Background: an optimization exercise with open tools, aiming at small area. Do not read the settings as production practice.
Where RTL was checked, it was by simulation tests only, not by an equivalence proof against the original.
The series may have gaps, and a smaller design here may also do less where the tests do not look.
For runs 2, 7, 8, 11 and 12, only the layout was checked, not whether the RTL still works.
The clock port is modelled as an ideal driver; clocking choices that lean on that would not hold on a real chip.

==> config.mk <==
export PLATFORM = sky130hd
export DESIGN_NAME = top
export DESIGN_NICKNAME = top
export VERILOG_FILES = /design/flow/design.v
export SDC_FILE = /design/flow/constraint.sdc
export NUM_CORES = 4
export LEC_CHECK = 0
export CAP_MARGIN = 20
export CORE_MARGIN = 2
export CORE_UTILIZATION = 30
export SLEW_MARGIN = 20
==> constraint.sdc <==
create_clock -name core_clock -period 6.0 [get_ports {bb_clk_in}]
set_input_delay 1.2000 -clock core_clock [delete_from_list [all_inputs] [get_ports {bb_clk_in}]]
set_output_delay 1.2000 -clock core_clock [all_outputs]
set_load 0.01 [all_outputs]
==> design.v <==
module xci2_buf (
    input wire a,
    output wire y
);
assign y = a;    
endmodule
module strobe_generator #(
    parameter STROBE_PERIOD = 3  
) (
    input wire clk,
    input wire rst_l,
    output reg strobe
);
localparam COUNTER_WIDTH = $clog2(STROBE_PERIOD);
reg [COUNTER_WIDTH-1:0] counter;
always @(posedge clk or negedge rst_l) begin
    if (!rst_l) begin
        counter <= 0;
        strobe <= 1'b0;
    end else begin
        if (counter >= STROBE_PERIOD - 1) begin
            counter <= 0;
            strobe <= 1'b1;
        end else begin
            counter <= counter + 1;
            strobe <= 1'b0;
        end
    end
end
endmodule
module slave_device(
	input  wire 	   clk,
	input  wire 	   rst_l,
	input  wire 	   ram_rd_rq,
	input  wire [15:0] rd_addr,
	output reg  [7:0]  data_o,
	input  wire 	   new_msg,
	output reg 		   ready
);
wire [7:0] data_gen_by_fpga;
wire [7:0] data_inf;
wire [7:0] data_ram;
reg [15:0] data_h;
wire [8:0] DOut1;
reg RDB;
reg [7:0] raddr;
wire        fifo_read_clk; 
wire 	    fifo_write_clk;
wire 	    full1;
wire	    empty1;
wire 	    eqth1;
wire	    geqt1;
wire 	    full2;
wire	    empty2;
wire 	    eqth2;
wire 	    geqth2;
wire RDB_buf, WRB_buf;
reg [15:0] rd_addr_reg;
reg [7:0]  data_o_next;
reg        RDB_next;
always @(posedge clk or negedge rst_l) begin : rd_addr_pipeline
    if (!rst_l) begin
        rd_addr_reg <= '0;
        data_o <= '0;
        RDB <= 1;
    end else begin
        rd_addr_reg <= rd_addr;  
        data_o <= data_o_next;   
        RDB <= RDB_next;         
    end
end
reg [7:0] raddr_reg;
always @(posedge clk or negedge rst_l) begin :  rd_addr_pipeline_minus1
    if (!rst_l) 
        raddr_reg <= '0;
    else
        raddr_reg <= rd_addr[7:0] - 1;  
end
always @(posedge clk or negedge rst_l) begin : header_increment
	if (!rst_l) 
		data_h <= '0;
	else
		data_h <= (ram_rd_rq && rd_addr_reg == 0) ? data_h + 1 : data_h;
end
always @(*) begin : package_coding
    case (rd_addr_reg)  
        16'h0: begin
            data_o_next = data_h[15:8];
            RDB_next = 1;
			raddr <= 0;
        end
        16'h1: begin
            data_o_next = data_h[7:0];
            RDB_next = !ram_rd_rq;
			raddr = raddr_reg;
        end
        default: begin
            data_o_next = data_ram;
            RDB_next = !ram_rd_rq;
			raddr = raddr_reg;
        end
    endcase
end
xci2_buf buf3 (
	.a(RDB),
	.y(RDB_buf)
);
xci2_buf buf7 (
	.a(clk),
	.y(fifo_write_clk)
);
xci2_buf buf8 (
	.a(clk),
	.y(fifo_read_clk)
);
genvar i;
generate
    for (i = 0; i < 8; i = i + 1) begin : data_buf_gen
            xci2_buf buf_inst0 (
                .a(DOut1[i]),       
                .y(data_ram[i])     
            );
    end
endgenerate
reg [7:0] read_data01;
always @(posedge clk) begin
    if (!RDB)
        read_data01 <= raddr;
end
assign DOut1 = {1'b0, read_data01};
endmodule
module crc16(clk, clk_en, reset, clr, d, data_out);
input clk, clk_en, reset, clr; 
input [7:0] d; 
output [15:0] data_out;
wire [15:0] xor_out; 
reg [15:0] r;
wire [15:0] temr;
assign temr[0] = d[4] ^ d[0];
assign temr[1] = d[5] ^ d[1];
assign temr[2] = d[6] ^ d[2];
assign temr[3] = d[7] ^ d[3];
assign temr[4] = r[12] ^ r[8];
assign temr[5] = r[13] ^ r[9];
assign temr[6] = r[14] ^ r[10];
assign temr[7] = r[15] ^ r[11];
assign temr[8] = d[4] ^ r[12];
assign temr[9] = d[5] ^ r[13];
assign temr[10] = d[6] ^ r[14];
assign temr[11] = d[7] ^ r[15];
assign temr[12] = temr[0] ^ temr[4];
assign temr[13] = temr[1] ^ temr[5];
assign temr[14] = temr[2] ^ temr[6];
assign temr[15] = temr[3] ^ temr[7];
assign xor_out[0] = temr[12];
assign xor_out[1] = temr[13];
assign xor_out[2] = temr[14];
assign xor_out[3] = temr[15];
assign xor_out[4] = temr[8];
assign xor_out[5] = temr[9] ^  temr[12];
assign xor_out[6] = temr[10] ^  temr[13];
assign xor_out[7] = temr[11] ^  temr[14];
assign xor_out[8] = temr[15] ^ r[0];
assign xor_out[9] = temr[8] ^ r[1];
assign xor_out[10] = temr[9] ^ r[2];
assign xor_out[11] = temr[10] ^ r[3];
assign xor_out[12] = temr[11] ^ temr[12] ^ r[4];
assign xor_out[13] = temr[13] ^ r[5];
assign xor_out[14] = temr[14] ^ r[6];
assign xor_out[15] = temr[15] ^ r[7];
always @(posedge clk or negedge reset) 
begin
	if (~reset)  							
		begin
			r <= 16'h0;
		end
	else if (!clr) 
		r <= 16'hffff; 
	else if (clk_en)
		r <= xor_out;
end
assign data_out = r; 
endmodule
module rs_coder(
CLK,
CLK_EN,
RESET,
WR_DATA, 
WR_EN,
OUT,
CODING,
FULL,
TIME_OUT
);
parameter 	PARITY_BIT = "ON",	 
			STOP_BIT = 1,		 
			WAIT_END = 1,		 
			FIRST_BIT = "MSB";	 
localparam BIT_COUNT = (PARITY_BIT == "ON") ? ((STOP_BIT == 1) ? 10 : 11) : ((STOP_BIT == 1) ? 9 : 10);
input 			CLK; 
input 			CLK_EN;
input 			RESET;
input [7:0]		WR_DATA;
input 			WR_EN;
output			OUT;  
output			CODING;
output			FULL;
output			TIME_OUT;
reg			CODING;
reg	[3:0]	count;
reg			FULL;
reg	[7:0]	reg_data_in;	
reg	[9:0]	shift_data;
wire		parity;
reg			TIME_OUT;	
reg			OUT;
initial  
begin
    if ((PARITY_BIT != "ON") && (PARITY_BIT != "OFF"))  
    begin
        $display("Error:  PARITY_BIT   ON  OFF");
    end
    if ((STOP_BIT != 1) && (STOP_BIT != 2))  
    begin
        $display("Error:  STOP_BIT   1  2");
    end
    if ((PARITY_BIT == "OFF") && (STOP_BIT == 1))  
    	begin
			if ((WAIT_END < 1) || (WAIT_END > 9))
       			$display("Error:  WAIT_END    1  9");
    	end
	else
		begin
			if ((WAIT_END < 1) || (WAIT_END > 10))
       			$display("Error:  WAIT_END    1  10");
		end
    if ((FIRST_BIT != "MSB") && (FIRST_BIT != "LSB"))  
    begin
        $display("Error:  FIRST_BIT   MSB  LSB");
    end
end
always @(posedge CLK or negedge RESET)
begin 
	if (~RESET)  							
		CODING <= 1'b0;
	else 
		if (CLK_EN)
				if (FULL) 	
						CODING <= 1'b1;
				else
				if (TIME_OUT & (count[3:0] == WAIT_END)) 	
						CODING <= 1'b0;		
end		
always @(posedge CLK)
begin 
		if (CLK_EN)
			if (CODING)	
				begin
					if (count[3:0] == BIT_COUNT)
							count[3:0] <= 4'b0;
					else
							count[3:0] <= count[3:0] + 1'b1;
				end
			else
				count[3:0] <= 4'b0;
end		
always @(posedge CLK or negedge RESET)
begin 
	if (~RESET)  							
		FULL <= 1'b0;
	else 
		if (CLK_EN)
				if ((count[3:0] == 0) & CODING) 	
						FULL <= 1'b0;
				else if (WR_EN & ~TIME_OUT) 	
						FULL <= 1'b1;
end		
always @(posedge CLK)
begin 
		if (CLK_EN & WR_EN & ~FULL)
				reg_data_in[7:0] <= WR_DATA[7:0];
end	
always @(posedge CLK or negedge RESET)
begin 
	if (~RESET)  							
		shift_data[9:0] <= 10'b1111111111;
	else 
		if (CLK_EN)
			if ((count[3:0] == 0) & FULL & CODING)	
						shift_data[9:0] <= (FIRST_BIT == "MSB") ? 
												({1'b0, 	reg_data_in[7:0], ((PARITY_BIT == "ON") ? (~parity) : 1'b1)})	 
												:
												({1'b0, 	reg_data_in[0], 												 
														reg_data_in[1], 
														reg_data_in[2], 
														reg_data_in[3], 
														reg_data_in[4], 
														reg_data_in[5], 
														reg_data_in[6], 
														reg_data_in[7], 
														((PARITY_BIT == "ON") ? (~parity) : 1'b1)});
			else
						shift_data[9:0] <= {shift_data[8:0], 1'b1};					
end		
assign	parity = ^reg_data_in[7:0];
always @(posedge CLK)
begin 	
	if (CLK_EN)	
		if (CODING)
			begin
				if ((count[3:0] == BIT_COUNT) & ~TIME_OUT)
					begin
						TIME_OUT <= ~(FULL | WR_EN);
					end
				else if ((count[3:0] == WAIT_END) & TIME_OUT)
					begin
						TIME_OUT <= 1'b0;
					end
			end
		else	TIME_OUT <= 1'b0;
end	
always @(posedge CLK or negedge RESET)
begin 
		if (!RESET)
			begin
				OUT <= 1'b1;
			end
		else
			begin
				if (CLK_EN)
					if (CODING)	
						OUT <= shift_data[9];
					else
						OUT <= 1'b1;	
			end	
end		
endmodule
module rs_decoder_4(
CLK, 
CLK_EN, 
RESET, 
IN,
DATA_OUT, 
DECODING, 
RD_EN, 
END_MESSAGE, 
ERROR);
parameter 	PARITY_BIT = "ON",	 
			STOP_BIT = 1,		 
			FIRST_BIT = "MSB",	 
			WAIT_END = 1;  
localparam BIT_NUMBER = (PARITY_BIT == "ON") ? ((STOP_BIT == 1) ? 10 : 11) : ((STOP_BIT == 1) ? 9 : 10);
localparam BIT_NUMBER_NEW_WORD = BIT_NUMBER + WAIT_END;
localparam TAKT_SAMPLE = 0;  
localparam TAKT_CHECK = 1;  
input 			CLK; 
input 			CLK_EN;
input 			RESET;
input			IN;  
output [7:0]	DATA_OUT;
output			DECODING;
output			RD_EN;
output			END_MESSAGE;
output			ERROR;
reg				IN_DFF;
reg				spad_dff;
wire 			spad;
reg	[1:0]	fsm_state;
parameter	FSM_WAITING_NEW_MSG 	= 6'b00,
			FSM_START_BIT_CHECK		= 6'b01,
			FSM_RECEIVING_WORD 		= 6'b10,
			FSM_WAITING_NEW_WORD 	= 6'b11;
reg [7:0]	DATA_OUT;
reg			DECODING;
reg			RD_EN; 
reg			END_MESSAGE; 
reg			ERROR;
reg [1:0]	takt_count;
reg [4:0]	bit_count;
reg			dot;
reg			shift_en;
reg			error_bit;
wire		parity;
initial  
begin
    if ((PARITY_BIT != "ON") && (PARITY_BIT != "OFF"))  
    begin
        $display("Error:  PARITY_BIT   ON  OFF");
    end
    if ((STOP_BIT != 1) && (STOP_BIT != 2))  
    begin
        $display("Error:  STOP_BIT   1  2");
    end
    if ((FIRST_BIT != "MSB") && (FIRST_BIT != "LSB"))  
    begin
        $display("Error:  FIRST_BIT   MSB  LSB");
    end
	if ((WAIT_END < 1) || (WAIT_END > 19))
	begin
       	$display("Error:  WAIT_END    1  19");
    end
end
always @(posedge CLK)
begin 
	if (CLK_EN)	IN_DFF <= IN;
end		
always @(posedge CLK)
begin 
	if (CLK_EN)	spad_dff <= IN_DFF;
end		
assign spad = ({spad_dff, IN_DFF} == 2'b10);
always @ (posedge CLK or negedge RESET)
begin
	if (~RESET) 
		begin
			fsm_state  <= FSM_WAITING_NEW_MSG;
			DECODING <= 1'b0;
			RD_EN <= 1'b0; 
			END_MESSAGE <= 1'b0; 
			ERROR <= 1'b0;
     	end 
	else if (CLK_EN) begin
       case(fsm_state)
	 FSM_WAITING_NEW_MSG : 
		begin
			takt_count <= 2'b00;
			bit_count <= 5'b00000;
			DECODING <= 1'b0;
			RD_EN <= 1'b0; 
			END_MESSAGE <= 1'b0; 
			ERROR <= 1'b0;
			if (spad)	fsm_state  <= FSM_START_BIT_CHECK;
	 	end
	 FSM_START_BIT_CHECK : 
		begin
			takt_count <= takt_count + 1'b1;
			if (takt_count == TAKT_SAMPLE) 	dot <= IN_DFF;
			if (takt_count == TAKT_CHECK)
				begin
					bit_count <= bit_count + 1'b1;  
					if (error_bit)	
						begin
							if (DECODING)	END_MESSAGE <= 1'b1;
							fsm_state  <= FSM_WAITING_NEW_MSG;
						end
					else			fsm_state  <= FSM_RECEIVING_WORD;
				end			
	 	end
	 FSM_RECEIVING_WORD : 
		begin
			DECODING <= 1'b1;
			takt_count <= takt_count + 1'b1;
			if (takt_count == TAKT_CHECK)	bit_count <= bit_count + 1'b1;  
			if (takt_count == TAKT_SAMPLE) 	dot <= IN_DFF;
			if ((takt_count == TAKT_CHECK) & shift_en)	
				begin
					DATA_OUT[7:0] <= (FIRST_BIT == "MSB") ? ({DATA_OUT[6:0], dot}) : ({dot, DATA_OUT[7:1]});
				end
			if (takt_count == TAKT_CHECK)
				begin
					if (error_bit)
						begin
							ERROR <= 1'b1;
							fsm_state  <= FSM_WAITING_NEW_MSG;
						end
					else if (bit_count == BIT_NUMBER)
						begin
							RD_EN <= 1'b1;
							fsm_state  <= FSM_WAITING_NEW_WORD;
						end
				end
	 	end
	 FSM_WAITING_NEW_WORD :
		begin 
			RD_EN <= 1'b0;
			if (takt_count == TAKT_SAMPLE) dot <= IN_DFF;
			if (spad)
				begin
					takt_count <= 2'b00;
					bit_count <= 5'b00000;
					fsm_state  <= FSM_START_BIT_CHECK;
				end
			else if ((bit_count == BIT_NUMBER_NEW_WORD) && (takt_count == TAKT_CHECK))
				begin
					takt_count <= takt_count + 1'b1;
					if (takt_count == TAKT_CHECK)	bit_count <= bit_count + 1'b1;  
					END_MESSAGE <= 1'b1;
					fsm_state  <= FSM_WAITING_NEW_MSG;
				end
			else
				begin
					takt_count <= takt_count + 1'b1;
					if (takt_count == TAKT_CHECK)	bit_count <= bit_count + 1'b1;  
				end
	 	end	
	default: 				fsm_state  <= FSM_WAITING_NEW_MSG;
       endcase
	end
end
always @(*)
begin
case (bit_count)
	5'd0: 											 
		begin
			shift_en = 1'b0;
			if (dot)		error_bit = 1'b1;
			else			error_bit = 1'b0;
		end
	5'd1, 5'd2, 5'd3, 5'd4, 5'd5, 5'd6, 5'd7, 5'd8:  
		begin
			shift_en = 1'b1;
			error_bit = 1'b0;
		end
	5'd9: 											 
		begin
			shift_en = 1'b0;
			if (dot)		error_bit = (PARITY_BIT == "ON") ? ( parity) : 1'b0;
			else			error_bit = (PARITY_BIT == "ON") ? (~parity) : 1'b1;
		end
	5'd10, 5'd11: 									 
		begin
			shift_en = 1'b0;
			if (dot)		error_bit = 1'b0;
			else			error_bit = 1'b1;
		end		
	default :										 
		begin
			shift_en = 1'b0;
		 	error_bit = 1'b1;	
		end
endcase
end
assign parity = ^DATA_OUT[7:0];
endmodule
module mod_hi_speed_protocol_coder(
CLK, 
RESET,
CLK_EN_RS, 
TX_STR,
TX_FLAG,
TX_BYTE_NUMBER,
TX_RAM_REQ_RD,
TX_RAM_RDY_RD,
TX_RAM_ADDR_OUT,
TX_RAM_DATA_IN,
CODING,
OUT,
test
);
parameter QUARTZ = 24;
parameter [7:0] MARKER_BYTE = 8'hb6;
input 			CLK; 
input 			RESET;
input 			CLK_EN_RS;
input 			TX_STR;
input [7:0] 	TX_FLAG;
input [15:0]	TX_BYTE_NUMBER;
output 			TX_RAM_REQ_RD;
input 			TX_RAM_RDY_RD;
output [15:0]	TX_RAM_ADDR_OUT;
input  [7:0]	TX_RAM_DATA_IN;
output 			CODING;
output 			OUT;
output [31:0] test;
wire		rs_coder_CODING;
wire		rs_coder_FULL;
wire		rs_coder_TIME_OUT;
reg [7:0]	coder_data_in;
wire [15:0]	crc16_coder_data_out;
reg			coder_wr_in_dff;
reg	[3:0]	fsm_state;
parameter	FSM_IDLE 			= 4'd0,
			FSM_TX_MARKER 		= 4'd1,
			FSM_TX_MARKER_END 	= 4'd2,
			FSM_TX_DATA1 		= 4'd3,
			FSM_TX_DATA2 		= 4'd4,
			FSM_TX_DATA_END		= 4'd5,
            FSM_TX_CRC     		= 4'd6,
            FSM_TX_CRC_END    	= 4'd7;
reg			crc_en;
reg	[1:0]	flag_tx_count;
reg	[15:0]	tx_count;
reg	[15:0]	TX_RAM_ADDR_OUT;
reg			CODING;
reg	[7:0]	reg_tx_flag;
reg	[15:0]	reg_tx_byte_number;
reg			coder_wr_in;
reg			TX_RAM_REQ_RD;
reg	[7:0]	reg_data;
rs_coder #(.PARITY_BIT("ON"), .STOP_BIT(1), .WAIT_END(1), .FIRST_BIT("LSB")) rs_coder_inst(
.CLK			(CLK),
.CLK_EN			(CLK_EN_RS),
.RESET			(RESET), 
.WR_DATA		(coder_data_in[7:0]),
.WR_EN			(coder_wr_in),
.OUT			(OUT),
.CODING			(rs_coder_CODING),
.FULL			(rs_coder_FULL),
.TIME_OUT		(rs_coder_TIME_OUT)
);
always @(*) 
begin
	case (flag_tx_count[1:0])
		2'd0	: 	begin 
						case (tx_count[15:0])
							16'd0	: 	coder_data_in[7:0] = MARKER_BYTE[7:0];
							16'd1	: 	coder_data_in[7:0] = reg_tx_flag[7:0];
							16'd2	: 	coder_data_in[7:0] = reg_tx_byte_number[15:8];
							default : 	coder_data_in[7:0] = reg_tx_byte_number[7:0];
						endcase
					end
		2'd1	: 	begin 
						coder_data_in[7:0] = reg_data[7:0];
					end
		default	: 	begin  
						case (tx_count[15:0])
							16'd0	: 	coder_data_in[7:0] = crc16_coder_data_out[15:8];
							default : 	coder_data_in[7:0] = crc16_coder_data_out[7:0];
						endcase
					end
	endcase
end
wire crc_clk_en = CLK_EN_RS & coder_wr_in & crc_en;
crc16 crc16_coder(
.clk		(CLK), 
.clk_en		(crc_clk_en), 
.reset		(RESET),
.clr		(CODING), 
.d			(coder_data_in[7:0]),	 
.data_out	(crc16_coder_data_out[15:0])   
);
assign test[31:0] = {4'b0, CLK, CLK_EN_RS & coder_wr_in & crc_en, RESET, CODING, coder_data_in[7:0], crc16_coder_data_out[15:0]};
always @ (posedge CLK or negedge RESET)
begin
	if (~RESET) 
		begin
			coder_wr_in_dff <= 1'b0;
     	end
	else if (CLK_EN_RS)
		begin
			coder_wr_in_dff <= coder_wr_in;
		end
end
always @ (posedge CLK or negedge RESET)
begin
	if (~RESET) 
		begin
			crc_en <= 1'b0;
			flag_tx_count[1:0] <= 2'd0;
			tx_count[15:0] <= 16'd0;
			TX_RAM_ADDR_OUT[15:0] <= 16'd0;
			CODING <= 1'b0;
			reg_tx_flag[7:0] <= 8'd0;
			reg_tx_byte_number[15:0] <= 16'd0;
			coder_wr_in <= 1'b0;
			TX_RAM_REQ_RD <= 1'b0;
			reg_data[7:0] <= 8'd0;
			fsm_state  <= FSM_IDLE;
     	end
	else begin
       case(fsm_state)
	 FSM_IDLE : 
		begin	
	 		crc_en <= 1'b1;
			flag_tx_count[1:0] <= 2'd0;
			tx_count[15:0] <= 16'd0;
			TX_RAM_ADDR_OUT[15:0] <= 16'd0;
			coder_wr_in <= 1'b0;
			TX_RAM_REQ_RD <= 1'b0;
			reg_data[7:0] <= 8'd0;
			if (TX_STR & ~CODING)
				begin
					CODING <= 1'b1;
					reg_tx_flag[7:0] <= TX_FLAG[7:0];
					reg_tx_byte_number[15:0] <= TX_BYTE_NUMBER[15:0];
					fsm_state  <= FSM_TX_MARKER;
				end
			else
				begin
					CODING <= 1'b0;
				end
	 	end
	 FSM_TX_MARKER :
		begin
			if (CLK_EN_RS)
				begin
					coder_wr_in <= ~coder_wr_in & ~rs_coder_FULL;
					if (coder_wr_in_dff)	tx_count[15:0] <= tx_count[15:0] + 1'b1;
					if (coder_wr_in & (tx_count[15:0] == 16'd3))	
						begin
							fsm_state  <= FSM_TX_MARKER_END;
						end
				end
	 	end
	 FSM_TX_MARKER_END :
		begin
			if (CLK_EN_RS)
				begin
					flag_tx_count[1:0] <= flag_tx_count[1:0] + 1'b1;
					tx_count[15:0] <= 16'h0;
					if (reg_tx_byte_number[15:0] == 16'd0)	fsm_state  <= FSM_TX_DATA_END;
					else									
						begin
							TX_RAM_REQ_RD <= 1'b1;
							fsm_state  <= FSM_TX_DATA1;
						end
				end
	 	end
	 FSM_TX_DATA1 :
		begin
			if (TX_RAM_RDY_RD)
				begin
					TX_RAM_REQ_RD <= 1'b0;
					reg_data[7:0] <= TX_RAM_DATA_IN[7:0];
					tx_count[15:0] <= tx_count[15:0] + 1'b1;
					TX_RAM_ADDR_OUT[15:0] <= TX_RAM_ADDR_OUT[15:0] + 1'b1;
					fsm_state  <= FSM_TX_DATA2;
				end
			else
				begin
					TX_RAM_REQ_RD <= 1'b1;
				end
	 	end
	 FSM_TX_DATA2 :
		begin
			if (CLK_EN_RS)
				begin
					coder_wr_in <= ~coder_wr_in & ~rs_coder_FULL;
					if (coder_wr_in)
						begin
							if (tx_count[15:0] == reg_tx_byte_number[15:0])		fsm_state  <= FSM_TX_DATA_END;
							else									
								begin
									TX_RAM_REQ_RD <= 1'b1;
									fsm_state  <= FSM_TX_DATA1;
								end
						end
				end
	 	end
	 FSM_TX_DATA_END :
		begin
			if (CLK_EN_RS)
				begin
					flag_tx_count[1:0] <= flag_tx_count[1:0] + 1'b1;
					tx_count[15:0] <= 16'd0;
					crc_en <= 1'b0;
					fsm_state  <= FSM_TX_CRC;
				end
	 	end
	 FSM_TX_CRC :
		begin
			if (CLK_EN_RS)
				begin
					coder_wr_in <= ~coder_wr_in & ~rs_coder_FULL;
					if (coder_wr_in_dff)	tx_count[15:0] <= tx_count[15:0] + 1'b1;
					if (coder_wr_in & (tx_count[15:0] == 16'd1))
						begin
							fsm_state  <= FSM_TX_CRC_END;
						end
				end
	 	end
	 FSM_TX_CRC_END :
		begin
			if (CLK_EN_RS)
				begin
					if (~rs_coder_CODING) fsm_state  <= FSM_IDLE;
				end
	 	end		 	
	default : 				fsm_state  <= FSM_IDLE;
       endcase
	end
end
endmodule
module mod_hi_speed_protocol_decoder(
CLK, 
RESET,
CLK_EN_RS, 
IN,
RX_FLAG,
RX_BYTE_NUMBER,
RX_FLAG_BYTE_NUMBER_RD_EN,
RX_RAM_REQ_WR,
RX_RAM_RDY_WR,
RX_RAM_ADDR_OUT,
RX_RAM_DATA_OUT,
DECODING,
RX_END_MESSAGE,
RX_MESSAGE_RIGHT
);
parameter QUARTZ = 24;
parameter [7:0] MARKER_BYTE = 8'ha5;
input 			CLK; 
input 			RESET;
input 			CLK_EN_RS;
input 			IN;
output [7:0]	RX_FLAG;
output [15:0]	RX_BYTE_NUMBER;
output			RX_FLAG_BYTE_NUMBER_RD_EN;
output			RX_RAM_REQ_WR;
input			RX_RAM_RDY_WR;
output [15:0]	RX_RAM_ADDR_OUT;
output [7:0]	RX_RAM_DATA_OUT;
output 			DECODING;
output 			RX_END_MESSAGE;
output 			RX_MESSAGE_RIGHT;
wire [7:0]	rs_decoder_data_out;
wire		rs_decoder_decoding;
wire		rs_decoder_rd_en;
wire		rs_decoder_end_message;
wire		rs_decoder_error;
wire [15:0]	crc16_decoder_data_out;
reg [1:0]	rs_decoder_decoding_dff;
reg			rs_decoder_decoding_front;
reg	[3:0]	fsm_state;
parameter	FSM_IDLE 			= 4'd0,
			FSM_RX_MARKER 		= 4'd1,
			FSM_RX_MARKER_END 	= 4'd2,
			FSM_RX_DATA1 		= 4'd3,
			FSM_RX_DATA2 		= 4'd4,
			FSM_RX_DATA_END		= 4'd5,
            FSM_RX_CRC     		= 4'd6,
            FSM_RX_CRC_END    	= 4'd7;
reg [15:0]	rx_count;
reg			RX_END_MESSAGE;
reg			RX_MESSAGE_RIGHT;
reg [7:0]	RX_FLAG;
reg [15:0]	RX_BYTE_NUMBER;
reg			RX_FLAG_BYTE_NUMBER_RD_EN;
reg			RX_RAM_REQ_WR;
reg [15:0]	RX_RAM_ADDR_OUT;
reg [7:0]	RX_RAM_DATA_OUT;	
reg			DECODING;
reg			crc_en;
reg [15:0]	reg_crc;		
rs_decoder_4 #(.PARITY_BIT("ON"), .STOP_BIT(1), .WAIT_END(1), .FIRST_BIT("LSB")) rs_decoder_4_inst(
.CLK			(CLK),
.CLK_EN			(CLK_EN_RS),
.RESET			(RESET), 
.IN				(IN),
.DATA_OUT		(rs_decoder_data_out[7:0]),
.DECODING		(rs_decoder_decoding),
.RD_EN			(rs_decoder_rd_en),
.END_MESSAGE	(rs_decoder_end_message),
.ERROR			(rs_decoder_error)
);
wire crc_clk_en = CLK_EN_RS & rs_decoder_rd_en & crc_en;
crc16 crc16_decoder(
.clk		(CLK), 
.clk_en		(crc_clk_en), 
.reset		(RESET),
.clr		(DECODING), 
.d			(rs_decoder_data_out[7:0]),		 
.data_out	(crc16_decoder_data_out[15:0])   
);
always @ (posedge CLK or negedge RESET)
begin
	if (~RESET) 
		begin
			rs_decoder_decoding_dff[1:0] <= 2'b0;
			rs_decoder_decoding_front <= 1'b0;
     	end
	else
		begin
			rs_decoder_decoding_dff[1:0] <= {rs_decoder_decoding_dff[0], rs_decoder_decoding};
			rs_decoder_decoding_front <= (rs_decoder_decoding_dff[1:0] == 2'b01);
		end
end
always @ (posedge CLK or negedge RESET)
begin
	if (~RESET) 
		begin
			rx_count[15:0] <= 16'b0;
			RX_END_MESSAGE <= 1'b0;
			RX_MESSAGE_RIGHT <= 1'b0;
			RX_FLAG[7:0] <= 8'b0;
			RX_BYTE_NUMBER[15:0] <= 16'b0;
			RX_FLAG_BYTE_NUMBER_RD_EN <= 1'b0;
			RX_RAM_REQ_WR <= 1'b0;
			RX_RAM_ADDR_OUT[15:0] <= 16'b0;
			RX_RAM_DATA_OUT[7:0] <= 8'b0;	
			reg_crc[15:0] <= 16'b0;
			DECODING <= 1'b0;
			crc_en <= 1'b0;
			fsm_state  <= FSM_IDLE;
     	end
	else begin
       case(fsm_state)
	 FSM_IDLE : 
		begin	
			rx_count[15:0] <= 16'b0;
			RX_END_MESSAGE <= 1'b0;
			RX_MESSAGE_RIGHT <= 1'b0;
			RX_FLAG[7:0] <= 8'b0;
			RX_BYTE_NUMBER[15:0] <= 16'b0;
			RX_FLAG_BYTE_NUMBER_RD_EN <= 1'b0;
			RX_RAM_REQ_WR <= 1'b0;
			RX_RAM_ADDR_OUT[15:0] <= 16'b0;
			RX_RAM_DATA_OUT[7:0] <= 8'b0;								
			reg_crc[15:0] <= 16'b0;
			if (rs_decoder_decoding_front & ~DECODING)
				begin
					DECODING <= 1'b1;
					crc_en <= 1'b1;
					fsm_state  <= FSM_RX_MARKER;
				end
			else
				begin
					DECODING <= 1'b0;
					crc_en <= 1'b0;
				end
	 	end
	 FSM_RX_MARKER :
		begin
			if (CLK_EN_RS)
				begin
					if (rs_decoder_error)
						begin
							RX_END_MESSAGE <= 1'b1;
							RX_MESSAGE_RIGHT <= 1'b0;
							fsm_state  <= FSM_IDLE;
						end
					else if (rs_decoder_end_message)
						begin
							RX_END_MESSAGE <= 1'b1;
							RX_MESSAGE_RIGHT <= 1'b0;
							fsm_state  <= FSM_IDLE;
						end
					else if (rs_decoder_rd_en)
						begin
							rx_count[15:0] <= rx_count[15:0] + 1'b1;
							case (rx_count[15:0])
								16'd0 : begin
											if (rs_decoder_data_out[7:0] != MARKER_BYTE[7:0])
												begin
													RX_END_MESSAGE <= 1'b1;
													RX_MESSAGE_RIGHT <= 1'b0;
													fsm_state  <= FSM_IDLE;
												end
										end
								16'd1 : begin
											RX_FLAG[7:0] <= rs_decoder_data_out[7:0];
										end
								16'd2 : begin
											RX_BYTE_NUMBER[15:8] <= rs_decoder_data_out[7:0];
										end
								16'd3 : begin
											RX_BYTE_NUMBER[7:0] <= rs_decoder_data_out[7:0];
											RX_FLAG_BYTE_NUMBER_RD_EN <= 1'b1;
											fsm_state  <= FSM_RX_MARKER_END;
										end	
								default : ;
							endcase
						end
				end
	 	end
	 FSM_RX_MARKER_END :
		begin
			rx_count[15:0] <= 16'b0;
			RX_FLAG_BYTE_NUMBER_RD_EN <= 1'b0;
			if (RX_BYTE_NUMBER[15:0] == 16'b0)	fsm_state  <= FSM_RX_DATA_END;
			else								fsm_state  <= FSM_RX_DATA1;
	 	end
	 FSM_RX_DATA1 :
		begin
			if (CLK_EN_RS)
				begin
					if (rs_decoder_error)
						begin
							RX_END_MESSAGE <= 1'b1;
							RX_MESSAGE_RIGHT <= 1'b0;
							fsm_state  <= FSM_IDLE;
						end
					else if (rs_decoder_end_message)
						begin
							RX_END_MESSAGE <= 1'b1;
							RX_MESSAGE_RIGHT <= 1'b0;
							fsm_state  <= FSM_IDLE;
						end
					else if (rs_decoder_rd_en)
						begin
							rx_count[15:0] <= rx_count[15:0] + 1'b1;
							RX_RAM_REQ_WR <= 1'b1;
							RX_RAM_DATA_OUT[7:0] <= rs_decoder_data_out[7:0];
							fsm_state  <= FSM_RX_DATA2;
						end
				end
	 	end
	 FSM_RX_DATA2 :
		begin
			if (rs_decoder_rd_en | rs_decoder_end_message)
				begin
					RX_END_MESSAGE <= 1'b1;
					RX_MESSAGE_RIGHT <= 1'b0;
					fsm_state  <= FSM_IDLE;				
				end
			else if (RX_RAM_RDY_WR)
				begin
					RX_RAM_REQ_WR <= 1'b0;
					RX_RAM_ADDR_OUT[15:0] <= RX_RAM_ADDR_OUT[15:0] + 1'b1;
					if (rx_count[15:0] == RX_BYTE_NUMBER[15:0])	fsm_state  <= FSM_RX_DATA_END;
					else										fsm_state  <= FSM_RX_DATA1;
				end
	 	end
	 FSM_RX_DATA_END :
		begin
			rx_count[15:0] <= 16'b0;
			crc_en <= 1'b0;
			fsm_state  <= FSM_RX_CRC;
	 	end
	 FSM_RX_CRC :
		begin
			if (CLK_EN_RS)
				begin
					if (rs_decoder_error)
						begin
							RX_END_MESSAGE <= 1'b1;
							RX_MESSAGE_RIGHT <= 1'b0;
							fsm_state  <= FSM_IDLE;
						end
					else if (rs_decoder_end_message)
						begin
							RX_END_MESSAGE <= 1'b1;
							RX_MESSAGE_RIGHT <= 1'b0;
							fsm_state  <= FSM_IDLE;
						end
					else if (rs_decoder_rd_en)
						begin
							rx_count[15:0] <= rx_count[15:0] + 1'b1;
							case (rx_count[15:0])
								16'd0 : begin
											reg_crc[15:8] <= rs_decoder_data_out[7:0];
										end
								16'd1 : begin
											reg_crc[7:0] <= rs_decoder_data_out[7:0];
											fsm_state  <= FSM_RX_CRC_END;
										end	
								default : ;
							endcase
						end
				end
	 	end
	 FSM_RX_CRC_END :
		begin
			if (reg_crc[15:0] == crc16_decoder_data_out[15:0])
				begin
					RX_END_MESSAGE <= 1'b1;
					RX_MESSAGE_RIGHT <= 1'b1;
					fsm_state  <= FSM_IDLE;
				end
			else
				begin
					RX_END_MESSAGE <= 1'b1;
					RX_MESSAGE_RIGHT <= 1'b0;
					fsm_state  <= FSM_IDLE;
				end
	 	end		 	
	default : 				fsm_state  <= FSM_IDLE;
       endcase
	end
end
endmodule
module mod_hi_speed_protocol_rx(
CLK, 
RESET,
CODING,
DECODING,
BIT_SR,
BIT_BUSY,
CLK_EN_RS_DECODER,
RX_FLAG,
RX_BYTE_NUMBER,
RX_FLAG_BYTE_NUMBER_RD_EN,
RX_RAM_REQ_WR,
RX_RAM_RDY_WR,
RX_RAM_ADDR_OUT,
RX_RAM_DATA_OUT,
RX_END_MESSAGE,
RX_MESSAGE_RIGHT,
RX_END_MESSAGE_LINE,
CLK_EN_RS_CODER,
TX_RAM_REQ_RD,
TX_RAM_RDY_RD,
TX_RAM_ADDR_OUT,
TX_RAM_DATA_IN,
FLAG_DATA_OUT,
COM1,
COM2,
DATA1,
DATA2
);
parameter QUARTZ = 24;
parameter MARKER_BYTE_CODER = 8'ha5;
parameter MARKER_BYTE_DECODER = 8'ha5;
input 			CLK; 
input 			RESET;
output 			CODING;
output 			DECODING;
input 			BIT_SR;  
input 			BIT_BUSY;  
input 			CLK_EN_RS_DECODER;
output  [7:0]	RX_FLAG;
output  [15:0]	RX_BYTE_NUMBER;
output			RX_FLAG_BYTE_NUMBER_RD_EN;
output			RX_RAM_REQ_WR;
input			RX_RAM_RDY_WR;
output [15:0]	RX_RAM_ADDR_OUT;
output [7:0]	RX_RAM_DATA_OUT;
output			RX_END_MESSAGE;
output			RX_MESSAGE_RIGHT;
output			RX_END_MESSAGE_LINE;
input 			CLK_EN_RS_CODER;
output 			TX_RAM_REQ_RD;
input 			TX_RAM_RDY_RD;
output [15:0]	TX_RAM_ADDR_OUT;
input  [7:0]	TX_RAM_DATA_IN;
output 			FLAG_DATA_OUT;
output			DATA1;
output			DATA2;
input 			COM1;
input 			COM2;
reg			r_data1_1takt_en;
reg			r_data2_1takt_en;
reg			r_data1_4takt_en;
reg [3:0]	r_data1_4takt_dff;
reg			r_data2_4takt_en;
reg [3:0]	r_data2_4takt_dff;
wire			mod_hi_speed_protocol_decoder_DECODING;
wire			mod_hi_speed_protocol_coder_CODING;
wire			mod_hi_speed_protocol_coder_OUT;
reg [15:0]		in_TX_BYTE_NUMBER;
reg	[3:0]	fsm_rx_state;
parameter	FSM_RX_IDLE 				= 4'd0,
			FSM_RX_WAIT_FOR_DECODING 	= 4'd1,
			FSM_RX_RX 					= 4'd2;
reg	[4:0]	wait_rx_for_decoding_count;
reg			DECODING;
reg	[3:0]	fsm_tx_state;
parameter	FSM_TX_IDLE 				= 4'd0,
			FSM_TX_WAIT_FOR_DECODING 	= 4'd1,
			FSM_TX_RX 					= 4'd2,
			FSM_TX_PAUSE 				= 4'd3,
			FSM_TX_TX 					= 4'd4,
			FSM_TX_TX1					= 4'd5,
            FSM_TX_END     				= 4'd6;
reg	[4:0]	wait_tx_for_decoding_count;
reg			reg_BIT_SR;
reg			reg_BIT_BUSY;
reg			flag_data_out;
reg			flag_error;
reg			reg_TX_STR;
reg			RX_END_MESSAGE_LINE;
reg			CODING;
always @ (posedge CLK or negedge RESET)
begin
	if (~RESET) 
		begin
			r_data1_1takt_en <= 1'b0;
			r_data2_1takt_en <= 1'b0;
			r_data1_4takt_en <= 1'b0;
			r_data1_4takt_dff[3:0] <= 4'b0;
			r_data2_4takt_en <= 1'b0;
			r_data2_4takt_dff[3:0] <= 4'b0;
     	end 
	else 
		begin 
			r_data1_1takt_en <= COM1;
			r_data2_1takt_en <= COM2;
			r_data1_4takt_en <= r_data1_4takt_dff[3];
			r_data1_4takt_dff[3:0] <= {r_data1_4takt_dff[2:0], COM1};
			r_data2_4takt_en <= r_data2_4takt_dff[3];
			r_data2_4takt_dff[3:0] <= {r_data2_4takt_dff[2:0], COM2};
		end		
end
mod_hi_speed_protocol_decoder #(.MARKER_BYTE(MARKER_BYTE_DECODER)) mod_hi_speed_protocol_decoder_inst(
.CLK						(CLK), 
.RESET						(RESET),
.CLK_EN_RS					(CLK_EN_RS_DECODER), 
.IN							(RX_END_MESSAGE_LINE ? r_data2_4takt_en : r_data1_4takt_en),
.RX_FLAG					(RX_FLAG[7:0]),
.RX_BYTE_NUMBER				(RX_BYTE_NUMBER[15:0]),
.RX_FLAG_BYTE_NUMBER_RD_EN	(RX_FLAG_BYTE_NUMBER_RD_EN),
.RX_RAM_REQ_WR				(RX_RAM_REQ_WR),
.RX_RAM_RDY_WR				(RX_RAM_RDY_WR),
.RX_RAM_ADDR_OUT			(RX_RAM_ADDR_OUT[15:0]),
.RX_RAM_DATA_OUT			(RX_RAM_DATA_OUT[7:0]),
.DECODING					(mod_hi_speed_protocol_decoder_DECODING),
.RX_END_MESSAGE				(RX_END_MESSAGE),
.RX_MESSAGE_RIGHT			(RX_MESSAGE_RIGHT)
);
mod_hi_speed_protocol_coder #(.MARKER_BYTE(MARKER_BYTE_CODER)) mod_hi_speed_protocol_coder_inst(
.CLK					(CLK), 
.RESET					(RESET),
.CLK_EN_RS				(CLK_EN_RS_CODER), 
.TX_STR					(reg_TX_STR),
.TX_FLAG				({3'b0, flag_data_out, 1'b0, BIT_BUSY, BIT_SR, flag_error}),
.TX_BYTE_NUMBER			(in_TX_BYTE_NUMBER[15:0]),
.TX_RAM_REQ_RD			(TX_RAM_REQ_RD),
.TX_RAM_RDY_RD			(TX_RAM_RDY_RD),
.TX_RAM_ADDR_OUT		(TX_RAM_ADDR_OUT[15:0]),
.TX_RAM_DATA_IN			(TX_RAM_DATA_IN[7:0]),
.CODING					(mod_hi_speed_protocol_coder_CODING),
.OUT					(mod_hi_speed_protocol_coder_OUT)
);
always @(*)
begin 
	case (flag_data_out)
		1'b0 : begin 
					in_TX_BYTE_NUMBER[15:0] = 16'h00;
				end
		default : 	begin 
						in_TX_BYTE_NUMBER[15:0] = 16'd2032;  
					end
	endcase
end
always @ (posedge CLK or negedge RESET)
begin
	if (~RESET) 
		begin
			wait_rx_for_decoding_count[4:0] <= 5'b0;
			RX_END_MESSAGE_LINE <= 1'b0;
			DECODING <= 1'b0;
			fsm_rx_state  <= FSM_RX_IDLE;
     	end 
	else begin
       case(fsm_rx_state)
	 FSM_RX_IDLE : 
		begin	
			wait_rx_for_decoding_count[4:0] <= 5'b0;
			if (~DECODING)
				begin
					if (CLK_EN_RS_DECODER)
						begin
							if (r_data1_1takt_en == 1'b0)
								begin
									RX_END_MESSAGE_LINE <= 1'b0;
									DECODING <= 1'b1;
									fsm_rx_state  <= FSM_RX_WAIT_FOR_DECODING;
								end
							else if (r_data2_1takt_en == 1'b0)
								begin
									RX_END_MESSAGE_LINE <= 1'b1;
									DECODING <= 1'b1;
									fsm_rx_state  <= FSM_RX_WAIT_FOR_DECODING;
								end
						end
				end
			else
				begin
					DECODING <= 1'b0;
				end
	 	end
	 FSM_RX_WAIT_FOR_DECODING :
		begin
			if (CLK_EN_RS_DECODER)
				begin
					wait_rx_for_decoding_count[4:0] <= wait_rx_for_decoding_count[4:0] + 1'b1;
					if (mod_hi_speed_protocol_decoder_DECODING)
						begin
							fsm_rx_state  <= FSM_RX_RX;
						end
					else if (wait_rx_for_decoding_count[4:0] == 5'd31)
						begin
							fsm_rx_state  <= FSM_RX_IDLE;
						end
				end
	 	end
	 FSM_RX_RX :
		begin
			if (RX_END_MESSAGE)
				begin
					fsm_rx_state  <= FSM_RX_IDLE;						
				end
	 	end
	default : 				fsm_rx_state  <= FSM_RX_IDLE;
       endcase
	end
end
always @ (posedge CLK or negedge RESET)
begin
	if (~RESET) 
		begin
			wait_tx_for_decoding_count[4:0] <= 5'b0;
			reg_BIT_SR <= 1'b0;
			reg_BIT_BUSY <= 1'b0;
			flag_data_out <= 1'b0;
			flag_error <= 1'b0;
			reg_TX_STR <= 1'b0;
			CODING <= 1'b0;
			fsm_tx_state  <= FSM_TX_IDLE;
     	end 
	else begin
       case(fsm_tx_state)
	 FSM_TX_IDLE : 
		begin	
			wait_tx_for_decoding_count[4:0] <= 5'b0;
			reg_BIT_SR <= 1'b0;
			reg_BIT_BUSY <= 1'b0;
			flag_data_out <= 1'b0;
			flag_error <= 1'b0;
			reg_TX_STR <= 1'b0;
			if (~CODING)
				begin
					if (CLK_EN_RS_DECODER)
						begin
							if (r_data1_1takt_en == 1'b0)
								begin
									fsm_tx_state  <= FSM_TX_WAIT_FOR_DECODING;
								end
							else if (r_data2_1takt_en == 1'b0)
								begin
									fsm_tx_state  <= FSM_TX_WAIT_FOR_DECODING;
								end
						end
				end
			else
				begin
					CODING <= 1'b0;
				end
	 	end
	 FSM_TX_WAIT_FOR_DECODING :
		begin
			if (CLK_EN_RS_DECODER)
				begin
					wait_tx_for_decoding_count[4:0] <= wait_tx_for_decoding_count[4:0] + 1'b1;
					if (mod_hi_speed_protocol_decoder_DECODING)
						begin
							reg_BIT_SR <= BIT_SR;
							reg_BIT_BUSY <= BIT_BUSY;
							fsm_tx_state  <= FSM_TX_RX;
						end
					else if (wait_tx_for_decoding_count[4:0] == 5'd31)
						begin
							fsm_tx_state  <= FSM_TX_IDLE;
						end
				end
	 	end
	 FSM_TX_RX :  
		begin
			if (RX_END_MESSAGE)
				begin
					flag_error <= ~RX_MESSAGE_RIGHT;
					case (RX_FLAG[7:0])
						8'h02 : 
								begin
									CODING <= 1'b1;
									fsm_tx_state  <= FSM_TX_PAUSE;
								end
						8'h03 : 
								begin
									CODING <= 1'b1;
									fsm_tx_state  <= FSM_TX_PAUSE;
								end
						8'h04 : 
								begin
									CODING <= 1'b1;
									flag_data_out <= RX_MESSAGE_RIGHT & reg_BIT_SR & ~reg_BIT_BUSY;   
									fsm_tx_state  <= FSM_TX_PAUSE;
								end
						default :  
								begin
									fsm_tx_state  <= FSM_TX_IDLE;
								end
					endcase
				end
	 	end
	 FSM_TX_PAUSE :
		begin
			fsm_tx_state  <= FSM_TX_TX;
	 	end	 
	 FSM_TX_TX :
		begin
			reg_TX_STR <= 1'b1;
			fsm_tx_state  <= FSM_TX_TX1;
	 	end	
	 FSM_TX_TX1 :
		begin
			reg_TX_STR <= 1'b0;
			if (mod_hi_speed_protocol_coder_CODING) fsm_tx_state <= FSM_TX_END;
	 	end	
	 FSM_TX_END :
		begin
			if (~mod_hi_speed_protocol_coder_CODING) fsm_tx_state <= FSM_TX_IDLE;
	 	end
	default : 				fsm_tx_state  <= FSM_TX_IDLE;
       endcase
	end
end
assign DATA1 = mod_hi_speed_protocol_coder_OUT;
assign DATA2 = mod_hi_speed_protocol_coder_OUT;
assign FLAG_DATA_OUT = flag_data_out;
endmodule
module top (
    input  wire bb_clk_in,
    input  wire rst_h,
    output wire DATA1,
    output wire DATA2,
    input  wire COM1,
    input  wire COM2
);
wire [7:0]  RX_FLAG;
wire [15:0] RX_BYTE_NUMBER;
wire 	   RX_FLAG_BYTE_NUMBER_RD_EN;
wire 		RX_RAM_REQ_WR;
wire 		RX_RAM_RDY_WR = 1'b1;
wire  [15:0]	RX_RAM_ADDR_OUT;
wire  [7:0]	RX_RAM_DATA_OUT;
wire 		RX_END_MESSAGE;
wire 		RX_MESSAGE_RIGHT;
wire 		RX_END_MESSAGE_LINE;
wire         FLAG_DATA_OUT;
wire CODING;
wire DECODING;
wire clk = bb_clk_in;
wire strobe_1mhz;
wire strobe_4mhz;
wire rst_l = !rst_h;
wire rst_s;
wire [15:0] rd_addr;   
wire       ram_rd_rq;
wire       ready;
wire [7:0] data_o;
assign data_mem_out = data_o[0];
strobe_generator #(.STROBE_PERIOD(2)) strobegen_1mhz (
    .clk(clk),
    .rst_l(rst_l),
    .strobe(strobe_1mhz)
);
strobe_generator #(.STROBE_PERIOD(3)) strobegen_4mhz (
    .clk(clk),
    .rst_l(rst_l),
    .strobe(strobe_4mhz)
);
slave_device slave_device_inst (
    .clk(clk),            
    .rst_l(rst_l),        
    .ram_rd_rq(ram_rd_rq),
    .rd_addr(rd_addr),    
    .data_o(data_o)           
);
mod_hi_speed_protocol_rx #(
    .QUARTZ(24),
    .MARKER_BYTE_CODER(8'hb6),
    .MARKER_BYTE_DECODER(8'ha5)
) hi_speed_protocol_rx_inst (
    .CLK(clk),
    .RESET(rst_l),
    .CODING(CODING),
    .DECODING(DECODING),
    .BIT_SR(1'b1),
    .BIT_BUSY(1'b0),
    .CLK_EN_RS_DECODER(strobe_4mhz),
    .RX_FLAG(RX_FLAG),
    .RX_BYTE_NUMBER(RX_BYTE_NUMBER),
    .RX_FLAG_BYTE_NUMBER_RD_EN(RX_FLAG_BYTE_NUMBER_RD_EN),
    .RX_RAM_REQ_WR(RX_RAM_REQ_WR),
    .RX_RAM_RDY_WR(RX_RAM_RDY_WR),
    .RX_RAM_ADDR_OUT(RX_RAM_ADDR_OUT),
    .RX_RAM_DATA_OUT(RX_RAM_DATA_OUT),
    .RX_END_MESSAGE(RX_END_MESSAGE),
    .RX_MESSAGE_RIGHT(RX_MESSAGE_RIGHT),
    .RX_END_MESSAGE_LINE(RX_END_MESSAGE_LINE),
    .CLK_EN_RS_CODER(strobe_1mhz),
    .TX_RAM_REQ_RD(ram_rd_rq),
    .TX_RAM_RDY_RD(1'b1),
    .TX_RAM_ADDR_OUT(rd_addr),
    .TX_RAM_DATA_IN(data_o),
    .FLAG_DATA_OUT(FLAG_DATA_OUT),
    .COM1(COM1),
    .COM2(COM2),
    .DATA1(DATA1),
    .DATA2(DATA2)
);
endmodule
==> run.sh <==
#!/bin/bash
# synth_recipe.tcl (not shown) runs the flow's synth.tcl, then flattens the netlist and writes it again
# the make line also repeats each setting of config.mk as NAME=value (left out here)
make -C /OpenROAD-flow-scripts/flow DESIGN_CONFIG=/design/flow/config.mk WORK_HOME=/design/flow/orfs CLKGATE_MAP_FILE= SYNTH_SCRIPT=/design/flow/synth_recipe.tcl finish
**Run 1: placed cells, one color a class**

Scale bar: 50 µm. Fill, decap, tap and diode cells in gray.
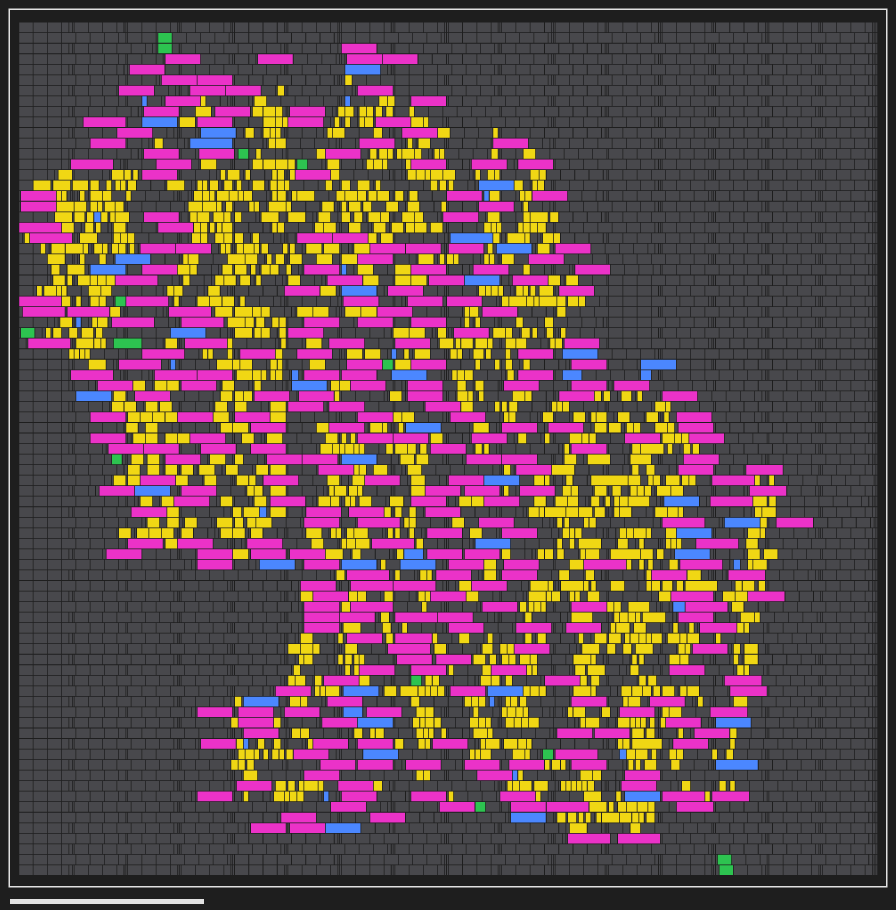
color	class	cells	share of their area
yellow	remaining logic cells	1058	44%
green	remaining buffers and delay cells	14	0.82%
magenta	registers	295	48%
blue	clock drivers and dummy loads	60	7.1%
FP Rows: 81
post-route cell area: 0.0166 mm²

**Run 1: wiring by layer**

Scale bar: 50 µm. Two of the layers only.
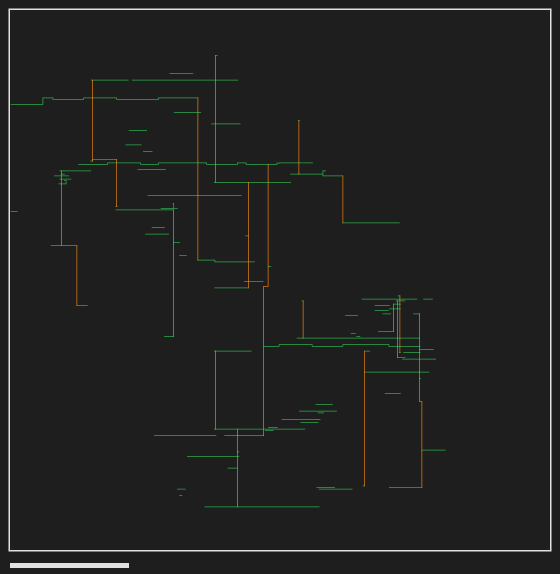
color	layer	wire length
orange	M4	756 µm
green	M3	1120 µm
GRT Overall Usage: 0.128
vias: 10300
wire per inst: 15.1 µm
Detailed Route WL: 31.6 mm

**Run 1: layout detail**

Region (101, 55) to (126, 80) µm. Cells in gray, sequential cells in the stronger gray; small squares are vias.
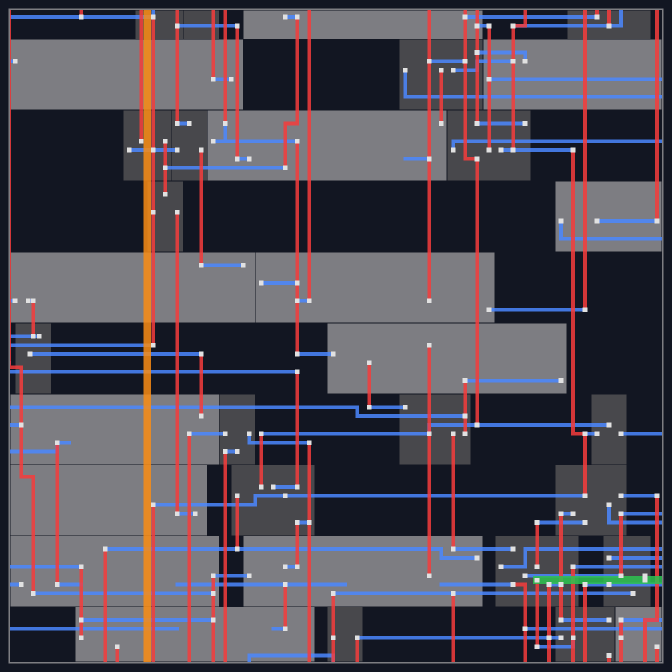
color	layer
blue	M1
red	M2
orange	M4
green	M3
netlist names of flops here include	slave_device_inst.read_data01 (3), hi_speed_protocol_rx_inst.mod_hi_speed_protocol_coder_inst.TX_RAM_ADDR_OUT (2), slave_device_inst.data_o (2)
cells with their middle in the window	26
most frequent	dfrtp_1 (7)
sequential cells in the window	11

==> metrics.cfg, run 1 <==
[cts]
cts_setup_buffers = 0
cts-buffers-inserted = 34
clockBufferDepth = 3
path_clk_slew_ns = 0.06
root_buffer = clkbuf_16
h-tree-depth = 2

[yosys]
yosys_warnings = 10
synth_top_area_frac = 0.412
synth_seq_area_share = 0.513
synth.top_cells.by_count = dfrtp_1 (244), nand2_1 (132), nor2_1 (111), o21ai_0 (75), xnor2_1 (67)
syn_area_mm2 = 0.0148
yosysMostFrequentCell = dfrtp_1
synth.avg_cell_area_um2 = 10.5
synth_seq_cells = 295

[global_routing]
use_met3 = 0.0228
antenna_found_initial = 0
use_met2 = 0.205
grt_pass1_vias = 10200
globalRouteMet1Util = 0.175

[detailed_routing]
drtAntennaViolNets = 0
top_layer = met4
viasPerCell = 4.94
first_pass_iters = 5
wl_met3_mm = 1.12
drt-initial-drc-count = 728
route.met2.wl_mm = 14.8

[timing]
relSlewSlack = 0.300
fin_crit_ns = 3.26
maxSlewViolCount = 0
fin_crit_sh = 0.544
worst_slew_pin_slew_ns = 1.04
fin_worst_skew_ns = 0.0199
max_clock_freq_ghz = 0.307
rsz0062_at_grt = false

[placed_design]
io_buffers = 5
post-dp-hpwl_mm = 21.5

[layout]
antenna_cells = 0
nFillCells = 4882
finalNetCount = 1442
drive_above_1_share = 0.105
final_util = 0.340

[die]
pin_count = 6
die_area_mm2 = 0.0512
die_y_um = 226

[critical_path]
arrival_ns = 3.64
critPathMaxStageDelay_ns = 0.78
startpoint_type = flip-flop
cp-end-kind = flip-flop
crit_path_top_delay_cell = and4_1
worst_ep_required_time_ns = 6.38

[outcome]
status = complete, no violations

[run 1: final cells by class]
class / instances / area, µm² / share of cell area
repair buffers: 14 / 130 / 0.00783
flip-flops and latches: 295 / 7590 / 0.457
well taps: 664 / 831 / 0.0500
multi-input cells: 1003 / 6740 / 0.406
clock buffers: 49 / 980 / 0.0590
clock inverters: 11 / 135 / 0.00813
inverters: 55 / 210 / 0.0126
[run 1: final timing paths]
path,cells past startpoint,slack (ns),end
worst max-delay path,10,2.74,flip-flop
worst min-delay path,0,0.35,hi_speed_protocol_rx_inst.r_data1_4takt_en
worst max register to register,10,2.74,flip-flop
worst min register to register,0,0.35,hi_speed_protocol_rx_inst.r_data1_4takt_en
max in group asynchronous,3,3.96,asynchronous set/reset pin
min in group asynchronous,2,0.98,asynchronous set/reset pin
[run 1: kinds of logic after synthesis]
logic type,after synthesis,share of synthesized area
muxes,78,0.0566
xor gates and xnor gates,132,0.0810
AOI/OAI and AO/OA,291,0.132
DFF,295,0.513
and+or+nand+nor,467,0.156
adders and majority gates,35,0.0296
buffers and inverters,119,0.0323
[run 1: metrics by stage]
step | std cells | cell area [µm²] | setup slack (ns)
global route | 2091 | 16600 | 2.47
global placement | 2031 | 15500 | 2.81
detailed placement | 2031 | 15500 | 2.64
finish | 2091 | 16600 | 2.74
floorplan | 1417 | 14800 | 1.44
CTS | 2091 | 16600 | 2.76
[run 1: worst max-delay path, delay by kind of cell (launching register included)]
family,cells,cell delay [ns]
compound gates,3,0.64
xor+xnor,2,0.44
fa+ha+maj,1,0.23
buf+inv,1,0.13
flops,1,0.41
simple gates,3,1.25
[run 1: cells in the final DEF (no fill, tap or decap), types with 7 or more instances in the layout]
cell type and instances:
a21oi_1 61, a22o_1 21, a31oi_1 16, and2_1 12, and3_1 14, buf_4 8, clkbuf_1 10, clkbuf_16 36
dfrtp_1 244, dfstp_2 12, edfxtp_1 39, ha_1 35, inv_1 51, mux2_2 45, mux2i_1 32, nand2_1 132
nand2b_1 11, nand3_1 45, nand3b_1 8, nand4_1 32, nor2_1 111, nor2b_1 20, nor3_1 29, nor4_1 18
o211ai_1 12, o21ai_0 75, o21ai_1 11, o22a_1 16, o22ai_1 9, o31ai_1 11, or2_2 9, or3_1 7
xnor2_1 67, xor2_1 60
## Run 2: what changed since run 1
--- a/design.v
+++ b/design.v
@@ -28,6 +28,64 @@
     end
 end
 endmodule
+module codegen #(
+	parameter DATA_WIDTH = 8
+) (
+	input  wire clk,
+	input  wire rst_l,
+	output reg ready,
+	input wire start,
+	output wire [DATA_WIDTH-1:0] data
+);
+reg [DATA_WIDTH-1:0] increment;
+always @(posedge clk or negedge rst_l) begin
+	if (!rst_l) begin
+		increment <= '0;
+		ready <= 0;
+	end
+	else begin
+		if (start)
+			if (increment < 8'hff) begin
+				increment <= increment + 1;
+				ready <= 0;
+			end
+			else	
+				ready <= 1;
+	end
+end
+assign data = increment;
+endmodule
+module psevdo_ram_block (
+    input [8:0] DIn,          
+    input [7:0] RADDR,        
+    input [7:0] WADDR,       
+    input RDB,               
+    input WRB,                
+    input RCLKS,              
+    input WCLKS,              
+    input DC_in0,             
+    input DC_in1,             
+    input DC_in2,            
+    output wire [8:0] DO1,    
+    output wire [8:0] DO2      
+);
+reg [8:0] memory_block0 [0:255];
+reg [8:0] read_data01;
+reg [8:0] read_data23;
+always @(posedge WCLKS) begin
+    if (!WRB) begin
+        memory_block0[WADDR] <= DIn;
+    end
+end
+always @(posedge RCLKS) begin
+    if (!RDB) begin
+		read_data01 <= memory_block0[RADDR];
+		read_data23 <= '0;
+	end
+end
+assign DO1 = read_data01;  
+assign DO2 = read_data23;
+endmodule
 module slave_device(
 	input  wire 	   clk,
 	input  wire 	   rst_l,
@@ -55,6 +113,13 @@
 wire 	    eqth2;
 wire 	    geqth2;
 wire RDB_buf, WRB_buf;
+codegen #(.DATA_WIDTH(8)) codegen_inst (
+	.clk(clk),
+	.rst_l(rst_l),
+	.data(data_inf),
+	.start(1'b1),
+	.ready(ready_inf)
+);
 reg [15:0] rd_addr_reg;
 reg [7:0]  data_o_next;
 reg        RDB_next;
@@ -105,6 +170,10 @@
 	.a(RDB),
 	.y(RDB_buf)
 );
+xci2_buf buf4a (
+	.a(ready_inf),
+	.y(WRB_buf)
+);
 xci2_buf buf7 (
 	.a(clk),
 	.y(fifo_write_clk)
@@ -122,12 +191,20 @@
             );
     end
 endgenerate
-reg [7:0] read_data01;
-always @(posedge clk) begin
-    if (!RDB)
-        read_data01 <= raddr;
-end
-assign DOut1 = {1'b0, read_data01};
+	psevdo_ram_block ram0 (
+	.DIn({1'b0,data_inf}),
+	.RADDR(raddr),
+	.WADDR(data_inf),
+	.RDB(RDB_buf),
+	.WRB(WRB_buf),
+	.RCLKS(fifo_read_clk),
+	.WCLKS(fifo_write_clk),
+	.DC_in0(0),
+	.DC_in1(0),
+	.DC_in2(0),
+	.DO1(DOut1),
+	.DO2()
+	);
 endmodule
 module crc16(clk, clk_en, reset, clr, d, data_out);
 input clk, clk_en, reset, clr; 
@@ -170,12 +247,12 @@
 assign xor_out[15] = temr[15] ^ r[7];
 always @(posedge clk or negedge reset) 
 begin
-	if (~reset)  							
+	if (~reset)  							 
 		begin
 			r <= 16'h0;
 		end
 	else if (!clr) 
-		r <= 16'hffff; 
+		r <= 16'hffff;  
 	else if (clk_en)
 		r <= xor_out;
 end
@@ -218,30 +295,30 @@
 begin
     if ((PARITY_BIT != "ON") && (PARITY_BIT != "OFF"))  
     begin
-        $display("Error:  PARITY_BIT   ON  OFF");
+        $display("Error: Параметр PARITY_BIT должен быть ON или OFF");
     end
     if ((STOP_BIT != 1) && (STOP_BIT != 2))  
     begin
-        $display("Error:  STOP_BIT   1  2");
+        $display("Error: Параметр STOP_BIT должен быть 1 или 2");
     end
     if ((PARITY_BIT == "OFF") && (STOP_BIT == 1))  
     	begin
 			if ((WAIT_END < 1) || (WAIT_END > 9))
-       			$display("Error:  WAIT_END    1  9");
+       			$display("Error: Параметр WAIT_END должен быть от 1 до 9");
     	end
 	else
 		begin
 			if ((WAIT_END < 1) || (WAIT_END > 10))
-       			$display("Error:  WAIT_END    1  10");
+       			$display("Error: Параметр WAIT_END должен быть от 1 до 10");
 		end
     if ((FIRST_BIT != "MSB") && (FIRST_BIT != "LSB"))  
     begin
-        $display("Error:  FIRST_BIT   MSB  LSB");
+        $display("Error: Параметр FIRST_BIT должен быть MSB или LSB");
     end
 end
 always @(posedge CLK or negedge RESET)
 begin 
-	if (~RESET)  							
+	if (~RESET)  							 
 		CODING <= 1'b0;
 	else 
 		if (CLK_EN)
@@ -266,7 +343,7 @@
 end		
 always @(posedge CLK or negedge RESET)
 begin 
-	if (~RESET)  							
+	if (~RESET)  							 
 		FULL <= 1'b0;
 	else 
 		if (CLK_EN)
@@ -282,7 +359,7 @@
 end	
 always @(posedge CLK or negedge RESET)
 begin 
-	if (~RESET)  							
+	if (~RESET)  							 
 		shift_data[9:0] <= 10'b1111111111;
 	else 
 		if (CLK_EN)
@@ -385,19 +462,19 @@
 begin
     if ((PARITY_BIT != "ON") && (PARITY_BIT != "OFF"))  
     begin
-        $display("Error:  PARITY_BIT   ON  OFF");
+        $display("Error: Параметр PARITY_BIT должен быть ON или OFF");
     end
     if ((STOP_BIT != 1) && (STOP_BIT != 2))  
     begin
-        $display("Error:  STOP_BIT   1  2");
+        $display("Error: Параметр STOP_BIT должен быть 1 или 2");
     end
     if ((FIRST_BIT != "MSB") && (FIRST_BIT != "LSB"))  
     begin
-        $display("Error:  FIRST_BIT   MSB  LSB");
+        $display("Error: Параметр FIRST_BIT должен быть MSB или LSB");
     end
 	if ((WAIT_END < 1) || (WAIT_END > 19))
 	begin
-       	$display("Error:  WAIT_END    1  19");
+       	$display("Error: Параметр WAIT_END должен быть от 1 до 19");
     end
 end
 always @(posedge CLK)
@@ -601,7 +678,7 @@
 always @(*) 
 begin
 	case (flag_tx_count[1:0])
-		2'd0	: 	begin 
+		2'd0	: 	begin  
 						case (tx_count[15:0])
 							16'd0	: 	coder_data_in[7:0] = MARKER_BYTE[7:0];
 							16'd1	: 	coder_data_in[7:0] = reg_tx_flag[7:0];
@@ -609,7 +686,7 @@
 							default : 	coder_data_in[7:0] = reg_tx_byte_number[7:0];
 						endcase
 					end
-		2'd1	: 	begin 
+		2'd1	: 	begin  
 						coder_data_in[7:0] = reg_data[7:0];
 					end
 		default	: 	begin  
@@ -1204,10 +1281,10 @@
 always @(*)
 begin 
 	case (flag_data_out)
-		1'b0 : begin 
+		1'b0 : begin  
 					in_TX_BYTE_NUMBER[15:0] = 16'h00;
 				end
-		default : 	begin 
+		default : 	begin  
 						in_TX_BYTE_NUMBER[15:0] = 16'd2032;  
 					end
 	endcase
@@ -1340,17 +1417,17 @@
 				begin
 					flag_error <= ~RX_MESSAGE_RIGHT;
 					case (RX_FLAG[7:0])
-						8'h02 : 
+						8'h02 :  
 								begin
 									CODING <= 1'b1;
 									fsm_tx_state  <= FSM_TX_PAUSE;
 								end
-						8'h03 : 
+						8'h03 :  
 								begin
 									CODING <= 1'b1;
 									fsm_tx_state  <= FSM_TX_PAUSE;
 								end
-						8'h04 : 
+						8'h04 :  
 								begin
 									CODING <= 1'b1;
 									flag_data_out <= RX_MESSAGE_RIGHT & reg_BIT_SR & ~reg_BIT_BUSY;   
**Run 2: placed standard cells**

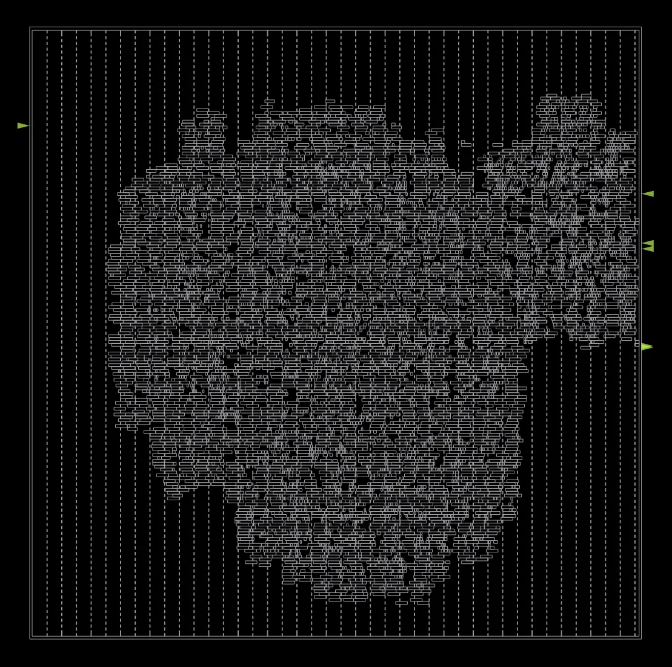
non-filler cells, final: 11100
tap cells: 4325

**Run 2: placed cells, one color a class**

Scale bar: 200 µm. Fill, decap, tap and diode cells in gray.
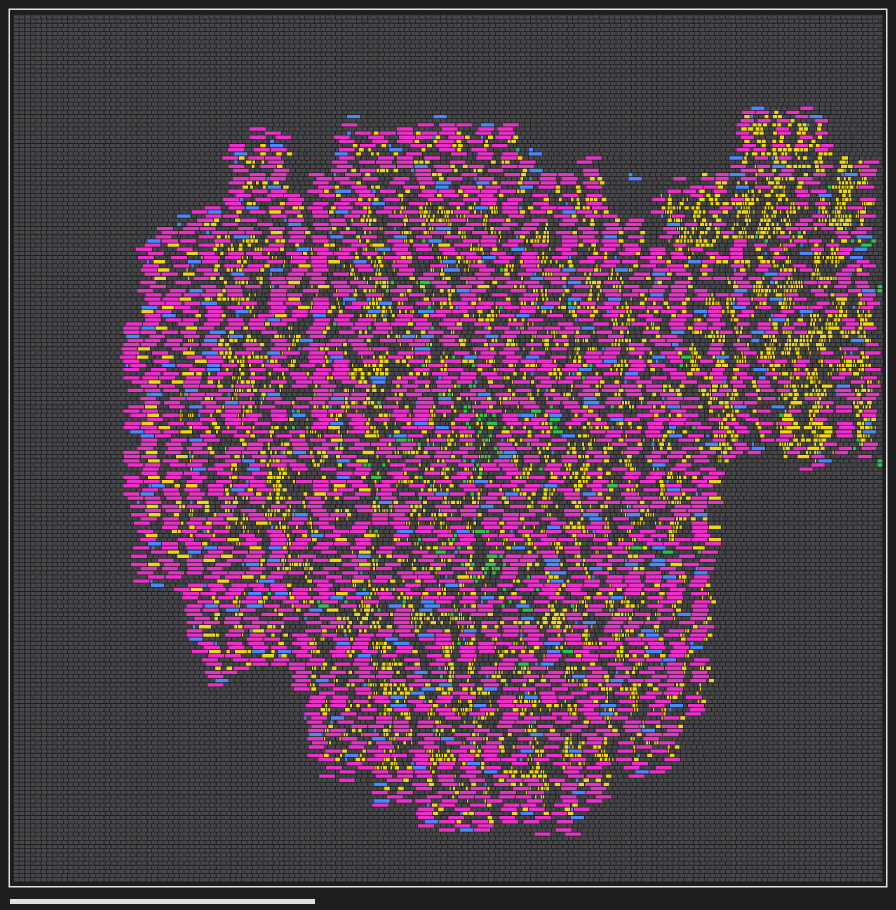
color	class	cells	share of their area
green	remaining buffers and delay cells	132	1.2%
blue	clock drivers and dummy loads	447	7.4%
magenta	registers	2352	66%
yellow	remaining logic cells	3861	25%

**Run 2: local utilization**

Scale bar: 200 µm. The die is cut into 29 by 29 equal tiles; dark blue is low, red is high, 0 to 100% covered.
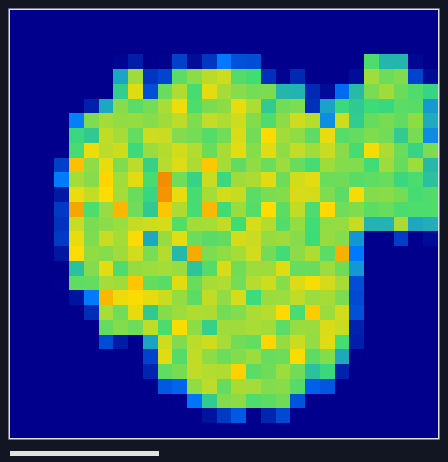
densest ninth of the die	center
emptiest ninth of the die	south-west
fullest tile	84%

==> run 2 against run 1 <==
Compared with the run above: still clean; sequential cell count up 2057; worst setup slack worse by 1.4 ns; critical path depth unchanged; synthesized cell count rose to 4.7 times the previous value; maximum frequency down 31%; clock-buffer cell count up 241; non-clock buffer count up 118; register-to-register slack worse by 1.4 ns; die area rose to 6.5 times the previous value; critical path type unchanged.
==> metrics.cfg, run 2 <==
[detailed_routing]
drc = 0
drtAntennaViolNets = 0  ; unchanged
wirelength_mm = 272  ; +760%
viasPerCell = 5.36  ; +8.6%
vias = 59600  ; +480%
drt-initial-drc-count = 7538  ; +940%

[cts]
clockBufferDepth = 3  ; unchanged
path_clk_slew_ns = 0.07  ; about the same
h-tree-depth = 4  ; +2
cts_setup_buffers = 0  ; unchanged
cts-buffers-inserted = 238  ; +600%
root_buffer = clkbuf_16

[global_routing]
grt_pass1_vias = 58200  ; +470%
grt_use_total = 0.160  ; +0.0320
antenna_found_initial = 9  ; +9

[die]
die_w_um = 574
die_area_mm2 = 0.330  ; +550%
pin_count = 6  ; unchanged
rows = 209  ; +160%
die_y_um = 574  ; +150%

[placed_design]
placed_area_mm2 = 0.103  ; +560%
post-dp-hpwl_mm = 163  ; +660%
io_buffers = 5  ; unchanged
place_inst = 10700  ; +430%

[layout]
layout_commonest_cell = edfxtp_1
finalNetCount = 6628  ; +360%
final_util = 0.341  ; +0.000344
nFillCells = 30900  ; +530%
largest_register_ff_count = 2048
drive_above_1_share = 0.126  ; +0.0206

[critical_path]
arrival_ns = 5.34  ; +1.70 ns
crit_top_cell = a211oi_1
crit_buf_inv = 2  ; +1
crit_family = compound AO/OA/AOI/OAI gates
cp-end-kind = flip-flop
critPathMaxStageDelay_ns = 0.66  ; -0.12 ns
startpoint_type = flip-flop
crit_path_top_delay_cell = a221oi_1

[timing]
fin_crit_sh = 0.785  ; +0.241
rsz0062_at_grt = false
max_clock_freq_ghz = 0.212  ; -31%
fin_crit_ns = 4.71  ; +1.45 ns
fin_worst_skew_ns = 0.0987  ; +0.0788 ns
relSlewSlack = 0.168  ; -0.132
maxSlewViolCount = 0  ; unchanged

[yosys]
synth_top_area_frac = 0.642  ; +0.230
yosys_warnings = 16  ; +6
synth_seq_cells = 2352  ; +700%
yosysMostFrequentCell = edfxtp_1
synth_seq_area_share = 0.710  ; +0.197
syn_area_mm2 = 0.0976  ; +560%

[outcome]
status = complete, no violations

[run]
cap_viol_max_count = 0

==> run 2: cell count changes in the layout (fill, tap and decap cells not counted), moves of 146 or more <==
cell and change:
a21oi_1 +251, clkbuf_16 +204, edfxtp_1 +2048, mux2i_1 +283
mux2_2 +176, nor2_1 +671, o221ai_1 +146, o21ai_0 +147
==> run 2: per-layer routing <==
| metal | share of wire | GRT usage | vias to the layer above |
|---|---|---|---|
| li1 | - | - | 25700 |
| met1 | 0.41 | 0.217 | 30300 |
| met2 | 0.46 | 0.251 | 3037 |
| met3 | 0.093 | 0.0325 | 553 |
| met4 | 0.040 | 0.0626 | 4 |
| met5 | 0.000085 | 0 | - |
==> run 2: layout make-up <==
type                       count  area, µm²  area share
antenna                        1       2.50   0.0000227
multi-input combinational   3729      26000       0.236
inverter                     132        503     0.00456
clock inverter               157       1520      0.0138
tap                         4325       5410      0.0490
timing repair buffer         132       1260      0.0114
clock buffer                 290       6230      0.0565
sequential                  2352      69400       0.629
==> run 2: final timing paths <==
kind | startpoint | cells past startpoint | endpoint | slack, ns
hold / removal | hi_speed_protocol_rx_inst.r_data1_4takt_dff[1] | 0 | hi_speed_protocol_rx_inst.r_data1_4takt_dff[2] | 0.35
setup / recovery | slave_device_inst.rd_addr_reg[9] | 10 | slave_device_inst.ram0.read_data01[6] | 1.29
min in group asynchronous | rst_h | 3 | asynchronous set/reset pin | 0.93
max in group asynchronous | rst_h | 4 | asynchronous set/reset pin | 3.99
setup reg to reg | slave_device_inst.rd_addr_reg[9] | 10 | slave_device_inst.ram0.read_data01[6] | 1.29
hold reg to reg | hi_speed_protocol_rx_inst.r_data1_4takt_dff[1] | 0 | hi_speed_protocol_rx_inst.r_data1_4takt_dff[2] | 0.35
==> run 2: cell families after synthesis <==
logic type | count (synthesis) | synth area share
compound gates | 1507 | 0.104
xor+xnor | 135 | 0.0134
flops | 2352 | 0.710
simple gates | 1424 | 0.0649
mux | 624 | 0.0781
fa+ha+maj | 39 | 0.00500
buf+inv | 578 | 0.0240
## Run 3: files that changed since run 2, shown whole
==> design.v <==
module top (
    input  wire bb_clk_in,
    input  wire rst_h,
    output wire DATA1,
    output wire DATA2,
    input  wire COM1,
    input  wire COM2
);
wire clk = bb_clk_in;
function [15:0] crc_upd;
    input [15:0] r;
    input [7:0]  d;
    reg   [15:0] t;
    begin
        t[0]  = d[4] ^ d[0];
        t[1]  = d[5] ^ d[1];
        t[2]  = d[6] ^ d[2];
        t[3]  = d[7] ^ d[3];
        t[4]  = r[12] ^ r[8];
        t[5]  = r[13] ^ r[9];
        t[6]  = r[14] ^ r[10];
        t[7]  = r[15] ^ r[11];
        t[8]  = d[4] ^ r[12];
        t[9]  = d[5] ^ r[13];
        t[10] = d[6] ^ r[14];
        t[11] = d[7] ^ r[15];
        t[12] = t[0] ^ t[4];
        t[13] = t[1] ^ t[5];
        t[14] = t[2] ^ t[6];
        t[15] = t[3] ^ t[7];
        crc_upd[0]  = t[12];
        crc_upd[1]  = t[13];
        crc_upd[2]  = t[14];
        crc_upd[3]  = t[15];
        crc_upd[4]  = t[8];
        crc_upd[5]  = t[9] ^ t[12];
        crc_upd[6]  = t[10] ^ t[13];
        crc_upd[7]  = t[11] ^ t[14];
        crc_upd[8]  = t[15] ^ r[0];
        crc_upd[9]  = t[8] ^ r[1];
        crc_upd[10] = t[9] ^ r[2];
        crc_upd[11] = t[10] ^ r[3];
        crc_upd[12] = t[11] ^ t[12] ^ r[4];
        crc_upd[13] = t[13] ^ r[5];
        crc_upd[14] = t[14] ^ r[6];
        crc_upd[15] = t[15] ^ r[7];
    end
endfunction
reg       q2;
reg [1:0] c3;    
always @(posedge clk or posedge rst_h)
    if (rst_h) begin
        q2 <= 1'b0;
        c3 <= 2'd3;
    end else begin
        q2 <= ~q2;
        c3 <= {c3 == 2'd1, ~(c3[1] ^ c3[0])};
    end
wire s2  = ~q2;
wire s3  = (c3 == 2'd0);
wire smp = (c3 == 2'd1);
reg r1, r2;          
reg a1, a2, b1, b2;  
always @(posedge clk) begin
    r1 <= COM1;
    r2 <= COM2;
    if (smp) begin
        a1 <= COM1;
        a2 <= COM2;
        b1 <= a1;
        b2 <= a2;
    end
end
reg line;    
wire rx_in = line ? b2 : b1;
reg       in_q, in_qq;
reg [1:0] rsd;       
reg       rdec;      
reg       rfail;     
reg [1:0] takt;
reg [3:0] bitc;
reg [7:0] rbyte;
reg       rpar;
wire spad = in_qq & ~in_q;
wire dot  = in_qq;
wire rerr = (bitc == 4'd0)  ? dot :
            (bitc == 4'd9)  ? ~(dot ^ rpar) :
            (bitc == 4'd10) ? ~dot : 1'b0;
wire shift_en = (bitc != 4'd0) && (bitc < 4'd9);
wire rd_en = (rsd == 2'd3) && (takt == 2'd2) && (bitc == 4'd11);
always @(posedge clk or posedge rst_h)
    if (rst_h) begin
        rsd   <= 2'd0;
        rdec  <= 1'b0;
        rfail <= 1'b0;
    end else if (s3) begin
        case (rsd)
        2'd0: begin
            rdec  <= 1'b0;
            rfail <= 1'b0;
            if (spad) rsd <= 2'd1;
        end
        2'd1: if (takt == 2'd1) begin
            if (rerr) begin
                rfail <= rdec;
                rsd   <= 2'd0;
            end else
                rsd <= 2'd2;
        end
        2'd2: begin
            if (takt == 2'd3) rdec <= 1'b1;
            if (takt == 2'd1) begin
                if (rerr) begin
                    rfail <= 1'b1;
                    rsd   <= 2'd0;
                end else if (bitc == 4'd10)
                    rsd <= 2'd3;
            end
        end
        default: begin
            if (spad) rsd <= 2'd1;
            else if (bitc == 4'd11 && takt == 2'd1) begin
                rfail <= 1'b1;
                rsd   <= 2'd0;
            end
        end
        endcase
    end
always @(posedge clk)
    if (s3) begin
        in_q  <= rx_in;
        in_qq <= in_q;
        if (rsd == 2'd0 || (rsd == 2'd3 && spad)) begin
            takt <= 2'd0;
            bitc <= 4'd0;
        end else begin
            takt <= takt + 2'd1;
            if (takt == 2'd1) bitc <= bitc + 4'd1;
        end
        if (rsd == 2'd2 && takt == 2'd1 && shift_en) begin
            rbyte <= {dot, rbyte[7:1]};
            rpar  <= rpar ^ dot;
        end
        if (rsd == 2'd1) rpar <= 1'b0;
    end
localparam D_IDLE = 3'd0, D_HDR = 3'd1, D_BODY = 3'd2, D_CHECK = 3'd3, D_OK = 3'd4, D_BAD = 3'd5;
reg [2:0]  dst;
reg [1:0]  idx;
reg [15:0] rem;
reg [1:0]  cls;      
reg [15:0] rcrc;
wire front   = s3 && (rsd == 2'd2) && (takt == 2'd3) && !rdec;
wire rx_byte = s3 && rd_en;
wire rx_done = (dst == D_OK) || (dst == D_BAD);
wire rx_ok   = (dst == D_OK);
wire rx_busy = (dst != D_IDLE);
always @(posedge clk or posedge rst_h)
    if (rst_h)
        dst <= D_IDLE;
    else case (dst)
        D_IDLE: if (front) dst <= D_HDR;
        D_HDR: if (s3) begin
            if (rfail) dst <= D_BAD;
            else if (rd_en) begin
                if (idx == 2'd0 && rbyte != 8'ha5) dst <= D_BAD;
                else if (idx == 2'd3) dst <= D_BODY;
            end
        end
        D_BODY: if (s3) begin
            if (rfail) dst <= D_BAD;
            else if (rd_en && rem == 16'd0 && idx == 2'd1) dst <= D_CHECK;
        end
        D_CHECK: dst <= (rcrc == 16'd0) ? D_OK : D_BAD;
        default: dst <= D_IDLE;
    endcase
always @(posedge clk)
    if (dst == D_IDLE) begin
        idx  <= 2'd0;
        cls  <= 2'd0;
        rcrc <= 16'hffff;
    end else if ((dst == D_HDR || dst == D_BODY) && rx_byte) begin
        rcrc <= crc_upd(rcrc, rbyte);
        if (dst == D_HDR || rem == 16'd0) idx <= idx + 2'd1;
        if (dst == D_HDR) begin
            if (idx == 2'd1) cls <= {rbyte == 8'h04, rbyte[7:1] == 7'h01};
            if (idx == 2'd2) rem[15:8] <= rbyte;
            if (idx == 2'd3) rem[7:0] <= rbyte;
        end else if (rem != 16'd0)
            rem <= rem - 16'd1;
    end
reg [1:0] rxs;       
reg [4:0] rcnt;
always @(posedge clk or posedge rst_h)
    if (rst_h) begin
        rxs  <= 2'd0;
        line <= 1'b0;
    end else case (rxs)
        2'd0: if (s3 && (!r1 || !r2)) begin
            line <= r1;
            rxs  <= 2'd2;
        end
        2'd1: rxs <= 2'd0;
        2'd2: if (s3) begin
            if (rx_busy) rxs <= 2'd3;
            else if (rcnt == 5'd31) rxs <= 2'd1;
        end
        default: if (rx_done) rxs <= 2'd1;
    endcase
always @(posedge clk)
    if (rxs != 2'd2) rcnt <= 5'd0;
    else if (s3) rcnt <= rcnt + 5'd1;
localparam T_IDLE = 4'd0, T_WAIT = 4'd1, T_RX = 4'd2, T_P1 = 4'd3, T_P2 = 4'd4, T_P3 = 4'd5,
           T_SEND = 4'd6, T_CEND = 4'd7, T_F1 = 4'd8, T_F2 = 4'd9, T_F3 = 4'd10;
reg [3:0]  txs;
reg [4:0]  tcnt;
reg        ferr, fdat;
reg        wr_in;
reg [10:0] M;        
reg [15:0] tcrc;
reg [15:0] pcnt;     
reg        coding, full, out, tmo, acc;
reg [3:0]  count;
wire hdr    = (M[10:4] == 7'h7f);
wire crcreg = (M[10:4] == 7'h7e) && (M[3:1] == 3'b111);
wire crc_hi = fdat ? (M == 11'h7ee) : (M == 11'h7fe);
reg [7:0] tbyte;
always @* begin
    if (hdr) begin
        case (M[2:0])
            3'd3:    tbyte = fdat ? 8'h12 : {7'h01, ferr};
            3'd4:    tbyte = fdat ? 8'h07 : 8'h00;
            3'd5:    tbyte = fdat ? 8'hf0 : 8'h00;
            3'd6:    tbyte = fdat ? pcnt[15:8] : tcrc[15:8];
            3'd7:    tbyte = fdat ? pcnt[7:0]  : tcrc[7:0];
            default: tbyte = 8'hb6;
        endcase
    end else if (crcreg)
        tbyte = M[0] ? tcrc[7:0] : tcrc[15:8];
    else
        tbyte = M[7:0];
end
wire load = s2 && coding && full && (count == 4'd0);
reg  sel;
always @* begin
    case (count)
        4'd0:    sel = 1'b1;
        4'd1:    sel = tmo;
        4'd2:    sel = tbyte[0];
        4'd3:    sel = tbyte[1];
        4'd4:    sel = tbyte[2];
        4'd5:    sel = tbyte[3];
        4'd6:    sel = tbyte[4];
        4'd7:    sel = tbyte[5];
        4'd8:    sel = tbyte[6];
        4'd9:    sel = tbyte[7];
        default: sel = acc;
    endcase
end
always @(posedge clk or posedge rst_h)
    if (rst_h)
        txs <= T_IDLE;
    else case (txs)
        T_IDLE: if (s3 && (!r1 || !r2)) txs <= T_WAIT;
        T_WAIT: if (s3) begin
            if (rx_busy) txs <= T_RX;
            else if (tcnt == 5'd31) txs <= T_IDLE;
        end
        T_RX: if (rx_done) txs <= (cls != 2'd0) ? T_P1 : T_IDLE;
        T_SEND: if (s2 && wr_in && crc_hi) txs <= T_CEND;
        T_CEND: if (s2 && !coding) txs <= T_F1;
        T_F3: txs <= T_IDLE;
        default: txs <= txs + 4'd1;
    endcase
always @(posedge clk) begin
    if (txs != T_WAIT) tcnt <= 5'd0;
    else if (s3) tcnt <= tcnt + 5'd1;
    if (txs == T_RX && rx_done) begin
        ferr <= !rx_ok;
        fdat <= rx_ok && cls[1];
    end
end
always @(posedge clk or posedge rst_h)
    if (rst_h)
        wr_in <= 1'b0;
    else if (txs != T_SEND)
        wr_in <= 1'b0;
    else if (s2)
        wr_in <= !wr_in && !full;
always @(posedge clk)
    if (txs == T_P3) begin
        M    <= 11'h7f9;
        tcrc <= 16'ha80c;    
    end else if (load) begin
        M <= M + 11'd1;
        if (!crc_hi) tcrc <= crc_upd(tcrc, tbyte);
    end
always @(posedge clk or posedge rst_h)
    if (rst_h)
        pcnt <= 16'd0;
    else if (load && fdat && M == 11'h7fe)
        pcnt <= pcnt + 16'd1;
always @(posedge clk or posedge rst_h)
    if (rst_h) begin
        coding <= 1'b0;
        full   <= 1'b0;
        out    <= 1'b1;
    end else if (s2) begin
        if (full) coding <= 1'b1;
        else if (tmo && count == 4'd1) coding <= 1'b0;
        if (count == 4'd0 && coding) full <= 1'b0;
        else if (wr_in && !tmo) full <= 1'b1;
        out <= coding ? sel : 1'b1;
    end
always @(posedge clk)
    if (s2) begin
        count <= !coding ? 4'd0 : (count == 4'd10) ? 4'd0 : count + 4'd1;
        tmo   <= coding && ((count == 4'd10) ? !(full || wr_in) : tmo);
        acc   <= (count < 4'd2) ? 1'b1 : acc ^ sel;
    end
assign DATA1 = out;
assign DATA2 = out;
endmodule
**Run 3: wiring by layer**

Scale bar: 50 µm. Two of the layers only.
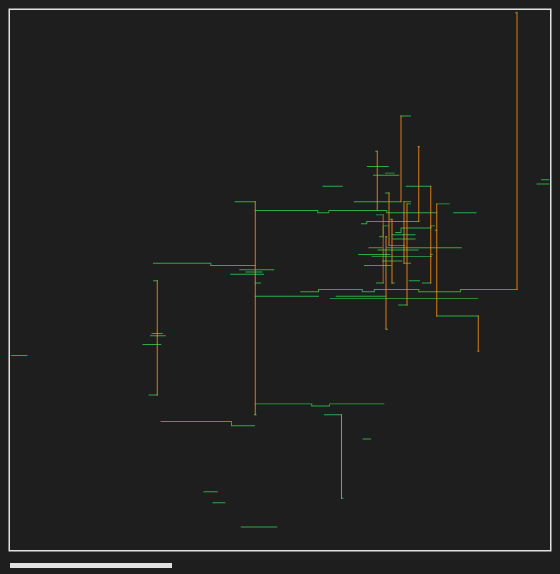
color	layer	wire length
green	M3	633 µm
orange	M4	492 µm
wire per inst: 14.6 µm
vias: 5828
GRT Overall Usage: 0.126
Detailed Route WL: 17.0 mm

**Run 3: local utilization**

Scale bar: 50 µm. The die is cut into 17 by 17 equal tiles; dark blue is low, red is high, 0 to 100% covered.
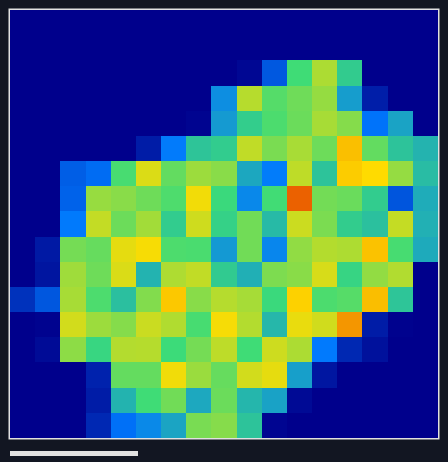
mean over tiles	30%
emptiest ninth of the die	north-west
nearly empty tiles	39%
tiles over 75% full	3.1%
fullest tile	89%

**Run 3: placed cells, one color a class**

Scale bar: 50 µm. Fill, decap, tap and diode cells in gray.
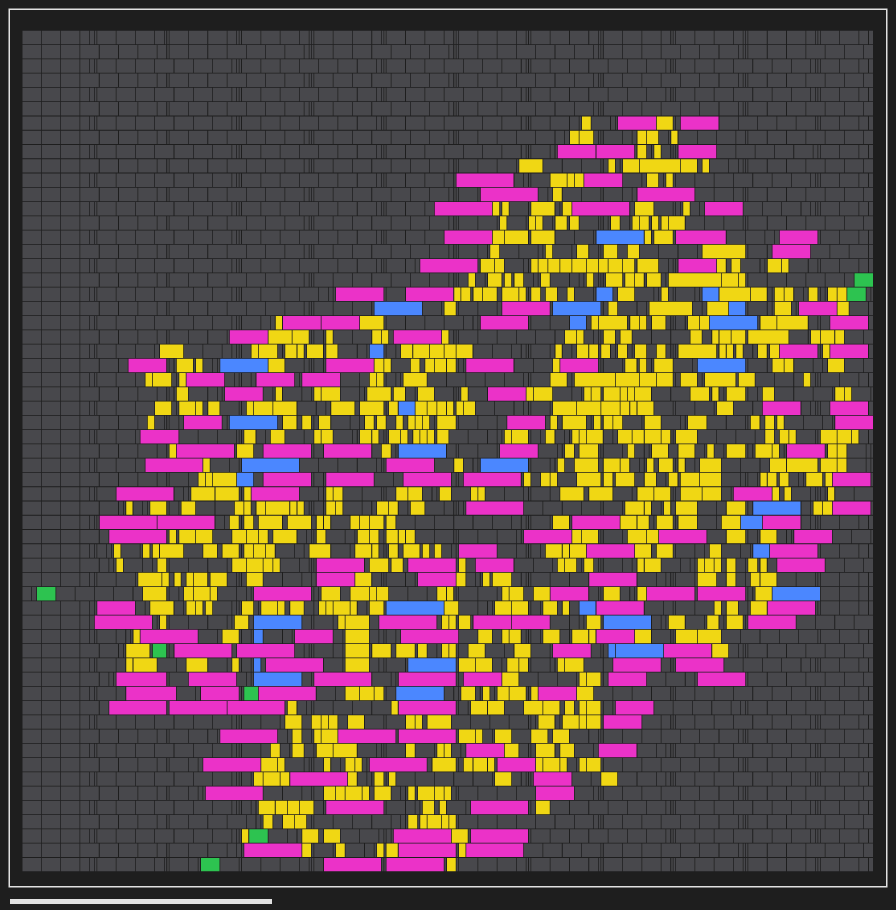
color	class	cells	share of their area
green	remaining buffers and delay cells	7	0.77%
blue	clock drivers and dummy loads	32	6.9%
magenta	registers	141	41%
yellow	remaining logic cells	649	51%
sequential cell area share: 0.389
FP Rows: 59
post-route cell area: 0.00890 mm²
Core Util, Final: 0.341
Core Box Area: 0.0261 mm²

==> run 3 against run 2 <==
Compared with the run above: global-route usage fell by 3.4 points; wire length fell by 94%; critical path depth fell by 1.
==> metrics.cfg, run 3 <==
[timing]
rsz0062_at_grt = false
relSlewSlack = 0.375  ; +0.207
max_clock_freq_ghz = 0.299  ; +41%
fin_crit_ns = 3.35  ; -1.36 ns
fin_crit_sh = 0.558  ; -0.227
fin_worst_skew_ns = 0.00684  ; -0.0918 ns

[placed_design]
post-dp-hpwl_mm = 12.3  ; -92%
io_buffers = 5  ; unchanged

[cts]
h-tree-depth = 4  ; unchanged
root_buffer = clkbuf_16
cts_setup_buffers = 0  ; unchanged
cts-buffers-inserted = 17  ; -93%
path_clk_slew_ns = 0.06  ; about the same

[global_routing]
antenna_found_initial = 0  ; -9
grt_pass1_vias = 5599  ; -90%

[yosys]
yosysMostFrequentCell = nand2_1
syn_area_mm2 = 0.00798  ; -92%
yosys_warnings = 1  ; -15

[critical_path]
cp-end-kind = flip-flop

[layout]
multi_input_area_mm2 = 0.00421  ; -84%
antenna_cells = 0  ; -1
finalNetCount = 859  ; -87%
regArea_mm2 = 0.00346  ; -95%
nFillCells = 2601  ; -92%

[die]
die_area_mm2 = 0.0279  ; -92%

[run]
cap_viol_max_count = 0  ; unchanged

[detailed_routing]
drt-initial-drc-count = 432  ; -94%
drc = 0  ; unchanged

[outcome]
status = complete, no violations

==> run 3: cell families after synthesis <==
logic type,after synthesis,synth area share
and+or+nand+nor,282,0.175
AOI/OAI and AO/OA,164,0.142
DFF,141,0.434
xor gates and xnor gates,92,0.108
buffers and inverters,78,0.0394
adders and majority gates,39,0.0611
muxes,31,0.0403
==> run 3: worst max-delay path, cell delays in order (launching register included) <==
cell       delay [ns]
dfxtp_1          0.68
inv_1            0.27
ha_1             0.33
o31ai_1          0.48
a211oi_2         0.19
a221oi_2         0.34
a2bb2oi_1        0.20
a31oi_1          0.09
or3_4            0.40
mux2i_1          0.12
==> run 3: metal layers <==
layer / wire (µm) / GRT usage
met2: 7610 / 0.190
met4: 492 / 0.0603
met5: 0 / 0
met1: 8300 / 0.171
met3: 633 / 0.0288
==> run 3: worst paths after layout <==
check                           startpoint    to  slack, ns  cells past startpoint
worst max-delay path                  M[0]   acc       2.65                      9
worst min-delay path                    a1    b1       0.42                      0
worst max register to register        M[0]   acc       2.65                      9
min in group asynchronous            rst_h  line       1.22                      3
max in group asynchronous            rst_h   out       4.41                      3
worst min register to register          a1    b1       0.42                      0
==> run 3: final cells by class <==
cell class / count / share of cell area
multi-input cells: 608 / 0.473
well taps: 335 / 0.0471
repair buffers: 7 / 0.00731
inverters: 41 / 0.0173
flip-flops and latches: 141 / 0.389
clock buffers: 17 / 0.0478
clock inverters: 15 / 0.0181
==> run 3: metrics by stage <==
stage / area (µm²) / cells
floorplan: 7980 / 827
global placement: 8300 / 1132
detailed placement: 8300 / 1132
CTS: 8890 / 1164
global route: 8900 / 1164
finish: 8900 / 1164
## Run 4: what changed since run 3
--- a/design.v
+++ b/design.v
@@ -60,19 +60,18 @@
 wire s3  = (c3 == 2'd0);
 wire smp = (c3 == 2'd1);
 reg r1, r2;          
-reg a1, a2, b1, b2;  
+reg a1, a2;      
+reg rx_in;       
+reg line;        
 always @(posedge clk) begin
     r1 <= COM1;
     r2 <= COM2;
     if (smp) begin
         a1 <= COM1;
         a2 <= COM2;
-        b1 <= a1;
-        b2 <= a2;
+        rx_in <= line ? a2 : a1;
     end
 end
-reg line;    
-wire rx_in = line ? b2 : b1;
 reg       in_q, in_qq;
 reg [1:0] rsd;       
 reg       rdec;      
@@ -102,7 +101,7 @@
         end
         2'd1: if (takt == 2'd1) begin
             if (rerr) begin
-                rfail <= rdec;
+                rfail <= 1'b1;
                 rsd   <= 2'd0;
             end else
                 rsd <= 2'd2;
@@ -149,6 +148,8 @@
 reg [15:0] rem;
 reg [1:0]  cls;      
 reg [15:0] rcrc;
+wire rx_crc_step = s3 && (rsd == 2'd2) && (bitc == 4'd9 || bitc == 4'd10);
+wire rx_crc_bit  = rbyte[{bitc[0], takt[1], ~takt[0]}];
 wire front   = s3 && (rsd == 2'd2) && (takt == 2'd3) && !rdec;
 wire rx_byte = s3 && rd_en;
 wire rx_done = (dst == D_OK) || (dst == D_BAD);
@@ -174,12 +175,15 @@
         default: dst <= D_IDLE;
     endcase
 always @(posedge clk)
+    if (dst == D_IDLE)
+        rcrc <= 16'hffff;
+    else if ((dst == D_HDR || dst == D_BODY) && rx_crc_step)
+        rcrc <= {rcrc[14:0], 1'b0} ^ ((rcrc[15] ^ rx_crc_bit) ? 16'h1021 : 16'h0000);
+always @(posedge clk)
     if (dst == D_IDLE) begin
         idx  <= 2'd0;
         cls  <= 2'd0;
-        rcrc <= 16'hffff;
     end else if ((dst == D_HDR || dst == D_BODY) && rx_byte) begin
-        rcrc <= crc_upd(rcrc, rbyte);
         if (dst == D_HDR || rem == 16'd0) idx <= idx + 2'd1;
         if (dst == D_HDR) begin
             if (idx == 2'd1) cls <= {rbyte == 8'h04, rbyte[7:1] == 7'h01};
@@ -216,13 +220,13 @@
 reg        ferr, fdat;
 reg        wr_in;
 reg [10:0] M;        
-reg [15:0] tcrc;
 reg [15:0] pcnt;     
 reg        coding, full, out, tmo, acc;
 reg [3:0]  count;
 wire hdr    = (M[10:4] == 7'h7f);
 wire crcreg = (M[10:4] == 7'h7e) && (M[3:1] == 3'b111);
 wire crc_hi = fdat ? (M == 11'h7ee) : (M == 11'h7fe);
+wire is_crc = crcreg || (hdr && M[2] && M[1] && !fdat);
 reg [7:0] tbyte;
 always @* begin
     if (hdr) begin
@@ -230,29 +234,47 @@
             3'd3:    tbyte = fdat ? 8'h12 : {7'h01, ferr};
             3'd4:    tbyte = fdat ? 8'h07 : 8'h00;
             3'd5:    tbyte = fdat ? 8'hf0 : 8'h00;
-            3'd6:    tbyte = fdat ? pcnt[15:8] : tcrc[15:8];
-            3'd7:    tbyte = fdat ? pcnt[7:0]  : tcrc[7:0];
+            3'd6:    tbyte = pcnt[15:8];
+            3'd7:    tbyte = pcnt[7:0];
             default: tbyte = 8'hb6;
         endcase
-    end else if (crcreg)
-        tbyte = M[0] ? tcrc[7:0] : tcrc[15:8];
-    else
+    end else
         tbyte = M[7:0];
 end
+wire [2:0] bi = count[2:0] - 3'd2;   
+wire [3:0] cj = {~M[0], bi};
+reg [15:0] gmask;
+reg        kbit, sbit0, sbit1;
+always @* begin
+    case (cj)
+        4'd0: begin gmask = 16'he091; kbit = 1'b0; sbit0 = 1'b0; sbit1 = 1'b0; end
+        4'd1: begin gmask = 16'hc122; kbit = 1'b1; sbit0 = 1'b0; sbit1 = 1'b0; end
+        4'd2: begin gmask = 16'h8245; kbit = 1'b1; sbit0 = 1'b0; sbit1 = 1'b0; end
+        4'd3: begin gmask = 16'h048b; kbit = 1'b1; sbit0 = 1'b1; sbit1 = 1'b1; end
+        4'd4: begin gmask = 16'h0916; kbit = 1'b1; sbit0 = 1'b0; sbit1 = 1'b1; end
+        4'd5: begin gmask = 16'hf2bd; kbit = 1'b1; sbit0 = 1'b1; sbit1 = 1'b0; end
+        4'd6: begin gmask = 16'he57a; kbit = 1'b1; sbit0 = 1'b1; sbit1 = 1'b1; end
+        4'd7: begin gmask = 16'hcaf4; kbit = 1'b0; sbit0 = 1'b1; sbit1 = 1'b1; end
+        4'd8: begin gmask = 16'h95e9; kbit = 1'b1; sbit0 = 1'b0; sbit1 = 1'b1; end
+        4'd9: begin gmask = 16'h2bd3; kbit = 1'b1; sbit0 = 1'b0; sbit1 = 1'b1; end
+        4'd10: begin gmask = 16'h57a6; kbit = 1'b1; sbit0 = 1'b1; sbit1 = 1'b0; end
+        4'd11: begin gmask = 16'haf4c; kbit = 1'b0; sbit0 = 1'b1; sbit1 = 1'b1; end
+        4'd12: begin gmask = 16'hbe09; kbit = 1'b0; sbit0 = 1'b1; sbit1 = 1'b0; end
+        4'd13: begin gmask = 16'h7c12; kbit = 1'b1; sbit0 = 1'b1; sbit1 = 1'b0; end
+        4'd14: begin gmask = 16'hf824; kbit = 1'b0; sbit0 = 1'b0; sbit1 = 1'b0; end
+        4'd15: begin gmask = 16'hf048; kbit = 1'b1; sbit0 = 1'b0; sbit1 = 1'b0; end
+    endcase
+end
+wire crcbit = fdat ? ((^(pcnt & gmask)) ^ kbit) : (ferr ? sbit1 : sbit0);
+wire dbit   = is_crc ? crcbit : tbyte[bi];
 wire load = s2 && coding && full && (count == 4'd0);
 reg  sel;
 always @* begin
     case (count)
         4'd0:    sel = 1'b1;
         4'd1:    sel = tmo;
-        4'd2:    sel = tbyte[0];
-        4'd3:    sel = tbyte[1];
-        4'd4:    sel = tbyte[2];
-        4'd5:    sel = tbyte[3];
-        4'd6:    sel = tbyte[4];
-        4'd7:    sel = tbyte[5];
-        4'd8:    sel = tbyte[6];
-        4'd9:    sel = tbyte[7];
+        4'd2, 4'd3, 4'd4, 4'd5, 4'd6, 4'd7, 4'd8, 4'd9:
+                 sel = dbit;
         default: sel = acc;
     endcase
 end
@@ -287,18 +309,17 @@
     else if (s2)
         wr_in <= !wr_in && !full;
 always @(posedge clk)
-    if (txs == T_P3) begin
-        M    <= 11'h7f9;
-        tcrc <= 16'ha80c;    
-    end else if (load) begin
+    if (txs == T_P3)
+        M <= 11'h7f9;
+    else if (load)
         M <= M + 11'd1;
-        if (!crc_hi) tcrc <= crc_upd(tcrc, tbyte);
-    end
 always @(posedge clk or posedge rst_h)
     if (rst_h)
         pcnt <= 16'd0;
-    else if (load && fdat && M == 11'h7fe)
-        pcnt <= pcnt + 16'd1;
+    else begin
+        if (load && fdat && M == 11'h7fd) pcnt[7:0] <= pcnt[7:0] + 8'd1;
+        if (txs == T_F1 && fdat && pcnt[7:0] == 8'd0) pcnt[15:8] <= pcnt[15:8] + 8'd1;
+    end
 always @(posedge clk or posedge rst_h)
     if (rst_h) begin
         coding <= 1'b0;
--- a/config.mk
+++ b/config.mk
@@ -8,4 +8,5 @@
 export CAP_MARGIN = 20
 export CORE_MARGIN = 2
 export CORE_UTILIZATION = 30
+export CTS_BUF_LIST = sky130_fd_sc_hd__clkbuf_8
 export SLEW_MARGIN = 20
**Run 4: placed cells, one color a class**

Scale bar: 50 µm. Fill, decap, tap and diode cells in gray.
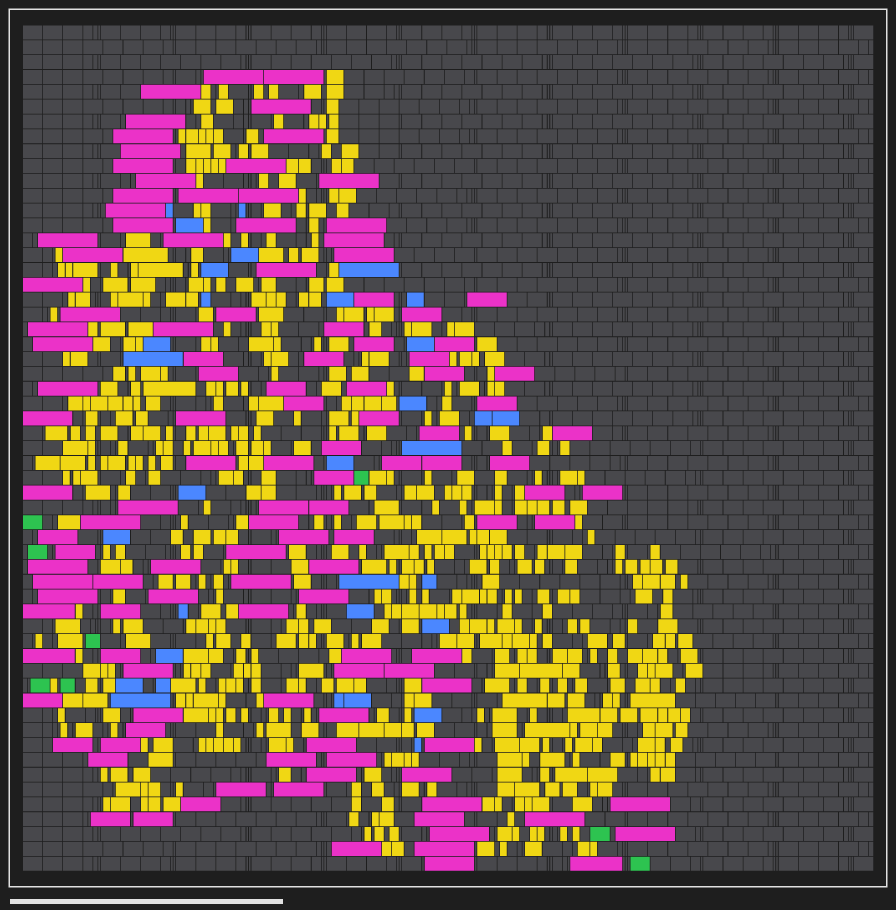
color	class	cells	share of their area
blue	clock drivers and dummy loads	32	5.7%
yellow	remaining logic cells	624	53%
green	remaining buffers and delay cells	8	0.94%
magenta	registers	124	40%
Core Box Area: 0.0242 mm²
Core Util, Final: 0.336
sequential cell area share: 0.383

**Run 4: layout detail**

Region (68, 36) to (93, 61) µm. Cells in gray, sequential cells in the stronger gray; small squares are vias.
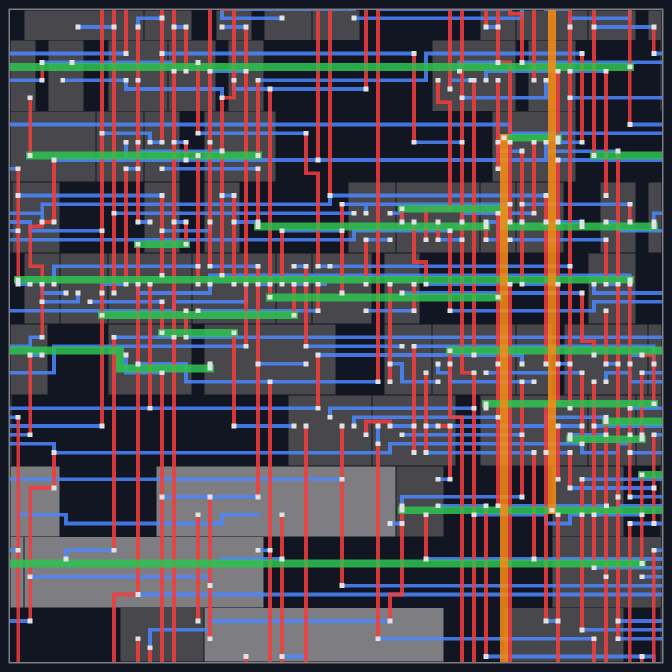
color	layer
orange	M4
red	M2
blue	M1
green	M3
most frequent	nand2_1 (6), a221oi_1 (5)
netlist names of flops here include	pcnt (3)
cells with their middle in the window	44
sequential cells in the window	3

**Run 4: wiring by layer**

Scale bar: 50 µm. Two of the layers only.
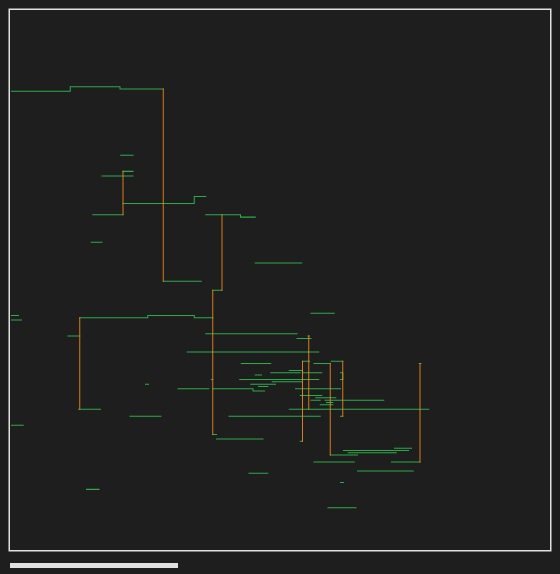
color	layer	wire length
orange	M4	281 µm
green	M3	642 µm

==> run 4 against run 3 <==
Compared with the run above: global-route usage grew 0.098 points; highest routed layer unchanged; via count shrank 3.8%; still clean on timing, DRC and antenna; maximum frequency shrank 20%; worst setup slack lost 0.82 ns; core utilization shrank 0.51 points; final cell count shrank 4.5%; sequential share of layout area shrank 0.64 points; wire length shrank 6.3%.
==> metrics.cfg, run 4 <==
[critical_path]
r2r_cells = 12  ; +3
reg2reg_slack_ns = 1.84  ; -0.82 ns
cp-end-kind = flip-flop
path_cells = ha_1 -> nand2b_1 -> nor3b_1 -> o21ai_1 -> xnor2_1 -> xnor2_1 -> xnor3_1 -> xnor2_1 -> a21oi_1 -> o32ai_2 -> mux2_4 -> o31ai_1
r2r_start = count[1]
crit_top_cell = xnor2_1
crit_family = adder cells
rr_endpoint = acc

[yosys]
synth-simple-area-share = 0.190  ; +0.0144
synth_mux_area_frac = 0.0489  ; +0.00857
syn_area_mm2 = 0.00735  ; -7.9%
synth_compound_area_frac = 0.143  ; +0.000990
yosys_warnings = 1  ; unchanged
yosysMostFrequentCell = nand2_1

[timing]
fin_worst_skew_ns = 0.0154  ; +0.00858 ns
fin_crit_ns = 4.16  ; +0.816 ns
fin_crit_sh = 0.694  ; +0.136
max_clock_freq_ghz = 0.240  ; -20%
relSlewSlack = 0.374  ; -0.000868
rsz0062_at_grt = false

[outcome]
status = complete, no violations

[layout]
nFillCells = 2499  ; -3.9%
finalNetCount = 823  ; -4.2%
postLayoutCellArea_mm2 = 0.00813  ; -8.6%

[global_routing]
antenna_found_initial = 0  ; unchanged
grt_use_total = 0.127  ; +0.000978

[cts]
cts_setup_buffers = 0  ; unchanged
cts-buffers-inserted = 17  ; unchanged
path_clk_slew_ns = 0.08  ; +0.02 ns

[die]
rows = 57  ; -3.4%

[detailed_routing]
vias = 5604  ; -3.8%
drt-initial-drc-count = 408  ; -5.6%

[placed_design]
place_inst = 1080  ; -4.6%
io_buffers = 5  ; unchanged
post-dp-hpwl_mm = 11.4  ; -7.3%
placed_area_mm2 = 0.00768  ; -7.5%

[run]
cap_viol_max_count = 0  ; unchanged

[hold_path]
hold_path_end = in_q
min_path_cells = 0  ; unchanged

[run 4: stage by stage]
stage	setup WS (ns)	hold WS (ns)
after floorplan	2.65	0.400
after global placement	2.05	0.432
after detailed placement	1.92	0.427
after CTS	1.91	0.445
after global routing	1.61	0.449
final	1.84	0.453
[run 4: layer usage]
layer,GRT usage,wire [µm],vias up
li1,-,-,2781
met1,0.172,7680,2688
met2,0.201,7350,110
met3,0.0274,641,25
met4,0.0438,280,0
met5,0,0,-
[run 4: worst max-delay path by stage]
stage / startpoint / to / slack (ns) / cells past startpoint
after floorplan: count[1] / acc / 2.65 / 14
after CTS: count[1] / acc / 1.91 / 12
after global placement: count[1] / acc / 2.05 / 12
after global routing: count[1] / acc / 1.61 / 12
final: count[1] / acc / 1.84 / 12
after detailed placement: count[1] / acc / 1.92 / 12
[run 4: layout make-up]
| type | count | area [µm²] | area share |
|---|---|---|---|
| multi-input combinational | 588 | 3960 | 0.487 |
| sequential | 124 | 3110 | 0.383 |
| tap | 324 | 405 | 0.0499 |
| clock buffer | 17 | 234 | 0.0288 |
| clock inverter | 15 | 209 | 0.0257 |
| inverter | 36 | 135 | 0.0166 |
| timing repair buffer | 8 | 72.6 | 0.00892 |
[run 4: kinds of logic after synthesis]
| group | Yosys count |
|---|---|
| multiplexers | 30 |
| flip-flops | 124 |
| AND/OR/NAND/NOR | 285 |
| AO/OA/AOI/OAI | 164 |
| XOR/XNOR | 65 |
| buffers and inverters | 69 |
| adder cells (fa/ha/maj) | 44 |
## Run 5: what changed since run 4
--- a/config.mk
+++ b/config.mk
@@ -9,4 +9,6 @@
 export CORE_MARGIN = 2
 export CORE_UTILIZATION = 30
 export CTS_BUF_LIST = sky130_fd_sc_hd__clkbuf_8
+export CTS_CLUSTER_DIAMETER = 100
+export CTS_CLUSTER_SIZE = 30
 export SLEW_MARGIN = 20
**Run 5: placed standard cells**

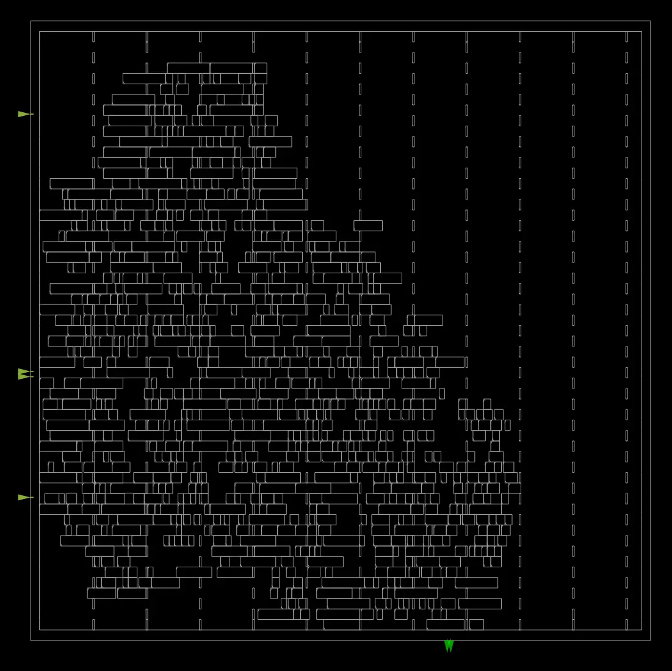
tap cells: 324
non-filler cells, final: 1112

**Run 5: local utilization**

Scale bar: 50 µm. The die is cut into 16 by 16 equal tiles; dark blue is low, red is high, 0 to 100% covered.
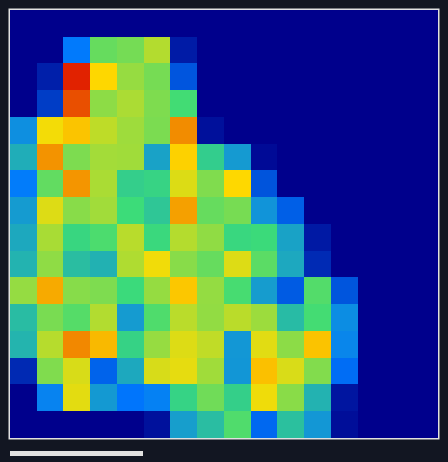
mean over tiles	30%
nearly empty tiles	41%
tiles over 75% full	6.2%
fullest tile	96%
emptiest ninth of the die	north-east

==> run 5 against run 4 <==
Compared with the run above: final cell count stayed put; critical path depth unchanged; clock-buffer cell count unchanged; global-route usage did not move; synthesized cell count stayed put; critical endpoint unchanged; sequential share of layout area unchanged; sequential cell count did not move.
==> metrics.cfg, run 5 <==
[placed_design]
finalWeightedCongestion = 0.950
pre_cts_slack_ns = 1.92  ; unchanged
io_buffers = 5  ; unchanged

[timing]
fin_crit_ns = 4.16  ; unchanged
relSlewSlack = 0.374  ; unchanged
finalWorstSetupSlack_ns = 1.84  ; unchanged
rsz0062_at_grt = false
fin_crit_sh = 0.694  ; unchanged
max_clock_freq_ghz = 0.240  ; unchanged
fin_worst_skew_ns = 0.0154  ; unchanged

[die]
core-area_mm2 = 0.0242  ; unchanged
rows = 57  ; unchanged

[cts]
cts-buffers-inserted = 17  ; unchanged
cts_setup_buffers = 0  ; unchanged
path_clk_slew_ns = 0.08  ; about the same

[layout]
finalNetCount = 823  ; unchanged
nFillCells = 2499  ; unchanged

[critical_path]
cp-endpoint = acc
r2r_start = count[1]
rr_endpoint = acc
cp-end-kind = flip-flop
reg2reg_slack_ns = 1.84  ; about the same

[outcome]
status = complete, no violations

[yosys]
yosys.area.top_type = edfxtp_1
syn_nets = 829
synth_seq_area_share = 0.423
synth-edff-count = 44
yosysMostFrequentCell = nand2_1
syn_area_mm2 = 0.00735  ; unchanged

[detailed_routing]
vias = 5604  ; unchanged

[global_routing]
antenna_found_initial = 0  ; unchanged
grt_use_total = 0.127  ; unchanged

[run]
cap_viol_max_count = 0  ; unchanged

[run 5: layout make-up]
cell class | instances | area [µm²] | share of cell area
Tap cell | 324 | 405 | 0.0499
Clock buffer | 17 | 234 | 0.0288
Timing Repair Buffer | 8 | 72.6 | 0.00892
Multi-Input combinational cell | 588 | 3960 | 0.487
Clock inverter | 15 | 209 | 0.0257
Inverter | 36 | 135 | 0.0166
Sequential cell | 124 | 3110 | 0.383
[run 5: per-stage QoR]
stage          cell area, µm²  hold slack (ns)  std cells
2_1_floorplan            7350            0.400        781
3_3_place_gp             7680            0.432       1080
3_5_place_dp             7680            0.427       1080
4_1_cts                  8120            0.445       1112
5_1_grt                  8130            0.449       1112
6_report                 8130            0.453       1112
[run 5: how the worst min path moves through the flow]
stage	end	slack [ns]	from
final	in_q	0.45	rx_in
after global routing	in_q	0.45	rx_in
after CTS	in_q	0.44	rx_in
after detailed placement	in_q	0.43	rx_in
after global placement	in_q	0.43	rx_in
after floorplan	in_q	0.40	rx_in
[run 5: critical path, stage by stage, from the launching register on]
cell	delay [ns]
edfxtp_1	0.70
ha_1	1.06
nand2b_1	0.19
nor3b_1	0.19
o21ai_1	0.20
xnor2_1	0.16
xnor2_1	0.14
xnor3_1	0.42
xnor2_1	0.21
a21oi_1	0.13
o32ai_2	0.20
mux2_4	0.33
o31ai_1	0.06
[run 5: layer usage]
layer  vias up  part of all wire  track usage
met5         -                 0            0
met4         0             0.018       0.0438
met3        25             0.040       0.0274
met2       110              0.46        0.201
met1      2688              0.48        0.172
li1       2781                 -            -
[run 5: cell families after synthesis]
group           Yosys count  synth area share
simple gates            285             0.190
compound gates          164             0.143
flops                   124             0.423
buf+inv                  69            0.0395
xor+xnor                 65            0.0804
fa+ha+maj                44            0.0749
mux                      30            0.0489
## Run 6: what changed since run 5
--- a/config.mk
+++ b/config.mk
@@ -8,7 +8,4 @@
 export CAP_MARGIN = 20
 export CORE_MARGIN = 2
 export CORE_UTILIZATION = 30
-export CTS_BUF_LIST = sky130_fd_sc_hd__clkbuf_8
-export CTS_CLUSTER_DIAMETER = 100
-export CTS_CLUSTER_SIZE = 30
 export SLEW_MARGIN = 20
**Run 6: placed standard cells**

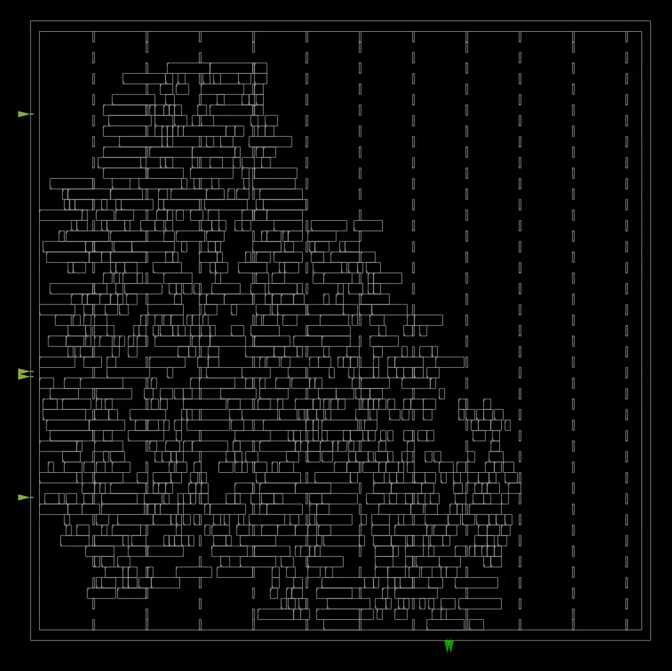
Core Util, Final: 0.344
Seq cells: 124
filler instances: 2478
sequential cell area share: 0.374

**Run 6: local utilization**

Scale bar: 50 µm. The die is cut into 16 by 16 equal tiles; dark blue is low, red is high, 0 to 100% covered.
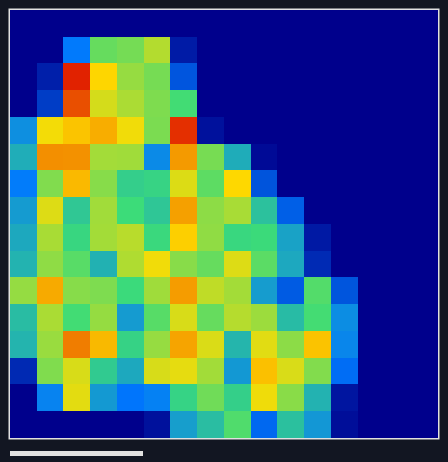
mean over tiles	31%
nearly empty tiles	41%
emptiest ninth of the die	north-east
Initial Util: 0.304

**Run 6: placed cells, one color a class**

Scale bar: 50 µm. Fill, decap, tap and diode cells in gray.
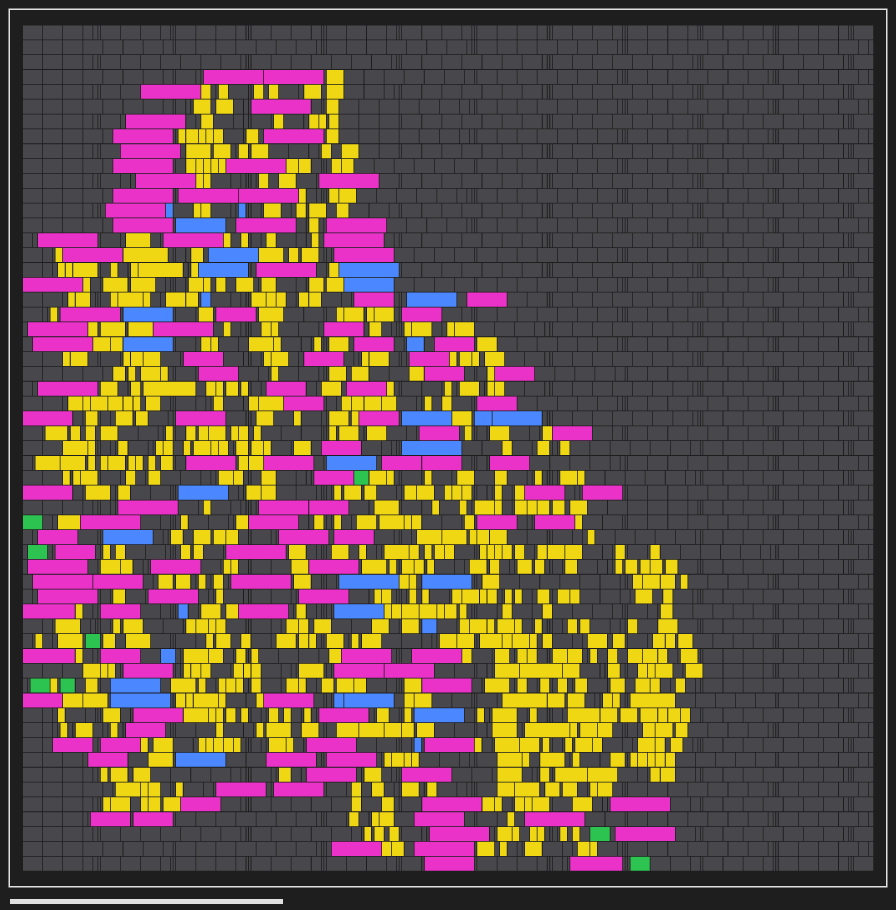
color	class	cells	share of their area
green	remaining buffers and delay cells	8	0.92%
magenta	registers	124	39%
yellow	remaining logic cells	624	52%
blue	clock drivers and dummy loads	32	8.0%
post-route cell area: 0.00832 mm²
FP Rows: 57

==> run 6 against run 5 <==
Compared with the run above: largest cell class unchanged; critical path depth is the same; highest routed layer unchanged; critical endpoint unchanged; hold slack lost 0.0020 ns; still clean.
==> metrics.cfg, run 6 <==
[placed_design]
io_buffers = 5  ; unchanged
finalWeightedCongestion = 0.950  ; unchanged
place_inst = 1080  ; unchanged
placed_area_mm2 = 0.00768  ; unchanged

[yosys]
yosys.area.top_type = edfxtp_1
synth-edff-count = 44  ; unchanged
syn_nets = 829  ; unchanged
synth_seq_area_share = 0.423  ; unchanged
syn_area_mm2 = 0.00735  ; unchanged
yosysMostFrequentCell = nand2_1

[layout]
regArea_mm2 = 0.00311  ; unchanged
finalNetCount = 823  ; unchanged
multi_input_area_mm2 = 0.00396  ; unchanged
instances_no_fill = 1112  ; unchanged

[critical_path]
path_cells = ha_1 -> nand2b_1 -> nor3b_1 -> o21ai_1 -> xnor2_1 -> xnor2_1 -> xnor3_1 -> xnor2_1 -> a21oi_1 -> o32ai_2 -> mux2_4 -> o31ai_1
r2r_start = count[1]
cp-end-kind = flip-flop
reg2reg_slack_ns = 1.85  ; about the same
critPathMaxStageDelay_ns = 1.06  ; about the same
crit_top_cell = xnor2_1
crit_path_top_delay_cell = ha_1
crit_family = adder cells

[detailed_routing]
vias = 5637  ; +0.59%

[cts]
cts-buffers-inserted = 17  ; unchanged
cts_setup_buffers = 0  ; unchanged

[die]
core-area_mm2 = 0.0242  ; unchanged

[global_routing]
use_met2 = 0.201  ; -0.000588
grt_use_total = 0.127  ; +0.000497
use_met3 = 0.0243  ; -0.00310
antenna_found_initial = 0  ; unchanged
gr-max-usage-layer = met2

[timing]
fin_crit_ns = 4.15  ; -0.0101 ns
max_clock_freq_ghz = 0.241  ; +0.24%
fin_setup_tns_ns = 0
rsz0062_at_grt = false
relSlewSlack = 0.370  ; -0.00413
fin_worst_skew_ns = 0.0142  ; -0.00123 ns
fin_crit_sh = 0.692  ; -0.00168

[run]
cap_viol_max_count = 0  ; unchanged

[outcome]
status = complete, no violations

[hold_path]
hold_start = rx_in

## run 6: cell count changes in the layout (fill, tap and decap cells not counted)
cell,previous run,this run
clkbuf_16,0,18
clkbuf_8,17,0
clkbuf_1,0,3
inv_1,38,35
bufinv_16,5,4
## run 6: worst paths after layout
| path | to | cells past startpoint |
|---|---|---|
| max | acc | 12 |
| min | in_q | 0 |
| max reg2reg | acc | 12 |
| min reg2reg | in_q | 0 |
| max in group asynchronous | out | 3 |
| min in group asynchronous | q2 | 3 |
## run 6: layer usage
layer  vias to the layer above  part of all wire  wire [µm]
li1                       2776                 -          -
met1                      2707              0.48       7590
met2                       129              0.46       7300
met3                        25             0.045        709
met4                         0             0.020        320
met5                         -                 0          0
## run 6: area by class of cell
class	instances	area share
inverters	36	0.0162
repair buffers	8	0.00872
flip-flops and latches	124	0.374
clock buffers	21	0.0555
multi-input cells	588	0.477
clock inverters	11	0.0202
well taps	324	0.0487
## run 6: cell families after synthesis
group / share of synthesized area
compound gates: 0.143
xor+xnor: 0.0804
fa+ha+maj: 0.0749
buf+inv: 0.0395
flops: 0.423
mux: 0.0489
simple gates: 0.190
## run 6: through the flow
step	worst slack [ns]	hold WS, ns
finish	1.85	0.451
floorplan	2.65	0.400
global route	1.62	0.444
CTS	1.91	0.441
detailed placement	1.92	0.427
global placement	2.05	0.432
## Run 7: what changed since run 6
--- a/design.v
+++ b/design.v
@@ -7,58 +7,19 @@
     input  wire COM2
 );
 wire clk = bb_clk_in;
-function [15:0] crc_upd;
-    input [15:0] r;
-    input [7:0]  d;
-    reg   [15:0] t;
-    begin
-        t[0]  = d[4] ^ d[0];
-        t[1]  = d[5] ^ d[1];
-        t[2]  = d[6] ^ d[2];
-        t[3]  = d[7] ^ d[3];
-        t[4]  = r[12] ^ r[8];
-        t[5]  = r[13] ^ r[9];
-        t[6]  = r[14] ^ r[10];
-        t[7]  = r[15] ^ r[11];
-        t[8]  = d[4] ^ r[12];
-        t[9]  = d[5] ^ r[13];
-        t[10] = d[6] ^ r[14];
-        t[11] = d[7] ^ r[15];
-        t[12] = t[0] ^ t[4];
-        t[13] = t[1] ^ t[5];
-        t[14] = t[2] ^ t[6];
-        t[15] = t[3] ^ t[7];
-        crc_upd[0]  = t[12];
-        crc_upd[1]  = t[13];
-        crc_upd[2]  = t[14];
-        crc_upd[3]  = t[15];
-        crc_upd[4]  = t[8];
-        crc_upd[5]  = t[9] ^ t[12];
-        crc_upd[6]  = t[10] ^ t[13];
-        crc_upd[7]  = t[11] ^ t[14];
-        crc_upd[8]  = t[15] ^ r[0];
-        crc_upd[9]  = t[8] ^ r[1];
-        crc_upd[10] = t[9] ^ r[2];
-        crc_upd[11] = t[10] ^ r[3];
-        crc_upd[12] = t[11] ^ t[12] ^ r[4];
-        crc_upd[13] = t[13] ^ r[5];
-        crc_upd[14] = t[14] ^ r[6];
-        crc_upd[15] = t[15] ^ r[7];
-    end
-endfunction
 reg       q2;
 reg [1:0] c3;    
 always @(posedge clk or posedge rst_h)
     if (rst_h) begin
         q2 <= 1'b0;
-        c3 <= 2'd3;
+        c3 <= 2'd0;
     end else begin
         q2 <= ~q2;
-        c3 <= {c3 == 2'd1, ~(c3[1] ^ c3[0])};
+        c3 <= {c3 != 2'd2, c3[1] ^ c3[0]};
     end
 wire s2  = ~q2;
-wire s3  = (c3 == 2'd0);
-wire smp = (c3 == 2'd1);
+wire s3  = (c3 == 2'd3);
+wire smp = (c3 == 2'd2);
 reg r1, r2;          
 reg a1, a2;      
 reg rx_in;       
==> flow/run.sh (new file) <==
#!/bin/bash
# Standard layout; clock tree with small leaf buffers and no dummy loads.
export CTS_ARGS="-sink_clustering_enable -repair_clock_nets -dont_use_dummy_load -root_buf sky130_fd_sc_hd__clkbuf_8 -buf_list sky130_fd_sc_hd__clkbuf_4"
bash standard.sh > standard.log 2>&1
==> standard.sh (new file) <==
#!/bin/bash
# synth_recipe.tcl (not shown) runs the flow's synth.tcl, then flattens the netlist and writes it again
# the make line also repeats each setting of config.mk as NAME=value (left out here)
make -C /OpenROAD-flow-scripts/flow DESIGN_CONFIG=/design/flow/config.mk WORK_HOME=/design/flow/orfs CLKGATE_MAP_FILE= SYNTH_SCRIPT=/design/flow/synth_recipe.tcl "${@:-finish}"
removed: run.sh
**Run 7: local utilization**

Scale bar: 50 µm. The die is cut into 16 by 16 equal tiles; dark blue is low, red is high, 0 to 100% covered.
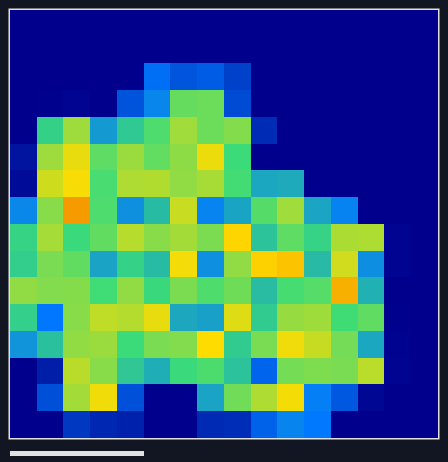
emptiest ninth of the die	north-east
mean over tiles	29%
nearly empty tiles	41%
fullest tile	82%
tiles over 75% full	2.0%
Initial Util: 0.307
Core Util, Final: 0.328
Core Box Area: 0.0236 mm²

**Run 7: placed standard cells**

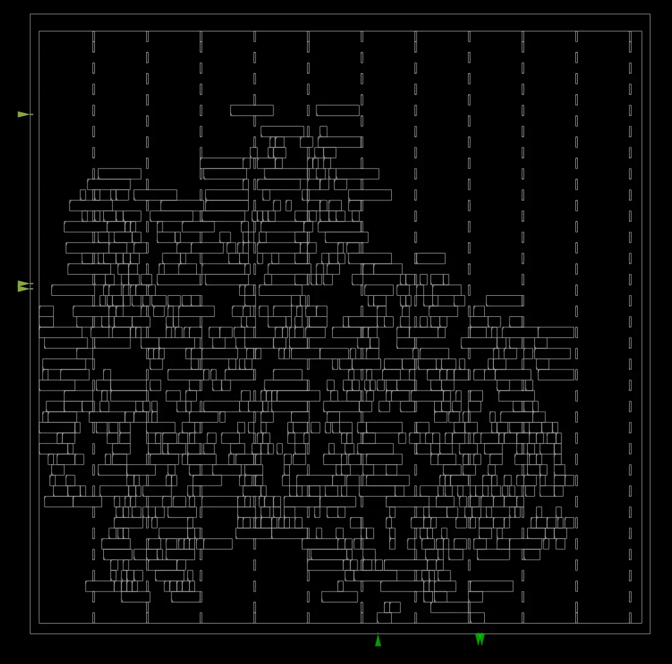
non-filler cells, final: 1101
FP Rows: 56
tap cells: 319

**Run 7: layout detail**

Region (67, 35) to (92, 60) µm. Cells in gray, sequential cells in the stronger gray; small squares are vias.
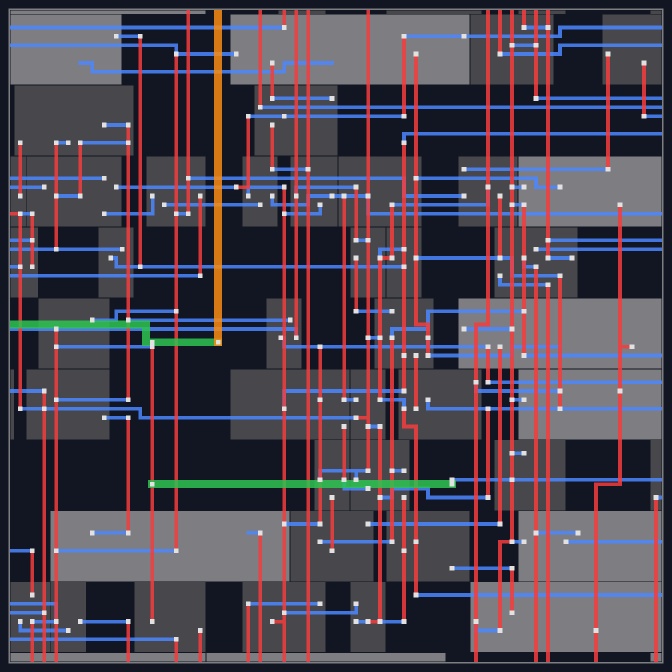
color	layer
orange	M4
red	M2
blue	M1
green	M3
sequential cells in the window	6
most frequent	dfrtp_1 (6), xnor2_1 (5), nor2_1 (4)
netlist names of flops here include	pcnt (6)
cells with their middle in the window	38

==> run 7 against run 6 <==
Compared with the run above: via count is 2.1% lower; still clean; die area is 1.3% lower; cell area is 6.8% lower.
==> metrics.cfg, run 7 <==
[yosys]
synth-edff-count = 44  ; unchanged
yosys.area.top_type = edfxtp_1
yosysMostFrequentCell = nand2_1
syn_nets = 834  ; +0.60%
synth_seq_area_share = 0.429  ; +0.00543
syn_area_mm2 = 0.00725  ; -1.3%

[timing]
relSlewSlack = 0.364  ; -0.00605
fin_worst_hold_slack_ns = 0.446  ; -0.00503 ns
max_clock_freq_ghz = 0.237  ; -1.5%
fin_crit_sh = 0.703  ; +0.0108
fin_worst_skew_ns = 0.0394  ; +0.0252 ns
fin_crit_ns = 4.22  ; +0.0647 ns

[cts]
path_clk_slew_ns = 0.10
h-tree-depth = 4
cts_setup_buffers = 0  ; unchanged
cts-buffers-inserted = 17  ; unchanged

[critical_path]
reg2reg_slack_ns = 1.78  ; -0.06 ns
r2r_cells = 11  ; -1
rr_endpoint = acc
r2r_start = count[1]
arrival_ns = 4.46
cp-end-kind = flip-flop

[run]
cap_viol_max_count = 0  ; unchanged

[placed_design]
io_buffers = 5  ; unchanged
place_inst = 1084  ; +0.37%
finalWeightedCongestion = 0.867  ; -8.7%

[global_routing]
antenna_found_initial = 0  ; unchanged

[layout]
nFillCells = 2469  ; -0.36%
regArea_mm2 = 0.00311  ; about the same
multi_input_area_mm2 = 0.00386  ; -2.6%
finalNetCount = 832  ; +1.1%

[detailed_routing]
vias = 5516  ; -2.1%

[hold_path]
min_path_cells = 0  ; unchanged
hold_path_end = in_q

[outcome]
status = complete, no violations

[run 7: cell types whose count changed after synthesis, moves of 5 or more]
cell      previous run  this run
nor2_1              71        81
nand2_1             82        96
o21ai_1              6         0
o211ai_1             3         9
xnor2_1             39        34
nand3_1             19        31
clkbuf_1            19        25
mux2i_1             22         9
nor3_1              21        11
a21oi_1             54        47
[run 7: how the worst max path moves through the flow]
stage	end	slack, ns	cells after the start
after floorplan	acc	2.52	12
after global placement	acc	1.87	11
after detailed placement	acc	1.84	11
after CTS	acc	1.81	11
after global routing	acc	1.57	11
final	acc	1.78	11
[run 7: logic make-up (layout without fill, tap and decap cells)]
| logic type | after synthesis | after routing | share of synthesized area |
|---|---|---|---|
| compound gates | 164 | 164 | 0.147 |
| xor+xnor | 65 | 65 | 0.0842 |
| fa+ha+maj | 44 | 44 | 0.0759 |
| buf+inv | 71 | 67 | 0.0392 |
| flops | 124 | 124 | 0.429 |
| mux | 16 | 16 | 0.0285 |
| simple gates | 302 | 302 | 0.196 |
[run 7: worst max-delay path: stages, from the launching register on]
cell and delay (ns):
edfxtp_1 0.64, ha_1 1.02, inv_2 0.18, or3_4 0.37, o211ai_2 0.08, xnor3_1 0.33, xnor2_1 0.14, xnor3_1 0.41
xor2_1 0.15, o311a_1 0.33, mux2_4 0.31, o21ai_2 0.10
[run 7: layout make-up]
cell class              instances  share of cell area
multi-input cells             591               0.498
flip-flops and latches        124               0.401
well taps                     319              0.0515
inverters                      39              0.0192
clock buffers                  17              0.0173
repair buffers                 11              0.0123
[run 7: layer usage]
layer / track usage / vias to the layer above / routed length (µm)
li1: - / 2790 / -
met1: 0.161 / 2610 / 7320
met2: 0.196 / 96 / 7130
met3: 0.0297 / 20 / 578
met4: 0.0384 / 0 / 261
met5: 0 / - / 0
[run 7: per-stage QoR]
| step | setup WS [ns] | instance area [µm²] |
|---|---|---|
| 3_3_place_gp | 1.87 | 7610 |
| 3_5_place_dp | 1.84 | 7610 |
| 2_1_floorplan | 2.52 | 7250 |
| 6_report | 1.78 | 7750 |
| 5_1_grt | 1.57 | 7750 |
| 4_1_cts | 1.81 | 7750 |
## Run 8: what changed since run 7
==> flow/run.sh (replaced) <==
#!/bin/bash
# Standard layout; clock tree with small buffers and no dummy loads.
export CTS_ARGS="-sink_clustering_enable -repair_clock_nets -dont_use_dummy_load -buf_list sky130_fd_sc_hd__clkbuf_4"
bash standard.sh > standard.log 2>&1
--- a/config.mk
+++ b/config.mk
@@ -7,5 +7,5 @@
 export LEC_CHECK = 0
 export CAP_MARGIN = 20
 export CORE_MARGIN = 2
-export CORE_UTILIZATION = 30
+export CORE_UTILIZATION = 60
 export SLEW_MARGIN = 20
**Run 8: layout detail**

Region (44, 22) to (69, 47) µm. Cells in gray, sequential cells in the stronger gray; small squares are vias.
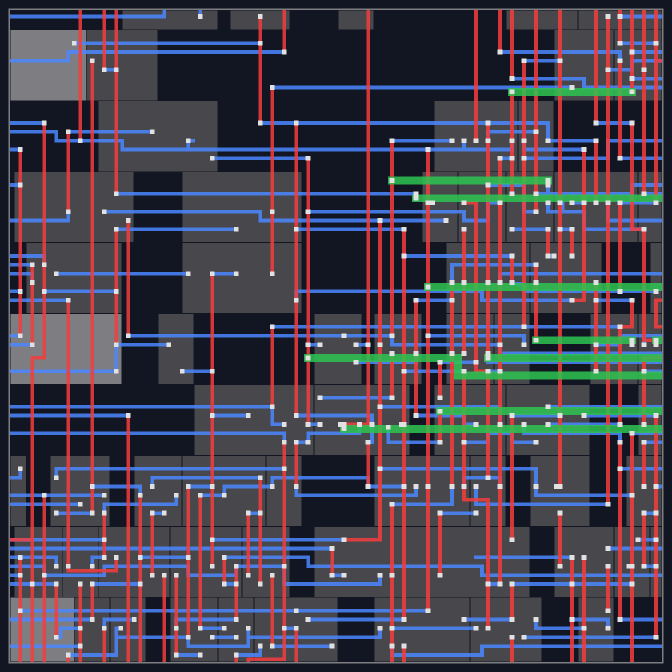
color	layer
blue	M1
green	M3
red	M2
sequential cells in the window	1
cells with their middle in the window	51
most frequent	o21ai_0 (5), nand2_1 (5), ha_1 (5)
netlist names of flops here include	M (1)

**Run 8: local utilization**

Scale bar: 20 µm. The die is cut into 11 by 11 equal tiles; dark blue is low, red is high, 0 to 100% covered.
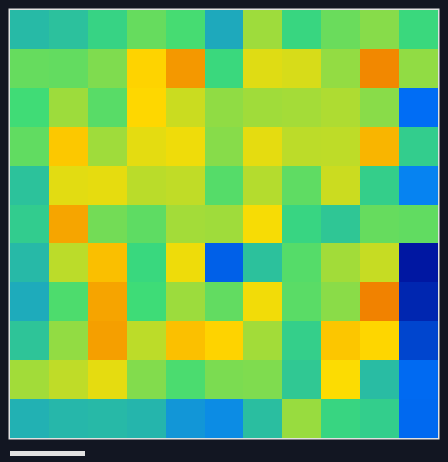
tiles over 75% full	12%
mean over tiles	57%
fullest tile	85%

**Run 8: placed standard cells**

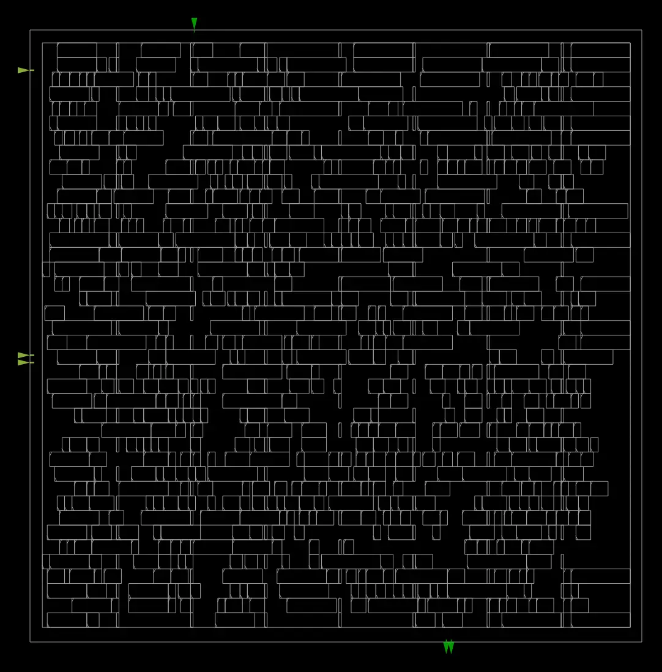
sequential cell area share: 0.413
Core Util, Final: 0.632
non-filler cells, final: 928
FP Rows: 40

==> run 8 against run 7 <==
Compared with the run above: clock skew shrank 0.0033 ns; die area shrank 49%; global-route usage grew 13 points; register-to-register slack lost 0.04 ns; critical endpoint unchanged; highest routed layer unchanged.
==> metrics.cfg, run 8 <==
[die]
start_util = 0.609  ; +0.302
core-area_mm2 = 0.0119  ; -50%

[layout]
nFillCells = 1016  ; -59%
regArea_mm2 = 0.00311  ; unchanged
syn_to_final_growth_pct = 3.85
finalNetCount = 831  ; -0.12%
multi_input_area_mm2 = 0.00387  ; +0.23%

[critical_path]
r2r_start = count[1]
cp-end-kind = flip-flop
crit_family = XOR/XNOR gates
critPathMaxStageDelay_ns = 1.03  ; about the same
path_cells = ha_1 -> inv_2 -> or3_4 -> o211ai_2 -> xnor3_1 -> xnor2_1 -> xnor3_1 -> xor2_1 -> o311a_1 -> mux2_4 -> o21ai_2
crit_top_cell = xnor3_1
arrival_ns = 4.63  ; +0.17 ns
crit_path_top_delay_cell = ha_1

[yosys]
yosysMostFrequentCell = nand2_1
syn_area_mm2 = 0.00725  ; unchanged
synth.area.top_cells = edfxtp_1 (18%), dfrtp_1 (12%), dfxtp_1 (12%), ha_1 (7.6%), nand2_1 (5.0%)
yosys_warnings = 1
syn_nets = 834  ; unchanged
synth-edff-count = 44  ; unchanged
synth_seq_cells = 124
yosys.area.top_type = edfxtp_1
synth_seq_area_share = 0.429  ; unchanged

[placed_design]
pre_cts_slack_ns = 1.81  ; -0.0311 ns
finalWeightedCongestion = 0.884  ; +1.9%
io_buffers = 5  ; unchanged

[timing]
finalWorstSetupSlack_ns = 1.75  ; -0.0380 ns
setup_violations = 0
relSlewSlack = 0.374  ; +0.00965
fin_crit_ns = 4.25  ; +0.0380 ns
fin_worst_skew_ns = 0.0361  ; -0.00330 ns
max_clock_freq_ghz = 0.235  ; -0.89%
fin_crit_sh = 0.709  ; +0.00633

[detailed_routing]
vias = 5618  ; +1.8%

[global_routing]
grt_pass1_wl_mm = 26.1
grt_use_total = 0.251
antenna_found_initial = 0  ; unchanged

[outcome]
status = complete, no violations

[run]
cap_viol_max_count = 0  ; unchanged

[cts]
cts-buffers-inserted = 17  ; unchanged
h-tree-depth = 4  ; unchanged
cts_setup_buffers = 0  ; unchanged
path_clk_slew_ns = 0.10  ; about the same
cts.sinks = 124

run 8: cell counts after synthesis:
Identical to the previous run, type by type.
run 8: worst paths after layout:
| kind | end | slack, ns | cells after the start |
|---|---|---|---|
| worst max-delay path | acc | 1.75 | 11 |
| worst min-delay path | in_q | 0.44 | 0 |
| worst max register to register | acc | 1.75 | 11 |
| worst min register to register | in_q | 0.44 | 0 |
| max in group asynchronous | out | 4.50 | 3 |
| min in group asynchronous | rsd[0] | 1.09 | 3 |
run 8: kinds of logic (layout without fill, tap and decap cells):
group                    after synthesis  in the layout  share of synthesized area
flip-flops                           124            124                      0.429
adder cells (fa/ha/maj)               44             44                     0.0759
XOR/XNOR                              65             65                     0.0842
buffers and inverters                 71             66                     0.0392
AO/OA/AOI/OAI                        164            164                      0.147
multiplexers                          16             16                     0.0285
AND/OR/NAND/NOR                      302            302                      0.196
run 8: per-stage QoR:
stage               instance area (µm²)   util  std cells  hold WS (ns)
CTS                                7520  0.631        928         0.447
global route                       7530  0.632        928         0.465
floorplan                          7250      -        786         0.400
finish                             7530  0.632        928         0.445
global placement                   7390  0.621        911         0.407
detailed placement                 7390  0.621        911         0.422
run 8: layout make-up:
type                       instances  share of cell area
sequential                       124               0.413
timing repair buffer              10              0.0116
multi-input combinational        591               0.514
clock buffer                      17              0.0170
tap                              147              0.0244
inverter                          39              0.0198
run 8: per-layer routing:
layer / vias to the layer above / GRT usage / share of wire
li1: 2783 / - / -
met1: 2685 / 0.351 / 0.48
met2: 124 / 0.385 / 0.45
met3: 26 / 0.0627 / 0.050
met4: 0 / 0.0821 / 0.018
met5: - / 0 / 0
run 8: worst register-to-register path, delay by kind of cell, from the launching register on:
family          cells  cell delay (ns)
compound gates      3             0.52
xor+xnor            4             1.04
fa+ha+maj           1             1.03
buf+inv             1             0.17
flops               1             0.66
mux                 1             0.31
simple gates        1             0.37
## Run 9: what changed since run 8
--- a/design.v
+++ b/design.v
@@ -36,12 +36,12 @@
 reg       in_q, in_qq;
 reg [1:0] rsd;       
 reg       rdec;      
-reg       rfail;     
 reg [1:0] takt;
 reg [3:0] bitc;
 reg [7:0] rbyte;
 reg       rpar;
 wire spad = in_qq & ~in_q;
+wire rfail = (rsd == 2'd0) && (takt == 2'd2);
 wire dot  = in_qq;
 wire rerr = (bitc == 4'd0)  ? dot :
             (bitc == 4'd9)  ? ~(dot ^ rpar) :
@@ -52,37 +52,27 @@
     if (rst_h) begin
         rsd   <= 2'd0;
         rdec  <= 1'b0;
-        rfail <= 1'b0;
     end else if (s3) begin
         case (rsd)
         2'd0: begin
             rdec  <= 1'b0;
-            rfail <= 1'b0;
             if (spad) rsd <= 2'd1;
         end
         2'd1: if (takt == 2'd1) begin
-            if (rerr) begin
-                rfail <= 1'b1;
-                rsd   <= 2'd0;
-            end else
-                rsd <= 2'd2;
+            if (rerr) rsd <= 2'd0;
+            else      rsd <= 2'd2;
         end
         2'd2: begin
             if (takt == 2'd3) rdec <= 1'b1;
             if (takt == 2'd1) begin
-                if (rerr) begin
-                    rfail <= 1'b1;
-                    rsd   <= 2'd0;
-                end else if (bitc == 4'd10)
+                if (rerr) rsd <= 2'd0;
+                else if (bitc == 4'd10)
                     rsd <= 2'd3;
             end
         end
         default: begin
             if (spad) rsd <= 2'd1;
-            else if (bitc == 4'd11 && takt == 2'd1) begin
-                rfail <= 1'b1;
-                rsd   <= 2'd0;
-            end
+            else if (bitc == 4'd11 && takt == 2'd1) rsd <= 2'd0;
         end
         endcase
     end
@@ -175,14 +165,14 @@
     if (rxs != 2'd2) rcnt <= 5'd0;
     else if (s3) rcnt <= rcnt + 5'd1;
 localparam T_IDLE = 4'd0, T_WAIT = 4'd1, T_RX = 4'd2, T_P1 = 4'd3, T_P2 = 4'd4, T_P3 = 4'd5,
-           T_SEND = 4'd6, T_CEND = 4'd7, T_F1 = 4'd8, T_F2 = 4'd9, T_F3 = 4'd10;
+           T_S0 = 4'd6, T_S1 = 4'd7, T_S2 = 4'd8, T_SEND = 4'd9, T_CEND = 4'd10,
+           T_F1 = 4'd11, T_F2 = 4'd12, T_F3 = 4'd13;
 reg [3:0]  txs;
 reg [4:0]  tcnt;
 reg        ferr, fdat;
-reg        wr_in;
 reg [10:0] M;        
 reg [15:0] pcnt;     
-reg        coding, full, out, tmo, acc;
+reg        coding, out, tmo, acc;
 reg [3:0]  count;
 wire hdr    = (M[10:4] == 7'h7f);
 wire crcreg = (M[10:4] == 7'h7e) && (M[3:1] == 3'b111);
@@ -228,7 +218,8 @@
 end
 wire crcbit = fdat ? ((^(pcnt & gmask)) ^ kbit) : (ferr ? sbit1 : sbit0);
 wire dbit   = is_crc ? crcbit : tbyte[bi];
-wire load = s2 && coding && full && (count == 4'd0);
+wire last = is_crc && M[0];    
+wire load = s2 && coding && !last && (count == 4'd0);
 reg  sel;
 always @* begin
     case (count)
@@ -249,7 +240,8 @@
             else if (tcnt == 5'd31) txs <= T_IDLE;
         end
         T_RX: if (rx_done) txs <= (cls != 2'd0) ? T_P1 : T_IDLE;
-        T_SEND: if (s2 && wr_in && crc_hi) txs <= T_CEND;
+        T_S0, T_S1, T_S2: if (s2) txs <= txs + 4'd1;
+        T_SEND: if (s2 && coding && count == 4'd2 && crc_hi) txs <= T_CEND;
         T_CEND: if (s2 && !coding) txs <= T_F1;
         T_F3: txs <= T_IDLE;
         default: txs <= txs + 4'd1;
@@ -262,13 +254,6 @@
         fdat <= rx_ok && cls[1];
     end
 end
-always @(posedge clk or posedge rst_h)
-    if (rst_h)
-        wr_in <= 1'b0;
-    else if (txs != T_SEND)
-        wr_in <= 1'b0;
-    else if (s2)
-        wr_in <= !wr_in && !full;
 always @(posedge clk)
     if (txs == T_P3)
         M <= 11'h7f9;
@@ -284,19 +269,16 @@
 always @(posedge clk or posedge rst_h)
     if (rst_h) begin
         coding <= 1'b0;
-        full   <= 1'b0;
         out    <= 1'b1;
     end else if (s2) begin
-        if (full) coding <= 1'b1;
+        if (txs == T_S2) coding <= 1'b1;
         else if (tmo && count == 4'd1) coding <= 1'b0;
-        if (count == 4'd0 && coding) full <= 1'b0;
-        else if (wr_in && !tmo) full <= 1'b1;
         out <= coding ? sel : 1'b1;
     end
 always @(posedge clk)
     if (s2) begin
         count <= !coding ? 4'd0 : (count == 4'd10) ? 4'd0 : count + 4'd1;
-        tmo   <= coding && ((count == 4'd10) ? !(full || wr_in) : tmo);
+        tmo   <= coding && ((count == 4'd10) ? last : tmo);
         acc   <= (count < 4'd2) ? 1'b1 : acc ^ sel;
     end
 assign DATA1 = out;
==> flow/run.sh (replaced) <==
#!/bin/bash
# Standard layout; clock tree with small leaf buffers and no dummy loads.
export CTS_ARGS="-sink_clustering_enable -repair_clock_nets -dont_use_dummy_load -root_buf sky130_fd_sc_hd__clkbuf_8 -buf_list sky130_fd_sc_hd__clkbuf_4"
bash standard.sh > standard.log 2>&1
--- a/config.mk
+++ b/config.mk
@@ -7,5 +7,5 @@
 export LEC_CHECK = 0
 export CAP_MARGIN = 20
 export CORE_MARGIN = 2
-export CORE_UTILIZATION = 60
+export CORE_UTILIZATION = 30
 export SLEW_MARGIN = 20
**Run 9: placed cells, one color a class**

Scale bar: 50 µm. Fill, decap, tap and diode cells in gray.
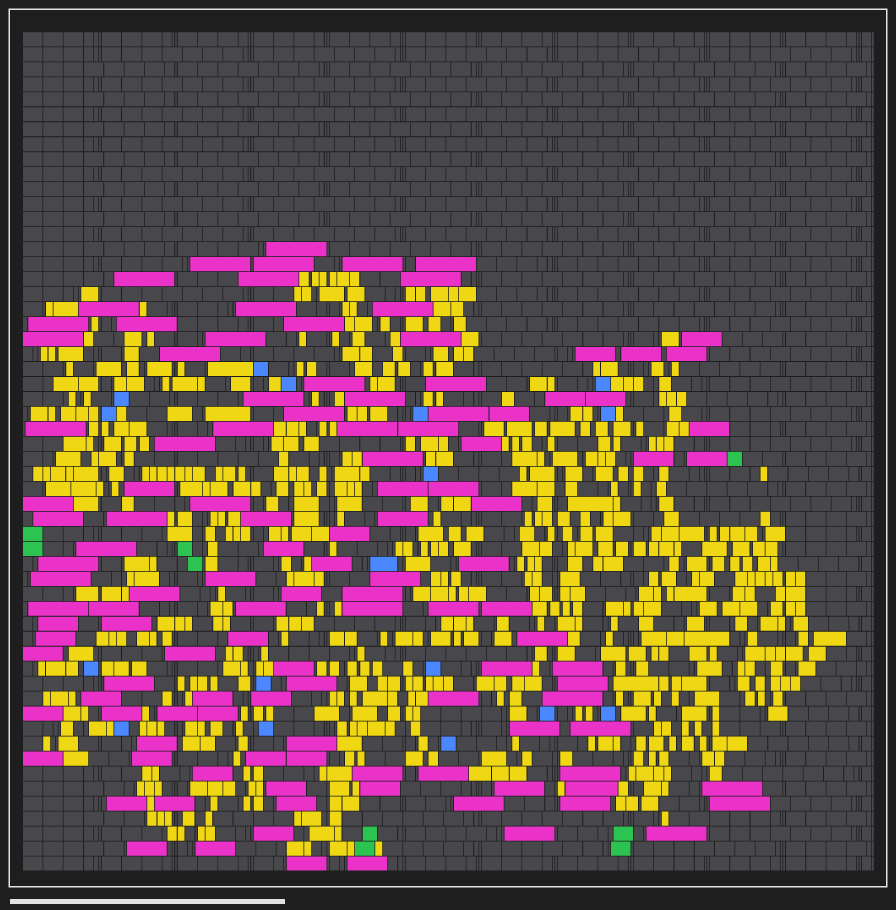
color	class	cells	share of their area
magenta	registers	121	42%
blue	clock-net drivers	17	1.8%
green	remaining buffers and delay cells	9	1.1%
yellow	remaining logic cells	635	55%

**Run 9: layout detail**

Region (67, 35) to (92, 60) µm. Cells in gray, sequential cells in the stronger gray; small squares are vias.
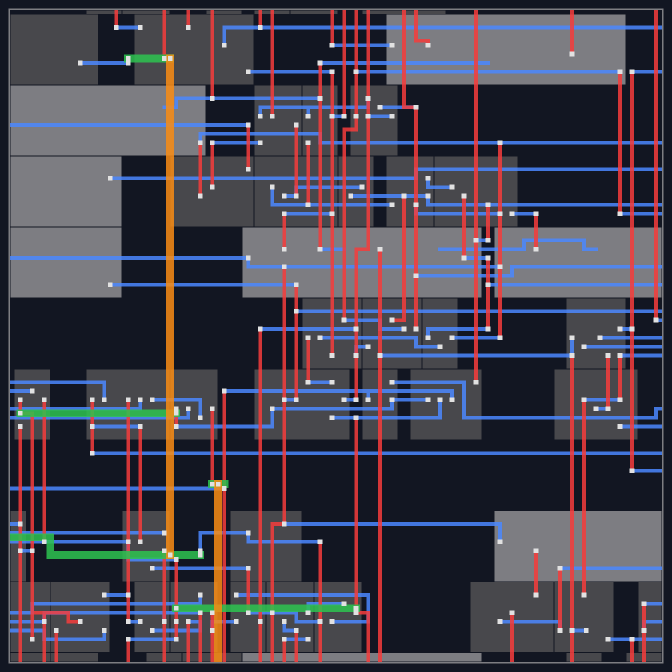
color	layer
red	M2
blue	M1
green	M3
orange	M4
most frequent	nor2_1 (5), dfrtp_1 (5)
cells with their middle in the window	37
sequential cells in the window	5
netlist names of flops here include	pcnt (5)

**Run 9: local utilization**

Scale bar: 50 µm. The die is cut into 16 by 16 equal tiles; dark blue is low, red is high, 0 to 100% covered.
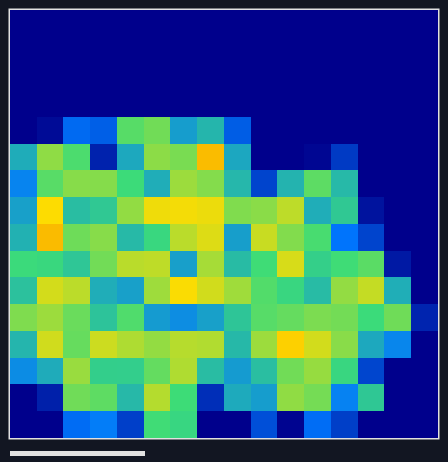
nearly empty tiles	40%
mean over tiles	29%
emptiest ninth of the die	north-east
tiles over 75% full	1.2%

==> run 9 against run 8 <==
Compared with the run above: area after synthesis decreased by 0.57%; largest cell class unchanged; critical path type unchanged; wire length fell by 3.9%; final cell count increased by 19%; synthesized cell count grew 1.1%; non-clock buffer count decreased by 1.
==> metrics.cfg, run 9 <==
[timing]
fin_worst_skew_ns = 0.0427  ; +0.00657 ns
fin_crit_ns = 4.05  ; -0.201 ns
setup_violations = 0  ; unchanged
fin_worst_hold_slack_ns = 0.436  ; -0.00940 ns
finalWorstSetupSlack_ns = 1.95  ; +0.201 ns
relSlewSlack = 0.364  ; -0.0100

[critical_path]
reg2reg_slack_ns = 1.95  ; +0.20 ns
cp.depth = 13  ; +2
crit_path_top_delay_cell = ha_1
r2r_cells = 13  ; +2
arrival_ns = 4.18  ; -0.45 ns
cp-endpoint = acc
cp-end-kind = flip-flop
critPathMaxStageDelay_ns = 1.04  ; about the same
crit_family = adder cells
r2r_start = count[1]
path_cells = ha_1 -> nor2b_1 -> nor3_1 -> a311o_1 -> xnor2_2 -> xnor2_1 -> xnor3_1 -> xnor2_1 -> a21oi_1 -> o21ai_2 -> a21oi_2 -> xnor2_1 -> o2bb2ai_1
crit_top_cell = xnor2_1
rr_endpoint = acc

[yosys]
synth_seq_cells = 121  ; -2.4%
synth.area.top_cells = edfxtp_1 (18%), dfxtp_1 (12%), dfrtp_1 (11%), ha_1 (7.8%), xnor2_1 (5.0%)
synth-edff-count = 44  ; unchanged
yosys_warnings = 1  ; unchanged
syn_area_mm2 = 0.00721  ; -0.57%
yosys.area.top_type = edfxtp_1
synth_seq_area_share = 0.421  ; -0.00796
syn_nets = 844  ; +1.2%
yosysMostFrequentCell = nand2_1
synth.top_cells.by_count = nand2_1 (91), nor2_1 (71), a21oi_1 (56), ha_1 (45), edfxtp_1 (44)

[cts]
path_clk_slew_ns = 0.09  ; about the same
cts_tree = done
h-tree-depth = 4  ; unchanged
cts-buffers-inserted = 17  ; unchanged
cts_setup_buffers = 0  ; unchanged
cts.sinks = 121  ; -2.4%

[die]
rows = 56  ; +40%
start_util = 0.306  ; -0.302
core-area_mm2 = 0.0235  ; +98%

[global_routing]
antenna_found_initial = 0  ; unchanged
grt_use_total = 0.122  ; -0.129
overflow = 0
grt_pass1_wl_mm = 25.5  ; -2.4%

[placed_design]
finalWeightedCongestion = 0.884  ; about the same
place_inst = 1084  ; +19%
io_buffers = 5  ; unchanged
pre_cts_slack_ns = 1.98  ; +0.178 ns

[detailed_routing]
drt-initial-drc-count = 400
wirelength_mm = 14.9
vias = 5509  ; -1.9%
drc = 0

[layout]
finalNetCount = 833  ; +0.24%
instances_no_fill = 1101  ; +19%
syn_to_final_growth_pct = 6.27

[run]
cap_viol_max_count = 0  ; unchanged

[hold_path]
worstHoldPathType = reg2reg

[outcome]
status = complete, no violations

[run 9: cell types whose count changed in the layout (fill, tap and decap cells not counted), moves of 5 or more]
cell	previous run	this run
nor3_1	11	22
nor2_1	81	71
xor2_1	28	18
a21oi_1	47	56
and2_1	2	10
xnor2_1	34	41
a211oi_1	7	1
nand2_1	96	91
nor2b_1	11	16
[run 9: layer usage]
layer	global-route usage	wire length (µm)	vias to the layer above	share of wire
li1	-	-	2785	-
met1	0.168	7340	2613	0.49
met5	0	0	-	0
met4	0.0351	172	0	0.012
met2	0.191	6780	99	0.46
met3	0.0284	608	12	0.041
[run 9: through the flow]
stage / instance area (µm²) / util
after floorplan: 7210 / -
after global placement: 7530 / 0.320
after detailed placement: 7530 / 0.320
after CTS: 7660 / 0.325
after global routing: 7660 / 0.325
final: 7660 / 0.325
[run 9: final cells by class]
class / count / area [µm²]
tap: 319 / 399
clock buffer: 17 / 134
fill: 2491 / 15900
inverter: 39 / 146
timing repair buffer: 9 / 80.1
multi-input combinational: 596 / 3870
sequential: 121 / 3030
[run 9: worst min-delay path by stage]
stage / startpoint / endpoint / cells after the start
3_3_place_gp: rx_in / in_q / 0
2_1_floorplan: rx_in / in_q / 0
3_5_place_dp: rx_in / in_q / 0
5_1_grt: rx_in / in_q / 0
4_1_cts: rx_in / in_q / 0
6_report: rx_in / in_q / 0
[run 9: worst reg2reg max path, cell delays in order, from the launching register on]
cell	delay, ns
edfxtp_1	0.63
ha_1	1.04
nor2b_1	0.22
nor3_1	0.06
a311o_1	0.38
xnor2_2	0.17
xnor2_1	0.14
xnor3_1	0.42
xnor2_1	0.13
a21oi_1	0.18
o21ai_2	0.09
a21oi_2	0.15
xnor2_1	0.12
o2bb2ai_1	0.07
[run 9: logic make-up (layout without fill, tap and decap cells)]
family	after synthesis	after routing	share of synthesized area
xor gates and xnor gates	62	62	0.0793
and+or+nand+nor	315	315	0.212
DFF	121	121	0.421
AOI/OAI and AO/OA	157	157	0.135
muxes	17	17	0.0309
buffers and inverters	78	65	0.0436
adders and majority gates	45	45	0.0781
## Run 10: what changed since run 9
==> run.sh (new file) <==
#!/bin/bash
# synth_recipe.tcl (not shown) runs the flow's synth.tcl, then flattens the netlist and writes it again
# the make line also repeats each setting of config.mk as NAME=value (left out here)
make -C /OpenROAD-flow-scripts/flow DESIGN_CONFIG=/design/flow/config.mk WORK_HOME=/design/flow/orfs CLKGATE_MAP_FILE= SYNTH_SCRIPT=/design/flow/synth_recipe.tcl finish
--- a/config.mk
+++ b/config.mk
@@ -8,4 +8,5 @@
 export CAP_MARGIN = 20
 export CORE_MARGIN = 2
 export CORE_UTILIZATION = 30
+export CTS_BUF_LIST = sky130_fd_sc_hd__clkbuf_8
 export SLEW_MARGIN = 20
removed: flow/run.sh
removed: standard.sh
**Run 10: placed cells, one color a class**

Scale bar: 50 µm. Fill, decap, tap and diode cells in gray.
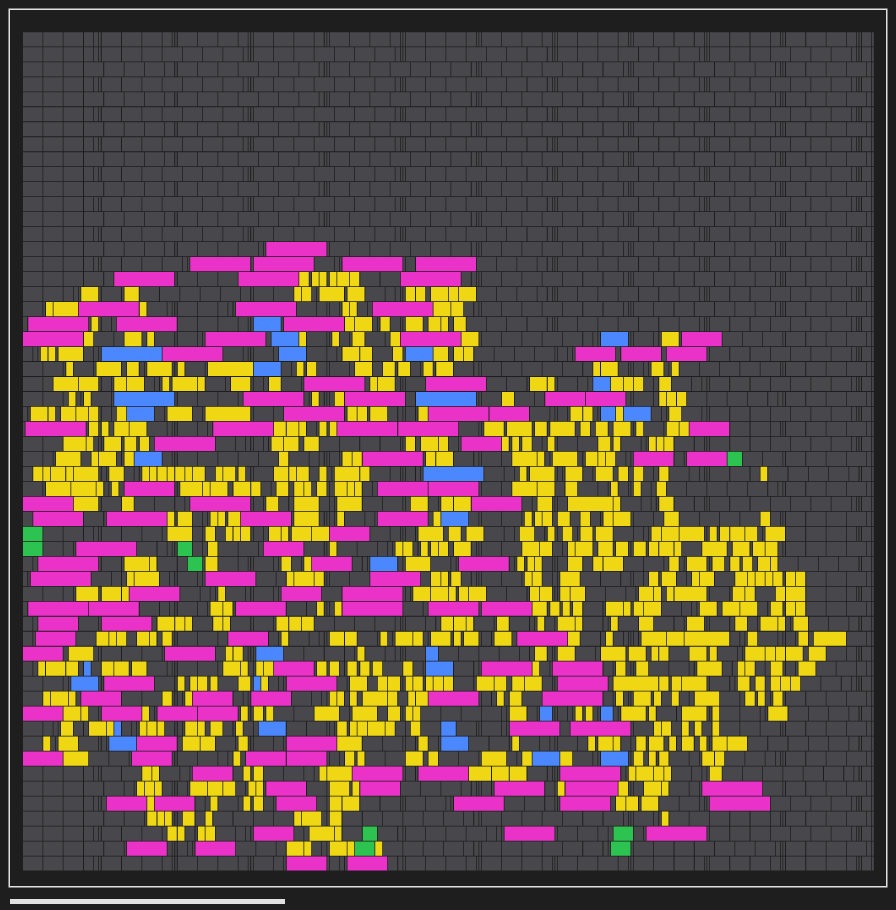
color	class	cells	share of their area
yellow	remaining logic cells	635	53%
green	remaining buffers and delay cells	9	1.1%
magenta	registers	121	40%
blue	clock drivers and dummy loads	32	5.8%

**Run 10: wiring by layer**

Scale bar: 50 µm. Two of the layers only.
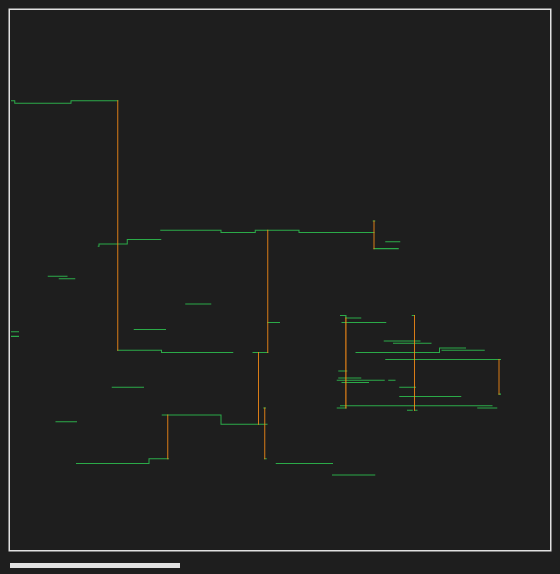
color	layer	wire length
orange	M4	231 µm
green	M3	540 µm

**Run 10: placed standard cells**

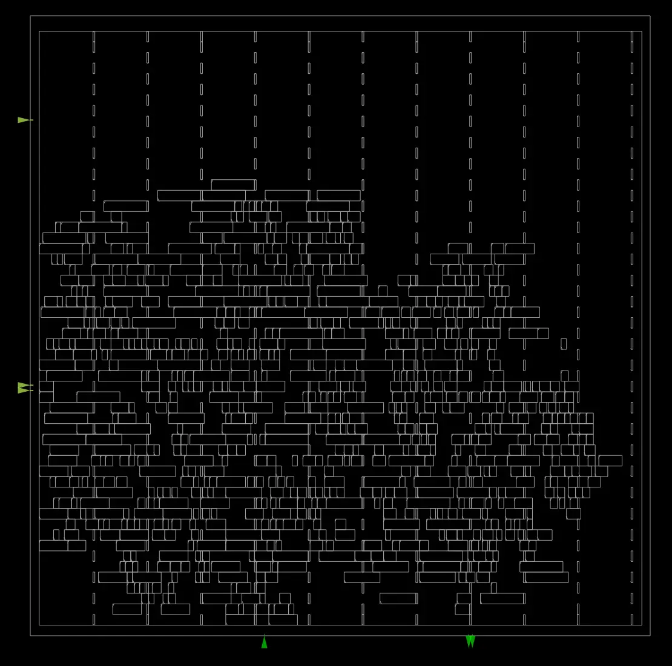
FP Rows: 56
Core Box Area: 0.0235 mm²
Core Util, Final: 0.338
sequential cell area share: 0.381

==> run 10 against run 9 <==
Compared with the run above: sequential cell count unchanged; wire length up 1.0%; sequential share of layout area decreased by 1.5 points; still clean; critical path depth unchanged; cell area increased by 3.9%; critical path type unchanged; global-route usage is 0.18 points higher; maximum frequency shrank 0.26%; via count up 0.58%; hold slack worse by 0.015 ns; largest cell class unchanged; first-iteration DRC count shrank 16%.
==> metrics.cfg, run 10 <==
[outcome]
status = complete, no violations

[critical_path]
crit_top_cell = xnor2_1
cp-end-kind = flip-flop
arrival_ns = 4.25  ; +0.07 ns
critPathMaxStageDelay_ns = 1.04  ; about the same
crit_path_top_delay_cell = ha_1
path_cells = ha_1 -> nor2b_1 -> nor3_1 -> a311o_1 -> xnor2_2 -> xnor2_1 -> xnor3_1 -> xnor2_1 -> a21oi_1 -> o21ai_2 -> a21oi_2 -> xnor2_1 -> o2bb2ai_1

[timing]
setup_violations = 0  ; unchanged
fin_crit_ns = 4.06  ; +0.0104 ns
relSlewSlack = 0.364  ; about the same
finalWorstSetupSlack_ns = 1.94  ; -0.0104 ns

[yosys]
syn_nets = 844  ; unchanged
synth_compound_area_frac = 0.135  ; unchanged
yosysMostFrequentCell = nand2_1
synth_seq_area_share = 0.421  ; unchanged
syn_area_mm2 = 0.00721  ; unchanged
synthAdderAreaFrac = 0.0781  ; unchanged
synth_mux_area_frac = 0.0309  ; unchanged

[layout]
multi_input_area_mm2 = 0.00387  ; unchanged
nFillCells = 2456  ; -1.4%
finalNetCount = 833  ; unchanged

[cts]
h-tree-depth = 4  ; unchanged
cts_setup_buffers = 0  ; unchanged
cts-buffers-inserted = 17  ; unchanged
path_clk_slew_ns = 0.07  ; -0.02 ns

[global_routing]
antenna_found_initial = 0  ; unchanged
grt_pass1_wl_mm = 25.7  ; +0.87%
overflow = 0  ; unchanged

[placed_design]
io_buffers = 5  ; unchanged
finalWeightedCongestion = 0.884  ; unchanged
pre_cts_slack_ns = 1.98  ; unchanged

[run]
cap_viol_max_count = 0  ; unchanged

[hold_path]
worstHoldPathType = reg2reg

[detailed_routing]
wirelength_mm = 15.1  ; +1.0%

==> run 10: worst paths after layout <==
| path | startpoint | to | slack (ns) | cells after the start |
|---|---|---|---|---|
| min in group asynchronous | rst_h | dst[1] | 1.16 | 3 |
| hold reg to reg | rx_in | in_q | 0.42 | 0 |
| hold / removal | rx_in | in_q | 0.42 | 0 |
| setup reg to reg | count[1] | acc | 1.94 | 13 |
| max in group asynchronous | rst_h | out | 4.49 | 3 |
| setup / recovery | count[1] | acc | 1.94 | 13 |
==> run 10: critical path, delay by kind of cell (launching register included) <==
kind,cells,cell delay (ns)
adder cells (fa/ha/maj),1,1.04
AND/OR/NAND/NOR,2,0.27
flip-flops,1,0.63
XOR/XNOR,5,0.98
AO/OA/AOI/OAI,5,0.87
==> run 10: cells by family (layout without fill, tap and decap cells) <==
logic type,Yosys count,count (layout)
AO/OA/AOI/OAI,157,157
XOR/XNOR,62,62
adder cells (fa/ha/maj),45,45
buffers and inverters,78,80
flip-flops,121,121
multiplexers,17,17
AND/OR/NAND/NOR,315,315
==> run 10: cell type report <==
type / instances / area share
Tap cell: 319 / 0.0501
Clock buffer: 19 / 0.0328
Clock inverter: 13 / 0.0218
Sequential cell: 121 / 0.381
Inverter: 39 / 0.0184
Multi-Input combinational cell: 596 / 0.486
Timing Repair Buffer: 9 / 0.0101
==> run 10: metrics by stage <==
stage | cell area, µm² | cells
after global routing | 7960 | 1116
after floorplan | 7210 | 795
final | 7960 | 1116
after CTS | 7960 | 1116
after global placement | 7530 | 1084
after detailed placement | 7530 | 1084
==> run 10: routing by layer <==
layer	routed length, µm	share of wire	GRT usage
met4	231	0.015	0.0426
met5	0	0	0
met3	540	0.036	0.0292
met2	6830	0.45	0.192
met1	7450	0.50	0.169
## Run 11: what changed since run 10
--- a/design.v
+++ b/design.v
@@ -96,12 +96,16 @@
 localparam D_IDLE = 3'd0, D_HDR = 3'd1, D_BODY = 3'd2, D_CHECK = 3'd3, D_OK = 3'd4, D_BAD = 3'd5;
 reg [2:0]  dst;
 reg [1:0]  idx;
-reg [15:0] rem;
+reg [15:0] rem;      
+reg        rdecr;    
+reg        rbor;     
 reg [1:0]  cls;      
 reg [15:0] rcrc;
 wire rx_crc_step = s3 && (rsd == 2'd2) && (bitc == 4'd9 || bitc == 4'd10);
 wire rx_crc_bit  = rbyte[{bitc[0], takt[1], ~takt[0]}];
 wire front   = s3 && (rsd == 2'd2) && (takt == 2'd3) && !rdec;
+wire rem_load = s3 && (rsd == 2'd2) && (takt == 2'd1) && shift_en && (dst == D_HDR) && idx[1];
+wire rem_step = s3 && (rsd == 2'd2) && rdecr && (bitc != 4'd0) && (bitc < 4'd5);
 wire rx_byte = s3 && rd_en;
 wire rx_done = (dst == D_OK) || (dst == D_BAD);
 wire rx_ok   = (dst == D_OK);
@@ -120,7 +124,7 @@
         end
         D_BODY: if (s3) begin
             if (rfail) dst <= D_BAD;
-            else if (rd_en && rem == 16'd0 && idx == 2'd1) dst <= D_CHECK;
+            else if (rd_en && !rdecr && idx == 2'd1) dst <= D_CHECK;
         end
         D_CHECK: dst <= (rcrc == 16'd0) ? D_OK : D_BAD;
         default: dst <= D_IDLE;
@@ -135,14 +139,22 @@
         idx  <= 2'd0;
         cls  <= 2'd0;
     end else if ((dst == D_HDR || dst == D_BODY) && rx_byte) begin
-        if (dst == D_HDR || rem == 16'd0) idx <= idx + 2'd1;
-        if (dst == D_HDR) begin
-            if (idx == 2'd1) cls <= {rbyte == 8'h04, rbyte[7:1] == 7'h01};
-            if (idx == 2'd2) rem[15:8] <= rbyte;
-            if (idx == 2'd3) rem[7:0] <= rbyte;
-        end else if (rem != 16'd0)
-            rem <= rem - 16'd1;
-    end
+        if (dst == D_HDR || !rdecr) idx <= idx + 2'd1;
+        if (dst == D_HDR && idx == 2'd1) cls <= {rbyte == 8'h04, rbyte[7:1] == 7'h01};
+    end
+always @(posedge clk) begin
+    if (s3 && rsd == 2'd1) begin
+        rdecr <= (dst == D_BODY) && (rem != 16'd0);
+        rbor  <= 1'b1;
+    end else if (rem_step)
+        rbor <= rbor & ~rem[8];
+    if (rem_load || rem_step) begin
+        rem[14:8] <= rem[15:9];
+        rem[6:0]  <= rem[7:1];
+        rem[7]    <= rem[8] ^ (rem_step & rbor);
+        rem[15]   <= rem_load ? dot : rem[0];
+    end
+end
 reg [1:0] rxs;       
 reg [4:0] rcnt;
 always @(posedge clk or posedge rst_h)
==> flow/run.sh (new file) <==
#!/bin/bash
# Standard layout, except: clock tree with small buffers and no dummy loads,
# and the smallest buffer on each port.
export CTS_ARGS="-sink_clustering_enable -repair_clock_nets -dont_use_dummy_load -root_buf sky130_fd_sc_hd__clkbuf_8 -buf_list sky130_fd_sc_hd__clkbuf_4"
export BUFFER_PORTS_ARGS="-buffer_cell sky130_fd_sc_hd__buf_1"
bash standard.sh > standard.log 2>&1
==> standard.sh (new file) <==
#!/bin/bash
# synth_recipe.tcl (not shown) runs the flow's synth.tcl, then flattens the netlist and writes it again
# the make line also repeats each setting of config.mk as NAME=value (left out here)
make -C /OpenROAD-flow-scripts/flow DESIGN_CONFIG=/design/flow/config.mk WORK_HOME=/design/flow/orfs CLKGATE_MAP_FILE= SYNTH_SCRIPT=/design/flow/synth_recipe.tcl "${@:-finish}"
--- a/config.mk
+++ b/config.mk
@@ -8,5 +8,4 @@
 export CAP_MARGIN = 20
 export CORE_MARGIN = 2
 export CORE_UTILIZATION = 30
-export CTS_BUF_LIST = sky130_fd_sc_hd__clkbuf_8
 export SLEW_MARGIN = 20
removed: run.sh
**Run 11: placed standard cells**

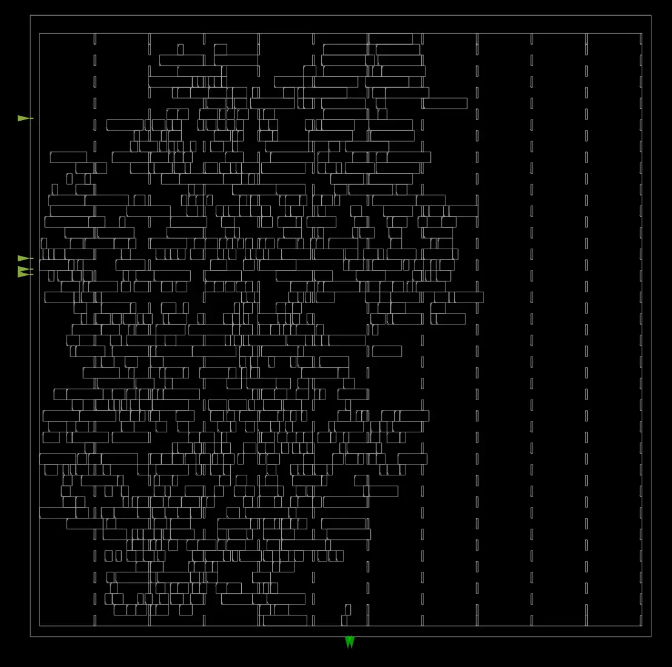
tap cells: 313
FP Rows: 55
Core Box Area: 0.0228 mm²
non-filler cells, final: 1014

**Run 11: wiring by layer**

Scale bar: 50 µm. Two of the layers only.
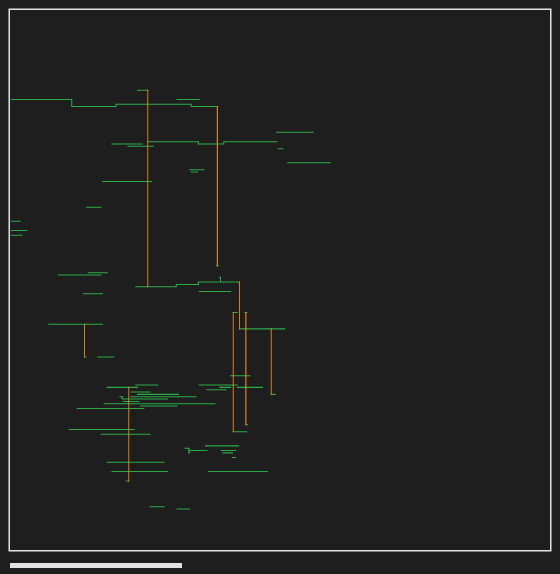
color	layer	wire length
green	M3	575 µm
orange	M4	240 µm

**Run 11: layout detail**

Region (66, 35) to (91, 60) µm. Cells in gray, sequential cells in the stronger gray; small squares are vias.
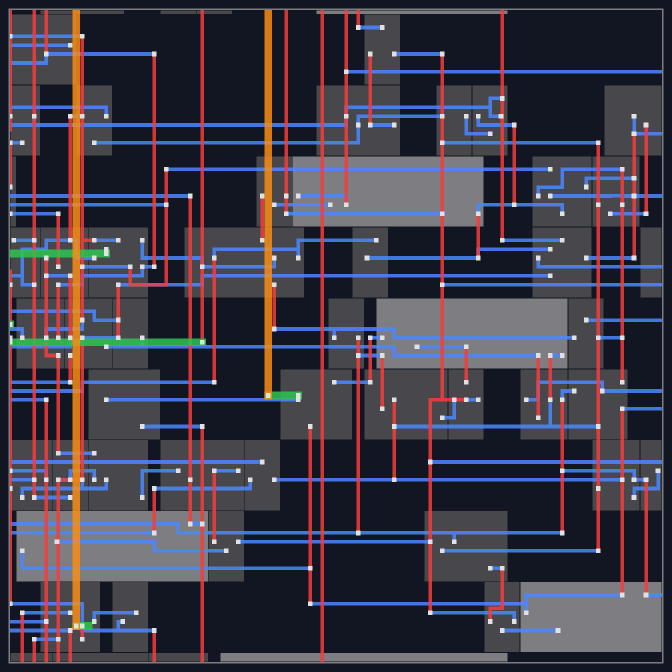
color	layer
red	M2
blue	M1
orange	M4
green	M3
sequential cells in the window	4
most frequent	nand2_1 (11), nand3_1 (5)
netlist names of flops here include	M (4)
cells with their middle in the window	44

==> run 11 against run 10 <==
Compared with the run above: register-to-register slack improved by 0.29 ns; global-route usage about the same; maximum frequency increased by 7.8%; non-clock buffer count unchanged; first-iteration DRC count increased by 25%; sequential cell count increased by 2; highest routed layer unchanged; clock-buffer cell count decreased by 2; synthesized cell count decreased by 11%; cell area decreased by 7.0%; largest cell class unchanged.
==> metrics.cfg, run 11 <==
[critical_path]
startpoint = count[1]
reg2reg_slack_ns = 2.23  ; +0.29 ns
r2r_start = count[1]
arrival_ns = 4.01  ; -0.24 ns
cp-end-kind = flip-flop

[global_routing]
use_met2 = 0.185  ; -0.00747
use_met3 = 0.0264  ; -0.00274
grt_pass1_wl_mm = 24.2  ; -5.7%
antenna_found_initial = 0  ; unchanged
globalRouteMet1Util = 0.176  ; +0.00726
gr-max-usage-layer = met2
grt_use_total = 0.123
overflow = 0  ; unchanged

[yosys]
synth_seq_area_share = 0.440  ; +0.0187

[hold_path]
worstHoldPathType = reg2reg
hold_start = rem[12]

[run]
cap_viol_max_count = 0  ; unchanged

[layout]
final_util = 0.325  ; -0.0131
finalNetCount = 750  ; -10%

[detailed_routing]
wl_met3_um = 574  ; +6.3%
drt-met1-wl_mm = 7.21  ; -3.3%
wirelength_mm = 14.3  ; -4.8%

[cts]
cts-buffers-inserted = 17  ; unchanged
h-tree-depth = 4  ; unchanged

[timing]
relSlewSlack = 0.360  ; -0.00326

[placed_design]
finalWeightedCongestion = 0.867  ; -2.0%
io_buffers = 5  ; unchanged

[outcome]
status = complete, no violations

run 11: cell count changes in the layout (fill, tap and decap cells not counted), sizes merged, moves of 11 or more:
cell	delta
a21oi	-31
inv	-12
mux2i	+12
nand2	-12
nand3	-15
nor3	-11
o21ai	-11
run 11: final timing paths:
check	endpoint	cells after the start
max	acc	12
max in group asynchronous	pcnt[7]	3
min	rem[11]	0
max reg2reg	acc	12
min reg2reg	rem[11]	0
min in group asynchronous	c3[1]	3
run 11: layout make-up:
cell class,count,area [µm²],area share
Tap cell,313,392,0.0529
Inverter,34,128,0.0172
Clock buffer,17,134,0.0181
Sequential cell,123,3080,0.417
Timing Repair Buffer,9,48.8,0.00659
Multi-Input combinational cell,518,3620,0.489
run 11: logic make-up (layout without fill, tap and decap cells):
| logic type | count (synthesis) | count (layout) | synth area share |
|---|---|---|---|
| AO/OA/AOI/OAI | 134 | 134 | 0.135 |
| XOR/XNOR | 55 | 55 | 0.0706 |
| adder cells (fa/ha/maj) | 43 | 43 | 0.0767 |
| buffers and inverters | 67 | 60 | 0.0449 |
| flip-flops | 123 | 123 | 0.440 |
| multiplexers | 32 | 32 | 0.0553 |
| AND/OR/NAND/NOR | 254 | 254 | 0.178 |
run 11: through the flow:
step	hold WS [ns]	setup slack (ns)	cells	area, µm²
after floorplan	0.400	2.94	708	7020
after global placement	0.403	2.07	997	7270
after detailed placement	0.409	1.92	997	7270
after CTS	0.441	1.92	1014	7400
after global routing	0.442	1.87	1014	7400
final	0.440	2.23	1014	7400
run 11: worst max-delay path: stages (launching register included):
cell and delay [ns]:
edfxtp_1 0.83, inv_1 0.26, ha_1 0.46, nor2b_1 0.18, and2_1 0.19, o21ai_1 0.15, xor2_1 0.16, xnor3_1 0.42
xnor2_1 0.15, xnor2_1 0.26, a31oi_4 0.13, o21a_1 0.23, o31ai_2 0.17
## Run 12: what changed since run 11
--- a/config.mk
+++ b/config.mk
@@ -5,7 +5,7 @@
 export SDC_FILE = /design/flow/constraint.sdc
 export NUM_CORES = 4
 export LEC_CHECK = 0
-export CAP_MARGIN = 20
+export CAP_MARGIN = 0
 export CORE_MARGIN = 2
 export CORE_UTILIZATION = 30
-export SLEW_MARGIN = 20
+export SLEW_MARGIN = 0
**Run 12: wiring by layer**

Scale bar: 50 µm. Two of the layers only.
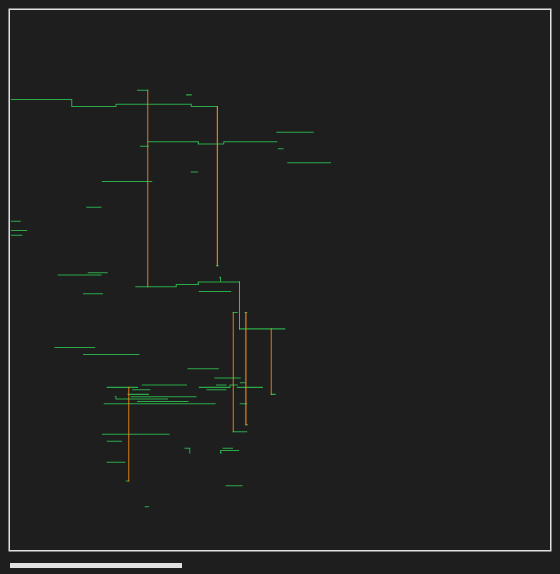
color	layer	wire length
orange	M4	231 µm
green	M3	484 µm

**Run 12: local utilization**

Scale bar: 50 µm. The die is cut into 16 by 16 equal tiles; dark blue is low, red is high, 0 to 100% covered.
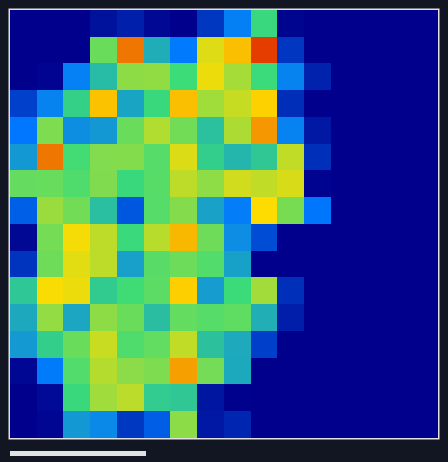
tiles over 75% full	4.3%
emptiest ninth of the die	south-east
fullest tile	93%
nearly empty tiles	40%
mean over tiles	28%

**Run 12: placed standard cells**

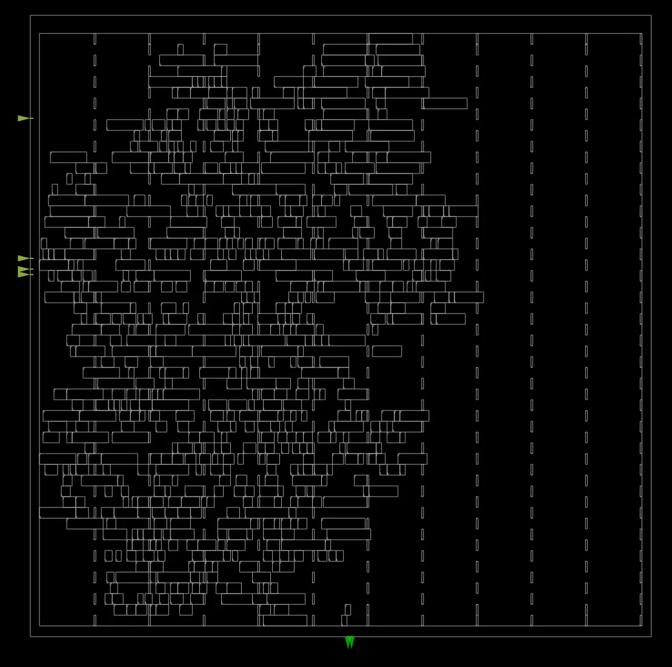
Core Util, Final: 0.325
filler instances: 2371

==> run 12 against run 11 <==
Compared with the run above: critical path type unchanged; maximum frequency fell by 7.8%; final cell count did not move; sequential share of layout area barely moved; clock-buffer cell count did not move; core utilization hardly changed; area after synthesis is the same.
==> metrics.cfg, run 12 <==
[outcome]
status = complete, no violations

[critical_path]
arrival_ns = 4.32  ; +0.31 ns
crit_top_cell = xnor2_1
path_cells = ha_1 -> nand2_1 -> o211ai_1 -> o311ai_2 -> xor2_1 -> xnor3_1 -> xnor2_1 -> xnor2_1 -> a31oi_4 -> o21a_1 -> o31ai_2
reg2reg_slack_ns = 1.91  ; -0.32 ns
cp-end-kind = flip-flop
critPathMaxStageDelay_ns = 1.16  ; +0.33 ns

[timing]
relSlewSlack = 0.276  ; -0.0846

[placed_design]
place_inst = 997  ; unchanged
finalWeightedCongestion = 0.867  ; unchanged
io_buffers = 5  ; unchanged

[global_routing]
grt_pass1_wl_mm = 24.2  ; unchanged
overflow = 0  ; unchanged
grt_use_total = 0.123  ; unchanged
antenna_found_initial = 0  ; unchanged

[layout]
finalNetCount = 750  ; unchanged
postLayoutCellArea_mm2 = 0.00740  ; about the same
instances_no_fill = 1014  ; unchanged

[yosys]
synth_top_family_by_area = simple AND/OR/NAND/NOR gates
synth_xor_area_frac = 0.0706  ; unchanged
synth_mux_area_frac = 0.0553  ; unchanged
synth_compound_area_frac = 0.135  ; unchanged
synth-edff-count = 45
synth-simple-area-share = 0.178  ; unchanged
synthAdderAreaFrac = 0.0767  ; unchanged

[cts]
h-tree-depth = 4  ; unchanged

[hold_path]
worstHoldPathType = reg2reg

[die]
rows = 55  ; unchanged
core-area_mm2 = 0.0228  ; unchanged

[detailed_routing]
wirelength_mm = 14.3  ; -0.24%

run 12: layer usage:
metal / vias up / share of wire / track usage / wire (µm)
met5: - / 0 / 0 / 0
met2: 97 / 0.44 / 0.185 / 6290
met3: 16 / 0.034 / 0.0264 / 483
met1: 2425 / 0.51 / 0.176 / 7280
li1: 2519 / - / - / -
met4: 0 / 0.016 / 0.0419 / 230
run 12: stage by stage:
stage	setup slack, ns	hold slack [ns]
floorplan	2.94	0.400
global placement	2.07	0.403
detailed placement	1.92	0.409
CTS	1.92	0.441
global route	1.51	0.442
finish	1.91	0.440
run 12: final cells by class:
cell class              instances  area [µm²]
inverters                      34         128
fillers                      2371       15400
clock buffers                  17         134
flip-flops and latches        123        3080
repair buffers                  9        48.8
multi-input cells             518        3620
well taps                     313         392
run 12: cell families (layout without fill, tap and decap cells):
group                    after synthesis  count (layout)
buffers and inverters                 67              60
flip-flops                           123             123
multiplexers                          32              32
XOR/XNOR                              55              55
adder cells (fa/ha/maj)               43              43
AND/OR/NAND/NOR                      254             254
AO/OA/AOI/OAI                        134             134
run 12: path summary, 6_finish.rpt:
check                      startpoint  endpoint  depth (start not counted)
setup / recovery             count[1]       acc                         11
hold / removal                  rx_in      in_q                          0
setup reg to reg             count[1]       acc                         11
hold reg to reg                 rx_in      in_q                          0
max in group asynchronous       rst_h    coding                          3
min in group asynchronous       rst_h     c3[1]                          3
run 12: critical path: cells and delay by family (launching register included):
kind            cells  cell delay (ns)
compound gates      5             0.85
flops               1             0.70
xor+xnor            4             1.01
fa+ha+maj           1             1.16
simple gates        1             0.18
## Run 13: what changed since run 12
--- a/design.v
+++ b/design.v
@@ -34,64 +34,54 @@
     end
 end
 reg       in_q, in_qq;
-reg [1:0] rsd;       
+reg       ract;      
 reg       rdec;      
 reg [1:0] takt;
-reg [3:0] bitc;
+reg [3:0] bitc;      
 reg [7:0] rbyte;
 reg       rpar;
+wire rs_start = ract && (bitc == 4'd0);
+wire rs_wnw   = ract && (bitc == 4'd11);
+wire rs_recv  = ract && !rs_start && !rs_wnw;
 wire spad = in_qq & ~in_q;
-wire rfail = (rsd == 2'd0) && (takt == 2'd2);
+wire rfail = !ract && (takt == 2'd2);
 wire dot  = in_qq;
 wire rerr = (bitc == 4'd0)  ? dot :
             (bitc == 4'd9)  ? ~(dot ^ rpar) :
             (bitc == 4'd10) ? ~dot : 1'b0;
 wire shift_en = (bitc != 4'd0) && (bitc < 4'd9);
-wire rd_en = (rsd == 2'd3) && (takt == 2'd2) && (bitc == 4'd11);
-always @(posedge clk or posedge rst_h)
-    if (rst_h) begin
-        rsd   <= 2'd0;
+wire rd_en = rs_wnw && (takt == 2'd2);
+always @(posedge clk or posedge rst_h)
+    if (rst_h) begin
+        ract  <= 1'b0;
         rdec  <= 1'b0;
     end else if (s3) begin
-        case (rsd)
-        2'd0: begin
-            rdec  <= 1'b0;
-            if (spad) rsd <= 2'd1;
-        end
-        2'd1: if (takt == 2'd1) begin
-            if (rerr) rsd <= 2'd0;
-            else      rsd <= 2'd2;
-        end
-        2'd2: begin
-            if (takt == 2'd3) rdec <= 1'b1;
-            if (takt == 2'd1) begin
-                if (rerr) rsd <= 2'd0;
-                else if (bitc == 4'd10)
-                    rsd <= 2'd3;
-            end
-        end
-        default: begin
-            if (spad) rsd <= 2'd1;
-            else if (bitc == 4'd11 && takt == 2'd1) rsd <= 2'd0;
-        end
-        endcase
+        if (!ract) begin
+            rdec <= 1'b0;
+            if (spad) ract <= 1'b1;
+        end else if (rs_wnw) begin
+            if (!spad && takt == 2'd1) ract <= 1'b0;
+        end else begin
+            if (rs_recv && takt == 2'd3) rdec <= 1'b1;
+            if (takt == 2'd1 && rerr) ract <= 1'b0;
+        end
     end
 always @(posedge clk)
     if (s3) begin
         in_q  <= rx_in;
         in_qq <= in_q;
-        if (rsd == 2'd0 || (rsd == 2'd3 && spad)) begin
+        if (!ract || (rs_wnw && spad)) begin
             takt <= 2'd0;
             bitc <= 4'd0;
         end else begin
             takt <= takt + 2'd1;
             if (takt == 2'd1) bitc <= bitc + 4'd1;
         end
-        if (rsd == 2'd2 && takt == 2'd1 && shift_en) begin
+        if (rs_recv && takt == 2'd1 && shift_en) begin
             rbyte <= {dot, rbyte[7:1]};
             rpar  <= rpar ^ dot;
         end
-        if (rsd == 2'd1) rpar <= 1'b0;
+        if (rs_start) rpar <= 1'b0;
     end
 localparam D_IDLE = 3'd0, D_HDR = 3'd1, D_BODY = 3'd2, D_CHECK = 3'd3, D_OK = 3'd4, D_BAD = 3'd5;
 reg [2:0]  dst;
@@ -101,11 +91,11 @@
 reg        rbor;     
 reg [1:0]  cls;      
 reg [15:0] rcrc;
-wire rx_crc_step = s3 && (rsd == 2'd2) && (bitc == 4'd9 || bitc == 4'd10);
+wire rx_crc_step = s3 && rs_recv && (bitc == 4'd9 || bitc == 4'd10);
 wire rx_crc_bit  = rbyte[{bitc[0], takt[1], ~takt[0]}];
-wire front   = s3 && (rsd == 2'd2) && (takt == 2'd3) && !rdec;
-wire rem_load = s3 && (rsd == 2'd2) && (takt == 2'd1) && shift_en && (dst == D_HDR) && idx[1];
-wire rem_step = s3 && (rsd == 2'd2) && rdecr && (bitc != 4'd0) && (bitc < 4'd5);
+wire front   = s3 && rs_recv && (takt == 2'd3) && !rdec;
+wire rem_load = s3 && rs_recv && (takt == 2'd1) && shift_en && (dst == D_HDR) && idx[1];
+wire rem_step = s3 && ract && rdecr && (bitc != 4'd0) && (bitc < 4'd5);
 wire rx_byte = s3 && rd_en;
 wire rx_done = (dst == D_OK) || (dst == D_BAD);
 wire rx_ok   = (dst == D_OK);
@@ -143,7 +133,7 @@
         if (dst == D_HDR && idx == 2'd1) cls <= {rbyte == 8'h04, rbyte[7:1] == 7'h01};
     end
 always @(posedge clk) begin
-    if (s3 && rsd == 2'd1) begin
+    if (s3 && rs_start) begin
         rdecr <= (dst == D_BODY) && (rem != 16'd0);
         rbor  <= 1'b1;
     end else if (rem_step)
==> flow/run.sh (replaced) <==
#!/bin/bash
# Standard layout, except: clock tree with small buffers and no dummy loads,
# and the smallest buffer on each port.
export CTS_ARGS="-sink_clustering_enable -repair_clock_nets -dont_use_dummy_load -buf_list {sky130_fd_sc_hd__clkbuf_4 sky130_fd_sc_hd__clkbuf_8}"
export BUFFER_PORTS_ARGS="-buffer_cell sky130_fd_sc_hd__buf_1"
bash standard.sh > standard.log 2>&1
--- a/config.mk
+++ b/config.mk
@@ -5,7 +5,7 @@
 export SDC_FILE = /design/flow/constraint.sdc
 export NUM_CORES = 4
 export LEC_CHECK = 0
-export CAP_MARGIN = 0
+export CAP_MARGIN = 20
 export CORE_MARGIN = 2
 export CORE_UTILIZATION = 30
-export SLEW_MARGIN = 0
+export SLEW_MARGIN = 20
**Run 13: placed standard cells**

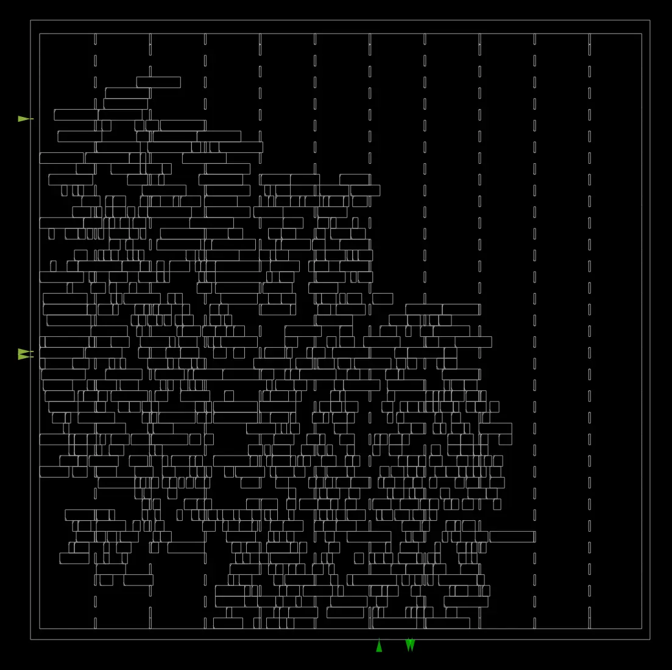
sequential cell area share: 0.416
Seq cells: 122

**Run 13: layout detail**

Region (65, 34) to (90, 59) µm. Cells in gray, sequential cells in the stronger gray; small squares are vias.
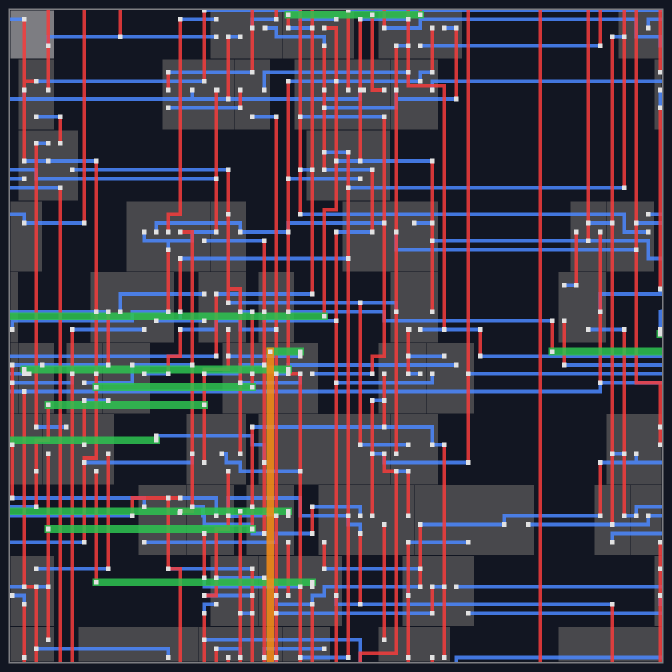
color	layer
green	M3
blue	M1
red	M2
orange	M4
most frequent	a21oi_1 (7), nand2_1 (6), nand3_1 (5)
sequential cells in the window	0
cells with their middle in the window	48

**Run 13: placed cells, one color a class**

Scale bar: 50 µm. Fill, decap, tap and diode cells in gray.
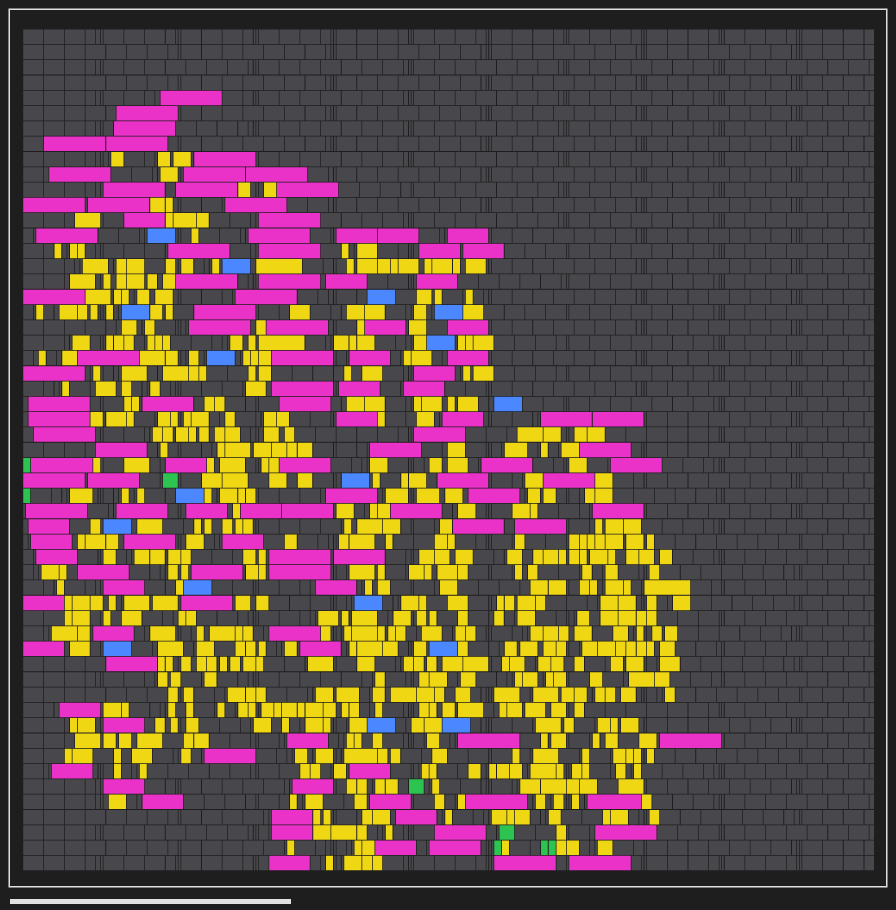
color	class	cells	share of their area
yellow	remaining logic cells	560	52%
magenta	registers	122	44%
blue	clock-net drivers	17	3.3%
green	remaining buffers and delay cells	8	0.59%

==> run 13 against run 12 <==
Compared with the run above: wire length rose by 2.3%; worst setup slack improved by 0.17 ns; critical endpoint unchanged; core utilization barely moved; sequential share of layout area fell by 0.085 points; non-clock buffer count fell by 1.
==> metrics.cfg, run 13 <==
[critical_path]
cp-end-kind = flip-flop
crit_buf_inv = 1  ; +1
crit_family = adder cells
critPathMaxStageDelay_ns = 0.97  ; -0.19 ns
path_cells = ha_1 -> inv_1 -> a21oi_1 -> o21ai_1 -> xor2_1 -> xnor3_1 -> xnor2_1 -> xnor2_1 -> a31oi_1 -> a2bb2oi_1 -> o32ai_1
arrival_ns = 4.09  ; -0.23 ns

[timing]
fin_worst_skew_ns = 0.0361
relSlewSlack = 0.331  ; +0.0551
hold_violations = 0
finalWorstSetupSlack_ns = 2.08  ; +0.166 ns

[die]
core-area_mm2 = 0.0226  ; -0.60%
rows = 55  ; unchanged

[placed_design]
finalWeightedCongestion = 0.836  ; -3.6%
pre_cts_slack_ns = 2.16  ; +0.234 ns
io_buffers = 5  ; unchanged

[yosys]
synth_top_family_by_area = simple AND/OR/NAND/NOR gates
synth_xor_area_frac = 0.0679  ; -0.00268
synth_top_area_frac = 0.196
synth_compound_area_frac = 0.142  ; +0.00758
synth_mux_area_frac = 0.0433  ; -0.0120
synth-edff-count = 45  ; unchanged
synthAdderAreaFrac = 0.0689  ; -0.00784

[layout]
final_util = 0.325  ; about the same
multi_input_area_mm2 = 0.00355  ; -1.8%
finalNetCount = 751  ; +0.13%
regArea_mm2 = 0.00306  ; -0.81%

[global_routing]
antenna_found_initial = 0  ; unchanged
grt_use_total = 0.123  ; about the same
overflow = 0  ; unchanged
grt_pass1_wl_mm = 24.0  ; -0.83%

[detailed_routing]
wirelength_mm = 14.6  ; +2.3%

[hold_path]
worstHoldPathType = reg2reg

[cts]
h-tree-depth = 4  ; unchanged

[outcome]
status = complete, no violations

==> run 13: cell types whose count changed after synthesis, moves of 5 or more <==
cell | previous run | this run
o311ai_1 | 1 | 6
xor2_1 | 20 | 15
nand3_1 | 17 | 23
o21ai_1 | 4 | 9
a21oi_1 | 26 | 35
nor3_1 | 10 | 16
nand2_1 | 79 | 72
ha_1 | 43 | 38
==> run 13: worst paths after layout <==
path / start / end / slack [ns] / cells after the start
max in group asynchronous: rst_h / rxs[1] / 4.79 / 3
worst min-delay path: rx_in / in_q / 0.44 / 0
min in group asynchronous: rst_h / coding / 0.84 / 3
worst max register to register: count[1] / acc / 2.08 / 11
worst min register to register: rx_in / in_q / 0.44 / 0
worst max-delay path: count[1] / acc / 2.08 / 11
==> run 13: logic make-up after synthesis <==
kind of cell / Yosys count
AOI/OAI and AO/OA: 149
xor gates and xnor gates: 52
adders and majority gates: 38
buffers and inverters: 68
DFF: 122
muxes: 27
and+or+nand+nor: 263
==> run 13: layout make-up <==
| cell class | count | share of cell area |
|---|---|---|
| sequential | 122 | 0.416 |
| inverter | 31 | 0.0158 |
| tap | 285 | 0.0485 |
| clock buffer | 17 | 0.0318 |
| multi-input combinational | 529 | 0.482 |
| timing repair buffer | 8 | 0.00561 |
==> run 13: layer usage <==
layer | track usage | part of all wire
met1 | 0.169 | 0.48
met2 | 0.193 | 0.46
met3 | 0.0278 | 0.043
met4 | 0.0384 | 0.013
met5 | 0 | 0
==> run 13: worst register-to-register path: stages, from the launching register on <==
cell	delay, ns
edfxtp_1	0.64
ha_1	0.97
inv_1	0.32
a21oi_1	0.23
o21ai_1	0.09
xor2_1	0.21
xnor3_1	0.34
xnor2_1	0.20
xnor2_1	0.13
a31oi_1	0.23
a2bb2oi_1	0.20
o32ai_1	0.10
==> run 13: per-stage QoR <==
step / hold slack (ns) / std cells
3_5_place_dp: 0.414 / 975
3_3_place_gp: 0.416 / 975
4_1_cts: 0.442 / 992
5_1_grt: 0.464 / 992
6_report: 0.438 / 992
2_1_floorplan: 0.400 / 719
## Run 14: what changed since run 13
==> flow/run.sh (replaced) <==
#!/bin/bash
# Standard layout, except: clock tree with small buffers and no dummy loads
# (leaf buffers that drive many flip-flops are then upsized, see
# post_cts.tcl), and the smallest buffer on each port.
export CTS_ARGS="-sink_clustering_enable -repair_clock_nets -dont_use_dummy_load -root_buf sky130_fd_sc_hd__clkbuf_8 -buf_list sky130_fd_sc_hd__clkbuf_4"
export BUFFER_PORTS_ARGS="-buffer_cell sky130_fd_sc_hd__buf_1"
export POST_CTS_TCL="$(pwd)/flow/post_cts.tcl"
bash standard.sh > standard.log 2>&1
==> flow/post_cts.tcl (new file) <==
set block [ord::get_db_block]
set n 0
foreach inst [$block getInsts] {
  if {[[$inst getMaster] getName] != "sky130_fd_sc_hd__clkbuf_4"} { continue }
  set net [[$inst findITerm X] getNet]
  if {$net == "NULL"} { continue }
  set fo [expr {[llength [$net getITerms]] - 1}]
  if {$fo > 8} {
    replace_cell [get_cells [$inst getName]] sky130_fd_sc_hd__clkbuf_8
    incr n
  }
}
puts "post_cts: upsized $n clock buffers"
detailed_placement
check_placement -verbose
estimate_parasitics -placement
**Run 14: wiring by layer**

Scale bar: 50 µm. Two of the layers only.
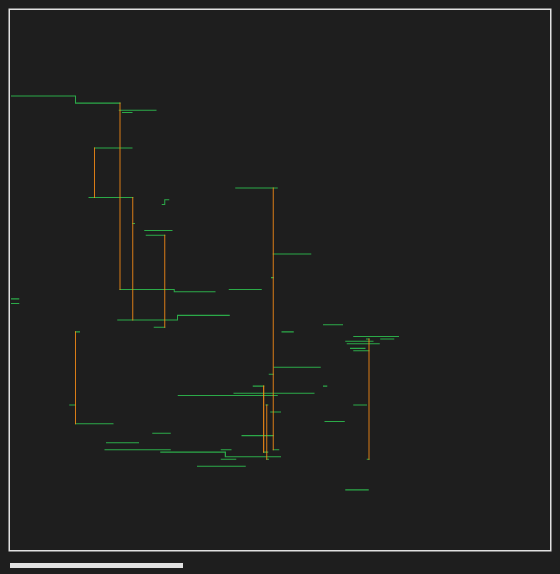
color	layer	wire length
green	M3	443 µm
orange	M4	301 µm
vias: 5119
GRT Overall Usage: 0.124
Detailed Route WL: 14.5 mm

**Run 14: placed cells, one color a class**

Scale bar: 50 µm. Fill, decap, tap and diode cells in gray.
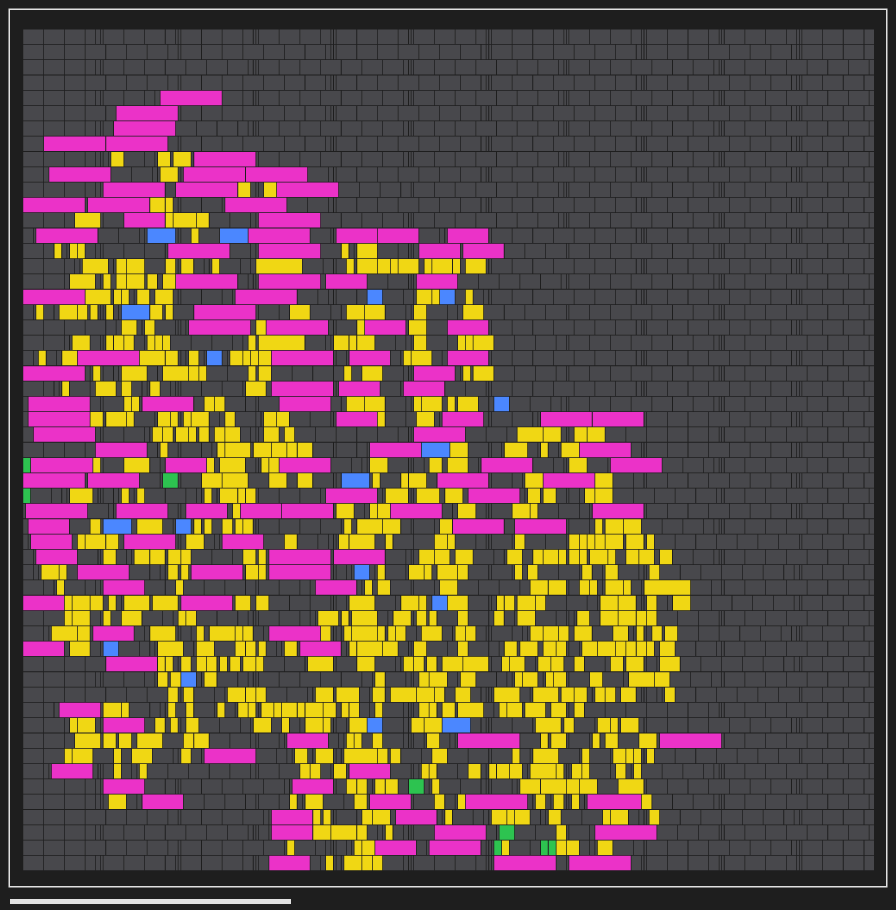
color	class	cells	share of their area
yellow	remaining logic cells	560	53%
green	remaining buffers and delay cells	8	0.60%
blue	clock-net drivers	17	2.5%
magenta	registers	122	44%
Core Box Area: 0.0226 mm²
Core Util, Final: 0.322

**Run 14: local utilization**

Scale bar: 50 µm. The die is cut into 16 by 16 equal tiles; dark blue is low, red is high, 0 to 100% covered.
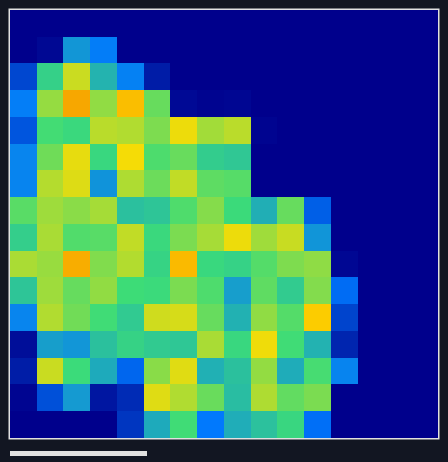
mean over tiles	29%
tiles over 75% full	2.0%
emptiest ninth of the die	north-east
nearly empty tiles	42%

==> run 14 against run 13 <==
Compared with the run above: register-to-register slack is essentially flat; non-clock buffer count unchanged; still clean on timing, DRC and antenna; largest cell class unchanged; worst setup slack better by 0.013 ns; hold slack got worse by 0.0080 ns; maximum frequency is 0.34% higher; area after synthesis unchanged; sequential cell count is the same; sequential share of layout area grew 0.36 points; clock-buffer cell count did not move; die area unchanged; critical path type unchanged.
==> metrics.cfg, run 14 <==
[timing]
fin_crit_ns = 3.91
fin_worst_skew_ns = 0.0343  ; -0.00183 ns
relSlewSlack = 0.323  ; -0.00765
rsz0062_at_grt = false
fin_crit_sh = 0.651
hold_violations = 0  ; unchanged
setup_violations = 0

[layout]
regArea_mm2 = 0.00306  ; unchanged
instances_no_fill = 992  ; unchanged
finalNetCount = 751  ; unchanged
multi_input_area_mm2 = 0.00355  ; unchanged
syn_to_final_growth_pct = 5.64
layout_commonest_cell = nand2_1

[critical_path]
cp-end-kind = flip-flop
worstPathMaxFanout = 30
reg2reg_slack_ns = 2.09  ; about the same
arrival_ns = 4.05  ; -0.04 ns

[yosys]
synth_top_area_frac = 0.196  ; unchanged
synth-edff-count = 45  ; unchanged
syn_nets = 761
syn-instance-count = 719
synth_seq_cells = 122
syn_area_mm2 = 0.00691
yosys_most_used_dff = edfxtp_1
synth.top_cells.by_count = nand2_1 (72), nor2_1 (61), edfxtp_1 (45), dfxtp_1 (44), ha_1 (38)

[die]
rows = 55  ; unchanged
start_util = 0.305
die_area_mm2 = 0.0242
pin_count = 6

[cts]
cts_tree = done
path_clk_slew_ns = 0.09
clock_latency_ns = 0.43

[placed_design]
io_buffers = 5  ; unchanged
finalWeightedCongestion = 0.836  ; unchanged
place_inst = 975  ; unchanged

[global_routing]
grt_pass1_wl_mm = 24.1  ; +0.26%
antenna_found_initial = 0  ; unchanged
overflow = 0  ; unchanged
grt_pass1_vias = 4819

[run]
cap_viol_max_count = 0

[detailed_routing]
drt-initial-drc-count = 435
drtAntennaViolNets = 0

[outcome]
status = complete, no violations

[hold_path]
worstHoldPathType = reg2reg

## run 14: cell count changes in the layout (fill, tap and decap cells not counted)
| cell | before | now |
|---|---|---|
| clkbuf_4 | 0 | 10 |
| clkbuf_8 | 17 | 7 |
## run 14: logic make-up after synthesis
| logic type | count (synthesis) | synth area share |
|---|---|---|
| AO/OA/AOI/OAI | 149 | 0.142 |
| XOR/XNOR | 52 | 0.0679 |
| adder cells (fa/ha/maj) | 38 | 0.0689 |
| buffers and inverters | 68 | 0.0429 |
| flip-flops | 122 | 0.443 |
| multiplexers | 27 | 0.0433 |
| AND/OR/NAND/NOR | 263 | 0.192 |
## run 14: final timing paths
kind | from | to | depth (start not counted)
max reg2reg | count[1] | acc | 11
min | rem[3] | rem[2] | 0
min reg2reg | rem[3] | rem[2] | 0
min in group asynchronous | rst_h | txs[3] | 3
max | count[1] | acc | 11
max in group asynchronous | rst_h | c3[0] | 3
## run 14: layer usage
metal	routed length [µm]	GRT usage	vias to the layer above	part of all wire
li1	-	-	2546	-
met1	7140	0.170	2460	0.49
met2	6610	0.193	88	0.46
met3	443	0.0264	25	0.031
met4	301	0.0454	0	0.021
met5	0	0	-	0
## run 14: cell type report
class                      count  share of cell area
clock buffer                  17              0.0235
multi-input combinational    529               0.487
sequential                   122               0.419
tap                          285              0.0489
timing repair buffer           8             0.00566
inverter                      31              0.0160
## run 14: critical path, stage by stage (launching register included)
cell       delay, ns
edfxtp_1        0.64
ha_1            0.98
inv_1           0.31
a21oi_1         0.22
o21ai_1         0.09
xor2_1          0.21
xnor3_1         0.34
xnor2_1         0.20
xnor2_1         0.13
a31oi_1         0.23
a2bb2oi_1       0.20
o32ai_1         0.10
## run 14: metrics by stage
step	cell area (µm²)	setup slack [ns]	hold slack [ns]	util
final	7290	2.09	0.430	0.322
after global routing	7290	1.76	0.463	0.322
after detailed placement	7120	2.16	0.414	0.315
after global placement	7120	2.21	0.416	0.315
after floorplan	6910	2.86	0.400	-
## Run 15: what changed since run 14
--- a/design.v
+++ b/design.v
@@ -170,7 +170,6 @@
            T_S0 = 4'd6, T_S1 = 4'd7, T_S2 = 4'd8, T_SEND = 4'd9, T_CEND = 4'd10,
            T_F1 = 4'd11, T_F2 = 4'd12, T_F3 = 4'd13;
 reg [3:0]  txs;
-reg [4:0]  tcnt;
 reg        ferr, fdat;
 reg [10:0] M;        
 reg [15:0] pcnt;     
@@ -239,7 +238,7 @@
         T_IDLE: if (s3 && (!r1 || !r2)) txs <= T_WAIT;
         T_WAIT: if (s3) begin
             if (rx_busy) txs <= T_RX;
-            else if (tcnt == 5'd31) txs <= T_IDLE;
+            else if (M[4:0] == 5'd31) txs <= T_IDLE;
         end
         T_RX: if (rx_done) txs <= (cls != 2'd0) ? T_P1 : T_IDLE;
         T_S0, T_S1, T_S2: if (s2) txs <= txs + 4'd1;
@@ -249,8 +248,6 @@
         default: txs <= txs + 4'd1;
     endcase
 always @(posedge clk) begin
-    if (txs != T_WAIT) tcnt <= 5'd0;
-    else if (s3) tcnt <= tcnt + 5'd1;
     if (txs == T_RX && rx_done) begin
         ferr <= !rx_ok;
         fdat <= rx_ok && cls[1];
@@ -259,7 +256,9 @@
 always @(posedge clk)
     if (txs == T_P3)
         M <= 11'h7f9;
-    else if (load)
+    else if (txs == T_IDLE)
+        M <= 11'd0;
+    else if (load || (txs == T_WAIT && s3))
         M <= M + 11'd1;
 always @(posedge clk or posedge rst_h)
     if (rst_h)
**Run 15: placed cells, one color a class**

Scale bar: 50 µm. Fill, decap, tap and diode cells in gray.
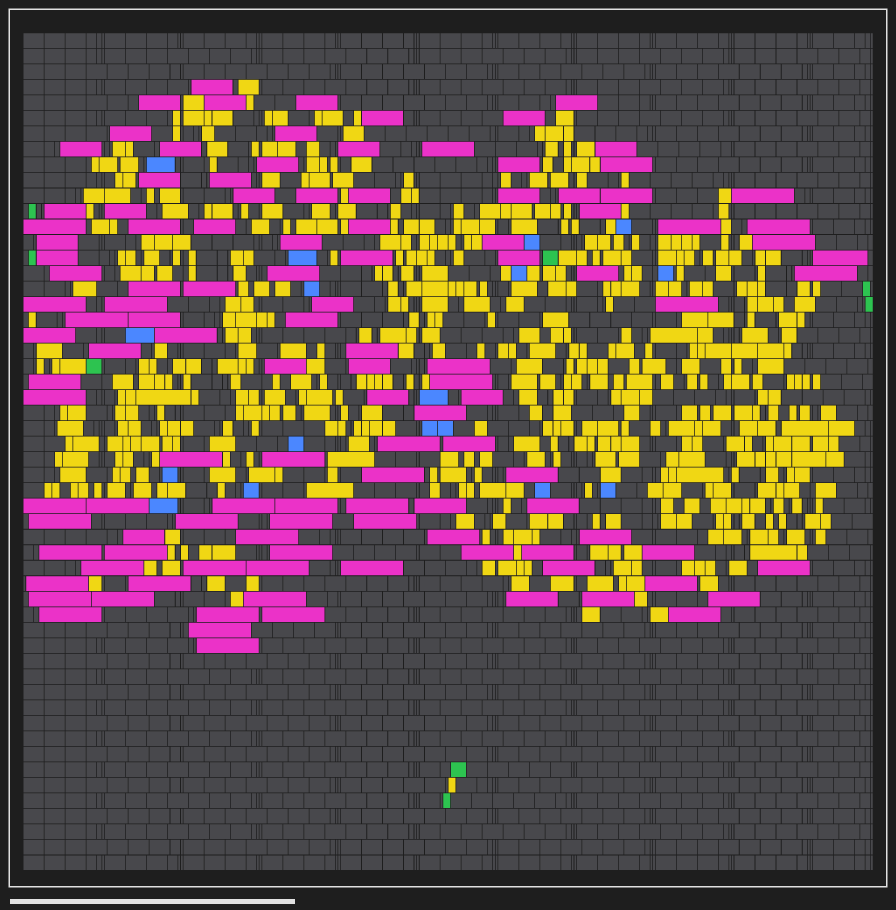
color	class	cells	share of their area
yellow	remaining logic cells	542	53%
magenta	registers	117	44%
blue	clock-net drivers	17	2.3%
green	remaining buffers and delay cells	8	0.61%

**Run 15: local utilization**

Scale bar: 50 µm. The die is cut into 15 by 15 equal tiles; dark blue is low, red is high, 0 to 100% covered.
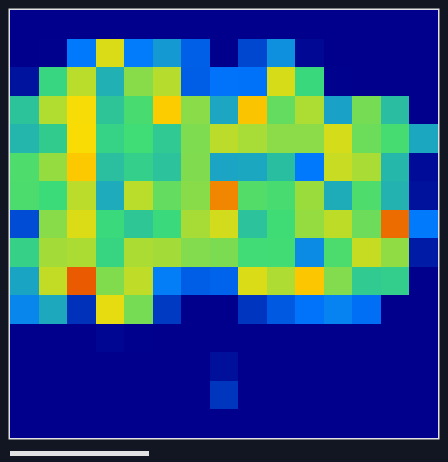
fullest tile	90%
mean over tiles	29%
tiles over 75% full	3.1%
emptiest ninth of the die	south
densest ninth of the die	west

**Run 15: wire density map**

Scale bar: 50 µm. The die is cut into 31 by 31 equal tiles; dark blue is low, red is high, scaled to the fullest tile. Values are wire area over tile area, all layers added.
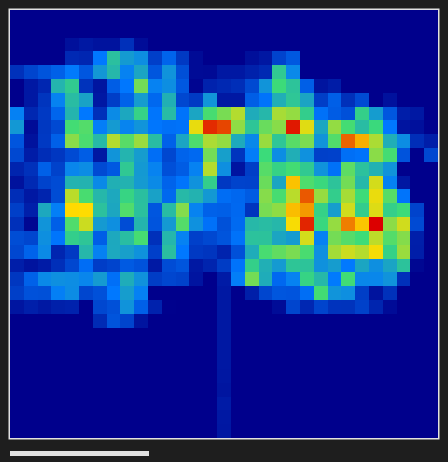
fullest tile	0.56
nearly empty tiles	45%
tiles over half the peak	10%
densest ninth of the die	east
emptiest ninth of the die	south
mean over tiles	0.093
wire per inst: 14.6 µm
Detailed Route WL: 14.1 mm

==> run 15 against run 14 <==
Compared with the run above: register-to-register slack got worse by 0.19 ns; wire length shrank 2.6%; clock-buffer cell count unchanged; maximum frequency is 4.6% lower; sequential share of layout area down 0.37 points; die area down 2.7%.
==> metrics.cfg, run 15 <==
[timing]
fin_worst_hold_slack_ns = 0.426  ; -0.00357 ns
hold_violations = 0  ; unchanged
fin_crit_sh = 0.683  ; +0.0315
rsz0062_at_grt = false
relSlewSlack = 0.383  ; +0.0595

[critical_path]
r2r_cells = 11  ; unchanged
arrival_ns = 4.25  ; +0.20 ns
rr_endpoint = acc
cp-end-kind = flip-flop

[die]
rows = 54  ; -1.8%
die_area_mm2 = 0.0236  ; -2.7%
pin_count = 6  ; unchanged

[detailed_routing]
drt-initial-drc-count = 327  ; -25%
drtAntennaViolNets = 0  ; unchanged
vias = 4964  ; -3.0%

[yosys]
synth_seq_cells = 117  ; -4.1%
yosys_most_used_dff = edfxtp_1
synth_top_area_frac = 0.201  ; +0.00554
syn_nets = 735  ; -3.4%
syn-instance-count = 694  ; -3.5%
synth.top_cells.by_count = nand2_1 (70), nor2_1 (62), edfxtp_1 (45), dfxtp_1 (39), ha_1 (37)

[run]
cap_viol_max_count = 0  ; unchanged

[layout]
syn_to_final_growth_pct = 6.02
layout_commonest_cell = nand2_1
finalNetCount = 727  ; -3.2%

[cts]
clock_latency_ns = 0.41  ; -0.02 ns

[hold_path]
worstHoldPathType = reg2reg
hold_path_end = in_q
hold_start = rx_in

[global_routing]
grt_pass1_wl_mm = 23.7  ; -1.8%
antenna_found_initial = 0  ; unchanged

[placed_design]
finalWeightedCongestion = 0.851  ; +1.8%

[outcome]
status = complete, no violations

==> run 15: cell count changes after synthesis, sizes merged, moves of 3 or more <==
cell    delta
o211ai     +8
a21oi      -6
xnor2      -6
dfxtp      -5
nor2b      -5
buf        -4
nand3      -4
nand4      -4
o31ai      -4
a221o      +3
a32oi      -3
inv        +3
nor4b      +3
==> run 15: per-layer routing <==
metal,part of all wire,global-route usage,wire (µm),up-vias
met3,0.040,0.0251,558,17
li1,-,-,-,2478
met2,0.45,0.190,6330,97
met1,0.50,0.170,7020,2372
met5,0,0,0,-
met4,0.015,0.0446,206,0
==> run 15: through the flow <==
stage / cells / worst slack [ns] / utilization / area [µm²]
after detailed placement: 947 / 1.94 / 0.317 / 6950
after floorplan: 694 / 2.97 / - / 6720
after global placement: 947 / 2.05 / 0.317 / 6950
final: 964 / 1.90 / 0.325 / 7120
after global routing: 964 / 1.66 / 0.325 / 7120
==> run 15: cells by family (layout without fill, tap and decap cells) <==
kind of cell,Yosys count,after routing,synth area share
AOI/OAI and AO/OA,142,142,0.143
xor gates and xnor gates,49,49,0.0680
adders and majority gates,37,37,0.0689
buffers and inverters,69,59,0.0434
DFF,117,117,0.441
muxes,29,29,0.0512
and+or+nand+nor,251,251,0.185
==> run 15: how the worst max path moves through the flow <==
| stage | depth (start not counted) | slack [ns] | endpoint | from |
|---|---|---|---|---|
| floorplan | 11 | 2.97 | acc | count[1] |
| global placement | 11 | 2.05 | acc | count[1] |
| detailed placement | 11 | 1.94 | acc | count[1] |
| global route | 11 | 1.66 | acc | count[1] |
| finish | 11 | 1.90 | acc | count[1] |
==> run 15: critical path, stage by stage (launching register included) <==
cell	delay, ns
edfxtp_1	0.67
ha_1	1.03
inv_2	0.23
mux4_2	0.49
nand2_1	0.09
xnor2_1	0.14
xnor3_1	0.27
xnor2_1	0.16
xor2_1	0.19
o211ai_2	0.22
nor3b_1	0.08
a211o_1	0.27
==> run 15: final cells by class <==
| type | instances | area [µm²] |
|---|---|---|
| fillers | 2278 | 14800 |
| multi-input cells | 508 | 3480 |
| flip-flops and latches | 117 | 2960 |
| well taps | 280 | 350 |
| clock buffers | 17 | 159 |
| inverters | 34 | 128 |
| repair buffers | 8 | 41.3 |
## Run 16: what changed since run 15
--- a/design.v
+++ b/design.v
@@ -173,7 +173,8 @@
 reg        ferr, fdat;
 reg [10:0] M;        
 reg [15:0] pcnt;     
-reg        coding, out, tmo, acc;
+reg        coding, out;
+reg        pt;       
 reg [3:0]  count;
 wire hdr    = (M[10:4] == 7'h7f);
 wire crcreg = (M[10:4] == 7'h7e) && (M[3:1] == 3'b111);
@@ -225,10 +226,10 @@
 always @* begin
     case (count)
         4'd0:    sel = 1'b1;
-        4'd1:    sel = tmo;
+        4'd1:    sel = pt;
         4'd2, 4'd3, 4'd4, 4'd5, 4'd6, 4'd7, 4'd8, 4'd9:
                  sel = dbit;
-        default: sel = acc;
+        default: sel = pt;
     endcase
 end
 always @(posedge clk or posedge rst_h)
@@ -273,14 +274,20 @@
         out    <= 1'b1;
     end else if (s2) begin
         if (txs == T_S2) coding <= 1'b1;
-        else if (tmo && count == 4'd1) coding <= 1'b0;
+        else if (pt && count == 4'd1) coding <= 1'b0;
         out <= coding ? sel : 1'b1;
     end
 always @(posedge clk)
     if (s2) begin
         count <= !coding ? 4'd0 : (count == 4'd10) ? 4'd0 : count + 4'd1;
-        tmo   <= coding && ((count == 4'd10) ? last : tmo);
-        acc   <= (count < 4'd2) ? 1'b1 : acc ^ sel;
+        if (!coding)
+            pt <= 1'b0;
+        else if (count == 4'd10)
+            pt <= last;
+        else if (count == 4'd2)
+            pt <= ~sel;
+        else if (count > 4'd2)
+            pt <= pt ^ sel;
     end
 assign DATA1 = out;
 assign DATA2 = out;
**Run 16: placed cells, one color a class**

Scale bar: 50 µm. Fill, decap, tap and diode cells in gray.
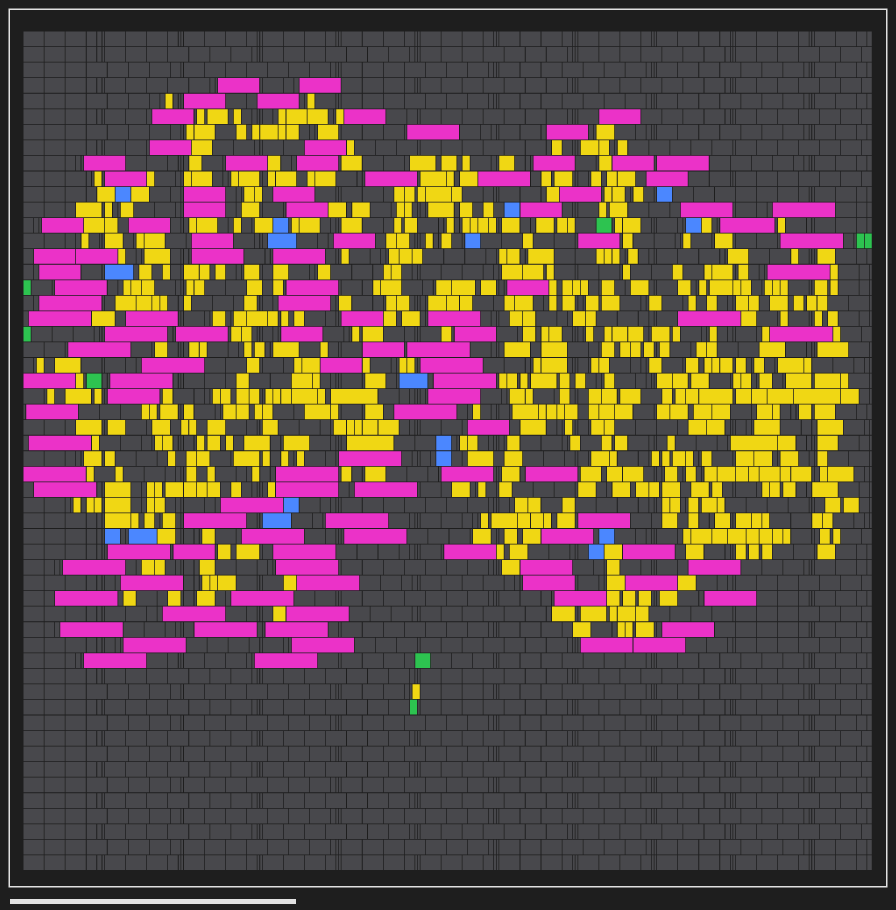
color	class	cells	share of their area
green	remaining buffers and delay cells	8	0.62%
magenta	registers	116	44%
yellow	remaining logic cells	547	53%
blue	clock-net drivers	17	2.4%

**Run 16: local utilization**

Scale bar: 50 µm. The die is cut into 15 by 15 equal tiles; dark blue is low, red is high, 0 to 100% covered.
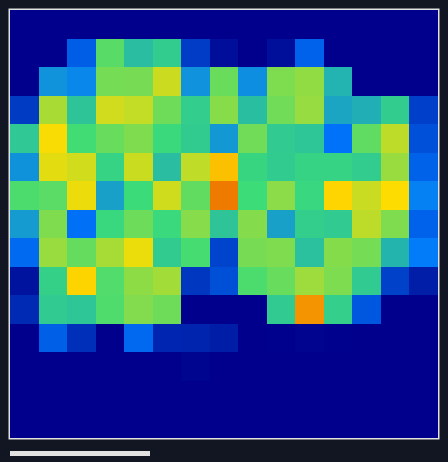
tiles over 75% full	2.2%
nearly empty tiles	38%
emptiest ninth of the die	south
fullest tile	86%
mean over tiles	28%

**Run 16: wiring by layer**

Scale bar: 50 µm. Two of the layers only.
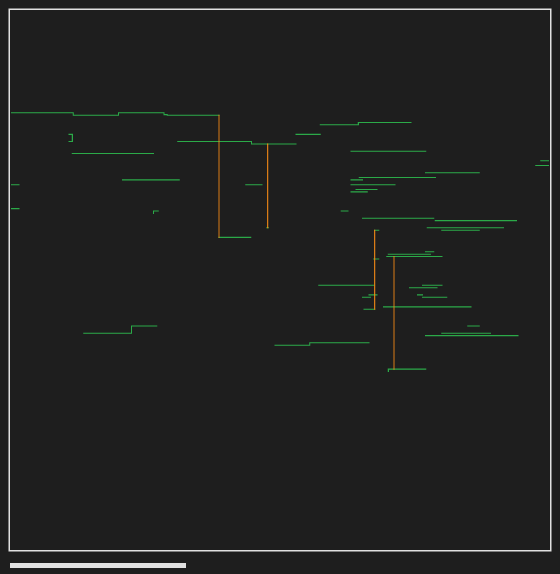
color	layer	wire length
orange	M4	113 µm
green	M3	566 µm
wire per inst: 14.6 µm
GRT Overall Usage: 0.124
Detailed Route WL: 14.1 mm

==> run 16 against run 15 <==
Compared with the run above: still clean on timing, DRC and antenna; critical path depth is 1 higher; hold slack worse by 0.0030 ns; maximum frequency is 0.48% lower; synthesized cell count is 0.86% higher; die area is 0.42% lower; first-iteration DRC count is 14% higher; wire length is 0.14% lower; critical path type unchanged; highest routed layer unchanged.
==> metrics.cfg, run 16 <==
[outcome]
status = complete, no violations

[critical_path]
reg2reg_slack_ns = 1.88
worstPathMaxFanout = 37
crit_type = reg2reg
arrival_ns = 4.27  ; +0.02 ns
worst_ep_required_time_ns = 6.16
cp-end-kind = flip-flop
startpoint_type = flip-flop

[yosys]
synth.top_cells.by_count = nand2_1 (67), nor2_1 (65), edfxtp_1 (44), dfxtp_1 (39), o21ai_0 (39)
yosys_most_used_dff = edfxtp_1
syn_area_mm2 = 0.00669
ys_types = 67
synth_seq_cells = 116  ; -0.85%
synth_top_area_frac = 0.198  ; -0.00362
syn_nets = 741  ; +0.82%
syn-instance-count = 700  ; +0.86%

[run]
cap_viol_max_count = 0  ; unchanged

[timing]
setup_violations = 0
fin_setup_tns_ns = 0
fin_worst_skew_ns = 0.0231
rsz0062_at_grt = false
relSlewSlack = 0.373  ; -0.00951
hold_violations = 0  ; unchanged
max_clock_freq_ghz = 0.243
fin_worst_hold_slack_ns = 0.423  ; -0.00300 ns
fin_crit_sh = 0.686  ; +0.00328

[layout]
syn_to_final_growth_pct = 5.50
nFillCells = 2273  ; -0.22%
finalNetCount = 731  ; +0.55%
layout_commonest_cell = nand2_1
multi_input_area_mm2 = 0.00345  ; -0.79%
regArea_mm2 = 0.00293  ; -1.0%

[detailed_routing]
drt-initial-drc-count = 374  ; +14%
vias = 4951  ; -0.26%
drtAntennaViolNets = 0  ; unchanged
first_pass_iters = 7

[global_routing]
antenna_found_initial = 0  ; unchanged
grt_pass1_wl_mm = 23.9  ; +0.96%
grt_max_degree = 38
overflow = 0

[placed_design]
finalWeightedCongestion = 0.829  ; -2.5%

[die]
die_area_mm2 = 0.0235  ; -0.42%
rows = 54  ; unchanged
pin_count = 6  ; unchanged
die_w_um = 153
start_util = 0.306

[cts]
clock_latency_ns = 0.40  ; about the same

[hold_path]
worstHoldPathType = reg2reg

==> run 16: cell types whose count changed after synthesis, moves of 5 or more <==
cell	change
o21ai_0	+12
a21oi_1	-6
nand4_1	+8
xnor2_1	+5
clkbuf_1	+5
o211ai_1	-6
a221oi_1	+5
==> run 16: final cells by class <==
class | instances | share of cell area
well taps | 280 | 0.0497
clock buffers | 17 | 0.0225
repair buffers | 8 | 0.00585
multi-input cells | 515 | 0.490
inverters | 32 | 0.0170
flip-flops and latches | 116 | 0.415
==> run 16: layer usage <==
layer,track usage,vias to the layer above,part of all wire
met5,0,-,0
met4,0.0326,0,0.0079
met3,0.0323,8,0.040
met2,0.193,90,0.45
met1,0.171,2380,0.50
li1,-,2473,-
==> run 16: worst paths after layout <==
kind / cells past startpoint / start / end
setup reg to reg: 12 / count[1] / pt
min in group asynchronous: 3 / rst_h / pcnt[6]
hold reg to reg: 0 / rx_in / in_q
setup / recovery: 12 / count[1] / pt
hold / removal: 0 / rx_in / in_q
max in group asynchronous: 3 / rst_h / rxs[0]
==> run 16: cell families (layout without fill, tap and decap cells) <==
family | after synthesis | after routing | synth area share
muxes | 34 | 34 | 0.0574
AOI/OAI and AO/OA | 135 | 135 | 0.128
buffers and inverters | 69 | 57 | 0.0457
xor gates and xnor gates | 52 | 52 | 0.0713
and+or+nand+nor | 257 | 257 | 0.190
adders and majority gates | 37 | 37 | 0.0692
DFF | 116 | 116 | 0.438
==> run 16: critical path, stage by stage (launching register included) <==
cell and delay (ns):
edfxtp_1 0.66, ha_2 0.87, nor2_1 0.14, nor4b_1 0.31, a31oi_1 0.09, xnor2_1 0.17
xnor2_1 0.21, xnor3_1 0.35, xnor2_1 0.18, a21oi_1 0.09, nor2_1 0.17, mux2_1 0.35
o311a_1 0.29
==> run 16: through the flow <==
step                       util  instance area (µm²)  setup slack [ns]  instances
after detailed placement  0.316                 6890              1.61        951
after global placement    0.316                 6890              1.70        951
final                     0.323                 7050              1.88        968
after floorplan               -                 6690              2.49        700
after global routing      0.323                 7050              1.53        968
## Run 17: what changed since run 16
==> flow/run.sh (replaced) <==
#!/bin/bash
# Standard layout, except: clock tree with small buffers and no dummy loads
# (leaf buffers that drive many flip-flops are then upsized, see
# post_cts.tcl), and the smallest buffer on each port.
export CTS_ARGS="-sink_clustering_enable -repair_clock_nets -dont_use_dummy_load -sink_clustering_size 30 -sink_clustering_max_diameter 400 -root_buf sky130_fd_sc_hd__clkbuf_8 -buf_list sky130_fd_sc_hd__clkbuf_4"
export BUFFER_PORTS_ARGS="-buffer_cell sky130_fd_sc_hd__buf_1"
export POST_CTS_TCL="$(pwd)/flow/post_cts.tcl"
bash standard.sh > standard.log 2>&1
**Run 17: wire density map**

Scale bar: 50 µm. The die is cut into 31 by 31 equal tiles; dark blue is low, red is high, scaled to the fullest tile. Values are wire area over tile area, all layers added.
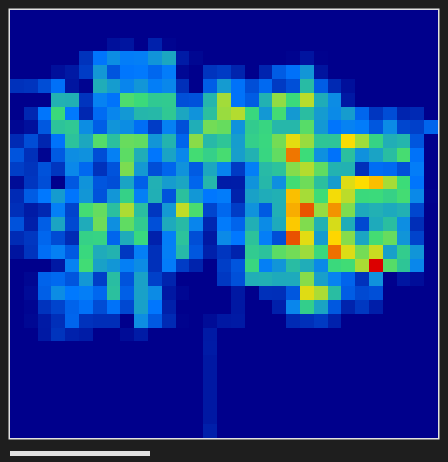
densest ninth of the die	east
mean over tiles	0.093
tiles over half the peak	8.0%
vias: 4951

**Run 17: placed standard cells**

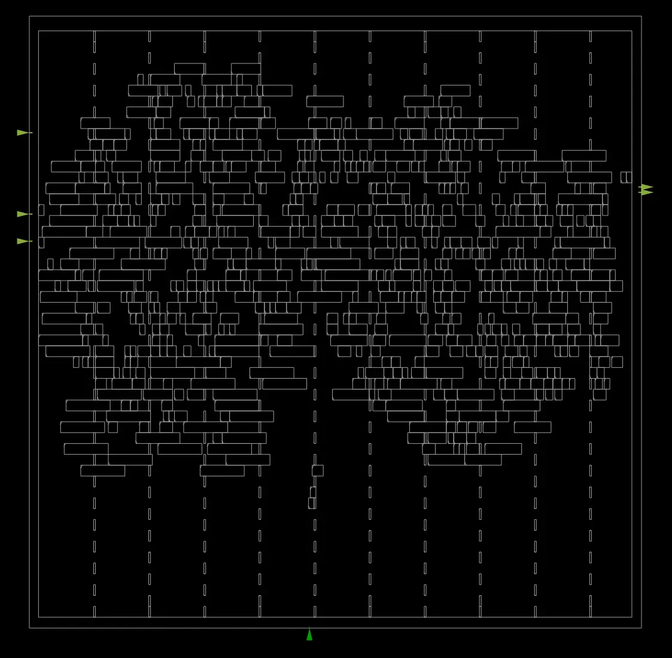
filler instances: 2273
Core Box Area: 0.0218 mm²

==> run 17 against run 16 <==
Compared with the run above: worst setup slack is the same; sequential share of layout area is the same; global-route usage is the same; synthesized cell count is the same; sequential cell count is the same; largest cell class unchanged; maximum frequency is the same; critical path type unchanged; critical path depth is the same; final cell count is the same; clock-buffer cell count is the same.
==> metrics.cfg, run 17 <==
[global_routing]
antenna_found_initial = 0  ; unchanged
grt_use_total = 0.124  ; unchanged
overflow = 0  ; unchanged
grt_pass1_wl_mm = 23.9  ; unchanged
grt_max_degree = 38  ; unchanged

[yosys]
ys_types = 67  ; unchanged
synth_top_area_frac = 0.198  ; unchanged
syn_area_mm2 = 0.00669  ; unchanged
synth_seq_cells = 116  ; unchanged
synth.top_cells.by_count = nand2_1 (67), nor2_1 (65), edfxtp_1 (44), dfxtp_1 (39), o21ai_0 (39)
synth-edff-count = 44
yosysMostFrequentCell = nand2_1
syn-instance-count = 700  ; unchanged
syn_nets = 741  ; unchanged
yosys_most_used_dff = edfxtp_1
async_reset_ff_frac = 0.284

[die]
pin_count = 6  ; unchanged
start_util = 0.306  ; unchanged
rows = 54  ; unchanged
die_w_um = 153  ; unchanged
die_area_mm2 = 0.0235  ; unchanged

[critical_path]
arrival_ns = 4.27  ; about the same
cp-end-kind = flip-flop
worst_ep_required_time_ns = 6.16  ; about the same
worstPathMaxFanout = 37  ; unchanged
startpoint_type = flip-flop
crit_type = reg2reg

[detailed_routing]
wirelength_mm = 14.1  ; unchanged
drtAntennaViolNets = 0  ; unchanged
first_pass_iters = 7  ; unchanged
drt-initial-drc-count = 374  ; unchanged
wl_per_cell_um = 14.6  ; unchanged

[layout]
syn_to_final_growth_pct = 5.50  ; unchanged
layout_commonest_cell = nand2_1
mostFrequentLayoutCells = nand2_1 (67), nor2_1 (65), edfxtp_1 (44)
finalNetCount = 731  ; unchanged
instances_no_fill = 968  ; unchanged
final_util = 0.323  ; unchanged

[timing]
finalWorstSetupSlack_ns = 1.88  ; unchanged
worst_slew_pin_slew_ns = 0.932
fin_setup_tns_ns = 0  ; unchanged
fin_worst_hold_slack_ns = 0.423  ; unchanged
fin_worst_skew_ns = 0.0231  ; unchanged
relSlewSlack = 0.373  ; unchanged
fin_crit_sh = 0.686  ; unchanged
rsz0062_at_grt = false
max_clock_freq_ghz = 0.243  ; unchanged
hold_violations = 0  ; unchanged
setup_violations = 0  ; unchanged

[placed_design]
finalWeightedCongestion = 0.829  ; unchanged
place_inst = 951  ; unchanged
pre_cts_slack_ns = 1.61  ; unchanged
post-dp-hpwl_mm = 9.97

[run]
cap_viol_max_count = 0  ; unchanged

[cts]
clock_latency_ns = 0.40  ; about the same

[outcome]
status = complete, no violations

[hold_path]
worstHoldPathType = reg2reg

==> run 17: kinds of logic (layout without fill, tap and decap cells) <==
kind of cell / Yosys count / after routing / synth area share
simple gates: 257 / 257 / 0.190
compound gates: 135 / 135 / 0.128
flops: 116 / 116 / 0.438
buf+inv: 69 / 57 / 0.0457
xor+xnor: 52 / 52 / 0.0713
fa+ha+maj: 37 / 37 / 0.0692
mux: 34 / 34 / 0.0574
==> run 17: worst max-delay path: stages, from the launching register on <==
cell      delay (ns)
edfxtp_1        0.66
ha_2            0.87
nor2_1          0.14
nor4b_1         0.31
a31oi_1         0.09
xnor2_1         0.17
xnor2_1         0.21
xnor3_1         0.35
xnor2_1         0.18
a21oi_1         0.09
nor2_1          0.17
mux2_1          0.35
o311a_1         0.29
==> run 17: final timing paths <==
check	start	end	slack, ns	cells past startpoint
min	rx_in	in_q	0.42	0
max reg2reg	count[1]	pt	1.88	12
min in group asynchronous	rst_h	pcnt[6]	0.88	3
max in group asynchronous	rst_h	rxs[0]	4.76	3
min reg2reg	rx_in	in_q	0.42	0
max	count[1]	pt	1.88	12
==> run 17: through the flow <==
step	cell area, µm²
after global placement	6890
final	7050
after detailed placement	6890
after global routing	7050
after floorplan	6690
==> run 17: cell type report <==
cell class,count,area [µm²],area share
Timing Repair Buffer,8,41.3,0.00585
Multi-Input combinational cell,515,3450,0.490
Clock buffer,17,159,0.0225
Inverter,32,120,0.0170
Tap cell,280,350,0.0497
Sequential cell,116,2930,0.415
==> run 17: routing by layer <==
metal,wire [µm],GRT usage,vias to the layer above
li1,-,-,2473
met5,0,0,-
met1,7020,0.171,2380
met3,565,0.0323,8
met2,6400,0.193,90
met4,112,0.0326,0
## Run 18: what changed since run 17
--- a/design.v
+++ b/design.v
@@ -167,15 +167,16 @@
     if (rxs != 2'd2) rcnt <= 5'd0;
     else if (s3) rcnt <= rcnt + 5'd1;
 localparam T_IDLE = 4'd0, T_WAIT = 4'd1, T_RX = 4'd2, T_P1 = 4'd3, T_P2 = 4'd4, T_P3 = 4'd5,
-           T_S0 = 4'd6, T_S1 = 4'd7, T_S2 = 4'd8, T_SEND = 4'd9, T_CEND = 4'd10,
-           T_F1 = 4'd11, T_F2 = 4'd12, T_F3 = 4'd13;
+           T_S0 = 4'd6, T_S1 = 4'd7, T_S2 = 4'd8, T_SEND = 4'd9, T_CEND = 4'd10, T_CEND2 = 4'd11,
+           T_F1 = 4'd12, T_F2 = 4'd13, T_F3 = 4'd14;
 reg [3:0]  txs;
 reg        ferr, fdat;
 reg [10:0] M;        
 reg [15:0] pcnt;     
-reg        coding, out;
+reg        out;
 reg        pt;       
 reg [3:0]  count;
+wire coding = (txs == T_SEND) || (txs == T_CEND);
 wire hdr    = (M[10:4] == 7'h7f);
 wire crcreg = (M[10:4] == 7'h7e) && (M[3:1] == 3'b111);
 wire crc_hi = fdat ? (M == 11'h7ee) : (M == 11'h7fe);
@@ -244,7 +245,8 @@
         T_RX: if (rx_done) txs <= (cls != 2'd0) ? T_P1 : T_IDLE;
         T_S0, T_S1, T_S2: if (s2) txs <= txs + 4'd1;
         T_SEND: if (s2 && coding && count == 4'd2 && crc_hi) txs <= T_CEND;
-        T_CEND: if (s2 && !coding) txs <= T_F1;
+        T_CEND: if (s2 && pt && count == 4'd1) txs <= T_CEND2;
+        T_CEND2: if (s2) txs <= T_F1;
         T_F3: txs <= T_IDLE;
         default: txs <= txs + 4'd1;
     endcase
@@ -270,11 +272,8 @@
     end
 always @(posedge clk or posedge rst_h)
     if (rst_h) begin
-        coding <= 1'b0;
         out    <= 1'b1;
     end else if (s2) begin
-        if (txs == T_S2) coding <= 1'b1;
-        else if (pt && count == 4'd1) coding <= 1'b0;
         out <= coding ? sel : 1'b1;
     end
 always @(posedge clk)
==> flow/run.sh (replaced) <==
#!/bin/bash
# Standard layout, except: clock tree with small buffers and no dummy loads
# (leaf buffers that drive many flip-flops are then upsized, see
# post_cts.tcl), and the smallest buffer on each port.
export CTS_ARGS="-sink_clustering_enable -repair_clock_nets -dont_use_dummy_load -root_buf sky130_fd_sc_hd__clkbuf_8 -buf_list sky130_fd_sc_hd__clkbuf_4"
export BUFFER_PORTS_ARGS="-buffer_cell sky130_fd_sc_hd__buf_1"
export POST_CTS_TCL="$(pwd)/flow/post_cts.tcl"
bash standard.sh > standard.log 2>&1
**Run 18: placed cells, one color a class**

Scale bar: 50 µm. Fill, decap, tap and diode cells in gray.
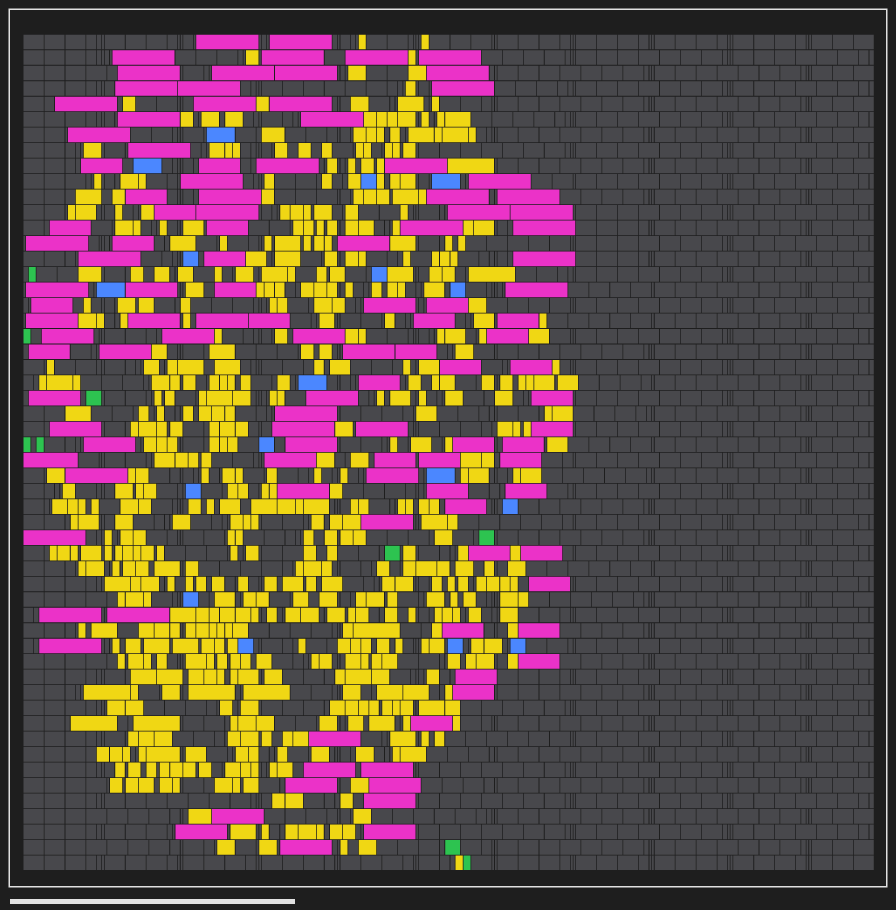
color	class	cells	share of their area
green	remaining buffers and delay cells	9	0.72%
yellow	remaining logic cells	555	54%
magenta	registers	115	43%
blue	clock-net drivers	17	2.4%
post-route cell area: 0.00715 mm²
sequential cell area share: 0.406
FP Rows: 54
Core Util, Final: 0.326

**Run 18: placed standard cells**

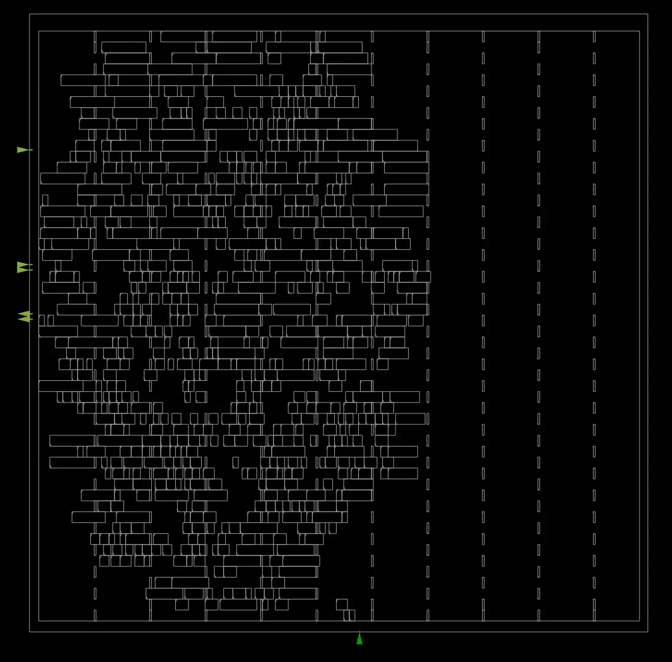
filler instances: 2242
tap cells: 280
Seq cells: 115

**Run 18: local utilization**

Scale bar: 50 µm. The die is cut into 15 by 15 equal tiles; dark blue is low, red is high, 0 to 100% covered.
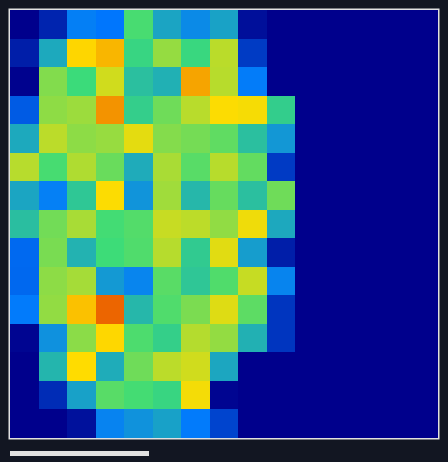
tiles over 75% full	3.1%
mean over tiles	29%
fullest tile	89%

==> run 18 against run 17 <==
Compared with the run above: area after synthesis increased by 0.77%; critical path depth fell by 3; via count rose by 2.5%; cell area grew 1.3%; final cell count up 0.83%; non-clock buffer count rose by 1; synthesized cell count is 1.0% higher; global-route usage grew 0.13 points; core utilization rose by 0.23 points; hold slack improved by 0.017 ns; critical path type unchanged; highest routed layer unchanged.
==> metrics.cfg, run 18 <==
[outcome]
status = complete, no violations

[yosys]
syn_area_mm2 = 0.00674  ; +0.77%
async_reset_ff_frac = 0.278  ; -0.00622
ys_types = 70  ; +4.5%
synth_top_area_frac = 0.196  ; -0.00150
yosys_most_used_dff = edfxtp_1
yosysMostFrequentCell = nor2_1
synth.top_cells.by_count = nor2_1 (62), nand2_1 (60), edfxtp_1 (44), dfxtp_1 (39), o21ai_0 (38)
synth-edff-count = 44  ; unchanged

[timing]
setup_violations = 0  ; unchanged
rsz0062_at_grt = false
fin_crit_sh = 0.737  ; +0.0515
worst_slew_pin_slew_ns = 1.02  ; +0.0870 ns
max_clock_freq_ghz = 0.226  ; -7.0%

[detailed_routing]
wirelength_mm = 14.3  ; +1.7%
drtAntennaViolNets = 0  ; unchanged
drt-initial-drc-count = 306  ; -18%
vias = 5077  ; +2.5%
route.met2.wl_mm = 6.35  ; -0.83%

[placed_design]
post-dp-hpwl_mm = 10.1  ; +1.3%
pre_cts_slack_ns = 1.65  ; +0.0426 ns

[die]
core-area_mm2 = 0.0220  ; +0.62%
start_util = 0.307  ; +0.000451
pin_count = 6  ; unchanged
die_area_mm2 = 0.0237  ; +0.75%

[critical_path]
r2r_cells = 9  ; -3
worst_ep_required_time_ns = 6.17  ; about the same
startpoint_type = flip-flop

[layout]
syn_to_final_growth_pct = 6.09
finalNetCount = 739  ; +1.1%

[global_routing]
grt_use_total = 0.125  ; +0.00126

[run 18: changes by cell type after synthesis, moves of 5 or more]
cell,change
a31oi_1,+5
o21ai_1,-8
mux2i_1,-5
buf_6,-5
nand2b_1,+6
a221oi_1,-5
o211ai_1,+5
nor2b_1,+8
nand2_1,-7
xor2_1,-7
[run 18: stage by stage]
step                instances  instance area, µm²  hold slack (ns)
detailed placement        959                6980            0.435
global route              976                7150            0.449
global placement          959                6980            0.431
floorplan                 707                6740            0.400
finish                    976                7150            0.441
[run 18: cell families after synthesis]
kind of cell               after synthesis  synth area share
AOI/OAI and AO/OA                      141             0.139
xor gates and xnor gates                48            0.0706
and+or+nand+nor                        267             0.199
buffers and inverters                   71            0.0418
DFF                                    115             0.431
muxes                                   28            0.0496
adders and majority gates               37            0.0687
[run 18: final cells by class]
type | instances | area [µm²]
timing repair buffer | 9 | 48.8
fill | 2242 | 14800
tap | 280 | 350
clock buffer | 17 | 165
sequential | 115 | 2900
multi-input combinational | 521 | 3550
inverter | 34 | 128
[run 18: worst paths after layout]
path	startpoint	to
max	count[1]	pt
min	rem[4]	rem[3]
max reg2reg	count[1]	pt
min reg2reg	rem[4]	rem[3]
max in group asynchronous	rst_h	out
min in group asynchronous	rst_h	pcnt[14]
[run 18: critical path, cell delays in order, from the launching register on]
cell      delay (ns)
edfxtp_1        0.70
ha_1            1.01
inv_2           0.27
o311a_1         0.37
o32ai_2         0.21
xnor3_1         0.43
xnor3_1         0.38
xnor3_1         0.27
or3_1           0.39
and3_1          0.14
[run 18: metal layers]
layer | track usage | vias to the layer above
met3 | 0.0279 | 29
met1 | 0.176 | 2406
met4 | 0.0481 | 0
li1 | - | 2522
met5 | 0 | -
met2 | 0.187 | 120

## Gallery

Local utilization.
Plate I
Scale bar: 50 µm. The die is cut into 16 by 16 equal tiles; dark blue is low, red is high, 0 to 100% covered.
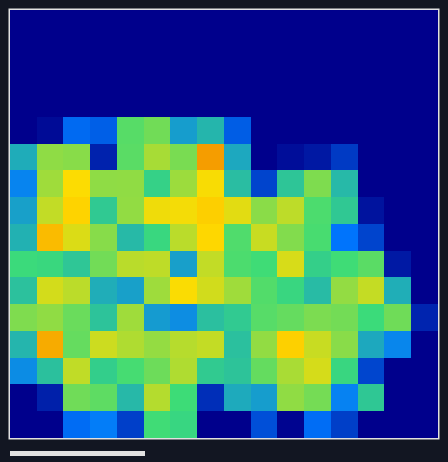
Plate II
Scale bar: 50 µm. The die is cut into 16 by 16 equal tiles; dark blue is low, red is high, 0 to 100% covered.
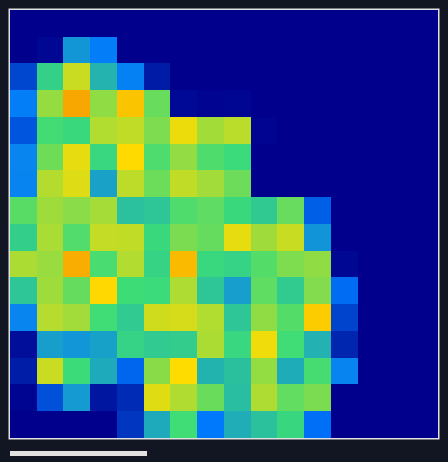
Plate III
Scale bar: 50 µm. The die is cut into 16 by 16 equal tiles; dark blue is low, red is high, 0 to 100% covered.
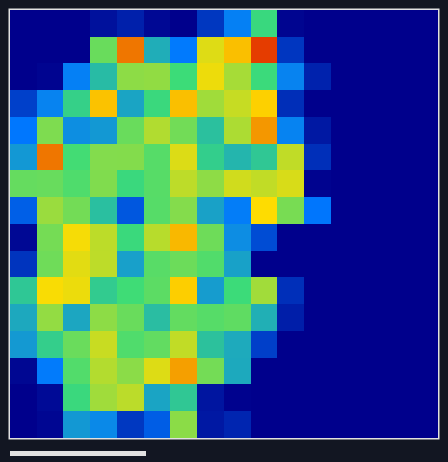
Plate IV
Scale bar: 50 µm. The die is cut into 23 by 23 equal tiles; dark blue is low, red is high, 0 to 100% covered.
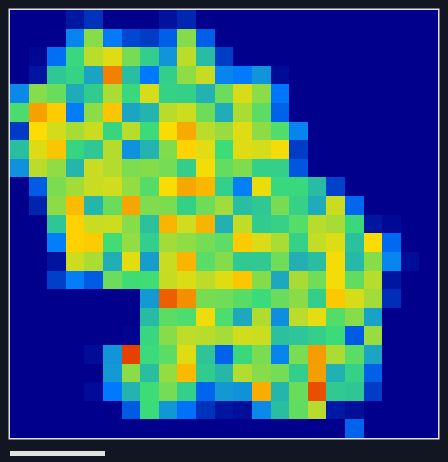
- Plate II = run 13
- Plate III = run 11
- Plate I = run 10
- Plate IV = run 1


## Gallery

Placed standard cells.
panel A
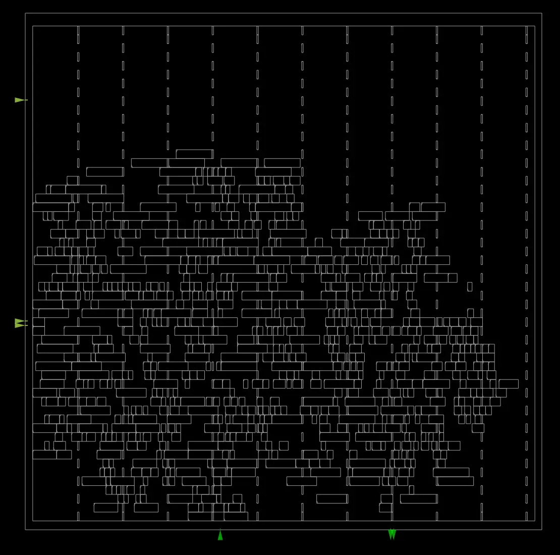
panel B
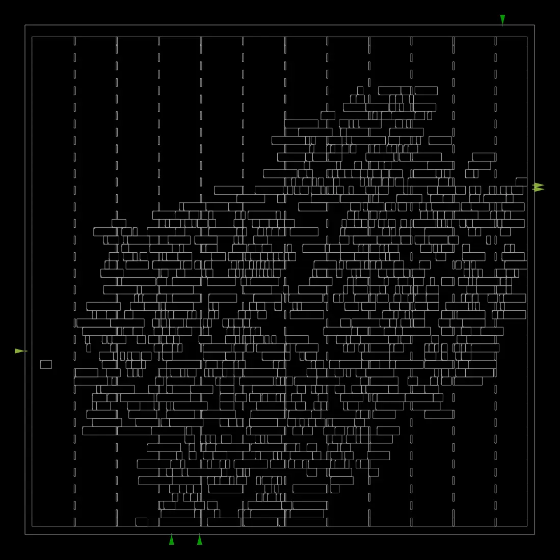
panel C
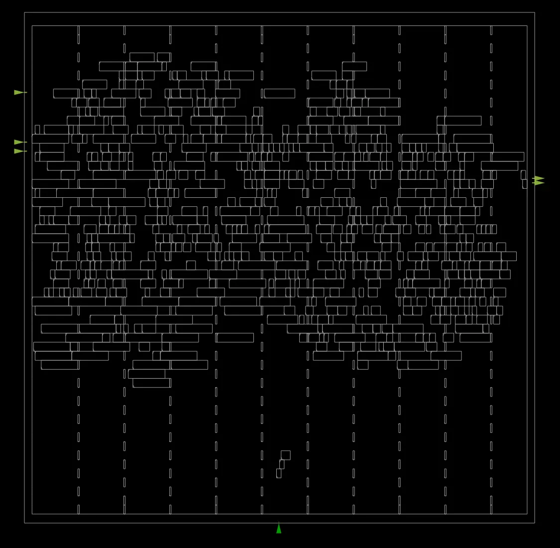
panel D
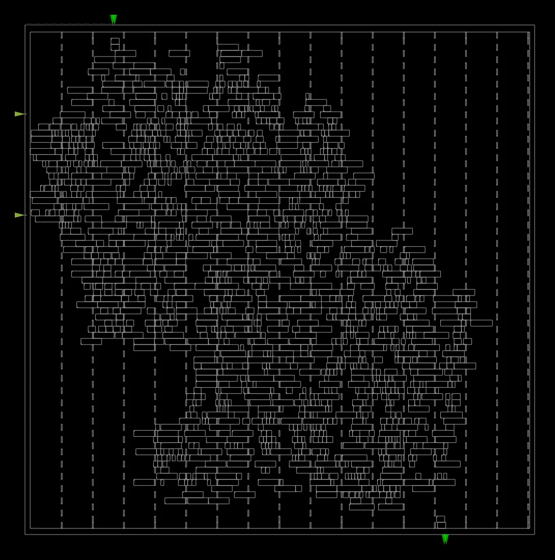
panel E
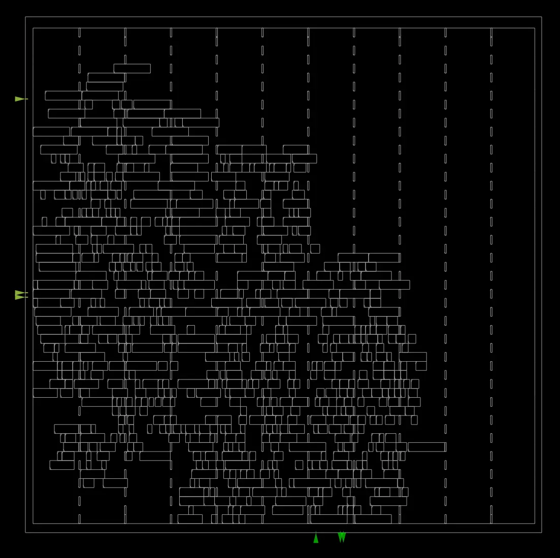
For run 15, see panel C.
For run 1, see panel D.
For run 14, see panel E.
For run 3, see panel B.
For run 9, see panel A.
The one with the most cells is panel D.

==> re-timing with driven ports <==
In the flow no input, the clock included, has a driving cell. The finished layouts below were timed again as built, in two steps. Step 1, drivers: a clkbuf_16 drives bb_clk_in and a buf_2 each remaining input, both assumed. Step 2, shift: input delay + t, output delay - t, t = (earliest + latest rising clock arrival at the registers) / 2. This alone moves slack from input paths to output paths. Slacks: no drivers / after step 1 / after step 2; pairs: no drivers / after step 1.
| run | t, ns | slack for setup (ns) | worst hold slack (ns) | latest minus earliest clock arrival (ns) | worst register clock-pin slew, ns |
|---|---|---|---|---|---|
| run 1 | 0.583 | 2.738 / 2.738 / 2.666 | 0.348 / 0.348 / 0.348 | 0.022 / 0.022 | 0.07 / 0.07 |
| run 2 | 0.969 | 1.291 / 1.291 / 1.291 | 0.349 / 0.349 / 0.349 | 0.099 / 0.098 | 0.07 / 0.07 |
| run 3 | 0.478 | 2.655 / 2.655 / 2.655 | 0.419 / 0.419 / 0.419 | 0.009 / 0.008 | 0.07 / 0.07 |
| run 4 | 0.471 | 1.839 / 1.839 / 1.839 | 0.453 / 0.453 / 0.453 | 0.021 / 0.020 | 0.08 / 0.08 |
| run 5 | 0.471 | 1.839 / 1.839 / 1.839 | 0.453 / 0.453 / 0.453 | 0.021 / 0.020 | 0.08 / 0.08 |
| run 6 | 0.459 | 1.849 / 1.849 / 1.849 | 0.451 / 0.451 / 0.451 | 0.015 / 0.015 | 0.06 / 0.06 |
| run 7 | 0.420 | 1.784 / 1.784 / 1.784 | 0.446 / 0.446 / 0.446 | 0.043 / 0.043 | 0.12 / 0.12 |
| run 8 | 0.543 | 1.746 / 1.746 / 1.746 | 0.445 / 0.445 / 0.445 | 0.036 / 0.036 | 0.11 / 0.11 |
| run 9 | 0.431 | 1.948 / 1.948 / 1.948 | 0.436 / 0.436 / 0.436 | 0.044 / 0.043 | 0.12 / 0.12 |
| run 10 | 0.480 | 1.937 / 1.937 / 1.937 | 0.420 / 0.420 / 0.420 | 0.015 / 0.015 | 0.08 / 0.08 |
| run 11 | 0.439 | 2.232 / 2.232 / 2.232 | 0.440 / 0.440 / 0.440 | 0.053 / 0.052 | 0.13 / 0.13 |
| run 12 | 0.437 | 1.913 / 1.913 / 1.913 | 0.440 / 0.440 / 0.440 | 0.053 / 0.052 | 0.13 / 0.13 |
| run 13 | 0.466 | 2.080 / 2.080 / 2.080 | 0.438 / 0.438 / 0.438 | 0.036 / 0.037 | 0.08 / 0.08 |
| run 14 | 0.451 | 2.093 / 2.093 / 2.093 | 0.430 / 0.430 / 0.430 | 0.034 / 0.034 | 0.09 / 0.09 |
| run 15 | 0.438 | 1.904 / 1.904 / 1.904 | 0.426 / 0.426 / 0.426 | 0.028 / 0.027 | 0.09 / 0.09 |
| run 16 | 0.422 | 1.884 / 1.884 / 1.884 | 0.423 / 0.423 / 0.423 | 0.023 / 0.023 | 0.09 / 0.09 |
| run 17 | 0.422 | 1.884 / 1.884 / 1.884 | 0.423 / 0.423 / 0.423 | 0.023 / 0.023 | 0.09 / 0.09 |
| run 18 | 0.440 | 1.575 / 1.575 / 1.575 | 0.441 / 0.441 / 0.441 | 0.032 / 0.032 | 0.09 / 0.09 |
After both steps every run listed still meets setup and hold. The setup slack of run 1, which loses most, moves by 0.000 ns with the drivers and by -0.072 ns with both steps.
